Background: an optimization exercise with open tools, aiming at small area. Do not read the settings as production practice. Where RTL was checked, it was by simulation tests only, not by an equivalence proof against the original. Not every run is shown, and edits may drop behaviour that the tests do not exercise. Function not checked in run 3: the RTL went through the layout flow alone. Power is estimated from default activity; no workload was simulated.

Fig. 1: run 1, supply network
Pins as bars on the die edge.
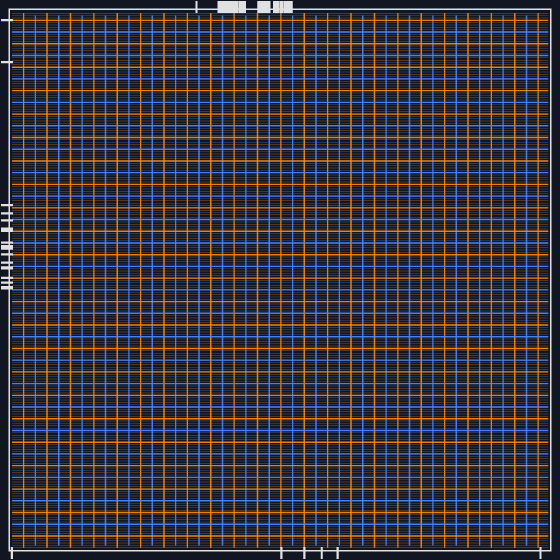
Fig. 2: run 1, placed cells, one colour a class
Scale: 1 px per µm.
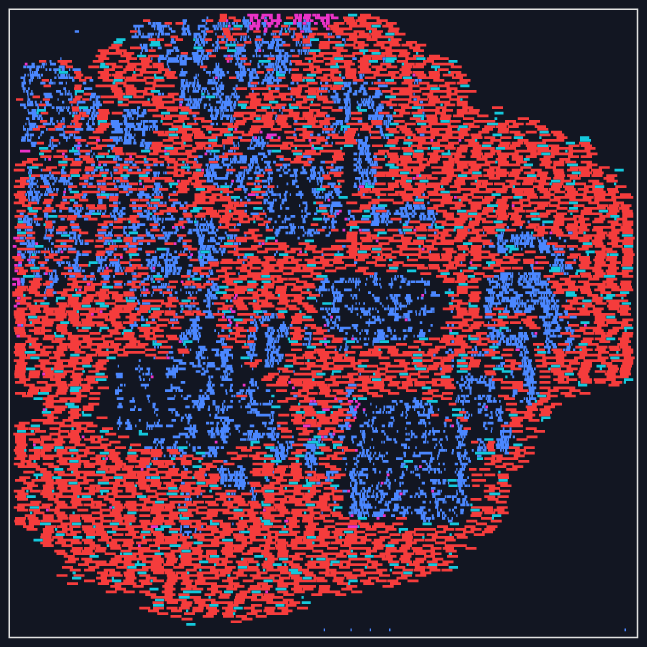
Fig. 3: run 1, clock distribution
Scale: 1 px per µm.
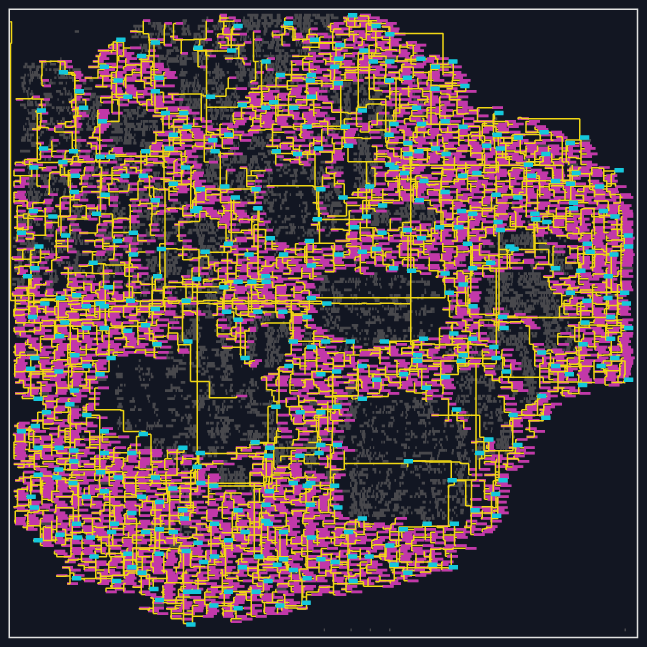
Fig. 4: run 1, wiring by layer
Scale: 1 px per µm.
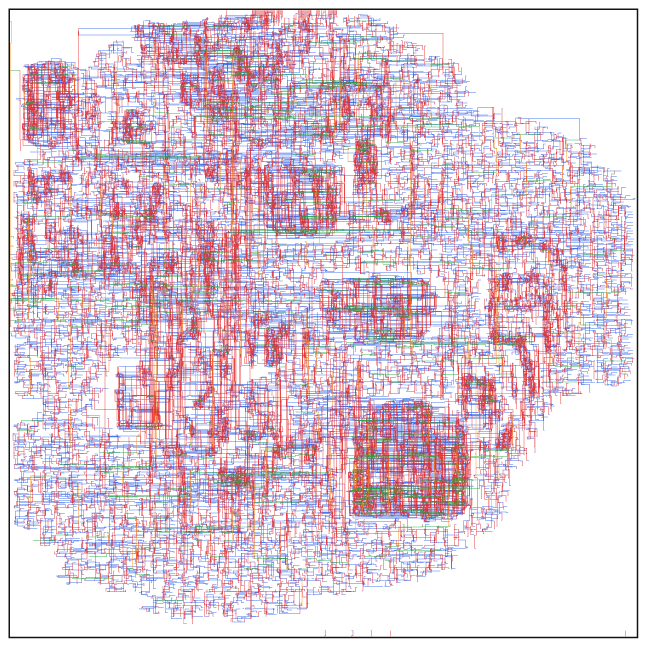
==> design.v <==
module jt51_sh #(parameter width=5, stages=32, rstval=1'b0, vdepth=stages ) (
    input                           clk,
    input                           cen,
    input       [5:0]               fill,
    input       [width-1:0]         din,
    output      [width-1:0]         drop
);
reg [stages-1:0] bits[width-1:0];
wire valid = fill[5] || ( fill[4:0] >= vdepth );
genvar i;
generate
    for (i=0; i < width; i=i+1) begin: bit_shifter
        always @(posedge clk) begin
            if(cen)
                bits[i] <= {bits[i][stages-2:0], din[i]};
        end
        assign drop[i] = valid ? bits[i][stages-1] : rstval;
    end
endgenerate
endmodule
module jt51_timers(
    input         rst,
    input         clk,
    input         cen,
    input         zero,
    input [9:0]   value_A,
    input [7:0]   value_B,
    input         load_A,
    input         load_B,
    input         clr_flag_A,
    input         clr_flag_B,
    input         enable_irq_A,
    input         enable_irq_B,
    output        flag_A,
    output        flag_B,
    output        overflow_A,
    output        irq_n
);
assign irq_n = ~( (flag_A&enable_irq_A) | (flag_B&enable_irq_B) );
jt51_timer #(.CW(10)) timer_A(
    .rst        ( rst       ),
    .clk        ( clk       ),
    .cen        ( cen       ),
    .zero       ( zero      ),
    .start_value( value_A   ),
    .load       ( load_A    ),
    .clr_flag   ( clr_flag_A),
    .flag       ( flag_A    ),
    .overflow   ( overflow_A)
);
jt51_timer #(.CW(8),.FREE_EN(1)) timer_B(
    .rst        ( rst           ),
    .clk        ( clk           ),
    .cen        ( cen           ),
    .zero       ( zero          ),
    .start_value( value_B       ),
    .load       ( load_B        ),
    .clr_flag   ( clr_flag_B    ),
    .flag       ( flag_B        ),
    .overflow   (               )
);
endmodule
module jt51_timer #(parameter
    CW      = 8,  
    FREE_EN = 0   
) (
    input   rst,
    input   clk,
    input   cen,
    input   zero,
    input   [CW-1:0] start_value,
    input   load,
    input   clr_flag,
    output reg flag,
    output reg overflow
);
reg          last_load;
reg [CW-1:0] cnt, next;
reg [   3:0] free_cnt, free_next;
reg          free_ov;
always@(posedge clk, posedge rst)
    if( rst )
        flag <= 1'b0;
    else   begin
        if( clr_flag )
            flag <= 1'b0;
        else if(overflow) flag<=1'b1;
    end
always @(*) begin
    {free_ov, free_next} = { 1'b0, free_cnt} + 1'b1;
    /*verilator lint_off WIDTH*/
    {overflow, next }    = { 1'b0, cnt }     + (FREE_EN ? free_ov : 1'b1);
    /*verilator lint_on WIDTH*/
end
always @(posedge clk, posedge rst) if( rst ) begin
    last_load <= 1'b0;
    cnt       <= {CW{1'b0}};
end else if(cen && zero) begin : counter
    last_load <= load;
    if( (load && !last_load) || overflow ) begin
      cnt  <= start_value;
    end
    else if( last_load ) cnt <= next;
end
always @(posedge clk) begin
    if( rst ) begin
        free_cnt <= 4'd0;
    end else if( cen&&zero ) begin
        free_cnt <= free_next;
    end
end
endmodule
`timescale 1ns / 1ps
module jt51_lfo_lfsr #(parameter init=220 )(
    input   rst,
    input   clk,
    input   cen,
    input   base,
    output  out
);
reg [18:0] bb;
assign out = bb[18];
reg last_base;
always @(posedge clk, posedge rst) begin : base_counter
    if( rst ) begin
        bb          <= init[18:0];
        last_base   <= 1'b0;
    end
    else if(cen) begin
        last_base <= base;
        if( last_base != base ) begin   
            bb[18:1]    <= bb[17:0];
            bb[0]       <= ^{bb[0],bb[1],bb[14],bb[15],bb[17],bb[18]};
        end
    end
end
endmodule
module jt51_lfo(
    input               rst,
    input               clk,
    input               cen,
    input       [4:0]   cycles,
    input       [7:0]   lfo_freq,
    input       [6:0]   lfo_amd,
    input       [6:0]   lfo_pmd,
    input       [1:0]   lfo_w,
    input               lfo_up,
    input               noise,
    input       [7:0]   test,
    output  reg         lfo_clk,
    output  reg [7:0]   am,
    output  reg [7:0]   pm
);
localparam [1:0] SAWTOOTH = 2'd0,
                 SQUARE   = 2'd1,
                 TRIANG   = 2'd2,
                 NOISE    = 2'd3;
reg  [14:0] lfo_lut[0:15];
reg  [ 3:0] cnt1, cnt3, bitcnt;
reg  [14:0] cnt2;
reg  [15:0] next_cnt2;
reg  [ 1:0] cnt1_ov, cnt2_ov;
reg  [15:0] val,     
            out2;    
reg  [ 6:0] out1;
wire        pm_sign;
reg         trig_sign, saw_sign;
reg         bitcnt_rst, cnt2_load, cnt3_step;
wire        lfo_clk_next;
reg         lfo_clk_latch;
wire cyc_5 = cycles[3:0]==4'h5;
wire cyc_6 = cycles[3:0]==4'h6;
wire cyc_c = cycles[3:0]==4'hc;  
wire cyc_d = cycles[3:0]==4'hd;  
wire cyc_e = cycles[3:0]==4'he;  
wire cyc_f = cycles[3:0]==4'hf;  
reg  cnt3_clk;
wire ampm_sel =  bitcnt[3];
wire bit7     = &bitcnt[2:0];
reg lfo_up_latch;
assign pm_sign = lfo_w==TRIANG ? trig_sign : saw_sign;
assign lfo_clk_next = test[2] | next_cnt2[15] | cnt3_step;
always @(*) begin
    if( cnt2_load ) begin
        next_cnt2 = {1'b0, lfo_lut[ lfo_freq[7:4] ] };
    end else begin
        next_cnt2 = {1'd0,cnt2 } + {15'd0,cnt1_ov[1]|test[3]};
    end
end
always @(posedge clk, posedge rst) begin
    if( rst )
        lfo_up_latch <= 0;
    else if( lfo_up )
        lfo_up_latch <= 1;
    else if( cen )
        lfo_up_latch <= 0;
end
always @(posedge clk, posedge rst) begin
    if( rst ) begin
        cnt1      <= 4'd0;
        cnt2      <= 15'd0;
        cnt3      <= 4'd0;
        cnt1_ov   <= 2'd0;
        cnt3_step <= 0;
        bitcnt    <= 4'h8;
        bitcnt_rst    <= 0;
        cnt2_load     <= 0;
        cnt2_ov       <= 2'd0;
        lfo_clk_latch <= 0;
        cnt3_clk      <= 0;
        lfo_clk       <= 0;
    end else if( cen ) begin
        if( cyc_c )
            { cnt1_ov[0], cnt1 } <= { 1'b0, cnt1 } + 1'd1;
        else
            cnt1_ov[0] <= 0;
        cnt1_ov[1] <= cnt1_ov[0];
        bitcnt_rst <= cnt1==4'd2;
        if( bitcnt_rst && !cyc_c )
            bitcnt <= 4'd0;
        else if( cyc_e )
            bitcnt <= bitcnt + 1'd1;
        cnt2_load <= lfo_up_latch | next_cnt2[15];
        cnt2 <= next_cnt2[14:0];
        if( cyc_e ) begin
            cnt2_ov[0]    <= next_cnt2[15];
            lfo_clk_latch <= lfo_clk_next;
        end
        if( cyc_5 ) cnt2_ov[1] <= cnt2_ov[0];
        cnt3_step <= 0;
        if( cnt2_ov[1] & cyc_d ) begin
            cnt3_clk <= 1;
            if( !cnt3[0] ) cnt3_step <= lfo_freq[3];
            else if( !cnt3[1] ) cnt3_step <= lfo_freq[2];
            else if( !cnt3[2] ) cnt3_step <= lfo_freq[1];
            else if( !cnt3[3] ) cnt3_step <= lfo_freq[0];
        end else begin
            cnt3_clk <= 0;
        end
        if( cnt3_clk )
            cnt3 <= cnt3 + 1'd1;
        lfo_clk <= lfo_clk_next;
    end
end
reg  [1:0] val_sum;
reg        val_c, wcarry, val0_next;
reg        w1, w2, w3, w4, w5, w6, w7, w8;
reg  [6:0] dmux;
reg        integ_c, out1bit;
reg  [1:0] out2sum;
wire [7:0] out2b;
reg  [2:0] bitsel;
assign out2b = out2[15:8];
always @(*) begin
    w1        = !lfo_clk || lfo_w==NOISE || !cyc_f;
    w4        =  lfo_clk_latch && lfo_w==NOISE;
    w3        = !w4 && val[15] && !test[1];
    w2        = !w1 && lfo_w==TRIANG;
    wcarry    = !w1 || ( !cyc_f && lfo_w!=NOISE && val_c);
    val_sum   = {1'b0, w2} + {1'b0, w3} + {1'b0, wcarry};
    val0_next = val_sum[0] || (lfo_w==NOISE && lfo_clk_latch && noise);
    w5        = ampm_sel ? saw_sign : (!trig_sign || lfo_w!=TRIANG);
    w6        = w5 ^ w3;
    w7        = cycles[3:0]<4'd7 || cycles[3:0]==4'd15;
    w8        = lfo_w == SQUARE ? (ampm_sel?cyc_6 : !saw_sign) : w6;
    w8        = ~(w8 & w7);
    dmux      = (ampm_sel ? lfo_pmd : lfo_amd) &~out1;
    bitsel    = ~(bitcnt[2:0]+3'd1);
    out1bit   = dmux[ bitsel ] & ~bit7;
    out2sum   = {1'b0, out1bit} + {1'b0, out2[0] && bitcnt[2:0]!=0} + {1'b0, integ_c & ~cyc_f };
end
always @(posedge clk, posedge rst) begin
    if( rst ) begin
        val       <= 16'd0;
        val_c     <= 0;
        trig_sign <= 0;
        saw_sign  <= 0;
        out1      <= ~7'd0;
        out2      <= 16'd0;
        integ_c   <= 0;
        am        <= 8'd0;
        pm        <= 8'd0;
    end else if( cen ) begin
        val   <= {val[14:0], val0_next };
        val_c <= val_sum[1];
        if( cyc_f ) begin
            trig_sign <= val[7];
            saw_sign  <= val[8];
        end
        out1 <= {out1[5:0], w8};
        integ_c <= out2sum[1];
        out2    <= { out2sum[0], out2[15:1] };
        if( bit7 & cyc_f ) begin
            if( ampm_sel )
                pm <= lfo_pmd==7'd0 ? 8'd0 : { out2b[7]^pm_sign, out2b[6:0]};
            else
                am <= out2b;
        end
    end
end
initial begin
    lfo_lut[0] = 15'h0000;
    lfo_lut[1] = 15'h4000;
    lfo_lut[2] = 15'h6000;
    lfo_lut[3] = 15'h7000;
    lfo_lut[4] = 15'h7800;
    lfo_lut[5] = 15'h7c00;
    lfo_lut[6] = 15'h7e00;
    lfo_lut[7] = 15'h7f00;
    lfo_lut[8] = 15'h7f80;
    lfo_lut[9] = 15'h7fc0;
    lfo_lut[10] = 15'h7fe0;
    lfo_lut[11] = 15'h7ff0;
    lfo_lut[12] = 15'h7ff8;
    lfo_lut[13] = 15'h7ffc;
    lfo_lut[14] = 15'h7ffe;
    lfo_lut[15] = 15'h7fff;
end
endmodule
module jt51_phinc_rom(
	input  		[9:0]	keycode,
	output reg	[11:0]	phinc
);
always @(*) begin : read_lut	
	case( keycode )   
        10'd0:   phinc = { 12'd1299 };  
        10'd1:   phinc = { 12'd1300 };  
        10'd2:   phinc = { 12'd1301 };  
        10'd3:   phinc = { 12'd1302 };  
        10'd4:   phinc = { 12'd1303 };  
        10'd5:   phinc = { 12'd1304 };  
        10'd6:   phinc = { 12'd1305 };  
        10'd7:   phinc = { 12'd1306 };  
        10'd8:   phinc = { 12'd1308 };  
        10'd9:   phinc = { 12'd1309 };  
        10'd10:  phinc = { 12'd1310 };  
        10'd11:  phinc = { 12'd1311 };  
        10'd12:  phinc = { 12'd1313 };  
        10'd13:  phinc = { 12'd1314 };  
        10'd14:  phinc = { 12'd1315 };  
        10'd15:  phinc = { 12'd1316 };  
        10'd16:  phinc = { 12'd1318 };  
        10'd17:  phinc = { 12'd1319 };  
        10'd18:  phinc = { 12'd1320 };  
        10'd19:  phinc = { 12'd1321 };  
        10'd20:  phinc = { 12'd1322 };  
        10'd21:  phinc = { 12'd1323 };  
        10'd22:  phinc = { 12'd1324 };  
        10'd23:  phinc = { 12'd1325 };  
        10'd24:  phinc = { 12'd1327 };  
        10'd25:  phinc = { 12'd1328 };  
        10'd26:  phinc = { 12'd1329 };  
        10'd27:  phinc = { 12'd1330 };  
        10'd28:  phinc = { 12'd1332 };  
        10'd29:  phinc = { 12'd1333 };  
        10'd30:  phinc = { 12'd1334 };  
        10'd31:  phinc = { 12'd1335 };  
        10'd32:  phinc = { 12'd1337 };  
        10'd33:  phinc = { 12'd1338 };  
        10'd34:  phinc = { 12'd1339 };  
        10'd35:  phinc = { 12'd1340 };  
        10'd36:  phinc = { 12'd1341 };  
        10'd37:  phinc = { 12'd1342 };  
        10'd38:  phinc = { 12'd1343 };  
        10'd39:  phinc = { 12'd1344 };  
        10'd40:  phinc = { 12'd1346 };  
        10'd41:  phinc = { 12'd1347 };  
        10'd42:  phinc = { 12'd1348 };  
        10'd43:  phinc = { 12'd1349 };  
        10'd44:  phinc = { 12'd1351 };  
        10'd45:  phinc = { 12'd1352 };  
        10'd46:  phinc = { 12'd1353 };  
        10'd47:  phinc = { 12'd1354 };  
        10'd48:  phinc = { 12'd1356 };  
        10'd49:  phinc = { 12'd1357 };  
        10'd50:  phinc = { 12'd1358 };  
        10'd51:  phinc = { 12'd1359 };  
        10'd52:  phinc = { 12'd1361 };  
        10'd53:  phinc = { 12'd1362 };  
        10'd54:  phinc = { 12'd1363 };  
        10'd55:  phinc = { 12'd1364 };  
        10'd56:  phinc = { 12'd1366 };  
        10'd57:  phinc = { 12'd1367 };  
        10'd58:  phinc = { 12'd1368 };  
        10'd59:  phinc = { 12'd1369 };  
        10'd60:  phinc = { 12'd1371 };  
        10'd61:  phinc = { 12'd1372 };  
        10'd62:  phinc = { 12'd1373 };  
        10'd63:  phinc = { 12'd1374 };  
        10'd64:  phinc = { 12'd1376 };  
        10'd65:  phinc = { 12'd1377 };  
        10'd66:  phinc = { 12'd1378 };  
        10'd67:  phinc = { 12'd1379 };  
        10'd68:  phinc = { 12'd1381 };  
        10'd69:  phinc = { 12'd1382 };  
        10'd70:  phinc = { 12'd1383 };  
        10'd71:  phinc = { 12'd1384 };  
        10'd72:  phinc = { 12'd1386 };  
        10'd73:  phinc = { 12'd1387 };  
        10'd74:  phinc = { 12'd1388 };  
        10'd75:  phinc = { 12'd1389 };  
        10'd76:  phinc = { 12'd1391 };  
        10'd77:  phinc = { 12'd1392 };  
        10'd78:  phinc = { 12'd1393 };  
        10'd79:  phinc = { 12'd1394 };  
        10'd80:  phinc = { 12'd1396 };  
        10'd81:  phinc = { 12'd1397 };  
        10'd82:  phinc = { 12'd1398 };  
        10'd83:  phinc = { 12'd1399 };  
        10'd84:  phinc = { 12'd1401 };  
        10'd85:  phinc = { 12'd1402 };  
        10'd86:  phinc = { 12'd1403 };  
        10'd87:  phinc = { 12'd1404 };  
        10'd88:  phinc = { 12'd1406 };  
        10'd89:  phinc = { 12'd1407 };  
        10'd90:  phinc = { 12'd1408 };  
        10'd91:  phinc = { 12'd1409 };  
        10'd92:  phinc = { 12'd1411 };  
        10'd93:  phinc = { 12'd1412 };  
        10'd94:  phinc = { 12'd1413 };  
        10'd95:  phinc = { 12'd1414 };  
        10'd96:  phinc = { 12'd1416 };  
        10'd97:  phinc = { 12'd1417 };  
        10'd98:  phinc = { 12'd1418 };  
        10'd99:  phinc = { 12'd1419 };  
        10'd100:     phinc = { 12'd1421 };  
        10'd101:     phinc = { 12'd1422 };  
        10'd102:     phinc = { 12'd1423 };  
        10'd103:     phinc = { 12'd1424 };  
        10'd104:     phinc = { 12'd1426 };  
        10'd105:     phinc = { 12'd1427 };  
        10'd106:     phinc = { 12'd1429 };  
        10'd107:     phinc = { 12'd1430 };  
        10'd108:     phinc = { 12'd1431 };  
        10'd109:     phinc = { 12'd1432 };  
        10'd110:     phinc = { 12'd1434 };  
        10'd111:     phinc = { 12'd1435 };  
        10'd112:     phinc = { 12'd1437 };  
        10'd113:     phinc = { 12'd1438 };  
        10'd114:     phinc = { 12'd1439 };  
        10'd115:     phinc = { 12'd1440 };  
        10'd116:     phinc = { 12'd1442 };  
        10'd117:     phinc = { 12'd1443 };  
        10'd118:     phinc = { 12'd1444 };  
        10'd119:     phinc = { 12'd1445 };  
        10'd120:     phinc = { 12'd1447 };  
        10'd121:     phinc = { 12'd1448 };  
        10'd122:     phinc = { 12'd1449 };  
        10'd123:     phinc = { 12'd1450 };  
        10'd124:     phinc = { 12'd1452 };  
        10'd125:     phinc = { 12'd1453 };  
        10'd126:     phinc = { 12'd1454 };  
        10'd127:     phinc = { 12'd1455 };  
        10'd128:     phinc = { 12'd1458 };  
        10'd129:     phinc = { 12'd1459 };  
        10'd130:     phinc = { 12'd1460 };  
        10'd131:     phinc = { 12'd1461 };  
        10'd132:     phinc = { 12'd1463 };  
        10'd133:     phinc = { 12'd1464 };  
        10'd134:     phinc = { 12'd1465 };  
        10'd135:     phinc = { 12'd1466 };  
        10'd136:     phinc = { 12'd1468 };  
        10'd137:     phinc = { 12'd1469 };  
        10'd138:     phinc = { 12'd1471 };  
        10'd139:     phinc = { 12'd1472 };  
        10'd140:     phinc = { 12'd1473 };  
        10'd141:     phinc = { 12'd1474 };  
        10'd142:     phinc = { 12'd1476 };  
        10'd143:     phinc = { 12'd1477 };  
        10'd144:     phinc = { 12'd1479 };  
        10'd145:     phinc = { 12'd1480 };  
        10'd146:     phinc = { 12'd1481 };  
        10'd147:     phinc = { 12'd1482 };  
        10'd148:     phinc = { 12'd1484 };  
        10'd149:     phinc = { 12'd1485 };  
        10'd150:     phinc = { 12'd1486 };  
        10'd151:     phinc = { 12'd1487 };  
        10'd152:     phinc = { 12'd1489 };  
        10'd153:     phinc = { 12'd1490 };  
        10'd154:     phinc = { 12'd1492 };  
        10'd155:     phinc = { 12'd1493 };  
        10'd156:     phinc = { 12'd1494 };  
        10'd157:     phinc = { 12'd1495 };  
        10'd158:     phinc = { 12'd1497 };  
        10'd159:     phinc = { 12'd1498 };  
        10'd160:     phinc = { 12'd1501 };  
        10'd161:     phinc = { 12'd1502 };  
        10'd162:     phinc = { 12'd1503 };  
        10'd163:     phinc = { 12'd1504 };  
        10'd164:     phinc = { 12'd1506 };  
        10'd165:     phinc = { 12'd1507 };  
        10'd166:     phinc = { 12'd1509 };  
        10'd167:     phinc = { 12'd1510 };  
        10'd168:     phinc = { 12'd1512 };  
        10'd169:     phinc = { 12'd1513 };  
        10'd170:     phinc = { 12'd1514 };  
        10'd171:     phinc = { 12'd1515 };  
        10'd172:     phinc = { 12'd1517 };  
        10'd173:     phinc = { 12'd1518 };  
        10'd174:     phinc = { 12'd1520 };  
        10'd175:     phinc = { 12'd1521 };  
        10'd176:     phinc = { 12'd1523 };  
        10'd177:     phinc = { 12'd1524 };  
        10'd178:     phinc = { 12'd1525 };  
        10'd179:     phinc = { 12'd1526 };  
        10'd180:     phinc = { 12'd1528 };  
        10'd181:     phinc = { 12'd1529 };  
        10'd182:     phinc = { 12'd1531 };  
        10'd183:     phinc = { 12'd1532 };  
        10'd184:     phinc = { 12'd1534 };  
        10'd185:     phinc = { 12'd1535 };  
        10'd186:     phinc = { 12'd1536 };  
        10'd187:     phinc = { 12'd1537 };  
        10'd188:     phinc = { 12'd1539 };  
        10'd189:     phinc = { 12'd1540 };  
        10'd190:     phinc = { 12'd1542 };  
        10'd191:     phinc = { 12'd1543 };  
        10'd192:     phinc = { 12'd1458 };  
        10'd193:     phinc = { 12'd1459 };  
        10'd194:     phinc = { 12'd1460 };  
        10'd195:     phinc = { 12'd1461 };  
        10'd196:     phinc = { 12'd1463 };  
        10'd197:     phinc = { 12'd1464 };  
        10'd198:     phinc = { 12'd1465 };  
        10'd199:     phinc = { 12'd1466 };  
        10'd200:     phinc = { 12'd1468 };  
        10'd201:     phinc = { 12'd1469 };  
        10'd202:     phinc = { 12'd1471 };  
        10'd203:     phinc = { 12'd1472 };  
        10'd204:     phinc = { 12'd1473 };  
        10'd205:     phinc = { 12'd1474 };  
        10'd206:     phinc = { 12'd1476 };  
        10'd207:     phinc = { 12'd1477 };  
        10'd208:     phinc = { 12'd1479 };  
        10'd209:     phinc = { 12'd1480 };  
        10'd210:     phinc = { 12'd1481 };  
        10'd211:     phinc = { 12'd1482 };  
        10'd212:     phinc = { 12'd1484 };  
        10'd213:     phinc = { 12'd1485 };  
        10'd214:     phinc = { 12'd1486 };  
        10'd215:     phinc = { 12'd1487 };  
        10'd216:     phinc = { 12'd1489 };  
        10'd217:     phinc = { 12'd1490 };  
        10'd218:     phinc = { 12'd1492 };  
        10'd219:     phinc = { 12'd1493 };  
        10'd220:     phinc = { 12'd1494 };  
        10'd221:     phinc = { 12'd1495 };  
        10'd222:     phinc = { 12'd1497 };  
        10'd223:     phinc = { 12'd1498 };  
        10'd224:     phinc = { 12'd1501 };  
        10'd225:     phinc = { 12'd1502 };  
        10'd226:     phinc = { 12'd1503 };  
        10'd227:     phinc = { 12'd1504 };  
        10'd228:     phinc = { 12'd1506 };  
        10'd229:     phinc = { 12'd1507 };  
        10'd230:     phinc = { 12'd1509 };  
        10'd231:     phinc = { 12'd1510 };  
        10'd232:     phinc = { 12'd1512 };  
        10'd233:     phinc = { 12'd1513 };  
        10'd234:     phinc = { 12'd1514 };  
        10'd235:     phinc = { 12'd1515 };  
        10'd236:     phinc = { 12'd1517 };  
        10'd237:     phinc = { 12'd1518 };  
        10'd238:     phinc = { 12'd1520 };  
        10'd239:     phinc = { 12'd1521 };  
        10'd240:     phinc = { 12'd1523 };  
        10'd241:     phinc = { 12'd1524 };  
        10'd242:     phinc = { 12'd1525 };  
        10'd243:     phinc = { 12'd1526 };  
        10'd244:     phinc = { 12'd1528 };  
        10'd245:     phinc = { 12'd1529 };  
        10'd246:     phinc = { 12'd1531 };  
        10'd247:     phinc = { 12'd1532 };  
        10'd248:     phinc = { 12'd1534 };  
        10'd249:     phinc = { 12'd1535 };  
        10'd250:     phinc = { 12'd1536 };  
        10'd251:     phinc = { 12'd1537 };  
        10'd252:     phinc = { 12'd1539 };  
        10'd253:     phinc = { 12'd1540 };  
        10'd254:     phinc = { 12'd1542 };  
        10'd255:     phinc = { 12'd1543 };  
        10'd256:     phinc = { 12'd1545 };  
        10'd257:     phinc = { 12'd1546 };  
        10'd258:     phinc = { 12'd1547 };  
        10'd259:     phinc = { 12'd1548 };  
        10'd260:     phinc = { 12'd1550 };  
        10'd261:     phinc = { 12'd1551 };  
        10'd262:     phinc = { 12'd1553 };  
        10'd263:     phinc = { 12'd1554 };  
        10'd264:     phinc = { 12'd1556 };  
        10'd265:     phinc = { 12'd1557 };  
        10'd266:     phinc = { 12'd1558 };  
        10'd267:     phinc = { 12'd1559 };  
        10'd268:     phinc = { 12'd1561 };  
        10'd269:     phinc = { 12'd1562 };  
        10'd270:     phinc = { 12'd1564 };  
        10'd271:     phinc = { 12'd1565 };  
        10'd272:     phinc = { 12'd1567 };  
        10'd273:     phinc = { 12'd1568 };  
        10'd274:     phinc = { 12'd1569 };  
        10'd275:     phinc = { 12'd1570 };  
        10'd276:     phinc = { 12'd1572 };  
        10'd277:     phinc = { 12'd1573 };  
        10'd278:     phinc = { 12'd1575 };  
        10'd279:     phinc = { 12'd1576 };  
        10'd280:     phinc = { 12'd1578 };  
        10'd281:     phinc = { 12'd1579 };  
        10'd282:     phinc = { 12'd1580 };  
        10'd283:     phinc = { 12'd1581 };  
        10'd284:     phinc = { 12'd1583 };  
        10'd285:     phinc = { 12'd1584 };  
        10'd286:     phinc = { 12'd1586 };  
        10'd287:     phinc = { 12'd1587 };  
        10'd288:     phinc = { 12'd1590 };  
        10'd289:     phinc = { 12'd1591 };  
        10'd290:     phinc = { 12'd1592 };  
        10'd291:     phinc = { 12'd1593 };  
        10'd292:     phinc = { 12'd1595 };  
        10'd293:     phinc = { 12'd1596 };  
        10'd294:     phinc = { 12'd1598 };  
        10'd295:     phinc = { 12'd1599 };  
        10'd296:     phinc = { 12'd1601 };  
        10'd297:     phinc = { 12'd1602 };  
        10'd298:     phinc = { 12'd1604 };  
        10'd299:     phinc = { 12'd1605 };  
        10'd300:     phinc = { 12'd1607 };  
        10'd301:     phinc = { 12'd1608 };  
        10'd302:     phinc = { 12'd1609 };  
        10'd303:     phinc = { 12'd1610 };  
        10'd304:     phinc = { 12'd1613 };  
        10'd305:     phinc = { 12'd1614 };  
        10'd306:     phinc = { 12'd1615 };  
        10'd307:     phinc = { 12'd1616 };  
        10'd308:     phinc = { 12'd1618 };  
        10'd309:     phinc = { 12'd1619 };  
        10'd310:     phinc = { 12'd1621 };  
        10'd311:     phinc = { 12'd1622 };  
        10'd312:     phinc = { 12'd1624 };  
        10'd313:     phinc = { 12'd1625 };  
        10'd314:     phinc = { 12'd1627 };  
        10'd315:     phinc = { 12'd1628 };  
        10'd316:     phinc = { 12'd1630 };  
        10'd317:     phinc = { 12'd1631 };  
        10'd318:     phinc = { 12'd1632 };  
        10'd319:     phinc = { 12'd1633 };  
        10'd320:     phinc = { 12'd1637 };  
        10'd321:     phinc = { 12'd1638 };  
        10'd322:     phinc = { 12'd1639 };  
        10'd323:     phinc = { 12'd1640 };  
        10'd324:     phinc = { 12'd1642 };  
        10'd325:     phinc = { 12'd1643 };  
        10'd326:     phinc = { 12'd1645 };  
        10'd327:     phinc = { 12'd1646 };  
        10'd328:     phinc = { 12'd1648 };  
        10'd329:     phinc = { 12'd1649 };  
        10'd330:     phinc = { 12'd1651 };  
        10'd331:     phinc = { 12'd1652 };  
        10'd332:     phinc = { 12'd1654 };  
        10'd333:     phinc = { 12'd1655 };  
        10'd334:     phinc = { 12'd1656 };  
        10'd335:     phinc = { 12'd1657 };  
        10'd336:     phinc = { 12'd1660 };  
        10'd337:     phinc = { 12'd1661 };  
        10'd338:     phinc = { 12'd1663 };  
        10'd339:     phinc = { 12'd1664 };  
        10'd340:     phinc = { 12'd1666 };  
        10'd341:     phinc = { 12'd1667 };  
        10'd342:     phinc = { 12'd1669 };  
        10'd343:     phinc = { 12'd1670 };  
        10'd344:     phinc = { 12'd1672 };  
        10'd345:     phinc = { 12'd1673 };  
        10'd346:     phinc = { 12'd1675 };  
        10'd347:     phinc = { 12'd1676 };  
        10'd348:     phinc = { 12'd1678 };  
        10'd349:     phinc = { 12'd1679 };  
        10'd350:     phinc = { 12'd1681 };  
        10'd351:     phinc = { 12'd1682 };  
        10'd352:     phinc = { 12'd1685 };  
        10'd353:     phinc = { 12'd1686 };  
        10'd354:     phinc = { 12'd1688 };  
        10'd355:     phinc = { 12'd1689 };  
        10'd356:     phinc = { 12'd1691 };  
        10'd357:     phinc = { 12'd1692 };  
        10'd358:     phinc = { 12'd1694 };  
        10'd359:     phinc = { 12'd1695 };  
        10'd360:     phinc = { 12'd1697 };  
        10'd361:     phinc = { 12'd1698 };  
        10'd362:     phinc = { 12'd1700 };  
        10'd363:     phinc = { 12'd1701 };  
        10'd364:     phinc = { 12'd1703 };  
        10'd365:     phinc = { 12'd1704 };  
        10'd366:     phinc = { 12'd1706 };  
        10'd367:     phinc = { 12'd1707 };  
        10'd368:     phinc = { 12'd1709 };  
        10'd369:     phinc = { 12'd1710 };  
        10'd370:     phinc = { 12'd1712 };  
        10'd371:     phinc = { 12'd1713 };  
        10'd372:     phinc = { 12'd1715 };  
        10'd373:     phinc = { 12'd1716 };  
        10'd374:     phinc = { 12'd1718 };  
        10'd375:     phinc = { 12'd1719 };  
        10'd376:     phinc = { 12'd1721 };  
        10'd377:     phinc = { 12'd1722 };  
        10'd378:     phinc = { 12'd1724 };  
        10'd379:     phinc = { 12'd1725 };  
        10'd380:     phinc = { 12'd1727 };  
        10'd381:     phinc = { 12'd1728 };  
        10'd382:     phinc = { 12'd1730 };  
        10'd383:     phinc = { 12'd1731 };  
        10'd384:     phinc = { 12'd1734 };  
        10'd385:     phinc = { 12'd1735 };  
        10'd386:     phinc = { 12'd1737 };  
        10'd387:     phinc = { 12'd1738 };  
        10'd388:     phinc = { 12'd1740 };  
        10'd389:     phinc = { 12'd1741 };  
        10'd390:     phinc = { 12'd1743 };  
        10'd391:     phinc = { 12'd1744 };  
        10'd392:     phinc = { 12'd1746 };  
        10'd393:     phinc = { 12'd1748 };  
        10'd394:     phinc = { 12'd1749 };  
        10'd395:     phinc = { 12'd1751 };  
        10'd396:     phinc = { 12'd1752 };  
        10'd397:     phinc = { 12'd1754 };  
        10'd398:     phinc = { 12'd1755 };  
        10'd399:     phinc = { 12'd1757 };  
        10'd400:     phinc = { 12'd1759 };  
        10'd401:     phinc = { 12'd1760 };  
        10'd402:     phinc = { 12'd1762 };  
        10'd403:     phinc = { 12'd1763 };  
        10'd404:     phinc = { 12'd1765 };  
        10'd405:     phinc = { 12'd1766 };  
        10'd406:     phinc = { 12'd1768 };  
        10'd407:     phinc = { 12'd1769 };  
        10'd408:     phinc = { 12'd1771 };  
        10'd409:     phinc = { 12'd1773 };  
        10'd410:     phinc = { 12'd1774 };  
        10'd411:     phinc = { 12'd1776 };  
        10'd412:     phinc = { 12'd1777 };  
        10'd413:     phinc = { 12'd1779 };  
        10'd414:     phinc = { 12'd1780 };  
        10'd415:     phinc = { 12'd1782 };  
        10'd416:     phinc = { 12'd1785 };  
        10'd417:     phinc = { 12'd1786 };  
        10'd418:     phinc = { 12'd1788 };  
        10'd419:     phinc = { 12'd1789 };  
        10'd420:     phinc = { 12'd1791 };  
        10'd421:     phinc = { 12'd1793 };  
        10'd422:     phinc = { 12'd1794 };  
        10'd423:     phinc = { 12'd1796 };  
        10'd424:     phinc = { 12'd1798 };  
        10'd425:     phinc = { 12'd1799 };  
        10'd426:     phinc = { 12'd1801 };  
        10'd427:     phinc = { 12'd1802 };  
        10'd428:     phinc = { 12'd1804 };  
        10'd429:     phinc = { 12'd1806 };  
        10'd430:     phinc = { 12'd1807 };  
        10'd431:     phinc = { 12'd1809 };  
        10'd432:     phinc = { 12'd1811 };  
        10'd433:     phinc = { 12'd1812 };  
        10'd434:     phinc = { 12'd1814 };  
        10'd435:     phinc = { 12'd1815 };  
        10'd436:     phinc = { 12'd1817 };  
        10'd437:     phinc = { 12'd1819 };  
        10'd438:     phinc = { 12'd1820 };  
        10'd439:     phinc = { 12'd1822 };  
        10'd440:     phinc = { 12'd1824 };  
        10'd441:     phinc = { 12'd1825 };  
        10'd442:     phinc = { 12'd1827 };  
        10'd443:     phinc = { 12'd1828 };  
        10'd444:     phinc = { 12'd1830 };  
        10'd445:     phinc = { 12'd1832 };  
        10'd446:     phinc = { 12'd1833 };  
        10'd447:     phinc = { 12'd1835 };  
        10'd448:     phinc = { 12'd1734 };  
        10'd449:     phinc = { 12'd1735 };  
        10'd450:     phinc = { 12'd1737 };  
        10'd451:     phinc = { 12'd1738 };  
        10'd452:     phinc = { 12'd1740 };  
        10'd453:     phinc = { 12'd1741 };  
        10'd454:     phinc = { 12'd1743 };  
        10'd455:     phinc = { 12'd1744 };  
        10'd456:     phinc = { 12'd1746 };  
        10'd457:     phinc = { 12'd1748 };  
        10'd458:     phinc = { 12'd1749 };  
        10'd459:     phinc = { 12'd1751 };  
        10'd460:     phinc = { 12'd1752 };  
        10'd461:     phinc = { 12'd1754 };  
        10'd462:     phinc = { 12'd1755 };  
        10'd463:     phinc = { 12'd1757 };  
        10'd464:     phinc = { 12'd1759 };  
        10'd465:     phinc = { 12'd1760 };  
        10'd466:     phinc = { 12'd1762 };  
        10'd467:     phinc = { 12'd1763 };  
        10'd468:     phinc = { 12'd1765 };  
        10'd469:     phinc = { 12'd1766 };  
        10'd470:     phinc = { 12'd1768 };  
        10'd471:     phinc = { 12'd1769 };  
        10'd472:     phinc = { 12'd1771 };  
        10'd473:     phinc = { 12'd1773 };  
        10'd474:     phinc = { 12'd1774 };  
        10'd475:     phinc = { 12'd1776 };  
        10'd476:     phinc = { 12'd1777 };  
        10'd477:     phinc = { 12'd1779 };  
        10'd478:     phinc = { 12'd1780 };  
        10'd479:     phinc = { 12'd1782 };  
        10'd480:     phinc = { 12'd1785 };  
        10'd481:     phinc = { 12'd1786 };  
        10'd482:     phinc = { 12'd1788 };  
        10'd483:     phinc = { 12'd1789 };  
        10'd484:     phinc = { 12'd1791 };  
        10'd485:     phinc = { 12'd1793 };  
        10'd486:     phinc = { 12'd1794 };  
        10'd487:     phinc = { 12'd1796 };  
        10'd488:     phinc = { 12'd1798 };  
        10'd489:     phinc = { 12'd1799 };  
        10'd490:     phinc = { 12'd1801 };  
        10'd491:     phinc = { 12'd1802 };  
        10'd492:     phinc = { 12'd1804 };  
        10'd493:     phinc = { 12'd1806 };  
        10'd494:     phinc = { 12'd1807 };  
        10'd495:     phinc = { 12'd1809 };  
        10'd496:     phinc = { 12'd1811 };  
        10'd497:     phinc = { 12'd1812 };  
        10'd498:     phinc = { 12'd1814 };  
        10'd499:     phinc = { 12'd1815 };  
        10'd500:     phinc = { 12'd1817 };  
        10'd501:     phinc = { 12'd1819 };  
        10'd502:     phinc = { 12'd1820 };  
        10'd503:     phinc = { 12'd1822 };  
        10'd504:     phinc = { 12'd1824 };  
        10'd505:     phinc = { 12'd1825 };  
        10'd506:     phinc = { 12'd1827 };  
        10'd507:     phinc = { 12'd1828 };  
        10'd508:     phinc = { 12'd1830 };  
        10'd509:     phinc = { 12'd1832 };  
        10'd510:     phinc = { 12'd1833 };  
        10'd511:     phinc = { 12'd1835 };  
        10'd512:     phinc = { 12'd1837 };  
        10'd513:     phinc = { 12'd1838 };  
        10'd514:     phinc = { 12'd1840 };  
        10'd515:     phinc = { 12'd1841 };  
        10'd516:     phinc = { 12'd1843 };  
        10'd517:     phinc = { 12'd1845 };  
        10'd518:     phinc = { 12'd1846 };  
        10'd519:     phinc = { 12'd1848 };  
        10'd520:     phinc = { 12'd1850 };  
        10'd521:     phinc = { 12'd1851 };  
        10'd522:     phinc = { 12'd1853 };  
        10'd523:     phinc = { 12'd1854 };  
        10'd524:     phinc = { 12'd1856 };  
        10'd525:     phinc = { 12'd1858 };  
        10'd526:     phinc = { 12'd1859 };  
        10'd527:     phinc = { 12'd1861 };  
        10'd528:     phinc = { 12'd1864 };  
        10'd529:     phinc = { 12'd1865 };  
        10'd530:     phinc = { 12'd1867 };  
        10'd531:     phinc = { 12'd1868 };  
        10'd532:     phinc = { 12'd1870 };  
        10'd533:     phinc = { 12'd1872 };  
        10'd534:     phinc = { 12'd1873 };  
        10'd535:     phinc = { 12'd1875 };  
        10'd536:     phinc = { 12'd1877 };  
        10'd537:     phinc = { 12'd1879 };  
        10'd538:     phinc = { 12'd1880 };  
        10'd539:     phinc = { 12'd1882 };  
        10'd540:     phinc = { 12'd1884 };  
        10'd541:     phinc = { 12'd1885 };  
        10'd542:     phinc = { 12'd1887 };  
        10'd543:     phinc = { 12'd1888 };  
        10'd544:     phinc = { 12'd1891 };  
        10'd545:     phinc = { 12'd1892 };  
        10'd546:     phinc = { 12'd1894 };  
        10'd547:     phinc = { 12'd1895 };  
        10'd548:     phinc = { 12'd1897 };  
        10'd549:     phinc = { 12'd1899 };  
        10'd550:     phinc = { 12'd1900 };  
        10'd551:     phinc = { 12'd1902 };  
        10'd552:     phinc = { 12'd1904 };  
        10'd553:     phinc = { 12'd1906 };  
        10'd554:     phinc = { 12'd1907 };  
        10'd555:     phinc = { 12'd1909 };  
        10'd556:     phinc = { 12'd1911 };  
        10'd557:     phinc = { 12'd1912 };  
        10'd558:     phinc = { 12'd1914 };  
        10'd559:     phinc = { 12'd1915 };  
        10'd560:     phinc = { 12'd1918 };  
        10'd561:     phinc = { 12'd1919 };  
        10'd562:     phinc = { 12'd1921 };  
        10'd563:     phinc = { 12'd1923 };  
        10'd564:     phinc = { 12'd1925 };  
        10'd565:     phinc = { 12'd1926 };  
        10'd566:     phinc = { 12'd1928 };  
        10'd567:     phinc = { 12'd1930 };  
        10'd568:     phinc = { 12'd1932 };  
        10'd569:     phinc = { 12'd1933 };  
        10'd570:     phinc = { 12'd1935 };  
        10'd571:     phinc = { 12'd1937 };  
        10'd572:     phinc = { 12'd1939 };  
        10'd573:     phinc = { 12'd1940 };  
        10'd574:     phinc = { 12'd1942 };  
        10'd575:     phinc = { 12'd1944 };  
        10'd576:     phinc = { 12'd1946 };  
        10'd577:     phinc = { 12'd1947 };  
        10'd578:     phinc = { 12'd1949 };  
        10'd579:     phinc = { 12'd1951 };  
        10'd580:     phinc = { 12'd1953 };  
        10'd581:     phinc = { 12'd1954 };  
        10'd582:     phinc = { 12'd1956 };  
        10'd583:     phinc = { 12'd1958 };  
        10'd584:     phinc = { 12'd1960 };  
        10'd585:     phinc = { 12'd1961 };  
        10'd586:     phinc = { 12'd1963 };  
        10'd587:     phinc = { 12'd1965 };  
        10'd588:     phinc = { 12'd1967 };  
        10'd589:     phinc = { 12'd1968 };  
        10'd590:     phinc = { 12'd1970 };  
        10'd591:     phinc = { 12'd1972 };  
        10'd592:     phinc = { 12'd1975 };  
        10'd593:     phinc = { 12'd1976 };  
        10'd594:     phinc = { 12'd1978 };  
        10'd595:     phinc = { 12'd1980 };  
        10'd596:     phinc = { 12'd1982 };  
        10'd597:     phinc = { 12'd1983 };  
        10'd598:     phinc = { 12'd1985 };  
        10'd599:     phinc = { 12'd1987 };  
        10'd600:     phinc = { 12'd1989 };  
        10'd601:     phinc = { 12'd1990 };  
        10'd602:     phinc = { 12'd1992 };  
        10'd603:     phinc = { 12'd1994 };  
        10'd604:     phinc = { 12'd1996 };  
        10'd605:     phinc = { 12'd1997 };  
        10'd606:     phinc = { 12'd1999 };  
        10'd607:     phinc = { 12'd2001 };  
        10'd608:     phinc = { 12'd2003 };  
        10'd609:     phinc = { 12'd2004 };  
        10'd610:     phinc = { 12'd2006 };  
        10'd611:     phinc = { 12'd2008 };  
        10'd612:     phinc = { 12'd2010 };  
        10'd613:     phinc = { 12'd2011 };  
        10'd614:     phinc = { 12'd2013 };  
        10'd615:     phinc = { 12'd2015 };  
        10'd616:     phinc = { 12'd2017 };  
        10'd617:     phinc = { 12'd2019 };  
        10'd618:     phinc = { 12'd2021 };  
        10'd619:     phinc = { 12'd2022 };  
        10'd620:     phinc = { 12'd2024 };  
        10'd621:     phinc = { 12'd2026 };  
        10'd622:     phinc = { 12'd2028 };  
        10'd623:     phinc = { 12'd2029 };  
        10'd624:     phinc = { 12'd2032 };  
        10'd625:     phinc = { 12'd2033 };  
        10'd626:     phinc = { 12'd2035 };  
        10'd627:     phinc = { 12'd2037 };  
        10'd628:     phinc = { 12'd2039 };  
        10'd629:     phinc = { 12'd2041 };  
        10'd630:     phinc = { 12'd2043 };  
        10'd631:     phinc = { 12'd2044 };  
        10'd632:     phinc = { 12'd2047 };  
        10'd633:     phinc = { 12'd2048 };  
        10'd634:     phinc = { 12'd2050 };  
        10'd635:     phinc = { 12'd2052 };  
        10'd636:     phinc = { 12'd2054 };  
        10'd637:     phinc = { 12'd2056 };  
        10'd638:     phinc = { 12'd2058 };  
        10'd639:     phinc = { 12'd2059 };  
        10'd640:     phinc = { 12'd2062 };  
        10'd641:     phinc = { 12'd2063 };  
        10'd642:     phinc = { 12'd2065 };  
        10'd643:     phinc = { 12'd2067 };  
        10'd644:     phinc = { 12'd2069 };  
        10'd645:     phinc = { 12'd2071 };  
        10'd646:     phinc = { 12'd2073 };  
        10'd647:     phinc = { 12'd2074 };  
        10'd648:     phinc = { 12'd2077 };  
        10'd649:     phinc = { 12'd2078 };  
        10'd650:     phinc = { 12'd2080 };  
        10'd651:     phinc = { 12'd2082 };  
        10'd652:     phinc = { 12'd2084 };  
        10'd653:     phinc = { 12'd2086 };  
        10'd654:     phinc = { 12'd2088 };  
        10'd655:     phinc = { 12'd2089 };  
        10'd656:     phinc = { 12'd2092 };  
        10'd657:     phinc = { 12'd2093 };  
        10'd658:     phinc = { 12'd2095 };  
        10'd659:     phinc = { 12'd2097 };  
        10'd660:     phinc = { 12'd2099 };  
        10'd661:     phinc = { 12'd2101 };  
        10'd662:     phinc = { 12'd2103 };  
        10'd663:     phinc = { 12'd2104 };  
        10'd664:     phinc = { 12'd2107 };  
        10'd665:     phinc = { 12'd2108 };  
        10'd666:     phinc = { 12'd2110 };  
        10'd667:     phinc = { 12'd2112 };  
        10'd668:     phinc = { 12'd2114 };  
        10'd669:     phinc = { 12'd2116 };  
        10'd670:     phinc = { 12'd2118 };  
        10'd671:     phinc = { 12'd2119 };  
        10'd672:     phinc = { 12'd2122 };  
        10'd673:     phinc = { 12'd2123 };  
        10'd674:     phinc = { 12'd2125 };  
        10'd675:     phinc = { 12'd2127 };  
        10'd676:     phinc = { 12'd2129 };  
        10'd677:     phinc = { 12'd2131 };  
        10'd678:     phinc = { 12'd2133 };  
        10'd679:     phinc = { 12'd2134 };  
        10'd680:     phinc = { 12'd2137 };  
        10'd681:     phinc = { 12'd2139 };  
        10'd682:     phinc = { 12'd2141 };  
        10'd683:     phinc = { 12'd2142 };  
        10'd684:     phinc = { 12'd2145 };  
        10'd685:     phinc = { 12'd2146 };  
        10'd686:     phinc = { 12'd2148 };  
        10'd687:     phinc = { 12'd2150 };  
        10'd688:     phinc = { 12'd2153 };  
        10'd689:     phinc = { 12'd2154 };  
        10'd690:     phinc = { 12'd2156 };  
        10'd691:     phinc = { 12'd2158 };  
        10'd692:     phinc = { 12'd2160 };  
        10'd693:     phinc = { 12'd2162 };  
        10'd694:     phinc = { 12'd2164 };  
        10'd695:     phinc = { 12'd2165 };  
        10'd696:     phinc = { 12'd2168 };  
        10'd697:     phinc = { 12'd2170 };  
        10'd698:     phinc = { 12'd2172 };  
        10'd699:     phinc = { 12'd2173 };  
        10'd700:     phinc = { 12'd2176 };  
        10'd701:     phinc = { 12'd2177 };  
        10'd702:     phinc = { 12'd2179 };  
        10'd703:     phinc = { 12'd2181 };  
        10'd704:     phinc = { 12'd2062 };  
        10'd705:     phinc = { 12'd2063 };  
        10'd706:     phinc = { 12'd2065 };  
        10'd707:     phinc = { 12'd2067 };  
        10'd708:     phinc = { 12'd2069 };  
        10'd709:     phinc = { 12'd2071 };  
        10'd710:     phinc = { 12'd2073 };  
        10'd711:     phinc = { 12'd2074 };  
        10'd712:     phinc = { 12'd2077 };  
        10'd713:     phinc = { 12'd2078 };  
        10'd714:     phinc = { 12'd2080 };  
        10'd715:     phinc = { 12'd2082 };  
        10'd716:     phinc = { 12'd2084 };  
        10'd717:     phinc = { 12'd2086 };  
        10'd718:     phinc = { 12'd2088 };  
        10'd719:     phinc = { 12'd2089 };  
        10'd720:     phinc = { 12'd2092 };  
        10'd721:     phinc = { 12'd2093 };  
        10'd722:     phinc = { 12'd2095 };  
        10'd723:     phinc = { 12'd2097 };  
        10'd724:     phinc = { 12'd2099 };  
        10'd725:     phinc = { 12'd2101 };  
        10'd726:     phinc = { 12'd2103 };  
        10'd727:     phinc = { 12'd2104 };  
        10'd728:     phinc = { 12'd2107 };  
        10'd729:     phinc = { 12'd2108 };  
        10'd730:     phinc = { 12'd2110 };  
        10'd731:     phinc = { 12'd2112 };  
        10'd732:     phinc = { 12'd2114 };  
        10'd733:     phinc = { 12'd2116 };  
        10'd734:     phinc = { 12'd2118 };  
        10'd735:     phinc = { 12'd2119 };  
        10'd736:     phinc = { 12'd2122 };  
        10'd737:     phinc = { 12'd2123 };  
        10'd738:     phinc = { 12'd2125 };  
        10'd739:     phinc = { 12'd2127 };  
        10'd740:     phinc = { 12'd2129 };  
        10'd741:     phinc = { 12'd2131 };  
        10'd742:     phinc = { 12'd2133 };  
        10'd743:     phinc = { 12'd2134 };  
        10'd744:     phinc = { 12'd2137 };  
        10'd745:     phinc = { 12'd2139 };  
        10'd746:     phinc = { 12'd2141 };  
        10'd747:     phinc = { 12'd2142 };  
        10'd748:     phinc = { 12'd2145 };  
        10'd749:     phinc = { 12'd2146 };  
        10'd750:     phinc = { 12'd2148 };  
        10'd751:     phinc = { 12'd2150 };  
        10'd752:     phinc = { 12'd2153 };  
        10'd753:     phinc = { 12'd2154 };  
        10'd754:     phinc = { 12'd2156 };  
        10'd755:     phinc = { 12'd2158 };  
        10'd756:     phinc = { 12'd2160 };  
        10'd757:     phinc = { 12'd2162 };  
        10'd758:     phinc = { 12'd2164 };  
        10'd759:     phinc = { 12'd2165 };  
        10'd760:     phinc = { 12'd2168 };  
        10'd761:     phinc = { 12'd2170 };  
        10'd762:     phinc = { 12'd2172 };  
        10'd763:     phinc = { 12'd2173 };  
        10'd764:     phinc = { 12'd2176 };  
        10'd765:     phinc = { 12'd2177 };  
        10'd766:     phinc = { 12'd2179 };  
        10'd767:     phinc = { 12'd2181 };  
        10'd768:     phinc = { 12'd2185 };  
        10'd769:     phinc = { 12'd2186 };  
        10'd770:     phinc = { 12'd2188 };  
        10'd771:     phinc = { 12'd2190 };  
        10'd772:     phinc = { 12'd2192 };  
        10'd773:     phinc = { 12'd2194 };  
        10'd774:     phinc = { 12'd2196 };  
        10'd775:     phinc = { 12'd2197 };  
        10'd776:     phinc = { 12'd2200 };  
        10'd777:     phinc = { 12'd2202 };  
        10'd778:     phinc = { 12'd2204 };  
        10'd779:     phinc = { 12'd2205 };  
        10'd780:     phinc = { 12'd2208 };  
        10'd781:     phinc = { 12'd2209 };  
        10'd782:     phinc = { 12'd2211 };  
        10'd783:     phinc = { 12'd2213 };  
        10'd784:     phinc = { 12'd2216 };  
        10'd785:     phinc = { 12'd2218 };  
        10'd786:     phinc = { 12'd2220 };  
        10'd787:     phinc = { 12'd2222 };  
        10'd788:     phinc = { 12'd2223 };  
        10'd789:     phinc = { 12'd2226 };  
        10'd790:     phinc = { 12'd2227 };  
        10'd791:     phinc = { 12'd2230 };  
        10'd792:     phinc = { 12'd2232 };  
        10'd793:     phinc = { 12'd2234 };  
        10'd794:     phinc = { 12'd2236 };  
        10'd795:     phinc = { 12'd2238 };  
        10'd796:     phinc = { 12'd2239 };  
        10'd797:     phinc = { 12'd2242 };  
        10'd798:     phinc = { 12'd2243 };  
        10'd799:     phinc = { 12'd2246 };  
        10'd800:     phinc = { 12'd2249 };  
        10'd801:     phinc = { 12'd2251 };  
        10'd802:     phinc = { 12'd2253 };  
        10'd803:     phinc = { 12'd2255 };  
        10'd804:     phinc = { 12'd2256 };  
        10'd805:     phinc = { 12'd2259 };  
        10'd806:     phinc = { 12'd2260 };  
        10'd807:     phinc = { 12'd2263 };  
        10'd808:     phinc = { 12'd2265 };  
        10'd809:     phinc = { 12'd2267 };  
        10'd810:     phinc = { 12'd2269 };  
        10'd811:     phinc = { 12'd2271 };  
        10'd812:     phinc = { 12'd2272 };  
        10'd813:     phinc = { 12'd2275 };  
        10'd814:     phinc = { 12'd2276 };  
        10'd815:     phinc = { 12'd2279 };  
        10'd816:     phinc = { 12'd2281 };  
        10'd817:     phinc = { 12'd2283 };  
        10'd818:     phinc = { 12'd2285 };  
        10'd819:     phinc = { 12'd2287 };  
        10'd820:     phinc = { 12'd2288 };  
        10'd821:     phinc = { 12'd2291 };  
        10'd822:     phinc = { 12'd2292 };  
        10'd823:     phinc = { 12'd2295 };  
        10'd824:     phinc = { 12'd2297 };  
        10'd825:     phinc = { 12'd2299 };  
        10'd826:     phinc = { 12'd2301 };  
        10'd827:     phinc = { 12'd2303 };  
        10'd828:     phinc = { 12'd2304 };  
        10'd829:     phinc = { 12'd2307 };  
        10'd830:     phinc = { 12'd2308 };  
        10'd831:     phinc = { 12'd2311 };  
        10'd832:     phinc = { 12'd2315 };  
        10'd833:     phinc = { 12'd2317 };  
        10'd834:     phinc = { 12'd2319 };  
        10'd835:     phinc = { 12'd2321 };  
        10'd836:     phinc = { 12'd2322 };  
        10'd837:     phinc = { 12'd2325 };  
        10'd838:     phinc = { 12'd2326 };  
        10'd839:     phinc = { 12'd2329 };  
        10'd840:     phinc = { 12'd2331 };  
        10'd841:     phinc = { 12'd2333 };  
        10'd842:     phinc = { 12'd2335 };  
        10'd843:     phinc = { 12'd2337 };  
        10'd844:     phinc = { 12'd2338 };  
        10'd845:     phinc = { 12'd2341 };  
        10'd846:     phinc = { 12'd2342 };  
        10'd847:     phinc = { 12'd2345 };  
        10'd848:     phinc = { 12'd2348 };  
        10'd849:     phinc = { 12'd2350 };  
        10'd850:     phinc = { 12'd2352 };  
        10'd851:     phinc = { 12'd2354 };  
        10'd852:     phinc = { 12'd2355 };  
        10'd853:     phinc = { 12'd2358 };  
        10'd854:     phinc = { 12'd2359 };  
        10'd855:     phinc = { 12'd2362 };  
        10'd856:     phinc = { 12'd2364 };  
        10'd857:     phinc = { 12'd2366 };  
        10'd858:     phinc = { 12'd2368 };  
        10'd859:     phinc = { 12'd2370 };  
        10'd860:     phinc = { 12'd2371 };  
        10'd861:     phinc = { 12'd2374 };  
        10'd862:     phinc = { 12'd2375 };  
        10'd863:     phinc = { 12'd2378 };  
        10'd864:     phinc = { 12'd2382 };  
        10'd865:     phinc = { 12'd2384 };  
        10'd866:     phinc = { 12'd2386 };  
        10'd867:     phinc = { 12'd2388 };  
        10'd868:     phinc = { 12'd2389 };  
        10'd869:     phinc = { 12'd2392 };  
        10'd870:     phinc = { 12'd2393 };  
        10'd871:     phinc = { 12'd2396 };  
        10'd872:     phinc = { 12'd2398 };  
        10'd873:     phinc = { 12'd2400 };  
        10'd874:     phinc = { 12'd2402 };  
        10'd875:     phinc = { 12'd2404 };  
        10'd876:     phinc = { 12'd2407 };  
        10'd877:     phinc = { 12'd2410 };  
        10'd878:     phinc = { 12'd2411 };  
        10'd879:     phinc = { 12'd2414 };  
        10'd880:     phinc = { 12'd2417 };  
        10'd881:     phinc = { 12'd2419 };  
        10'd882:     phinc = { 12'd2421 };  
        10'd883:     phinc = { 12'd2423 };  
        10'd884:     phinc = { 12'd2424 };  
        10'd885:     phinc = { 12'd2427 };  
        10'd886:     phinc = { 12'd2428 };  
        10'd887:     phinc = { 12'd2431 };  
        10'd888:     phinc = { 12'd2433 };  
        10'd889:     phinc = { 12'd2435 };  
        10'd890:     phinc = { 12'd2437 };  
        10'd891:     phinc = { 12'd2439 };  
        10'd892:     phinc = { 12'd2442 };  
        10'd893:     phinc = { 12'd2445 };  
        10'd894:     phinc = { 12'd2446 };  
        10'd895:     phinc = { 12'd2449 };  
        10'd896:     phinc = { 12'd2452 };  
        10'd897:     phinc = { 12'd2454 };  
        10'd898:     phinc = { 12'd2456 };  
        10'd899:     phinc = { 12'd2458 };  
        10'd900:     phinc = { 12'd2459 };  
        10'd901:     phinc = { 12'd2462 };  
        10'd902:     phinc = { 12'd2463 };  
        10'd903:     phinc = { 12'd2466 };  
        10'd904:     phinc = { 12'd2468 };  
        10'd905:     phinc = { 12'd2470 };  
        10'd906:     phinc = { 12'd2472 };  
        10'd907:     phinc = { 12'd2474 };  
        10'd908:     phinc = { 12'd2477 };  
        10'd909:     phinc = { 12'd2480 };  
        10'd910:     phinc = { 12'd2481 };  
        10'd911:     phinc = { 12'd2484 };  
        10'd912:     phinc = { 12'd2488 };  
        10'd913:     phinc = { 12'd2490 };  
        10'd914:     phinc = { 12'd2492 };  
        10'd915:     phinc = { 12'd2494 };  
        10'd916:     phinc = { 12'd2495 };  
        10'd917:     phinc = { 12'd2498 };  
        10'd918:     phinc = { 12'd2499 };  
        10'd919:     phinc = { 12'd2502 };  
        10'd920:     phinc = { 12'd2504 };  
        10'd921:     phinc = { 12'd2506 };  
        10'd922:     phinc = { 12'd2508 };  
        10'd923:     phinc = { 12'd2510 };  
        10'd924:     phinc = { 12'd2513 };  
        10'd925:     phinc = { 12'd2516 };  
        10'd926:     phinc = { 12'd2517 };  
        10'd927:     phinc = { 12'd2520 };  
        10'd928:     phinc = { 12'd2524 };  
        10'd929:     phinc = { 12'd2526 };  
        10'd930:     phinc = { 12'd2528 };  
        10'd931:     phinc = { 12'd2530 };  
        10'd932:     phinc = { 12'd2531 };  
        10'd933:     phinc = { 12'd2534 };  
        10'd934:     phinc = { 12'd2535 };  
        10'd935:     phinc = { 12'd2538 };  
        10'd936:     phinc = { 12'd2540 };  
        10'd937:     phinc = { 12'd2542 };  
        10'd938:     phinc = { 12'd2544 };  
        10'd939:     phinc = { 12'd2546 };  
        10'd940:     phinc = { 12'd2549 };  
        10'd941:     phinc = { 12'd2552 };  
        10'd942:     phinc = { 12'd2553 };  
        10'd943:     phinc = { 12'd2556 };  
        10'd944:     phinc = { 12'd2561 };  
        10'd945:     phinc = { 12'd2563 };  
        10'd946:     phinc = { 12'd2565 };  
        10'd947:     phinc = { 12'd2567 };  
        10'd948:     phinc = { 12'd2568 };  
        10'd949:     phinc = { 12'd2571 };  
        10'd950:     phinc = { 12'd2572 };  
        10'd951:     phinc = { 12'd2575 };  
        10'd952:     phinc = { 12'd2577 };  
        10'd953:     phinc = { 12'd2579 };  
        10'd954:     phinc = { 12'd2581 };  
        10'd955:     phinc = { 12'd2583 };  
        10'd956:     phinc = { 12'd2586 };  
        10'd957:     phinc = { 12'd2589 };  
        10'd958:     phinc = { 12'd2590 };  
        10'd959:     phinc = { 12'd2593 };  
        10'd960:     phinc = { 12'd2452 };  
        10'd961:     phinc = { 12'd2454 };  
        10'd962:     phinc = { 12'd2456 };  
        10'd963:     phinc = { 12'd2458 };  
        10'd964:     phinc = { 12'd2459 };  
        10'd965:     phinc = { 12'd2462 };  
        10'd966:     phinc = { 12'd2463 };  
        10'd967:     phinc = { 12'd2466 };  
        10'd968:     phinc = { 12'd2468 };  
        10'd969:     phinc = { 12'd2470 };  
        10'd970:     phinc = { 12'd2472 };  
        10'd971:     phinc = { 12'd2474 };  
        10'd972:     phinc = { 12'd2477 };  
        10'd973:     phinc = { 12'd2480 };  
        10'd974:     phinc = { 12'd2481 };  
        10'd975:     phinc = { 12'd2484 };  
        10'd976:     phinc = { 12'd2488 };  
        10'd977:     phinc = { 12'd2490 };  
        10'd978:     phinc = { 12'd2492 };  
        10'd979:     phinc = { 12'd2494 };  
        10'd980:     phinc = { 12'd2495 };  
        10'd981:     phinc = { 12'd2498 };  
        10'd982:     phinc = { 12'd2499 };  
        10'd983:     phinc = { 12'd2502 };  
        10'd984:     phinc = { 12'd2504 };  
        10'd985:     phinc = { 12'd2506 };  
        10'd986:     phinc = { 12'd2508 };  
        10'd987:     phinc = { 12'd2510 };  
        10'd988:     phinc = { 12'd2513 };  
        10'd989:     phinc = { 12'd2516 };  
        10'd990:     phinc = { 12'd2517 };  
        10'd991:     phinc = { 12'd2520 };  
        10'd992:     phinc = { 12'd2524 };  
        10'd993:     phinc = { 12'd2526 };  
        10'd994:     phinc = { 12'd2528 };  
        10'd995:     phinc = { 12'd2530 };  
        10'd996:     phinc = { 12'd2531 };  
        10'd997:     phinc = { 12'd2534 };  
        10'd998:     phinc = { 12'd2535 };  
        10'd999:     phinc = { 12'd2538 };  
        10'd1000:    phinc = { 12'd2540 };  
        10'd1001:    phinc = { 12'd2542 };  
        10'd1002:    phinc = { 12'd2544 };  
        10'd1003:    phinc = { 12'd2546 };  
        10'd1004:    phinc = { 12'd2549 };  
        10'd1005:    phinc = { 12'd2552 };  
        10'd1006:    phinc = { 12'd2553 };  
        10'd1007:    phinc = { 12'd2556 };  
        10'd1008:    phinc = { 12'd2561 };  
        10'd1009:    phinc = { 12'd2563 };  
        10'd1010:    phinc = { 12'd2565 };  
        10'd1011:    phinc = { 12'd2567 };  
        10'd1012:    phinc = { 12'd2568 };  
        10'd1013:    phinc = { 12'd2571 };  
        10'd1014:    phinc = { 12'd2572 };  
        10'd1015:    phinc = { 12'd2575 };  
        10'd1016:    phinc = { 12'd2577 };  
        10'd1017:    phinc = { 12'd2579 };  
        10'd1018:    phinc = { 12'd2581 };  
        10'd1019:    phinc = { 12'd2583 };  
        10'd1020:    phinc = { 12'd2586 };  
        10'd1021:    phinc = { 12'd2589 };  
        10'd1022:    phinc = { 12'd2590 };  
        10'd1023:    phinc = { 12'd2593 };  
    endcase
end
endmodule
module jt51_pm(
    input      [ 6:0] kc_I,
    input      [ 5:0] kf_I,
    input      [ 8:0] mod_I,
    input             add,
    output reg [12:0] kcex
);
reg [ 9:0] lim;
reg [13:0] kcex0, kcex1;
reg [ 1:0] extra;
reg [ 6:0] kcin;
reg        carry;
always @(*) begin: kc_input_cleaner
    { carry, kcin } = kc_I[1:0]==2'd3 ? { 1'b0, kc_I } + 8'd1 : {1'b0,kc_I};
end
always @(*) begin : addition
    lim = { 1'd0, mod_I } +  { 4'd0, kf_I };
    case( kcin[3:0] )
        default:
            if( lim>=10'd448 ) extra = 2'd2;
            else if( lim>=10'd256 ) extra = 2'd1;
            else extra = 2'd0;
         4'd1,4'd5,4'd9,4'd13:
            if( lim>=10'd384 ) extra = 2'd2;
            else if( lim>=10'd192 ) extra = 2'd1;
            else extra = 2'd0;
         4'd2,4'd6,4'd10,4'd14:
            if( lim>=10'd512 ) extra = 2'd3;
            else if( lim>=10'd320 ) extra = 2'd2;
            else if( lim>=10'd128 ) extra = 2'd1;
            else extra = 2'd0;
    endcase
    kcex0 = {1'b0,kcin,kf_I} + { 6'd0, extra, 6'd0 } + { 5'd0, mod_I };
    kcex1 = kcex0[7:6]==2'd3 ? kcex0 + 14'd64 : kcex0;
end
reg signed [ 9:0] slim;
reg        [ 1:0] sextra;
reg        [13:0] skcex0, skcex1;
always @(*) begin : subtraction
    slim = { 1'd0, mod_I } - { 4'd0, kf_I };
    case( kcin[3:0] )
        default:
            if( slim>=10'sd449 ) sextra = 2'd3;
            else if( slim>=10'sd257 ) sextra = 2'd2;
            else if( slim>=10'sd65 ) sextra = 2'd1;
            else sextra = 2'd0;
         4'd1,4'd5,4'd9,4'd13:
            if( slim>=10'sd321 ) sextra = 2'd2;
            else if( slim>=10'sd129 ) sextra = 2'd1;
            else sextra = 2'd0;
         4'd2,4'd6,4'd10,4'd14:
            if( slim>=10'sd385 ) sextra = 2'd2;
            else if( slim>=10'sd193 ) sextra = 2'd1;
            else sextra = 2'd0;
    endcase
    skcex0 = {1'b0,kcin,kf_I} - { 6'd0, sextra, 6'd0 } - { 5'd0, mod_I };
    skcex1 = skcex0[7:6]==2'd3 ? skcex0 - 14'd64 : skcex0;
end
always @(*) begin : mux
    if ( add )
        kcex = kcex1[13] | carry ? {3'd7, 4'd14, 6'd63} : kcex1[12:0];
    else
        kcex = carry ? {3'd7, 4'd14, 6'd63} : (skcex1[13] ? 13'd0 : skcex1[12:0]);
end
endmodule
module jt51_pg(
    input               rst,
    input               clk,
    input       [5:0]   fill,
    input               cen  ,
    input               zero,
    input       [6:0]   kc_I,
    input       [5:0]   kf_I,
    input       [3:0]   mul_VI,
    input       [2:0]   dt1_II,
    input       [1:0]   dt2_I,
    input       [7:0]   pm,
    input       [2:0]   pms_I,
    input               pg_rst_III,
    output  reg [ 4:0]  keycode_III,
    output      [ 9:0]  pg_phase_X
);
wire [19:0] ph_VII;
reg [19:0]  phase_base_VI, phase_step_VII, ph_VIII;
reg [17:0]  phase_base_IV, phase_base_V;
wire pg_rst_VII;
wire        [11:0]  phinc_III;
reg [ 9:0]  phinc_addr_III;
reg [13:0]  keycode_II;
reg [5:0]   dt1_kf_III;
reg [ 2:0]  dt1_kf_IV;
reg [4:0]   pow2;
reg [4:0]   dt1_offset_V;
reg [2:0]   pow2ind_IV;
reg  [2:0]  dt1_III, dt1_IV, dt1_V;
jt51_phinc_rom u_phinctable(
    .keycode( phinc_addr_III[9:0]  ),
    .phinc  ( phinc_III    )
);
always @(*) begin : calcpow2
    case( pow2ind_IV )
        3'd0: pow2 = 5'd16;
        3'd1: pow2 = 5'd17;
        3'd2: pow2 = 5'd19;
        3'd3: pow2 = 5'd20;
        3'd4: pow2 = 5'd22;
        3'd5: pow2 = 5'd24;
        3'd6: pow2 = 5'd26;
        3'd7: pow2 = 5'd29;
    endcase
end
reg [5:0] dt1_limit, dt1_unlimited;
reg [4:0] dt1_limited_IV;
always @(*) begin : dt1_limit_mux
    case( dt1_IV[1:0] )
        default: dt1_limit = 6'd8;
        2'd1: dt1_limit    = 6'd8;
        2'd2: dt1_limit    = 6'd16;
        2'd3: dt1_limit    = 6'd22;
    endcase
    case( dt1_kf_IV )
        3'd0:   dt1_unlimited = { 5'd0, pow2[4]   };  
        3'd1:   dt1_unlimited = { 4'd0, pow2[4:3] };  
        3'd2:   dt1_unlimited = { 3'd0, pow2[4:2] };  
        3'd3:   dt1_unlimited = { 2'd0, pow2[4:1] };
        3'd4:   dt1_unlimited = { 1'd0, pow2[4:0] };
        3'd5:   dt1_unlimited = { pow2[4:0], 1'd0 };
        default:dt1_unlimited = 6'd0;
    endcase
    dt1_limited_IV = dt1_unlimited > dt1_limit ?
                            dt1_limit[4:0] : dt1_unlimited[4:0];
end
reg signed [8:0] mod_I;
always @(*) begin
    case( pms_I )  
        3'd0: mod_I = 9'd0;
        3'd1: mod_I = { 7'd0, pm[6:5] };
        3'd2: mod_I = { 6'd0, pm[6:4] };
        3'd3: mod_I = { 5'd0, pm[6:3] };
        3'd4: mod_I = { 4'd0, pm[6:2] };
        3'd5: mod_I = { 3'd0, pm[6:1] };
        3'd6: mod_I = { 1'd0, pm[6:0], 1'b0 };
        3'd7: mod_I = {       pm[6:0], 2'b0 };
    endcase
end
reg [3:0]   octave_III;
wire [12:0] keycode_I;
jt51_pm u_pm(
    .kc_I   ( kc_I      ),
    .kf_I   ( kf_I      ),
    .add    ( ~pm[7]    ),
    .mod_I  ( mod_I     ),
    .kcex   ( keycode_I )
);
parameter dt2_lim2 = 8'd11 + 8'd64;
parameter dt2_lim3 = 8'd31 + 8'd64;
always @(posedge clk) if(cen) begin : phase_calculation
    case ( dt2_I )
        2'd0: keycode_II <=  { 1'b0, keycode_I } +
            (keycode_I[7:6]==2'd3 ? 14'd64:14'd0);
        2'd1: keycode_II <= { 1'b0, keycode_I } + 14'd512 +
            (keycode_I[7:6]==2'd3 ? 14'd64:14'd0);
        2'd2: keycode_II <= { 1'b0, keycode_I } + 14'd628 +
            (keycode_I[7:0]>dt2_lim2 ? 14'd64:14'd0);
        2'd3: keycode_II <= { 1'b0, keycode_I } + 14'd800 +
            (keycode_I[7:0]>dt2_lim3  ? 14'd64:14'd0);
    endcase
end
always @(posedge clk) if(cen) begin
    phinc_addr_III  <= keycode_II[9:0];
    octave_III  <= keycode_II[13:10];
    keycode_III <=  keycode_II[12:8];
    case( dt1_II[1:0] )
        2'd1:   dt1_kf_III  <=  keycode_II[13:8]    - (6'b1<<2);
        2'd2:   dt1_kf_III  <=  keycode_II[13:8]    + (6'b1<<2);
        2'd3:   dt1_kf_III  <=  keycode_II[13:8]    + (6'b1<<3);
        default:dt1_kf_III  <=  keycode_II[13:8];
    endcase
    dt1_III   <= dt1_II;
end
always @(posedge clk) if(cen) begin
    case( octave_III )
        4'd0:   phase_base_IV   <=  { 8'd0, phinc_III[11:2] };
        4'd1:   phase_base_IV   <=  { 7'd0, phinc_III[11:1] };
        4'd2:   phase_base_IV   <=  { 6'd0, phinc_III[11:0] };
        4'd3:   phase_base_IV   <=  { 5'd0, phinc_III[11:0], 1'b0 };
        4'd4:   phase_base_IV   <=  { 4'd0, phinc_III[11:0], 2'b0 };
        4'd5:   phase_base_IV   <=  { 3'd0, phinc_III[11:0], 3'b0 };
        4'd6:   phase_base_IV   <=  { 2'd0, phinc_III[11:0], 4'b0 };
        4'd7:   phase_base_IV   <=  { 1'd0, phinc_III[11:0], 5'b0 };
        4'd8:   phase_base_IV   <=  {       phinc_III[11:0], 6'b0 };
        default:phase_base_IV   <=  18'd0;
    endcase
    pow2ind_IV  <= dt1_kf_III[2:0];
    dt1_IV      <= dt1_III;
    dt1_kf_IV   <= dt1_kf_III[5:3];
end
always @(posedge clk) if(cen) begin
    if( phase_base_IV > 18'd82976 )
        phase_base_V <= 18'd82976;
    else
        phase_base_V <= phase_base_IV;
    dt1_offset_V <= dt1_limited_IV;
    dt1_V <= dt1_IV;
end
always @(posedge clk) if(cen) begin
    if( dt1_V[1:0]==2'd0 )
        phase_base_VI   <=  {2'b0, phase_base_V};
    else begin
        if( !dt1_V[2] )
            phase_base_VI   <= {2'b0, phase_base_V} + { 15'd0, dt1_offset_V };
        else
            phase_base_VI   <= {2'b0, phase_base_V} - { 15'd0, dt1_offset_V };
    end
end
always @(posedge clk) if(cen) begin
    if( mul_VI==4'd0 )
        phase_step_VII  <= { 1'b0, phase_base_VI[19:1] };
    else
        phase_step_VII  <= phase_base_VI * mul_VI;
end
always @(posedge clk) if(cen) begin
    ph_VIII <= pg_rst_VII ? 20'd0 : ph_VII + phase_step_VII;
end
reg [19:0] ph_IX;
always @(posedge clk) if(cen) begin
    ph_IX <= ph_VIII[19:0];
end
reg [19:0] ph_X;
wire ph_X_ok = fill[5] || fill[4:0] >= 5'd3;
assign pg_phase_X = ph_X_ok ? ph_X[19:10] : 10'd0;
always @(posedge clk) if(cen) begin
    ph_X  <= ph_IX;
end
jt51_sh #( .width(20), .stages(32-3), .vdepth(32) ) u_phsh(
    .fill   ( fill  ),
    .clk    ( clk       ),
    .cen    ( cen       ),
    .din    ( ph_X      ),
    .drop   ( ph_VII    )
);
jt51_sh #( .width(1), .stages(4) ) u_pgrstsh(
    .fill   ( fill  ),
    .clk    ( clk       ),
    .cen    ( cen       ),
    .din    ( pg_rst_III),
    .drop   ( pg_rst_VII)
);
endmodule
module jt51_eg(
    input               rst,
    input               clk,
    input       [5:0]   fill,
    input               cen,
    input               zero,
    input       [4:0]   keycode_III,
    input       [4:0]   arate_II,
    input       [4:0]   rate1_II,
    input       [4:0]   rate2_II,
    input       [3:0]   rrate_II,
    input       [3:0]   d1l_I,
    input       [1:0]   ks_III,
    input               keyon_II,
    output  reg         pg_rst_III,
    input       [6:0]   tl_VII,
    input       [7:0]   am,
    input       [1:0]   ams_VII,
    input               amsen_VII,
    output      [9:0]   eg_XI
);
localparam ATTACK=2'd0,
           DECAY1=2'd1,
           DECAY2=2'd2,
           RELEASE=2'd3;
reg     [ 4:0]  d1level_II;
reg     [ 2:0]  cnt_V;
reg     [ 5:0]  rate_IV;
wire    [ 9:0]  eg_VI;
reg     [ 9:0]  eg_VII, eg_VIII;
wire    [ 9:0]  eg_II;
reg     [11:0]  sum_eg_tl_VII;
reg     step_V, step_VI;
reg     sum_up;
reg     [5:0]   rate_V;
reg     [5:1]   rate_VI;
reg     [ 1:0]  eg_cnt_base;
reg     [14:0]  eg_cnt;
reg     [ 9:0]  am_final_VII;
always @(posedge clk) begin : envelope_counter
    if( rst ) begin
        eg_cnt_base <= 2'd0;
        eg_cnt      <=15'd0;
    end
    else if(cen) begin
        if( zero ) begin
            if( eg_cnt_base == 2'd2 ) begin
                eg_cnt      <= eg_cnt + 1'b1;
                eg_cnt_base <= 2'd0;
            end
            else eg_cnt_base <= eg_cnt_base + 1'b1;
        end
    end
end
wire            cnt_out;  
reg     [6:0]   pre_rate_III;
reg     [4:0]   kshift_III;
reg     [4:0]   cfg_III;
always @(*) begin : pre_rate_calc
    kshift_III = keycode_III >> ~ks_III;
    pre_rate_III = { 1'b0, cfg_III, 1'b0 } + { 2'b0, kshift_III };
end
reg [7:0]   step_idx;
reg [1:0]   state_in_III, state_in_IV, state_in_V, state_in_VI;
always @(*) begin : rate_step
    if( rate_V[5:4]==2'b11 ) begin  
        if( rate_V[5:2]==4'hf && state_in_V == ATTACK)
            step_idx = 8'b11111111;  
        else
        case( rate_V[1:0] )
            2'd0: step_idx = 8'b00000000;
            2'd1: step_idx = 8'b10001000;  
            2'd2: step_idx = 8'b10101010;  
            2'd3: step_idx = 8'b11101110;  
        endcase
    end
    else begin
        if( rate_V[5:2]==4'd0 && state_in_V != ATTACK)
            step_idx = 8'b11111110;  
        else
        case( rate_V[1:0] )
            2'd0: step_idx = 8'b10101010;  
            2'd1: step_idx = 8'b11101010;  
            2'd2: step_idx = 8'b11101110;  
            2'd3: step_idx = 8'b11111110;  
        endcase
    end
    step_V = rate_V[5:2]==4'd0 ? 1'b0 : step_idx[ cnt_V ];
end
wire    ar_off_VI;
always @(posedge clk) if(cen) begin
    if( d1l_I == 4'd15 )
        d1level_II <= 5'h10;  
    else
        d1level_II <= {1'b0,d1l_I};
end
wire    keyon_last_II;
wire    keyon_now_II  = !keyon_last_II && keyon_II;
wire    keyoff_now_II = keyon_last_II && !keyon_II;
wire    ar_off_II = keyon_now_II && (arate_II == 5'h1f);
wire [1:0]  state_II;
always @(posedge clk) if(cen) begin
    pg_rst_III <= keyon_now_II;
    if( keyoff_now_II ) begin
        cfg_III <= { rrate_II, 1'b1 };
        state_in_III <= RELEASE;
    end
    else begin
        if( keyon_now_II ) begin
            cfg_III <= arate_II;
            state_in_III <= ATTACK;
        end
        else begin : sel_rate
            case ( state_II )
                ATTACK: begin
                    if( eg_II==10'd0 ) begin
                        state_in_III <= DECAY1;
                        cfg_III      <= rate1_II;
                    end
                    else begin
                        state_in_III <= state_II;  
                        cfg_III      <= arate_II;
                    end
                end
                DECAY1: begin
                    if( eg_II[9:5] >= d1level_II ) begin
                        cfg_III      <= rate2_II;
                        state_in_III <= DECAY2;
                    end
                    else begin
                        cfg_III      <= rate1_II;
                        state_in_III <= state_II;    
                    end
                end
                DECAY2: begin
                        cfg_III      <= rate2_II;
                        state_in_III <= state_II;    
                    end
                RELEASE: begin
                        cfg_III      <= { rrate_II, 1'b1 };
                        state_in_III <= state_II;    
                    end
            endcase
        end
    end
end
always @(posedge clk) if(cen) begin
    state_in_IV <= state_in_III;
    rate_IV <= pre_rate_III[6] ? 6'd63 : pre_rate_III[5:0];
end
always @(posedge clk) if(cen) begin
    state_in_V  <= state_in_IV;
    rate_V <= rate_IV;
    if( state_in_IV == ATTACK )
        case( rate_IV[5:2] )
            4'h0: cnt_V <= eg_cnt[13:11];
            4'h1: cnt_V <= eg_cnt[12:10];
            4'h2: cnt_V <= eg_cnt[11: 9];
            4'h3: cnt_V <= eg_cnt[10: 8];
            4'h4: cnt_V <= eg_cnt[ 9: 7];
            4'h5: cnt_V <= eg_cnt[ 8: 6];
            4'h6: cnt_V <= eg_cnt[ 7: 5];
            4'h7: cnt_V <= eg_cnt[ 6: 4];
            4'h8: cnt_V <= eg_cnt[ 5: 3];
            4'h9: cnt_V <= eg_cnt[ 4: 2];
            4'ha: cnt_V <= eg_cnt[ 3: 1];
            default: cnt_V <= eg_cnt[ 2: 0];
        endcase
    else
        case( rate_IV[5:2] )
            4'h0: cnt_V <= eg_cnt[14:12];
            4'h1: cnt_V <= eg_cnt[13:11];
            4'h2: cnt_V <= eg_cnt[12:10];
            4'h3: cnt_V <= eg_cnt[11: 9];
            4'h4: cnt_V <= eg_cnt[10: 8];
            4'h5: cnt_V <= eg_cnt[ 9: 7];
            4'h6: cnt_V <= eg_cnt[ 8: 6];
            4'h7: cnt_V <= eg_cnt[ 7: 5];
            4'h8: cnt_V <= eg_cnt[ 6: 4];
            4'h9: cnt_V <= eg_cnt[ 5: 3];
            4'ha: cnt_V <= eg_cnt[ 4: 2];
            4'hb: cnt_V <= eg_cnt[ 3: 1];
            default: cnt_V <= eg_cnt[ 2: 0];
        endcase
end
always @(posedge clk) if(cen) begin
    state_in_VI <= state_in_V;
    rate_VI     <= rate_V[5:1];
    sum_up      <= cnt_V[0] != cnt_out;
    step_VI     <= step_V;
end
reg [8:0] ar_sum0_VI;
reg [9:0] ar_result_VI, ar_sum_VI;
always @(*) begin : ar_calculation
    casez( rate_VI[5:2] )
        default: ar_sum0_VI = { 3'd0, eg_VI[9:4] } + 9'd1;
        4'b1100: ar_sum0_VI = { 3'd0, eg_VI[9:4] } + 9'd1;
        4'b1101: ar_sum0_VI = { 2'd0, eg_VI[9:3] } + 9'd1;
        4'b111?: ar_sum0_VI = { 1'd0, eg_VI[9:2] } + 9'd1;
    endcase
    if( rate_VI[5:4] == 2'b11 )
        ar_sum_VI = step_VI ? { ar_sum0_VI, 1'b0 } : { 1'b0, ar_sum0_VI };
    else
        ar_sum_VI = step_VI ? { 1'b0, ar_sum0_VI } : 10'd0;
    ar_result_VI = ar_sum_VI<eg_VI ? eg_VI-ar_sum_VI : 10'd0;
end
always @(posedge clk) if(cen) begin
    if( ar_off_VI )
        eg_VII <= 10'd0;
    else
    if( state_in_VI == ATTACK ) begin
        if( sum_up && eg_VI != 10'd0 )
            if( rate_VI[5:1]==5'hf )
                eg_VII <= 10'd0;
            else
                eg_VII <= ar_result_VI;
        else
            eg_VII <= eg_VI;
    end
    else begin : DECAY_SUM
        if( sum_up ) begin
            if ( eg_VI<= (10'd1023-10'd8) )
                case( rate_VI[5:2] )
                    4'b1100: eg_VII <= eg_VI + { 8'd0, step_VI, ~step_VI };  
                    4'b1101: eg_VII <= eg_VI + { 7'd0, step_VI, ~step_VI, 1'b0 };  
                    4'b1110: eg_VII <= eg_VI + { 6'd0, step_VI, ~step_VI, 2'b0 };  
                    4'b1111: eg_VII <= eg_VI + 10'd8; 
                    default: eg_VII <= eg_VI + { 8'd0, step_VI, 1'b0 };
                endcase
            else eg_VII <= 10'h3FF;
        end
        else eg_VII <= eg_VI;
    end
end
always @(*) begin : sum_eg_and_tl
    casez( {amsen_VII, ams_VII } )
        3'b0_??,
        3'b1_00: am_final_VII = 10'd0;
        3'b1_01: am_final_VII = { 2'b0, am };        
        3'b1_10: am_final_VII = { 1'b0, am, 1'b0 };   
        3'b1_11: am_final_VII = { am, 2'b0       };   
    endcase
    sum_eg_tl_VII = { 2'b0, tl_VII, 3'd0 }  
                  + { 2'b0, eg_VII       }  
                  + { 2'b0, am_final_VII };
end
always @(posedge clk) if(cen) begin
    eg_VIII <= |sum_eg_tl_VII[11:10] ? {10{1'b1}} : sum_eg_tl_VII[9:0];
end
jt51_sh #( .width(10), .stages(3) ) u_egpadding (
    .fill   ( fill  ),
    .clk    ( clk       ),
    .cen    ( cen       ),
    .din    ( eg_VIII   ),
    .drop   ( eg_XI     )
);
jt51_sh #( .width(10), .stages(32-7+2), .rstval(1'b1) ) u_eg1sh(
    .fill   ( fill  ),
    .clk    ( clk       ),
    .cen    ( cen       ),
    .din    ( eg_VII    ),
    .drop   ( eg_II     )
);
jt51_sh #( .width(10), .stages(4), .rstval(1'b1) ) u_eg2sh(
    .fill   ( fill  ),
    .clk    ( clk       ),
    .cen    ( cen       ),
    .din    ( eg_II     ),
    .drop   ( eg_VI     )
);
jt51_sh #( .width(1), .stages(4) ) u_aroffsh(
    .fill   ( fill  ),
    .clk    ( clk       ),
    .cen    ( cen       ),
    .din    ( ar_off_II ),
    .drop   ( ar_off_VI )
);
jt51_sh #( .width(1), .stages(32) ) u_konsh(
    .fill   ( fill  ),
    .clk    ( clk       ),
    .din    ( keyon_II  ),
    .cen    ( cen       ),
    .drop   ( keyon_last_II )
);
jt51_sh #( .width(1), .stages(32) ) u_cntsh(
    .fill   ( fill  ),
    .clk    ( clk       ),
    .cen    ( cen       ),
    .din    ( cnt_V[0]  ),
    .drop   ( cnt_out   )
);
jt51_sh #( .width(2), .stages(32-3+2), .rstval(1'b1) ) u_statesh(
    .fill   ( fill  ),
    .clk    ( clk       ),
    .cen    ( cen       ),
    .din    ( state_in_III  ),
    .drop   ( state_II )
);
endmodule
module jt51_phrom
(
	input [4:0] addr,
	input clk,
	input cen,
	output [45:0] ph
);
	reg [45:0] sinetable[31:0];
	initial
	begin
	sinetable[5'd0 ] = 46'b0001100000100100010001000010101010101001010010;
	sinetable[5'd1 ] = 46'b0001100000110100000100000010010001001101000001;
	sinetable[5'd2 ] = 46'b0001100000110100000100110010001011001101100000;
	sinetable[5'd3 ] = 46'b0001110000010000000000110010110001001101110010;
	sinetable[5'd4 ] = 46'b0001110000010000001100000010111010001101101001;
	sinetable[5'd5 ] = 46'b0001110000010100001001100010000000101101111010;
	sinetable[5'd6 ] = 46'b0001110000010100001101100010010011001101011010;
	sinetable[5'd7 ] = 46'b0001110000011100000101010010111000101111111100;
	sinetable[5'd8 ] = 46'b0001110000111000000001110010101110001101110111;
	sinetable[5'd9 ] = 46'b0001110000111000010100111000011101011010100110;
	sinetable[5'd10] = 46'b0001110000111100011000011000111100001001111010;
	sinetable[5'd11] = 46'b0001110000111100011100111001101011001001110111;
	sinetable[5'd12] = 46'b0100100001010000010001011001001000111010110111;
	sinetable[5'd13] = 46'b0100100001010100010001001001110001111100101010;
	sinetable[5'd14] = 46'b0100100001010100010101101101111110100101000110;
	sinetable[5'd15] = 46'b0100100011100000001000011001010110101101111001;
	sinetable[5'd16] = 46'b0100100011100100001000101011100101001011101111;
	sinetable[5'd17] = 46'b0100100011101100000111011010000001011010110001;
	sinetable[5'd18] = 46'b0100110011001000000111101010000010111010111111;
	sinetable[5'd19] = 46'b0100110011001100001011011110101110110110000001;
	sinetable[5'd20] = 46'b0100110011101000011010111011001010001101110001;
	sinetable[5'd21] = 46'b0100110011101101011010110101111001010100001111;
	sinetable[5'd22] = 46'b0111000010000001010111000101010101010110010111;
	sinetable[5'd23] = 46'b0111000010000101010111110111110101010010111011;
	sinetable[5'd24] = 46'b0111000010110101101000101100001000010000011001;
	sinetable[5'd25] = 46'b0111010010011001100100011110100100010010010010;
	sinetable[5'd26] = 46'b0111010010111010100101100101000000110100100011;
	sinetable[5'd27] = 46'b1010000010011010101101011101100001110010011010;
	sinetable[5'd28] = 46'b1010000010111111111100100111010100010000111001;
	sinetable[5'd29] = 46'b1010010111110100110010001100111001010110100000;
	sinetable[5'd30] = 46'b1011010111010011111011011110000100110010100001;
	sinetable[5'd31] = 46'b1110011011110001111011100111100001110110100111;
	end
assign ph = sinetable[addr];
endmodule
module jt51_exprom
(
    input [4:0]         addr,
    input               clk,
    input               cen,
    output [44:0] exp
);
    reg [44:0] explut[31:0];
    initial
    begin
    explut[0] = 45'b111110101011010110001011010000010010111011011;
    explut[1] = 45'b111101010011010101000011001100101110110101011;
    explut[2] = 45'b111011111011010011110111001000110010101110011;
    explut[3] = 45'b111010100101010010101111000100110010101000011;
    explut[4] = 45'b111001001101010001100111000000110010100001011;
    explut[5] = 45'b110111111011010000011110111101010010011011011;
    explut[6] = 45'b110110100011001111010110111001010010010100100;
    explut[7] = 45'b110101001011001110001110110101110010001110011;
    explut[8] = 45'b110011111011001101000110110001110010001000011;
    explut[9] = 45'b110010100011001011111110101110010010000010011;
    explut[10] = 45'b110001010011001010111010101010010001111011011;
    explut[11] = 45'b101111111011001001110010100110110001110101011;
    explut[12] = 45'b101110101011001000101010100011001101101111011;
    explut[13] = 45'b101101010101000111100110011111010001101001011;
    explut[14] = 45'b101100000011000110100010011011110001100011011;
    explut[15] = 45'b101010110011000101011110011000010001011101011;
    explut[16] = 45'b101001100011000100011010010100101101010111011;
    explut[17] = 45'b101000010011000011010010010001001101010001011;
    explut[18] = 45'b100111000011000010010010001101101101001011011;
    explut[19] = 45'b100101110011000001001110001010001101000101011;
    explut[20] = 45'b100100100011000000001010000110010000111111011;
    explut[21] = 45'b100011010010111111001010000011001100111001011;
    explut[22] = 45'b100010000010111110000101111111101100110011011;
    explut[23] = 45'b100000110010111101000001111100001100101101011;
    explut[24] = 45'b011111101010111100000001111000101100101000010;
    explut[25] = 45'b011110011010111011000001110101001100100010011;
    explut[26] = 45'b011101001010111010000001110001110000011100011;
    explut[27] = 45'b011100000010111001000001101110010000010110011;
    explut[28] = 45'b011010110010111000000001101011001100010001011;
    explut[29] = 45'b011001101010110111000001100111101100001011011;
    explut[30] = 45'b011000100000110110000001100100010000000110010;
    explut[31] = 45'b010111010010110101000001100001001100000000011;
    end
assign exp = explut[addr];
endmodule
module jt51_op(
    input               rst,
    input               clk,
    input       [5:0]   fill,
    input               cen,             
    input       [9:0]   pg_phase_X,
    input       [2:0]   con_I,
    input       [2:0]   fb_II,
    input       [9:0]   eg_atten_XI,
    input               use_prevprev1,
    input               use_internal_x,
    input               use_internal_y,    
    input               use_prev2,
    input               use_prev1,
    input               test_214,
    input               m1_enters,
    input               c1_enters,
    output signed   [13:0]  op_XVII
);
wire signed [13:0] prev1, prevprev1, prev2;
jt51_sh #( .width(14), .stages(8)) prev1_buffer(
    .fill   ( fill  ),
    .clk    ( clk   ),
    .cen    ( cen   ),
    .din    ( c1_enters ? op_XVII : prev1 ),
    .drop   ( prev1 )
);
jt51_sh #( .width(14), .stages(8)) prevprev1_buffer(
    .fill   ( fill  ),
    .clk    ( clk   ),
    .cen    ( cen   ),
    .din    ( c1_enters ? prev1 : prevprev1 ),
    .drop   ( prevprev1 )
);
jt51_sh #( .width(14), .stages(8)) prev2_buffer(
    .fill   ( fill  ),
    .clk    ( clk   ),
    .cen    ( cen   ),
    .din    ( m1_enters ? op_XVII : prev2 ),
    .drop   ( prev2 )
);
reg [13:0]  x,  y;
reg [14:0]  xs, ys, pm_preshift_II;
reg         m1_II;
always @(*) begin
    x  = ( {14{use_prevprev1}}  & prevprev1 ) |
          ( {14{use_internal_x}} & op_XVII ) |
          ( {14{use_prev2}}      & prev2 );
    y  = ( {14{use_prev1}}      & prev1 ) |
          ( {14{use_internal_y}} & op_XVII );
    xs = { x[13], x };  
    ys = { y[13], y };  
end
always @(posedge clk) if(cen) begin
    pm_preshift_II <= xs + ys;  
    m1_II <= m1_enters;
end
reg  [9:0]  phasemod_II;
wire [9:0]  phasemod_X;
always @(*) begin
    if (!m1_II )  
        phasemod_II = pm_preshift_II[10:1];  
    else  
        case( fb_II )
            3'd0: phasemod_II = 10'd0;      
            3'd1: phasemod_II = { {4{pm_preshift_II[14]}}, pm_preshift_II[14:9] };
            3'd2: phasemod_II = { {3{pm_preshift_II[14]}}, pm_preshift_II[14:8] };
            3'd3: phasemod_II = { {2{pm_preshift_II[14]}}, pm_preshift_II[14:7] };
            3'd4: phasemod_II = {    pm_preshift_II[14],   pm_preshift_II[14:6] };
            3'd5: phasemod_II = pm_preshift_II[14:5];
            3'd6: phasemod_II = pm_preshift_II[13:4];
            3'd7: phasemod_II = pm_preshift_II[12:3];
            default: phasemod_II = 10'dx;
        endcase
end
jt51_sh #( .width(10), .stages(8)) phasemod_sh(
    .fill   ( fill  ),
    .clk    ( clk           ),
    .cen    ( cen           ),
    .din    ( phasemod_II   ),
    .drop   ( phasemod_X    )
);
reg [ 9:0]  phase;
reg [ 7:0]  phaselo_XI, aux_X;
reg signbit_X;
always @(*) begin
    phase   = phasemod_X + pg_phase_X;
    aux_X   = phase[7:0] ^ {8{~phase[8]}};
    signbit_X = phase[9];
end
always @(posedge clk) if(cen) begin    
    phaselo_XI <= aux_X;
end
wire [45:0] sta_XI;
jt51_phrom u_phrom(
    .clk    ( clk       ),
    .cen    ( cen       ),
    .addr   ( phaselo_XI[5:1]),
    .ph     ( sta_XI    )
);
reg [18:0]  stb;
reg [10:0]  stf, stg;
reg [11:0]  logsin;
reg [10:0]  subtresult;
reg [11:0]  atten_internal_XI;
always @(*) begin
    case( phaselo_XI[7:6] )
        2'b00: stb = { 10'b0, sta_XI[29], sta_XI[25], 2'b0, sta_XI[18], 
            sta_XI[14], 1'b0, sta_XI[7] , sta_XI[3] };
        2'b01: stb = { 6'b0 , sta_XI[37], sta_XI[34], 2'b0, sta_XI[28], 
            sta_XI[24], 2'b0, sta_XI[17], sta_XI[13], sta_XI[10], sta_XI[6], sta_XI[2] };
        2'b10: stb = { 2'b0, sta_XI[43], sta_XI[41], 2'b0, sta_XI[36],
            sta_XI[33], 2'b0, sta_XI[27], sta_XI[23], 1'b0, sta_XI[20],
            sta_XI[16], sta_XI[12], sta_XI[9], sta_XI[5], sta_XI[1] };
        2'b11: stb = {
              sta_XI[45], sta_XI[44], sta_XI[42], sta_XI[40]
            , sta_XI[39], sta_XI[38], sta_XI[35], sta_XI[32]
            , sta_XI[31], sta_XI[30], sta_XI[26], sta_XI[22]
            , sta_XI[21], sta_XI[19], sta_XI[15], sta_XI[11]
            , sta_XI[8], sta_XI[4], sta_XI[0] };
        default: stb = 19'dx;
    endcase
    stf = { stb[18:15], stb[12:11], stb[8:7], stb[4:3], stb[0] };
    if( phaselo_XI[0] )
        stg = { 2'b0, stb[14], stb[14:13], stb[10:9], stb[6:5], stb[2:1] };
    else
        stg = 11'd0;
    logsin = stf + stg;  
    subtresult = eg_atten_XI + logsin[11:2];
    atten_internal_XI = { subtresult[9:0], logsin[1:0] } | {12{subtresult[10]}};
end
wire [44:0] exp_XII;
reg  [11:0] totalatten_XII;
reg  [12:0] etb;
reg  [ 9:0] etf;
reg  [ 2:0] etg;
jt51_exprom u_exprom(
    .clk    ( clk           ),
    .cen    ( cen           ),
    .addr   ( totalatten_XII[5:1] ),
    .exp    ( exp_XII       )
);
always @(posedge clk) if(cen) begin
    totalatten_XII <= atten_internal_XI;
end
always @(*) begin    
    case( totalatten_XII[7:6] )
        2'b00: begin
                etf = { 1'b1, exp_XII[44:36]  };
                etg = { 1'b1, exp_XII[35:34] };             
            end
        2'b01: begin
                etf = exp_XII[33:24];
                etg = { 2'b10, exp_XII[23] };               
            end
        2'b10: begin
                etf = { 1'b0, exp_XII[22:14]  };
                etg = exp_XII[13:11];               
            end
        2'b11: begin
                etf = { 2'b00, exp_XII[10:3]  };
                etg = exp_XII[2:0];
            end
    endcase 
end
reg [9:0]   mantissa_XIII;
reg [3:0]   exponent_XIII;
always @(posedge clk) if(cen) begin
    mantissa_XIII <= etf + { 7'd0, totalatten_XII[0] ? 3'd0 : etg };  
    exponent_XIII <= totalatten_XII[11:8];
end
reg [12:0]  shifter, shifter_2, shifter_3;
always @(*) begin    
    shifter = { 3'b001, mantissa_XIII };
    case( ~exponent_XIII[1:0] )
        2'b00: shifter_2 = { 1'b0, shifter[12:1] };  
        2'b01: shifter_2 = shifter;
        2'b10: shifter_2 = { shifter[11:0], 1'b0 };
        2'b11: shifter_2 = { shifter[10:0], 2'b0 };
    endcase
    case( ~exponent_XIII[3:2] )
        2'b00: shifter_3 = {12'b0, shifter_2[12]   };
        2'b01: shifter_3 = { 8'b0, shifter_2[12:8] };
        2'b10: shifter_3 = { 4'b0, shifter_2[12:4] };
        2'b11: shifter_3 = shifter_2;
    endcase
end
reg signed [13:0] op_XIII;
wire signbit_XIII;
always @(*) begin
    op_XIII = ({ test_214, shifter_3 } ^ {14{signbit_XIII}}) + {13'd0, signbit_XIII};               
end
jt51_sh #( .width(14), .stages(4)) out_padding(
    .fill   ( fill  ),
    .clk    ( clk       ),
    .cen    ( cen       ),
    .din    ( op_XIII   ),  
    .drop   ( op_XVII   )
);
jt51_sh #( .width(1), .stages(3)) shsignbit(
    .fill   ( fill  ),
    .clk    ( clk       ),
    .cen    ( cen       ),
    .din    ( signbit_X ),
    .drop   ( signbit_XIII  )
);
endmodule
module jt51_noise_lfsr #(parameter init=14220 )(
    input   rst,
    input   clk,
    input   cen,
    input   base,
    output  out
);
reg [16:0] bb;
assign out = bb[16];
always @(posedge clk, posedge rst) begin : base_counter
    if( rst ) begin
        bb          <= init[16:0];
    end
    else if(cen) begin
        if(  base ) begin   
            bb[16:1]    <= bb[15:0];
            bb[0]       <= ~(bb[16]^bb[13]);
        end
    end
end
endmodule
module jt51_noise(
    input             rst,
    input             clk,
    input             cen,     
    input      [ 4:0] cycles,
    input      [ 4:0] nfrq,
    input      [ 9:0] eg,      
    input             op31_no,
    output            out,
    output reg [11:0] mix
);
reg         update, nfrq_met;
reg  [ 4:0] cnt;
reg  [15:0] lfsr;
reg         last_lfsr0;
wire        all1, fb;
wire        mix_sgn;
assign out = lfsr[0];
always @(posedge clk, posedge rst) begin
    if( rst ) begin
        cnt  <= 5'b0;
    end else if(cen) begin
        if( &cycles[3:0] ) begin
            cnt <= update ? 5'd0 : (cnt+5'd1);
        end
        update   <= nfrq_met;
        nfrq_met <= ~nfrq == cnt;
    end
end
assign fb   = update ? ~((all1 & ~last_lfsr0) | (lfsr[2]^last_lfsr0))
                     : ~lfsr[0];
assign all1 = &lfsr;
always @(posedge clk, posedge rst) begin
    if( rst ) begin
        lfsr       <= 16'hffff;
        last_lfsr0 <= 1'b0;
    end else if(cen) begin
        lfsr       <= { fb, lfsr[15:1] };
        if(update) last_lfsr0 <= ~lfsr[0];
    end
end
assign mix_sgn =   ~out;
always @(posedge clk, posedge rst) begin
    if( rst ) begin
        mix <= 12'd0;
    end else if( op31_no && cen ) begin
        mix     <= { mix_sgn, eg[9:2] ^ {8{out}}, {3{mix_sgn}} };
    end
end
endmodule
module jt51_exp2lin(
  output	reg signed 	[15:0] 	lin,
  input 		signed	[9:0] 	man,
  input			[2:0] 	exp
);
always @(*) begin
	case( exp )
		3'd7: lin = { man, 6'b0 };
		3'd6: lin = { {1{man[9]}}, man, 5'b0 };
		3'd5: lin = { {2{man[9]}}, man, 4'b0 };
		3'd4: lin = { {3{man[9]}}, man, 3'b0 };
		3'd3: lin = { {4{man[9]}}, man, 2'b0 };
		3'd2: lin = { {5{man[9]}}, man, 1'b0 };
		3'd1: lin = { {6{man[9]}}, man };
		3'd0: lin = 16'd0;		
	endcase	
end
endmodule
module jt51_lin2exp(
  input      [15:0] lin,
  output reg [9:0] man,
  output reg [2:0] exp
);
always @(*) begin
  casez( lin[15:9] )
    7'b10?????: begin
        man = lin[15:6];
        exp = 3'd7;
      end
    7'b110????: begin
        man = lin[14:5];
        exp = 3'd6;
      end
    7'b1110???: begin
        man = lin[13:4];
        exp = 3'd5;
      end
    7'b11110??: begin
        man = lin[12:3];
        exp = 3'd4;
      end
    7'b111110?: begin
        man = lin[11:2];
        exp = 3'd3;
      end
    7'b1111110: begin
        man = lin[10:1];
        exp = 3'd2;
      end
    7'b1111111: begin
        man = lin[ 9:0];
        exp = 3'd1;
      end    
    7'b01?????: begin
        man = lin[15:6];
        exp = 3'd7;
      end
    7'b001????: begin
        man = lin[14:5];
        exp = 3'd6;
      end
    7'b0001???: begin
        man = lin[13:4];
        exp = 3'd5;
      end
    7'b00001??: begin
        man = lin[12:3];
        exp = 3'd4;
      end
    7'b000001?: begin
        man = lin[11:2];
        exp = 3'd3;
      end
    7'b0000001: begin
        man = lin[10:1];
        exp = 3'd2;
      end
    7'b0000000: begin
        man = lin[ 9:0];
        exp = 3'd1;
      end
    default: begin
        man = lin[9:0];
        exp = 3'd1;
      end
  endcase
end
endmodule
module jt51_acc(
    input                   rst,
    input                   clk,
    input       [5:0]   fill,
    input                   cen,
    input                   m1_enters,
    input                   m2_enters,
    input                   c1_enters,
    input                   c2_enters,
    input                   op31_acc,
    input           [1:0]   rl_I,
    input           [2:0]   con_I,
    input   signed  [13:0]  op_out,
    input                   ne,      
    input   signed  [11:0]  noise_mix,
    output  signed  [15:0]  left,
    output  signed  [15:0]  right,
    output  reg signed  [15:0]  xleft,   
    output  reg signed  [15:0]  xright
);
reg signed [13:0] op_val;
always @(*) begin
    if( ne && op31_acc )  
        op_val = { {2{noise_mix[11]}}, noise_mix };
    else
        op_val = op_out;
end
reg sum_en;
always @(*) begin
    case ( con_I )
        3'd0,3'd1,3'd2,3'd3:    sum_en = m2_enters;
        3'd4:                   sum_en = m1_enters | m2_enters;
        3'd5,3'd6:              sum_en = ~c1_enters;
        3'd7:                   sum_en = 1'b1;
        default:                sum_en = 1'bx;
    endcase
end
wire ren = rl_I[1];
wire len = rl_I[0];
reg signed [16:0] pre_left, pre_right;
wire signed [15:0] total;
wire signed [16:0] total_ex = {total[15],total};
reg sum_all;
wire rst_sum = c2_enters;
function signed [15:0] lim16;
    input signed [16:0] din;
    lim16 = !din[16] &&  din[15] ? 16'h7fff :
           ( din[16] && !din[15] ? 16'h8000 : din[15:0] );
endfunction
always @(posedge clk) begin
    if( rst ) begin
        sum_all <= 1'b0;
        pre_left  <= 17'd0;
        pre_right <= 17'd0;
        xleft     <= 16'd0;
        xright    <= 16'd0;
    end
    else if(cen) begin
        if( rst_sum )  begin
            sum_all <= 1'b1;
            if( !sum_all ) begin
                pre_right <= ren ? total_ex : 17'd0;
                pre_left  <= len ? total_ex : 17'd0;
            end
            else begin
                pre_right <= pre_right + (ren ? total_ex : 17'd0);
                pre_left  <= pre_left  + (len ? total_ex : 17'd0);
            end
        end
        if( c1_enters ) begin
            sum_all <= 1'b0;
            xleft  <= lim16(pre_left);
            xright <= lim16(pre_right);
        end
    end
end
reg  signed [15:0] opsum;
wire signed [16:0] opsum10 = {{3{op_val[13]}},op_val}+{total[15],total};
always @(*) begin
    if( rst_sum )
        opsum = sum_en ? { {2{op_val[13]}}, op_val } : 16'd0;
    else begin
        if( sum_en )
            if( opsum10[16]==opsum10[15] )
                opsum = opsum10[15:0];
            else begin
                opsum = opsum10[16] ? 16'h8000 : 16'h7fff;
            end
        else
            opsum = total;
    end
end
jt51_sh #(.width(16),.stages(8)) u_acc(
    .fill   ( fill  ),
    .clk    ( clk       ),
    .cen    ( cen       ),
    .din    ( opsum     ),
    .drop   ( total     )
);
wire signed [9:0] left_man, right_man;
wire [2:0] left_exp, right_exp;
jt51_exp2lin left_reconstruct(
    .lin( left      ),
    .man( left_man  ),
    .exp( left_exp  )
);
jt51_exp2lin right_reconstruct(
    .lin( right     ),
    .man( right_man ),
    .exp( right_exp )
);
jt51_lin2exp left2exp(
  .lin( xleft    ),
  .man( left_man ),
  .exp( left_exp ) );
jt51_lin2exp right2exp(
  .lin( xright    ),
  .man( right_man ),
  .exp( right_exp ) );
endmodule
module jt51_kon(
    input           rst,
    input           clk,
    input       [5:0]   fill,
    input           cen,
    input   [3:0]   keyon_op,
    input   [2:0]   keyon_ch,
    input   [1:0]   cur_op,
    input   [2:0]   cur_ch,
    input           up_keyon,
    input           csm,
    input           overflow_A,
    output  reg     keyon_II
);
reg din;
wire drop;
reg [3:0] cur_op_hot;
always @(posedge clk) if (cen)
    keyon_II <= (csm&&overflow_A) || drop;
always @(*) begin
    case( cur_op )
        2'd0: cur_op_hot = 4'b0001;  
        2'd1: cur_op_hot = 4'b0100;  
        2'd2: cur_op_hot = 4'b0010;  
        2'd3: cur_op_hot = 4'b1000;  
    endcase
    din = keyon_ch==cur_ch && up_keyon ? |(keyon_op&cur_op_hot) : drop;
end
jt51_sh #(.width(1),.stages(32)) u_konch(
    .fill   ( fill  ),
    .clk    ( clk       ),
    .cen    ( cen       ),
    .din    ( din       ),
    .drop   ( drop      )
);
endmodule
module jt51_mod(
    input       m1_enters,
    input       m2_enters,
    input       c1_enters,
    input       c2_enters,
    input [2:0] alg_I,
    output reg  use_prevprev1,
    output reg  use_internal_x,
    output reg  use_internal_y,    
    output reg  use_prev2,
    output reg  use_prev1       
);
reg [7:0] alg_hot;
always @(*) begin
    case( alg_I )
        3'd0: alg_hot = 8'h1;   
        3'd1: alg_hot = 8'h2;   
        3'd2: alg_hot = 8'h4;   
        3'd3: alg_hot = 8'h8;   
        3'd4: alg_hot = 8'h10;  
        3'd5: alg_hot = 8'h20;  
        3'd6: alg_hot = 8'h40;  
        3'd7: alg_hot = 8'h80;  
        default: alg_hot = 8'hx;
    endcase
end
always @(*) begin
    use_prevprev1   = m1_enters | (m2_enters&alg_hot[5]);
    use_prev2       = (m2_enters&(|alg_hot[2:0])) | (c2_enters&alg_hot[3]);
    use_internal_x  = c2_enters & alg_hot[2];
    use_internal_y  = c2_enters & (|{alg_hot[4:3],alg_hot[1:0]});
    use_prev1       = m1_enters | (m2_enters&alg_hot[1]) |
        (c1_enters&(|{alg_hot[6:3],alg_hot[0]}) )|
        (c2_enters&(|{alg_hot[5],alg_hot[2]}));
end
endmodule
module jt51_csr_op(
    input               rst,
    input               clk,
    input       [5:0]   fill,
    input               cen,
    input        [ 7:0] din,
    input               up_dt1_op,  
    input               up_mul_op,  
    input               up_tl_op,   
    input               up_ks_op,   
    input               up_amsen_op,
    input               up_dt2_op,  
    input               up_d1l_op,  
    input               up_ar_op,   
    input               up_d1r_op,  
    input               up_d2r_op,  
    input               up_rr_op, 
    output        [2:0] dt1,
    output        [3:0] mul,
    output        [6:0] tl,
    output        [1:0] ks,
    output              amsen, 
    output        [1:0] dt2,
    output        [3:0] d1l,
    output        [4:0] arate,
    output        [4:0] rate1,
    output        [4:0] rate2,
    output        [3:0] rrate
);
wire    [2:0]   dt1_in  = din[6:4];
wire    [3:0]   mul_in  = din[3:0];
wire    [6:0]   tl_in   = din[6:0];
wire    [1:0]   ks_in   = din[7:6];
wire            amsen_in= din[7];
wire    [1:0]   dt2_in  = din[7:6];
wire    [3:0]   d1l_in  = din[7:4];
wire    [4:0]   ar_in   = din[4:0];
wire    [4:0]   d1r_in  = din[4:0];
wire    [4:0]   d2r_in  = din[4:0];
wire    [3:0]   rr_in   = din[3:0];
wire [30:0] reg0_in = {   
        up_dt1_op   ? dt1_in    : dt1,           
        up_mul_op   ? mul_in    : mul,           
        up_ks_op    ? ks_in     : ks,            
        up_amsen_op ? amsen_in  : amsen,         
        up_dt2_op   ? dt2_in    : dt2,           
        up_d1l_op   ? d1l_in    : d1l,           
        up_ar_op    ? ar_in     : arate,         
        up_d1r_op   ? d1r_in    : rate1,         
        up_d2r_op   ? d2r_in    : rate2    };    
wire [10:0] reg1_in = {
        up_tl_op    ? tl_in     : tl,            
        up_rr_op    ? rr_in     : rrate    };    
wire [30:0] reg0_out;
wire [10:0] reg1_out;
assign { dt1, mul, ks, amsen, dt2, d1l, arate, rate1, rate2, tl, rrate  } 
    = {reg0_out, reg1_out};
jt51_sh #( .width(31), .stages(32)) u_reg0op(
    .fill   ( fill  ),
    .clk    ( clk      ),
    .cen    ( cen      ),
    .din    ( reg0_in  ),
    .drop   ( reg0_out )
);
jt51_sh #( .width(11), .stages(32), .rstval(1'b1)) u_reg1op(
    .fill   ( fill  ),
    .clk    ( clk      ),
    .cen    ( cen      ),
    .din    ( reg1_in  ),
    .drop   ( reg1_out )
);
endmodule
module jt51_csr_ch(
    input         rst,
    input         clk,
    input       [5:0]   fill,
    input         cen,
    input  [ 7:0] din,
    input         up_rl_ch,  
    input         up_fb_ch,  
    input         up_con_ch, 
    input         up_kc_ch,  
    input         up_kf_ch,  
    input         up_ams_ch, 
    input         up_pms_ch, 
    output  [1:0] rl,
    output  [2:0] fb,
    output  [2:0] con,
    output  [6:0] kc,
    output  [5:0] kf,
    output  [1:0] ams,
    output  [2:0] pms
);
wire    [1:0]   rl_in   = din[7:6];
wire    [2:0]   fb_in   = din[5:3];
wire    [2:0]   con_in  = din[2:0];
wire    [6:0]   kc_in   = din[6:0];
wire    [5:0]   kf_in   = din[7:2];
wire    [1:0]   ams_in  = din[1:0];
wire    [2:0]   pms_in  = din[6:4];
wire [25:0] reg_in = {   
        up_rl_ch    ? rl_in     : rl,
        up_fb_ch    ? fb_in     : fb,
        up_con_ch   ? con_in    : con,
        up_kc_ch    ? kc_in     : kc,
        up_kf_ch    ? kf_in     : kf,
        up_ams_ch   ? ams_in    : ams,
        up_pms_ch   ? pms_in    : pms   };
wire [25:0] reg_out;
assign { rl, fb, con, kc, kf, ams, pms  } = reg_out;
jt51_sh #( .width(26), .stages(8)) u_regop(
    .fill   ( fill  ),
    .clk    ( clk     ),
    .cen    ( cen     ),
    .din    ( reg_in  ),
    .drop   ( reg_out )
);
endmodule
module jt51_reg(
    input           rst,
    input           clk,
    input           cen,         
    input   [7:0]   din,
    input           up_rl,
    input           up_kc,
    input           up_kf,
    input           up_pms,
    input           up_dt1,
    input           up_tl,
    input           up_ks,
    input           up_amsen,
    input           up_dt2,
    input           up_d1l,
    input           up_keyon,
    input   [1:0]   op,      
    input   [2:0]   ch,      
    input           csm,
    input           overflow_A,
    output  [1:0]   rl_I,
    output  [2:0]   fb_II,
    output  [2:0]   con_I,
    output  [6:0]   kc_I,
    output  [5:0]   kf_I,
    output  [2:0]   pms_I,
    output  [1:0]   ams_VII,
    output  [2:0]   dt1_II,
    output  [3:0]   mul_VI,
    output  [6:0]   tl_VII,
    output  [1:0]   ks_III,
    output          amsen_VII,
    output  [4:0]   arate_II,
    output  [4:0]   rate1_II,
    output  [4:0]   rate2_II,
    output  [3:0]   rrate_II,
    output  [1:0]   dt2_I,
    output  [3:0]   d1l_I,
    output          keyon_II,
    output  reg     zero,
    output  reg     half,
    output  [4:0]   cycles,
    output  reg     m1_enters,
    output  reg     m2_enters,
    output  reg     c1_enters,
    output  reg     c2_enters,
    output          use_prevprev1,
    output          use_internal_x,
    output          use_internal_y,
    output          use_prev2,
    output          use_prev1,
    output  [1:0]   cur_op,
    output  reg     op31_no,
    output  reg     op31_acc,
    output  [5:0]   fill
);
reg     kon, koff;
reg [1:0] csm_state;
reg [4:0] csm_cnt;
always @(*) begin
    m1_enters = cur_op == 2'b00;
    m2_enters = cur_op == 2'b01;
    c1_enters = cur_op == 2'b10;
    c2_enters = cur_op == 2'b11;
end
reg [4:0]   cur;
reg         wrapped;     
assign fill = { wrapped, cur };
always @(posedge clk) if(cen) begin
    op31_no  <= cur == 5'o10;
    op31_acc <= cur == 5'o16;
end
assign cur_op = cur[4:3];
assign cycles = cur;
wire [4:0] req_I   = { op, ch };
wire [4:0] req_II  = req_I   + 5'd1;
wire [4:0] req_III = req_II  + 5'd1;
wire [4:0] req_IV  = req_III + 5'd1;
wire [4:0] req_V   = req_IV  + 5'd1;
wire [4:0] req_VI  = req_V   + 5'd1;
wire [4:0] req_VII = req_VI  + 5'd1;
wire    update_op_I     = cur == req_I;
wire    update_op_II    = cur == req_II;
wire    update_op_III   = cur == req_III;
wire    update_op_VI    = cur == req_VI;
wire    update_op_VII   = cur == req_VII;
wire up_rl_ch   = up_rl     & update_op_I;
wire up_fb_ch   = up_rl     & update_op_II;
wire up_con_ch  = up_rl     & update_op_I;
wire up_kc_ch   = up_kc     & update_op_I;
wire up_kf_ch   = up_kf     & update_op_I;
wire up_pms_ch  = up_pms    & update_op_I;
wire up_ams_ch  = up_pms    & update_op_VII;
wire up_dt1_op  = up_dt1    & update_op_II;  
wire up_mul_op  = up_dt1    & update_op_VI;  
wire up_tl_op   = up_tl     & update_op_VII;
wire up_ks_op   = up_ks     & update_op_III;  
wire up_amsen_op= up_amsen  & update_op_VII;  
wire up_dt2_op  = up_dt2    & update_op_I;  
wire up_d1l_op  = up_d1l    & update_op_I;  
wire up_ar_op   = up_ks     & update_op_II;  
wire up_d1r_op  = up_amsen  & update_op_II;  
wire up_d2r_op  = up_dt2    & update_op_II;  
wire up_rr_op   = up_d1l    & update_op_II;  
wire [4:0] next = cur+5'd1;
always @(posedge clk, posedge rst) begin : up_counter
    if( rst ) begin
        cur     <= 5'h0;
        wrapped <= 1'b0;
        zero    <= 1'b0;
        half    <= 1'b0;
    end
    else if(cen) begin
        cur     <= next;
        if( &cur ) wrapped <= 1'b1;
        zero    <= next== 5'd0;
        half    <= next[3:0] == 4'd0;
    end
end
wire [2:0] cur_ch =  cur[2:0];
wire [3:0] keyon_op = din[6:3];
wire [2:0] keyon_ch = din[2:0];
jt51_kon u_kon (
    .fill       (  fill         ),
    .rst       (rst       ),
    .clk       (clk       ),
    .cen       (cen       ),
    .keyon_op  (keyon_op  ),
    .keyon_ch  (keyon_ch  ),
    .cur_op    (cur_op    ),
    .cur_ch    (cur_ch    ),
    .up_keyon  (up_keyon  ),
    .csm       (csm       ),
    .overflow_A(overflow_A),
    .keyon_II  (keyon_II  )
);
jt51_mod u_mod(
    .alg_I      ( con_I ),
    .m1_enters  ( m1_enters ),
    .m2_enters  ( m2_enters ),
    .c1_enters  ( c1_enters ),
    .c2_enters  ( c2_enters ),
    .use_prevprev1 ( use_prevprev1  ),
    .use_internal_x( use_internal_x ),
    .use_internal_y( use_internal_y ),
    .use_prev2   ( use_prev2      ),
    .use_prev1   ( use_prev1      )
);
jt51_csr_op u_csr_op(
    .fill       (  fill         ),
    .rst            (  rst          ),
    .clk            (  clk          ),
    .cen            (  cen          ),   
    .din            (  din          ),
    .up_dt1_op      (  up_dt1_op    ),
    .up_mul_op      (  up_mul_op    ),
    .up_tl_op       (  up_tl_op     ),
    .up_ks_op       (  up_ks_op     ),
    .up_amsen_op    (  up_amsen_op  ),
    .up_dt2_op      (  up_dt2_op    ),
    .up_d1l_op      (  up_d1l_op    ),
    .up_ar_op       (  up_ar_op     ),
    .up_d1r_op      (  up_d1r_op    ),
    .up_d2r_op      (  up_d2r_op    ),
    .up_rr_op       (  up_rr_op     ),
    .dt1            (  dt1_II       ),
    .mul            (  mul_VI       ),
    .tl             (  tl_VII       ),
    .ks             (  ks_III       ),
    .amsen          (  amsen_VII    ),
    .dt2            (  dt2_I        ),
    .d1l            (  d1l_I        ),
    .arate          (  arate_II     ),
    .rate1          (  rate1_II     ),
    .rate2          (  rate2_II     ),
    .rrate          (  rrate_II     )
);
jt51_csr_ch u_csr_ch(
    .fill       (  fill         ),
    .rst        (  rst          ),
    .clk        (  clk          ),
    .cen        (  cen          ),
    .din        (  din          ),
    .up_rl_ch   (  up_rl_ch     ),
    .up_fb_ch   (  up_fb_ch     ),
    .up_con_ch  (  up_con_ch    ),
    .up_kc_ch   (  up_kc_ch     ),
    .up_kf_ch   (  up_kf_ch     ),
    .up_ams_ch  (  up_ams_ch    ),
    .up_pms_ch  (  up_pms_ch    ),
    .rl         (  rl_I         ),
    .fb         (  fb_II        ),
    .con        (  con_I        ),
    .kc         (  kc_I         ),
    .kf         (  kf_I         ),
    .ams        (  ams_VII      ),
    .pms        (  pms_I        )
);
endmodule
module jt51_mmr(
    input           rst,
    input           clk,
    input           cen,         
    input   [7:0]   din,
    input           write,
    input           a0,
    output  reg     busy,
    output reg [7:0] test_mode,
    output  reg     ct1,
    output  reg     ct2,
    output  reg         ne,
    output  reg [4:0]   nfrq,
    output  reg [7:0]   lfo_freq,
    output  reg [1:0]   lfo_w,
    output  reg [6:0]   lfo_amd,
    output  reg [6:0]   lfo_pmd,
    output  reg         lfo_up,
    output  reg [9:0]   value_A,
    output  reg [7:0]   value_B,
    output  reg         load_A,
    output  reg         load_B,
    output  reg         enable_irq_A,
    output  reg         enable_irq_B,
    output  reg         clr_flag_A,
    output  reg         clr_flag_B,
    input               overflow_A,
    output  [1:0]   rl_I,
    output  [2:0]   fb_II,
    output  [2:0]   con_I,
    output  [6:0]   kc_I,
    output  [5:0]   kf_I,
    output  [2:0]   pms_I,
    output  [1:0]   ams_VII,
    output  [2:0]   dt1_II,
    output  [3:0]   mul_VI,
    output  [6:0]   tl_VII,
    output  [1:0]   ks_III,
    output  [4:0]   arate_II,
    output          amsen_VII,
    output  [4:0]   rate1_II,
    output  [1:0]   dt2_I,
    output  [4:0]   rate2_II,
    output  [3:0]   d1l_I,
    output  [3:0]   rrate_II,
    output          keyon_II,
    output  [1:0]   cur_op,
    output          op31_no,
    output          op31_acc,
    output          zero,        
    output          half,        
    output  [4:0]   cycles,
    output          m1_enters,
    output          m2_enters,
    output          c1_enters,
    output          c2_enters,
    output          use_prevprev1,
    output          use_internal_x,
    output          use_internal_y,
    output          use_prev2,
    output          use_prev1,
    output  [5:0]   fill
);
reg [7:0] selected_register, din_copy ;
reg       up_rl,  up_kc,  up_kf,  up_pms,
          up_dt1, up_tl,  up_ks,  up_dt2,
          up_d1l, up_keyon,   up_amsen;
reg [1:0] up_op;
reg [2:0] up_ch;
parameter   REG_TEST    =   8'h01,
            REG_TEST2   =   8'h02,
            REG_KON     =   8'h08,
            REG_NOISE   =   8'h0f,
            REG_CLKA1   =   8'h10,
            REG_CLKA2   =   8'h11,
            REG_CLKB    =   8'h12,
            REG_TIMER   =   8'h14,
            REG_LFRQ    =   8'h18,
            REG_PMDAMD  =   8'h19,
            REG_CTW     =   8'h1b,
            REG_DUMP    =   8'h1f;
reg csm;
always @(posedge clk, posedge rst) begin : memory_mapped_registers
    if( rst ) begin
        selected_register   <= 8'h0;
        { up_rl, up_kc, up_kf, up_pms, up_dt1, up_tl,
                up_ks, up_amsen, up_dt2, up_d1l, up_keyon } <= 11'd0;
        nfrq <= 5'b0;
        ne   <= 1'b0;
        { value_A, value_B } <= 18'd0;
        { clr_flag_B, clr_flag_A,
        enable_irq_B, enable_irq_A, load_B, load_A } <= 6'd0;
        { lfo_amd, lfo_pmd }    <= 14'h0;
        lfo_up          <= 1'b0;
        lfo_freq        <= 8'd0;
        lfo_w           <= 2'd0;
        { ct2, ct1 }    <= 2'd0;
        csm             <= 1'b0;
        din_copy        <= 8'd0;
        test_mode       <= 8'd0;
    end else begin
        if( write ) begin
            if( !a0 )
                selected_register <= din;
            else begin
                din_copy <= din;
                up_op    <= selected_register[4:3];  
                up_ch    <= selected_register[2:0];  
                up_rl    <= 1'b0;
                up_kc    <= 1'b0;
                up_kf    <= 1'b0;
                up_pms   <= 1'b0;
                up_dt1   <= 1'b0;
                up_tl    <= 1'b0;
                up_ks    <= 1'b0;
                up_amsen <= 1'b0;
                up_dt2   <= 1'b0;
                up_d1l   <= 1'b0;
                up_keyon <= 1'b0;
                if( selected_register < 8'h20 ) begin
                    case( selected_register)
                    REG_TEST:   test_mode <= din;  
                    REG_KON:    up_keyon     <= 1'b1;
                    REG_NOISE:  { ne, nfrq } <= { din[7], din[4:0] };
                    REG_CLKA1:  value_A[9:2] <= din;
                    REG_CLKA2:  value_A[1:0] <= din[1:0];
                    REG_CLKB:   value_B      <= din;
                    REG_TIMER: begin
                        csm <= din[7];
                        { clr_flag_B, clr_flag_A,
                          enable_irq_B, enable_irq_A,
                          load_B, load_A } <= din[5:0];
                        end
                    REG_LFRQ: begin
                        lfo_freq <= din;
                        lfo_up   <= 1;
                    end
                    REG_PMDAMD: begin
                        if( !din[7] )
                            lfo_amd <= din[6:0];
                        else
                            lfo_pmd <= din[6:0];
                        end
                    REG_CTW: begin
                        { ct2, ct1 } <= din[7:6];
                        lfo_w        <= din[1:0];
                        end
                    default:;
                    endcase
                end else
                if( selected_register < 8'h40 ) begin
                    case( selected_register[4:3] )
                        2'h0: up_rl <= 1'b1;
                        2'h1: up_kc <= 1'b1;
                        2'h2: up_kf <= 1'b1;
                        2'h3: up_pms<= 1'b1;
                    endcase
                end
                else
                begin
                    case( selected_register[7:5] )
                        3'h2: up_dt1    <= 1'b1;
                        3'h3: up_tl     <= 1'b1;
                        3'h4: up_ks     <= 1'b1;
                        3'h5: up_amsen  <= 1'b1;
                        3'h6: up_dt2    <= 1'b1;
                        3'h7: up_d1l    <= 1'b1;
                        default:;
                    endcase
                end
            end
        end
        else begin  
            csm     <= 0;
            lfo_up  <= 0;
            { clr_flag_B, clr_flag_A } <= 2'd0;
        end
    end
end
reg [4:0] busy_cnt;  
reg       old_write;
always @(posedge clk)
    if( rst ) begin
        busy <= 1'b0;
        busy_cnt <= 5'd0;
    end
    else begin
        old_write <= write;
        if (!old_write && write && a0 ) begin  
            busy <= 1'b1;
            busy_cnt <= 5'd0;
        end
        else if(cen) begin
            if( busy_cnt == 5'd31 ) busy <= 1'b0;
            busy_cnt <= busy_cnt+5'd1;
        end
    end
jt51_reg u_reg(
    .rst        ( rst       ),
    .clk        ( clk       ),       
    .cen        ( cen       ),       
    .din        ( din_copy  ),
    .up_rl      ( up_rl     ),
    .up_kc      ( up_kc     ),
    .up_kf      ( up_kf     ),
    .up_pms     ( up_pms    ),
    .up_dt1     ( up_dt1    ),
    .up_tl      ( up_tl     ),
    .up_ks      ( up_ks     ),
    .up_amsen   ( up_amsen  ),
    .up_dt2     ( up_dt2    ),
    .up_d1l     ( up_d1l    ),
    .up_keyon   ( up_keyon  ),
    .op         ( up_op     ),       
    .ch         ( up_ch     ),       
    .csm        ( csm       ),
    .overflow_A ( overflow_A),
    .rl_I       ( rl_I      ),
    .fb_II      ( fb_II     ),
    .con_I      ( con_I     ),
    .kc_I       ( kc_I      ),
    .kf_I       ( kf_I      ),
    .pms_I      ( pms_I     ),
    .ams_VII    ( ams_VII   ),
    .dt1_II     ( dt1_II    ),
    .dt2_I      ( dt2_I     ),
    .mul_VI     ( mul_VI    ),
    .tl_VII     ( tl_VII    ),
    .ks_III     ( ks_III    ),
    .arate_II   ( arate_II  ),
    .amsen_VII  ( amsen_VII ),
    .rate1_II   ( rate1_II  ),
    .rate2_II   ( rate2_II  ),
    .rrate_II   ( rrate_II  ),
    .d1l_I      ( d1l_I     ),
    .keyon_II   ( keyon_II  ),
    .cur_op     ( cur_op    ),
    .op31_no    ( op31_no   ),
    .op31_acc   ( op31_acc  ),
    .zero       ( zero      ),
    .half       ( half      ),
    .cycles     ( cycles    ),
    .m1_enters  ( m1_enters ),
    .m2_enters  ( m2_enters ),
    .c1_enters  ( c1_enters ),
    .c2_enters  ( c2_enters ),
    .use_prevprev1  ( use_prevprev1     ),
    .use_internal_x ( use_internal_x    ),
    .use_internal_y ( use_internal_y    ),
    .use_prev2      ( use_prev2         ),
    .use_prev1      ( use_prev1         ),
    .fill           ( fill              )
);
endmodule
module jt51(
    input               rst,     
    input               clk,     
    (* direct_enable *) input cen,     
    (* direct_enable *) input cen_p1,  
    input               cs_n,    
    input               wr_n,    
    input               a0,
    input       [7:0]   din,  
    output      [7:0]   dout,  
    output              ct1,
    output              ct2,
    output              irq_n,   
    output              sample,  
    output  signed  [15:0] left,
    output  signed  [15:0] right,
    output  signed  [15:0] xleft,
    output  signed  [15:0] xright
);
wire [9:0]  value_A;
wire [7:0]  value_B;
wire        load_A, load_B;
wire        enable_irq_A, enable_irq_B;
wire        clr_flag_A, clr_flag_B;
wire        flag_A, flag_B, overflow_A;
wire        zero, half;
wire [4:0]  cycles;
wire [5:0]  fill;
jt51_timers u_timers(
    .clk        ( clk           ),
    .cen        ( cen_p1        ),
    .rst        ( rst           ),
    .zero       ( zero          ),
    .value_A    ( value_A       ),
    .value_B    ( value_B       ),
    .load_A     ( load_A        ),
    .load_B     ( load_B        ),
    .enable_irq_A( enable_irq_A ),
    .enable_irq_B( enable_irq_B ),
    .clr_flag_A ( clr_flag_A    ),
    .clr_flag_B ( clr_flag_B    ),
    .flag_A     ( flag_A        ),
    .flag_B     ( flag_B        ),
    .overflow_A ( overflow_A    ),
    .irq_n      ( irq_n         )
);
/*verilator tracing_on*/
wire    [1:0]   rl_I;
wire    [2:0]   fb_II;
wire    [2:0]   con_I;
wire    [6:0]   kc_I;
wire    [5:0]   kf_I;
wire    [2:0]   pms_I;
wire    [1:0]   ams_VII;
wire    [2:0]   dt1_II;
wire    [3:0]   mul_VI;
wire    [6:0]   tl_VII;
wire    [1:0]   ks_III;
wire    [4:0]   arate_II;
wire            amsen_VII;
wire    [4:0]   rate1_II;
wire    [1:0]   dt2_I;
wire    [4:0]   rate2_II;
wire    [3:0]   d1l_I;
wire    [3:0]   rrate_II;
wire    [1:0]   cur_op;
wire            keyon_II;
wire    [7:0]   lfo_freq;
wire    [1:0]   lfo_w;
wire            lfo_up;
wire    [7:0]   am;
wire    [7:0]   pm;
wire    [6:0]   amd, pmd;
wire    [7:0]   test_mode;
wire            noise;
wire m1_enters, m2_enters, c1_enters, c2_enters;
wire use_prevprev1,use_internal_x,use_internal_y, use_prev2,use_prev1;
assign  sample = zero & cen_p1;  
jt51_lfo u_lfo(
    .rst        ( rst       ),
    .clk        ( clk       ),
    .cen        ( cen_p1    ),
    .cycles     ( cycles    ),
    .lfo_freq   ( lfo_freq  ),
    .lfo_w      ( lfo_w     ),
    .lfo_amd    ( amd       ),
    .lfo_pmd    ( pmd       ),
    .lfo_up     ( lfo_up    ),
    .noise      ( noise     ),
    .test       ( test_mode ),
    .lfo_clk    (           ),
    .am         ( am        ),
    .pm         ( pm        )
);
wire    [ 4:0]  keycode_III;
wire    [ 9:0]  ph_X;
wire            pg_rst_III;
/*verilator tracing_on*/
jt51_pg u_pg(
    .fill       ( fill      ),
    .rst        ( rst       ),
    .clk        ( clk       ),               
    .cen        ( cen_p1    ),
    .zero       ( zero      ),
    .kc_I       ( kc_I      ),
    .kf_I       ( kf_I      ),
    .mul_VI     ( mul_VI    ),
    .dt1_II     ( dt1_II    ),
    .dt2_I      ( dt2_I     ),
    .pms_I      ( pms_I     ),
    .pm         ( pm        ),
    .pg_rst_III ( pg_rst_III    ),
    .keycode_III( keycode_III   ),
    .pg_phase_X ( ph_X          )
);
wire [9:0]  eg_XI;
jt51_eg u_eg(
    .fill       ( fill      ),
    .rst        ( rst       ),
    .clk        ( clk       ),
    .cen        ( cen_p1    ),
    .zero       ( zero      ),
    .keycode_III(keycode_III),   
    .arate_II   ( arate_II  ),
    .rate1_II   ( rate1_II  ),
    .rate2_II   ( rate2_II  ),
    .rrate_II   ( rrate_II  ),
    .d1l_I      ( d1l_I     ),
    .ks_III     ( ks_III    ),
    .keyon_II   ( keyon_II  ),
    .pg_rst_III ( pg_rst_III),
    .tl_VII     ( tl_VII    ),
    .am         ( am        ),
    .ams_VII    ( ams_VII   ),
    .amsen_VII  ( amsen_VII ),
    .eg_XI      ( eg_XI )
);
/*verilator tracing_off*/
wire signed [13:0] op_out;
jt51_op u_op(
    .fill       ( fill      ),
    .rst            ( rst               ),
    .clk            ( clk               ),
    .cen            ( cen_p1            ),
    .pg_phase_X     ( ph_X              ),
    .con_I          ( con_I             ),
    .fb_II          ( fb_II             ),
    .eg_atten_XI    ( eg_XI             ),
    .m1_enters      ( m1_enters         ),
    .c1_enters      ( c1_enters         ),
    .use_prevprev1  ( use_prevprev1     ),
    .use_internal_x ( use_internal_x    ),
    .use_internal_y ( use_internal_y    ),
    .use_prev2      ( use_prev2         ),
    .use_prev1      ( use_prev1         ),
    .test_214       ( 1'b0              ),
    .op_XVII        ( op_out            )
);
wire [ 4:0] nfrq;
wire [11:0] noise_mix;
wire        ne, op31_acc, op31_no;
jt51_noise u_noise(
    .rst    ( rst       ),
    .clk    ( clk       ),
    .cen    ( cen_p1    ),
    .cycles ( cycles    ),
    .nfrq   ( nfrq      ),
    .eg     ( eg_XI     ),
    .op31_no( op31_no   ),
    .out    ( noise     ),
    .mix    ( noise_mix )
);
jt51_acc u_acc(
    .fill       ( fill      ),
    .rst        ( rst           ),
    .clk        ( clk           ),
    .cen        ( cen_p1        ),
    .m1_enters  ( m1_enters     ),
    .m2_enters  ( m2_enters     ),
    .c1_enters  ( c1_enters     ),
    .c2_enters  ( c2_enters     ),
    .op31_acc   ( op31_acc      ),
    .rl_I       ( rl_I          ),
    .con_I      ( con_I         ),
    .op_out     ( op_out        ),
    .ne         ( ne            ),
    .noise_mix  ( noise_mix     ),
    .left       ( left          ),
    .right      ( right         ),
    .xleft      ( xleft         ),
    .xright     ( xright        )
);
wire    busy;
wire    write = !cs_n && !wr_n;
assign  dout = { busy, 5'h0, flag_B, flag_A };
/*verilator tracing_on*/
jt51_mmr u_mmr(
    .rst        ( rst           ),
    .clk        ( clk           ),
    .cen        ( cen_p1        ),
    .a0         ( a0            ),
    .write      ( write         ),
    .din        ( din           ),
    .busy       ( busy          ),
    .test_mode  ( test_mode     ),
    .ct1        ( ct1           ),  
    .ct2        ( ct2           ),
    .lfo_freq   ( lfo_freq      ),
    .lfo_w      ( lfo_w         ),
    .lfo_amd    ( amd           ),
    .lfo_pmd    ( pmd           ),
    .lfo_up     ( lfo_up        ),
    .ne         ( ne            ),
    .nfrq       ( nfrq          ),
    .value_A    ( value_A       ),
    .value_B    ( value_B       ),
    .load_A     ( load_A        ),
    .load_B     ( load_B        ),
    .enable_irq_A( enable_irq_A ),
    .enable_irq_B( enable_irq_B ),
    .clr_flag_A ( clr_flag_A    ),
    .clr_flag_B ( clr_flag_B    ),
    .overflow_A ( overflow_A    ),
    .rl_I       ( rl_I          ),
    .fb_II      ( fb_II         ),
    .con_I      ( con_I         ),
    .kc_I       ( kc_I          ),
    .kf_I       ( kf_I          ),
    .pms_I      ( pms_I         ),
    .ams_VII    ( ams_VII       ),
    .dt1_II     ( dt1_II        ),
    .mul_VI     ( mul_VI        ),
    .tl_VII     ( tl_VII        ),
    .ks_III     ( ks_III        ),
    .arate_II   ( arate_II      ),
    .amsen_VII  ( amsen_VII     ),
    .rate1_II   ( rate1_II      ),
    .dt2_I      ( dt2_I         ),
    .rate2_II   ( rate2_II      ),
    .d1l_I      ( d1l_I         ),
    .rrate_II   ( rrate_II      ),
    .keyon_II   ( keyon_II      ),
    .cur_op     ( cur_op        ),
    .op31_no    ( op31_no       ),
    .op31_acc   ( op31_acc      ),
    .zero       ( zero          ),
    .half       ( half          ),
    .cycles     ( cycles        ),
    .m1_enters  ( m1_enters     ),
    .m2_enters  ( m2_enters     ),
    .c1_enters  ( c1_enters     ),
    .c2_enters  ( c2_enters     ),
    .use_prevprev1  ( use_prevprev1     ),
    .use_internal_x ( use_internal_x    ),
    .use_internal_y ( use_internal_y    ),
    .use_prev2      ( use_prev2         ),
    .use_prev1      ( use_prev1         ),
    .fill           ( fill              )
);
endmodule
==> run.sh <==
#!/bin/bash
# synth_recipe.tcl (not shown) runs the flow's synth.tcl, then flattens the netlist and writes it again
# the make line also repeats each setting of config.mk as NAME=value (left out here)
make -C /OpenROAD-flow-scripts/flow DESIGN_CONFIG=/design/flow/config.mk WORK_HOME=/design/flow/orfs CLKGATE_MAP_FILE= SYNTH_SCRIPT=/design/flow/synth_recipe.tcl finish
==> config.mk <==
export PLATFORM = sky130hd
export DESIGN_NAME = jt51
export DESIGN_NICKNAME = jt51
export VERILOG_FILES = /design/flow/design.v
export SDC_FILE = /design/flow/constraint.sdc
export NUM_CORES = 4
export LEC_CHECK = 0
export CAP_MARGIN = 20
export CORE_MARGIN = 2
export CORE_UTILIZATION = 40
export SLEW_MARGIN = 20
export SYNTH_MEMORY_MAX_BITS = 65536
==> constraint.sdc <==
create_clock -name core_clock -period 12.0 [get_ports {clk}]
set_input_delay 2.4000 -clock core_clock [delete_from_list [all_inputs] [get_ports {clk}]]
set_output_delay 2.4000 -clock core_clock [all_outputs]
set_load 0.01 [all_outputs]
==> impl_metrics.yaml, run 1 <==
route:
  route.met3.wl_mm: 18.1
  met1_length_mm: 155
  wl_per_cell_um: 20.5
finish:
  fillers: 33400
  largestRegisters: "u_mmr.u_reg.u_csr_op.u_reg0op.bits: 992 flops, u_pg.u_phsh.bits: 580 flops, u_mmr.u_reg.u_csr_op.u_reg1op.bits: 352 flops"
  mostFrequentLayoutCells: "edfxtp_1, nand2_1, nor2_1, o21ai_0, a21oi_1"
  multi_input_area_um2: 35700
  num_antenna_cells: 2
  multi_input_area_share_pct: 20.4
clock_tree:
  clkSinkCount: 3989
  cts_resized: 0
  htree_num_levels: 5
critical_path:
  critPathLaunch: "u_mmr.u_reg.wrapped"
  crit_type: "reg -> reg"
  critPathArrivalTime_ns: 10.71
  cp_max_fo: 29
timing:
  drv_slew: 0
  setup_viol: 0
global_route:
  met1_usage_pct: 24.3
  grt.met2_usage_pct: 23.9
  grt_antenna_before_repair: 24
  grt_pass1_wl_mm: 493
  grt_usage_pct: 16.0
power_and_ir_drop:
  p_switching_uw: 10100
  power.group.top: "sequential cells"
  p_seq_share_pct: 48.6
place:
  routabilityCongestion: 0.873
outcome:
  status: "no timing/DRC/antenna violations"
yosys:
  yosys_warnings: 48
  yosysTopAreaCell: "edfxtp_1"
hold_path:
  hold_class: "reg -> reg"
die:
  rows: 228
Back to the opening pictures, Fig. 1:
VDD: drawn in blue. VSS: drawn in orange.
91 signal pins sit on the boundary. 45 straps on met5.

Back to the opening pictures, Fig. 2:
other buffers and delay cells: drawn in magenta, cells 224, share of their area 1.2%. flip-flops: drawn in red, cells 3989, share of their area 69%. all other logic: drawn in blue, cells 5624, share of their area 22%. clock drivers and dummy loads: drawn in cyan, cells 745, share of their area 7.7%.

Back to the opening pictures, Fig. 3:
clock wires: drawn in yellow, length 46.5 mm. cells driving clock nets: drawn in cyan, count 399. flip-flops: drawn in magenta, count 3989.
There are 400 routed clock nets. Position of the flops: widely spread.
Worst-Skew Late Latency: 0.98 ns
Clk network pwr share: 33.8%
clock network power: 12200 µW
Final Skew: 0.101 ns

Back to the opening pictures, Fig. 4:
met1: drawn in blue, wire length 155 mm. met3: drawn in green, wire length 18100 µm. met5: drawn in purple, wire length 22.1 µm. met2: drawn in red, wire length 142 mm. met4: drawn in orange, wire length 7550 µm.

==> run 2: changes to the inputs <==
--- a/config.mk
+++ b/config.mk
@@ -8,5 +8,6 @@
 export CAP_MARGIN = 20
 export CORE_MARGIN = 2
-export CORE_UTILIZATION = 40
+export CORE_UTILIZATION = 55
+export CTS_BUF_LIST = sky130_fd_sc_hd__clkbuf_8
 export SLEW_MARGIN = 20
 export SYNTH_MEMORY_MAX_BITS = 65536
Fig. 5: run 2, worst path highlighted
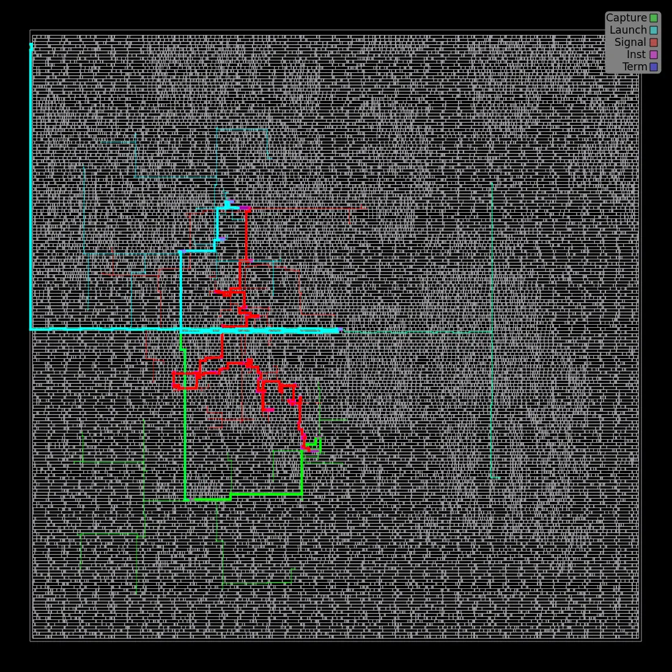
PnR worst setup slack: 1.73 ns
setup TNS: 0 ns
Core Util, Final: 61.5%

Fig. 6: run 2, clock distribution
Scale: 1 px per µm.
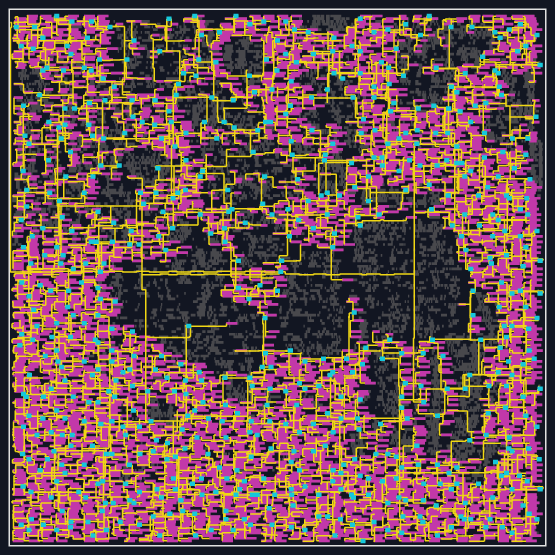
Final Skew: 0.0808 ns
Worst-Skew Late Latency: 1.18 ns
clock network power: 10900 µW

Fig. 7: run 2, placed cells, one colour a class
Scale: 1 px per µm.
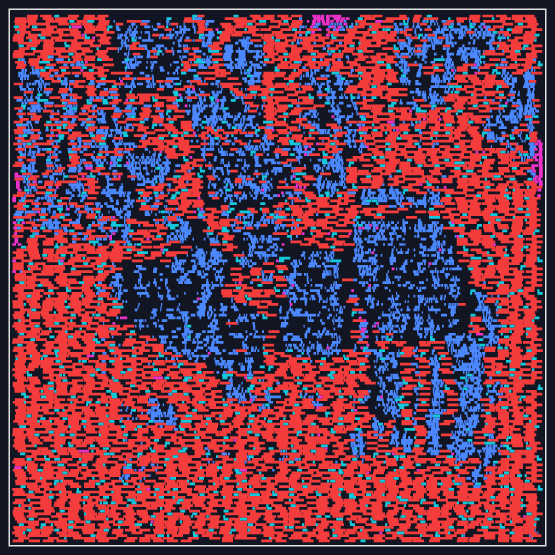
clock drivers and dummy loads: drawn in cyan, cells 1142, share of their area 7.2%. flip-flops: drawn in red, cells 3989, share of their area 70%. other buffers and delay cells: drawn in magenta, cells 211, share of their area 1.2%. all other logic: drawn in blue, cells 5624, share of their area 22%.
final instance area: 172000 µm²
core area: 280000 µm²
fraction of area in registers: 67.7%
Rows: 194

==> run 2 against run 1 <==
Compared with the run above:
- still clean
- core utilization rose by 16 points
- synthesized area did not move
- non-clock buffer count fell by 13
- clock skew fell by 0.021 ns
- sequential power barely moved
- first-iteration DRC count fell by 0.17%
- global-route usage rose by 5.7 points
- sequential cell count did not move
- synthesized cell count did not move
- combinational power fell by 2%
==> impl_metrics.yaml, run 2 <==
outcome:
  status: "no timing/DRC/antenna violations"
finish:
  largestRegisters: "u_mmr.u_reg.u_csr_op.u_reg0op.bits: 992 flops, u_pg.u_phsh.bits: 580 flops, u_mmr.u_reg.u_csr_op.u_reg1op.bits: 352 flops"
  fillers: 20800
  multi_input_area_um2: 35700
  num_antenna_cells: 7
  multi_input_area_share_pct: 20.7
  mostFrequentLayoutCells: "edfxtp_1, nand2_1, clkbuf_8, nor2_1, o21ai_0"
hold_path:
  hold_class: "reg -> reg"
route:
  route.met3.wl_mm: 19.8
  ant_nets: 0
  met1_length_mm: 147
  wl_per_cell_um: 21.6
global_route:
  grt_antenna_before_repair: 19
  grt_usage_pct: 21.7
  met1_usage_pct: 32.3
  grt_pass1_wl_mm: 483
power_and_ir_drop:
  p_seq_share_pct: 50.6
  power.group.top: "sequential cells"
  irDropWorstVdd_uv: 163
critical_path:
  crit_type: "reg -> reg"
  critPathLaunch: "u_mmr.u_reg.wrapped"
  cp_max_fo: 28
  crit_family: "compound AO/OA/AOI/OAI gates"
yosys:
  yosysTopAreaCell: "edfxtp_1"
  synth_edf_count: 3544
place:
  postPlaceCellArea_um2: 160000
  routabilityCongestion: 0.896
clock_tree:
  htree_num_levels: 6
  clkSinkCount: 3989
  cts_resized: 0
==> run 3: changes to the inputs <==
--- a/design.v
+++ b/design.v
@@ -1,19 +1,20 @@
-module jt51_sh #(parameter width=5, stages=32, rstval=1'b0, vdepth=stages ) (
+module jt51_sh #(parameter width=5, stages=32, rstval=1'b0 ) (
+    input                           rst,
     input                           clk,
     input                           cen,
-    input       [5:0]               fill,
     input       [width-1:0]         din,
     output      [width-1:0]         drop
 );
 reg [stages-1:0] bits[width-1:0];
-wire valid = fill[5] || ( fill[4:0] >= vdepth );
 genvar i;
 generate
     for (i=0; i < width; i=i+1) begin: bit_shifter
-        always @(posedge clk) begin
-            if(cen)
+        always @(posedge clk, posedge rst) begin
+            if(rst)
+                bits[i] <= {stages{rstval}};
+            else if(cen)
                 bits[i] <= {bits[i][stages-2:0], din[i]};
         end
-        assign drop[i] = valid ? bits[i][stages-1] : rstval;
+        assign drop[i] = bits[i][stages-1];
     end
 endgenerate
@@ -1419,5 +1420,4 @@
     input               rst,
     input               clk,
-    input       [5:0]   fill,
     input               cen  ,
     input               zero,
@@ -1572,19 +1572,30 @@
         phase_step_VII  <= phase_base_VI * mul_VI;
 end
-always @(posedge clk) if(cen) begin
-    ph_VIII <= pg_rst_VII ? 20'd0 : ph_VII + phase_step_VII;
+always @(posedge clk, posedge rst) begin
+    if( rst )
+        ph_VIII <= 20'd0;
+    else if(cen) begin
+        ph_VIII <= pg_rst_VII ? 20'd0 : ph_VII + phase_step_VII;
+    end
 end
 reg [19:0] ph_IX;
-always @(posedge clk) if(cen) begin
-    ph_IX <= ph_VIII[19:0];
+always @(posedge clk, posedge rst) begin
+    if( rst )
+        ph_IX <= 20'd0;
+    else if(cen) begin
+        ph_IX <= ph_VIII[19:0];
+    end
 end
 reg [19:0] ph_X;
-wire ph_X_ok = fill[5] || fill[4:0] >= 5'd3;
-assign pg_phase_X = ph_X_ok ? ph_X[19:10] : 10'd0;
-always @(posedge clk) if(cen) begin
-    ph_X  <= ph_IX;
+assign pg_phase_X = ph_X[19:10];
+always @(posedge clk, posedge rst) begin
+    if( rst ) begin
+        ph_X  <= 20'd0;
+    end else if(cen) begin
+        ph_X  <= ph_IX;
+    end
 end
-jt51_sh #( .width(20), .stages(32-3), .vdepth(32) ) u_phsh(
-    .fill   ( fill  ),
+jt51_sh #( .width(20), .stages(32-3) ) u_phsh(
+    .rst    ( rst       ),
     .clk    ( clk       ),
     .cen    ( cen       ),
@@ -1593,5 +1604,5 @@
 );
 jt51_sh #( .width(1), .stages(4) ) u_pgrstsh(
-    .fill   ( fill  ),
+    .rst    ( rst       ),
     .clk    ( clk       ),
     .cen    ( cen       ),
@@ -1603,5 +1614,4 @@
     input               rst,
     input               clk,
-    input       [5:0]   fill,
     input               cen,
     input               zero,
@@ -1850,5 +1860,5 @@
 end
 jt51_sh #( .width(10), .stages(3) ) u_egpadding (
-    .fill   ( fill  ),
+    .rst    ( rst       ),
     .clk    ( clk       ),
     .cen    ( cen       ),
@@ -1857,5 +1867,5 @@
 );
 jt51_sh #( .width(10), .stages(32-7+2), .rstval(1'b1) ) u_eg1sh(
-    .fill   ( fill  ),
+    .rst    ( rst       ),
     .clk    ( clk       ),
     .cen    ( cen       ),
@@ -1864,5 +1874,5 @@
 );
 jt51_sh #( .width(10), .stages(4), .rstval(1'b1) ) u_eg2sh(
-    .fill   ( fill  ),
+    .rst    ( rst       ),
     .clk    ( clk       ),
     .cen    ( cen       ),
@@ -1871,5 +1881,5 @@
 );
 jt51_sh #( .width(1), .stages(4) ) u_aroffsh(
-    .fill   ( fill  ),
+    .rst    ( rst       ),
     .clk    ( clk       ),
     .cen    ( cen       ),
@@ -1878,5 +1888,5 @@
 );
 jt51_sh #( .width(1), .stages(32) ) u_konsh(
-    .fill   ( fill  ),
+    .rst    ( rst       ),
     .clk    ( clk       ),
     .din    ( keyon_II  ),
@@ -1885,5 +1895,5 @@
 );
 jt51_sh #( .width(1), .stages(32) ) u_cntsh(
-    .fill   ( fill  ),
+    .rst    ( rst       ),
     .clk    ( clk       ),
     .cen    ( cen       ),
@@ -1892,5 +1902,5 @@
 );
 jt51_sh #( .width(2), .stages(32-3+2), .rstval(1'b1) ) u_statesh(
-    .fill   ( fill  ),
+    .rst    ( rst       ),
     .clk    ( clk       ),
     .cen    ( cen       ),
@@ -1904,5 +1914,5 @@
 	input clk,
 	input cen,
-	output [45:0] ph
+	output reg [45:0] ph
 );
 	reg [45:0] sinetable[31:0];
@@ -1942,5 +1952,6 @@
 	sinetable[5'd31] = 46'b1110011011110001111011100111100001110110100111;
 	end
-assign ph = sinetable[addr];
+	always @ (posedge clk) if(cen)
+		ph <= sinetable[addr];
 endmodule
 module jt51_exprom
@@ -1949,5 +1960,5 @@
     input               clk,
     input               cen,
-    output [44:0] exp
+    output reg [44:0]   exp
 );
     reg [44:0] explut[31:0];
@@ -1987,10 +1998,11 @@
     explut[31] = 45'b010111010010110101000001100001001100000000011;
     end
-assign exp = explut[addr];
+    always @ (posedge clk) if(cen) begin
+        exp <= explut[addr];
+    end
 endmodule
 module jt51_op(
     input               rst,
     input               clk,
-    input       [5:0]   fill,
     input               cen,             
     input       [9:0]   pg_phase_X,
@@ -2010,5 +2022,5 @@
 wire signed [13:0] prev1, prevprev1, prev2;
 jt51_sh #( .width(14), .stages(8)) prev1_buffer(
-    .fill   ( fill  ),
+    .rst    ( rst   ),
     .clk    ( clk   ),
     .cen    ( cen   ),
@@ -2017,5 +2029,5 @@
 );
 jt51_sh #( .width(14), .stages(8)) prevprev1_buffer(
-    .fill   ( fill  ),
+    .rst    ( rst   ),
     .clk    ( clk   ),
     .cen    ( cen   ),
@@ -2024,5 +2036,5 @@
 );
 jt51_sh #( .width(14), .stages(8)) prev2_buffer(
-    .fill   ( fill  ),
+    .rst    ( rst   ),
     .clk    ( clk   ),
     .cen    ( cen   ),
@@ -2065,5 +2077,5 @@
 end
 jt51_sh #( .width(10), .stages(8)) phasemod_sh(
-    .fill   ( fill  ),
+    .rst    ( rst           ),
     .clk    ( clk           ),
     .cen    ( cen           ),
@@ -2086,5 +2098,5 @@
     .clk    ( clk       ),
     .cen    ( cen       ),
-    .addr   ( phaselo_XI[5:1]),
+    .addr   ( aux_X[5:1]),
     .ph     ( sta_XI    )
 );
@@ -2128,5 +2140,5 @@
     .clk    ( clk           ),
     .cen    ( cen           ),
-    .addr   ( totalatten_XII[5:1] ),
+    .addr   ( atten_internal_XI[5:1] ),
     .exp    ( exp_XII       )
 );
@@ -2182,5 +2194,5 @@
 end
 jt51_sh #( .width(14), .stages(4)) out_padding(
-    .fill   ( fill  ),
+    .rst    ( rst       ),
     .clk    ( clk       ),
     .cen    ( cen       ),
@@ -2189,5 +2201,5 @@
 );
 jt51_sh #( .width(1), .stages(3)) shsignbit(
-    .fill   ( fill  ),
+    .rst    ( rst       ),
     .clk    ( clk       ),
     .cen    ( cen       ),
@@ -2358,5 +2370,4 @@
     input                   rst,
     input                   clk,
-    input       [5:0]   fill,
     input                   cen,
     input                   m1_enters,
@@ -2448,5 +2459,5 @@
 end
 jt51_sh #(.width(16),.stages(8)) u_acc(
-    .fill   ( fill  ),
+    .rst    ( rst       ),
     .clk    ( clk       ),
     .cen    ( cen       ),
@@ -2478,5 +2489,4 @@
     input           rst,
     input           clk,
-    input       [5:0]   fill,
     input           cen,
     input   [3:0]   keyon_op,
@@ -2504,5 +2514,5 @@
 end
 jt51_sh #(.width(1),.stages(32)) u_konch(
-    .fill   ( fill  ),
+    .rst    ( rst       ),
     .clk    ( clk       ),
     .cen    ( cen       ),
@@ -2550,5 +2560,4 @@
     input               rst,
     input               clk,
-    input       [5:0]   fill,
     input               cen,
     input        [ 7:0] din,
@@ -2605,5 +2614,5 @@
     = {reg0_out, reg1_out};
 jt51_sh #( .width(31), .stages(32)) u_reg0op(
-    .fill   ( fill  ),
+    .rst    ( rst      ),
     .clk    ( clk      ),
     .cen    ( cen      ),
@@ -2612,5 +2621,5 @@
 );
 jt51_sh #( .width(11), .stages(32), .rstval(1'b1)) u_reg1op(
-    .fill   ( fill  ),
+    .rst    ( rst      ),
     .clk    ( clk      ),
     .cen    ( cen      ),
@@ -2622,5 +2631,4 @@
     input         rst,
     input         clk,
-    input       [5:0]   fill,
     input         cen,
     input  [ 7:0] din,
@@ -2658,5 +2666,5 @@
 assign { rl, fb, con, kc, kf, ams, pms  } = reg_out;
 jt51_sh #( .width(26), .stages(8)) u_regop(
-    .fill   ( fill  ),
+    .rst    ( rst     ),
     .clk    ( clk     ),
     .cen    ( cen     ),
@@ -2718,6 +2726,5 @@
     output  [1:0]   cur_op,
     output  reg     op31_no,
-    output  reg     op31_acc,
-    output  [5:0]   fill
+    output  reg     op31_acc
 );
 reg     kon, koff;
@@ -2731,6 +2738,4 @@
 end
 reg [4:0]   cur;
-reg         wrapped;     
-assign fill = { wrapped, cur };
 always @(posedge clk) if(cen) begin
     op31_no  <= cur == 5'o10;
@@ -2773,5 +2778,4 @@
     if( rst ) begin
         cur     <= 5'h0;
-        wrapped <= 1'b0;
         zero    <= 1'b0;
         half    <= 1'b0;
@@ -2779,5 +2783,4 @@
     else if(cen) begin
         cur     <= next;
-        if( &cur ) wrapped <= 1'b1;
         zero    <= next== 5'd0;
         half    <= next[3:0] == 4'd0;
@@ -2788,5 +2791,4 @@
 wire [2:0] keyon_ch = din[2:0];
 jt51_kon u_kon (
-    .fill       (  fill         ),
     .rst       (rst       ),
     .clk       (clk       ),
@@ -2814,5 +2816,4 @@
 );
 jt51_csr_op u_csr_op(
-    .fill       (  fill         ),
     .rst            (  rst          ),
     .clk            (  clk          ),
@@ -2843,5 +2844,4 @@
 );
 jt51_csr_ch u_csr_ch(
-    .fill       (  fill         ),
     .rst        (  rst          ),
     .clk        (  clk          ),
@@ -2924,6 +2924,5 @@
     output          use_internal_y,
     output          use_prev2,
-    output          use_prev1,
-    output  [5:0]   fill
+    output          use_prev1
 );
 reg [7:0] selected_register, din_copy ;
@@ -3114,6 +3113,5 @@
     .use_internal_y ( use_internal_y    ),
     .use_prev2      ( use_prev2         ),
-    .use_prev1      ( use_prev1         ),
-    .fill           ( fill              )
+    .use_prev1      ( use_prev1         )
 );
 endmodule
@@ -3145,5 +3143,4 @@
 wire        zero, half;
 wire [4:0]  cycles;
-wire [5:0]  fill;
 jt51_timers u_timers(
     .clk        ( clk           ),
@@ -3217,5 +3214,4 @@
 /*verilator tracing_on*/
 jt51_pg u_pg(
-    .fill       ( fill      ),
     .rst        ( rst       ),
     .clk        ( clk       ),               
@@ -3235,5 +3231,4 @@
 wire [9:0]  eg_XI;
 jt51_eg u_eg(
-    .fill       ( fill      ),
     .rst        ( rst       ),
     .clk        ( clk       ),
@@ -3258,5 +3253,4 @@
 wire signed [13:0] op_out;
 jt51_op u_op(
-    .fill       ( fill      ),
     .rst            ( rst               ),
     .clk            ( clk               ),
@@ -3291,5 +3285,4 @@
 );
 jt51_acc u_acc(
-    .fill       ( fill      ),
     .rst        ( rst           ),
     .clk        ( clk           ),
@@ -3374,6 +3367,5 @@
     .use_internal_y ( use_internal_y    ),
     .use_prev2      ( use_prev2         ),
-    .use_prev1      ( use_prev1         ),
-    .fill           ( fill              )
+    .use_prev1      ( use_prev1         )
 );
 endmodule
--- a/config.mk
+++ b/config.mk
@@ -8,6 +8,5 @@
 export CAP_MARGIN = 20
 export CORE_MARGIN = 2
-export CORE_UTILIZATION = 55
-export CTS_BUF_LIST = sky130_fd_sc_hd__clkbuf_8
+export CORE_UTILIZATION = 40
 export SLEW_MARGIN = 20
 export SYNTH_MEMORY_MAX_BITS = 65536
Fig. 8: run 3, wiring by layer
Scale: 1 px per µm.
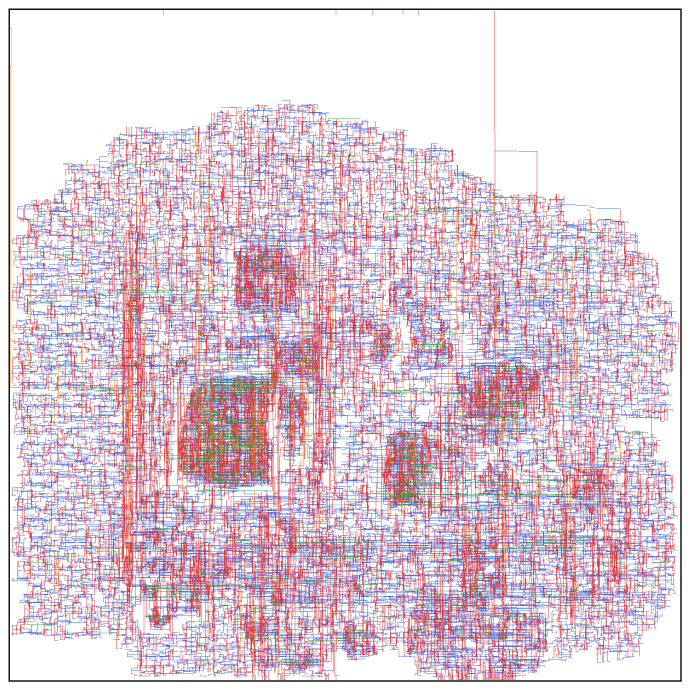
met4: drawn in orange, wire length 9790 µm. met1: drawn in blue, wire length 167 mm. met2: drawn in red, wire length 154 mm. met3: drawn in green, wire length 14500 µm.

Fig. 9: run 3, the whole layout, all layers
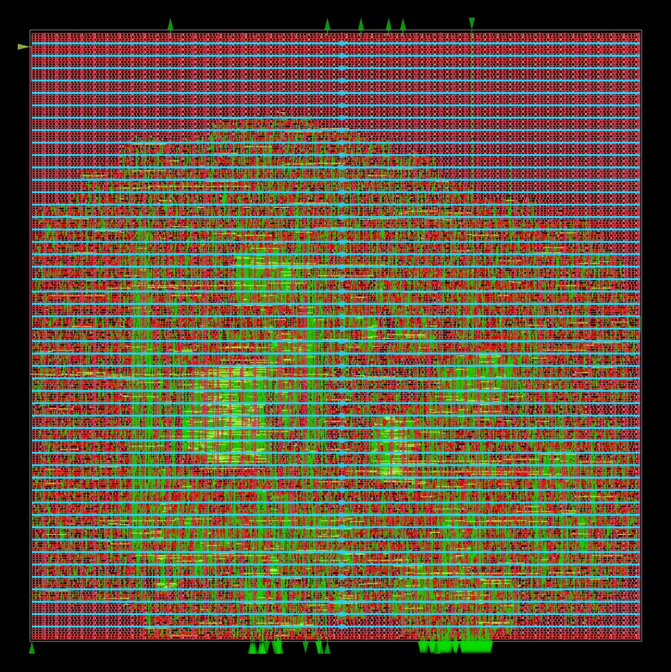
Die ar.: 449000 µm²
WL final: 345 mm

Fig. 10: run 3, worst path highlighted
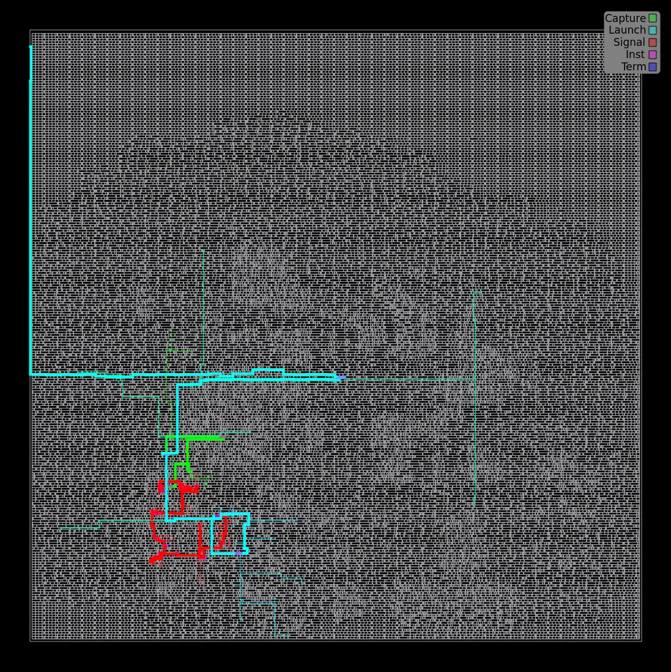
Finished Layout Cells: 19800
PnR worst setup slack: 2.54 ns
Core Util, Final: 44.8%
post-route minimum period: 9.46 ns

==> run 3 against run 2 <==
Compared with the run above:
- first-iteration DRC count shrank 6.0%
- critical endpoint is now u_pg.keycode_II[10]
- clock power increased by 18%
- clock skew down 0.020 ns
- register-to-register slack improved by 0.82 ns
- highest routed layer unchanged
- global-route usage is 6.6 points lower
- critical path depth grew 3
- critical path type unchanged
- worst setup slack better by 0.82 ns
- non-clock buffer count is 42 higher
==> impl_metrics.yaml, run 3 <==
timing:
  setup_viol: 0
  timing.setup.tns_ns: 0
  fin_skew_ns: 0.0607
critical_path:
  critPathArrivalTime_ns: 10.13
  crit_type: "reg -> reg"
  crit_family: "compound AO/OA/AOI/OAI gates"
power_and_ir_drop:
  power.group.top: "sequential cells"
  irDropWorstVdd_uv: 539
  p_seq_share_pct: 40.7
  powerClk_uw: 12900
  p_switching_uw: 19800
  p_clk_share_pct: 22.8
clock_tree:
  htree_num_levels: 5
  cts_resized: 0
  clk_latency_ns: 0.98
finish:
  num_antenna_cells: 9
  sh_seq_area_pct: 51.4
  largestRegisters: "u_mmr.u_reg.u_csr_op.u_reg0op.bits: 992 flops, u_pg.u_phsh.bits: 580 flops, u_mmr.u_reg.u_csr_op.u_reg1op.bits: 352 flops"
  fillers: 40200
  stdcell_area_um2: 198000
  multi_input_area_um2: 71700
  mostFrequentLayoutCells: "mux2_2, dfrtp_1, dfstp_2, nor2_1, nand2_1"
yosys:
  yosys_warnings: 48
  synth_edf_count: 329
  yosysTopAreaCell: "dfrtp_1"
place:
  routabilityCongestion: 0.868
global_route:
  grt.met2_usage_pct: 23.1
  grt_usage_pct: 15.0
die:
  rows: 244
hold_path:
  hold_class: "reg -> reg"
route:
  ant_nets: 0
outcome:
  status: "no timing/DRC/antenna violations"

-- afterwards: timing with drivers on the ports --
The flow's constraints put no driver on any port. The routed layouts listed below were extracted and timed again, unchanged, in two steps.
Step 1, drivers: a clkbuf_16 drives clk and a buf_2 each remaining input, both assumed.
Step 2 also shifts input and output timing later by t, the mid clock arrival at the registers, as if the neighbouring blocks saw the same clock.
Three values: ideal ports, drivers, drivers and shift; two values: the first two.
run	t, ns	slack for setup (ns)	worst setup path at the end	clock arrival spread, ns	worst register clock-pin slew, ns
run 1	1.031	2.006 / 2.006 / 2.006	register to register	0.102 / 0.102	0.08 / 0.08
run 2	1.227	1.729 / 1.729 / 1.729	register to register	0.108 / 0.108	0.07 / 0.07
run 3	1.067	2.544 / 2.544 / 2.544	register to register	0.074 / 0.074	0.08 / 0.08
After both steps every run listed still meets setup and hold.
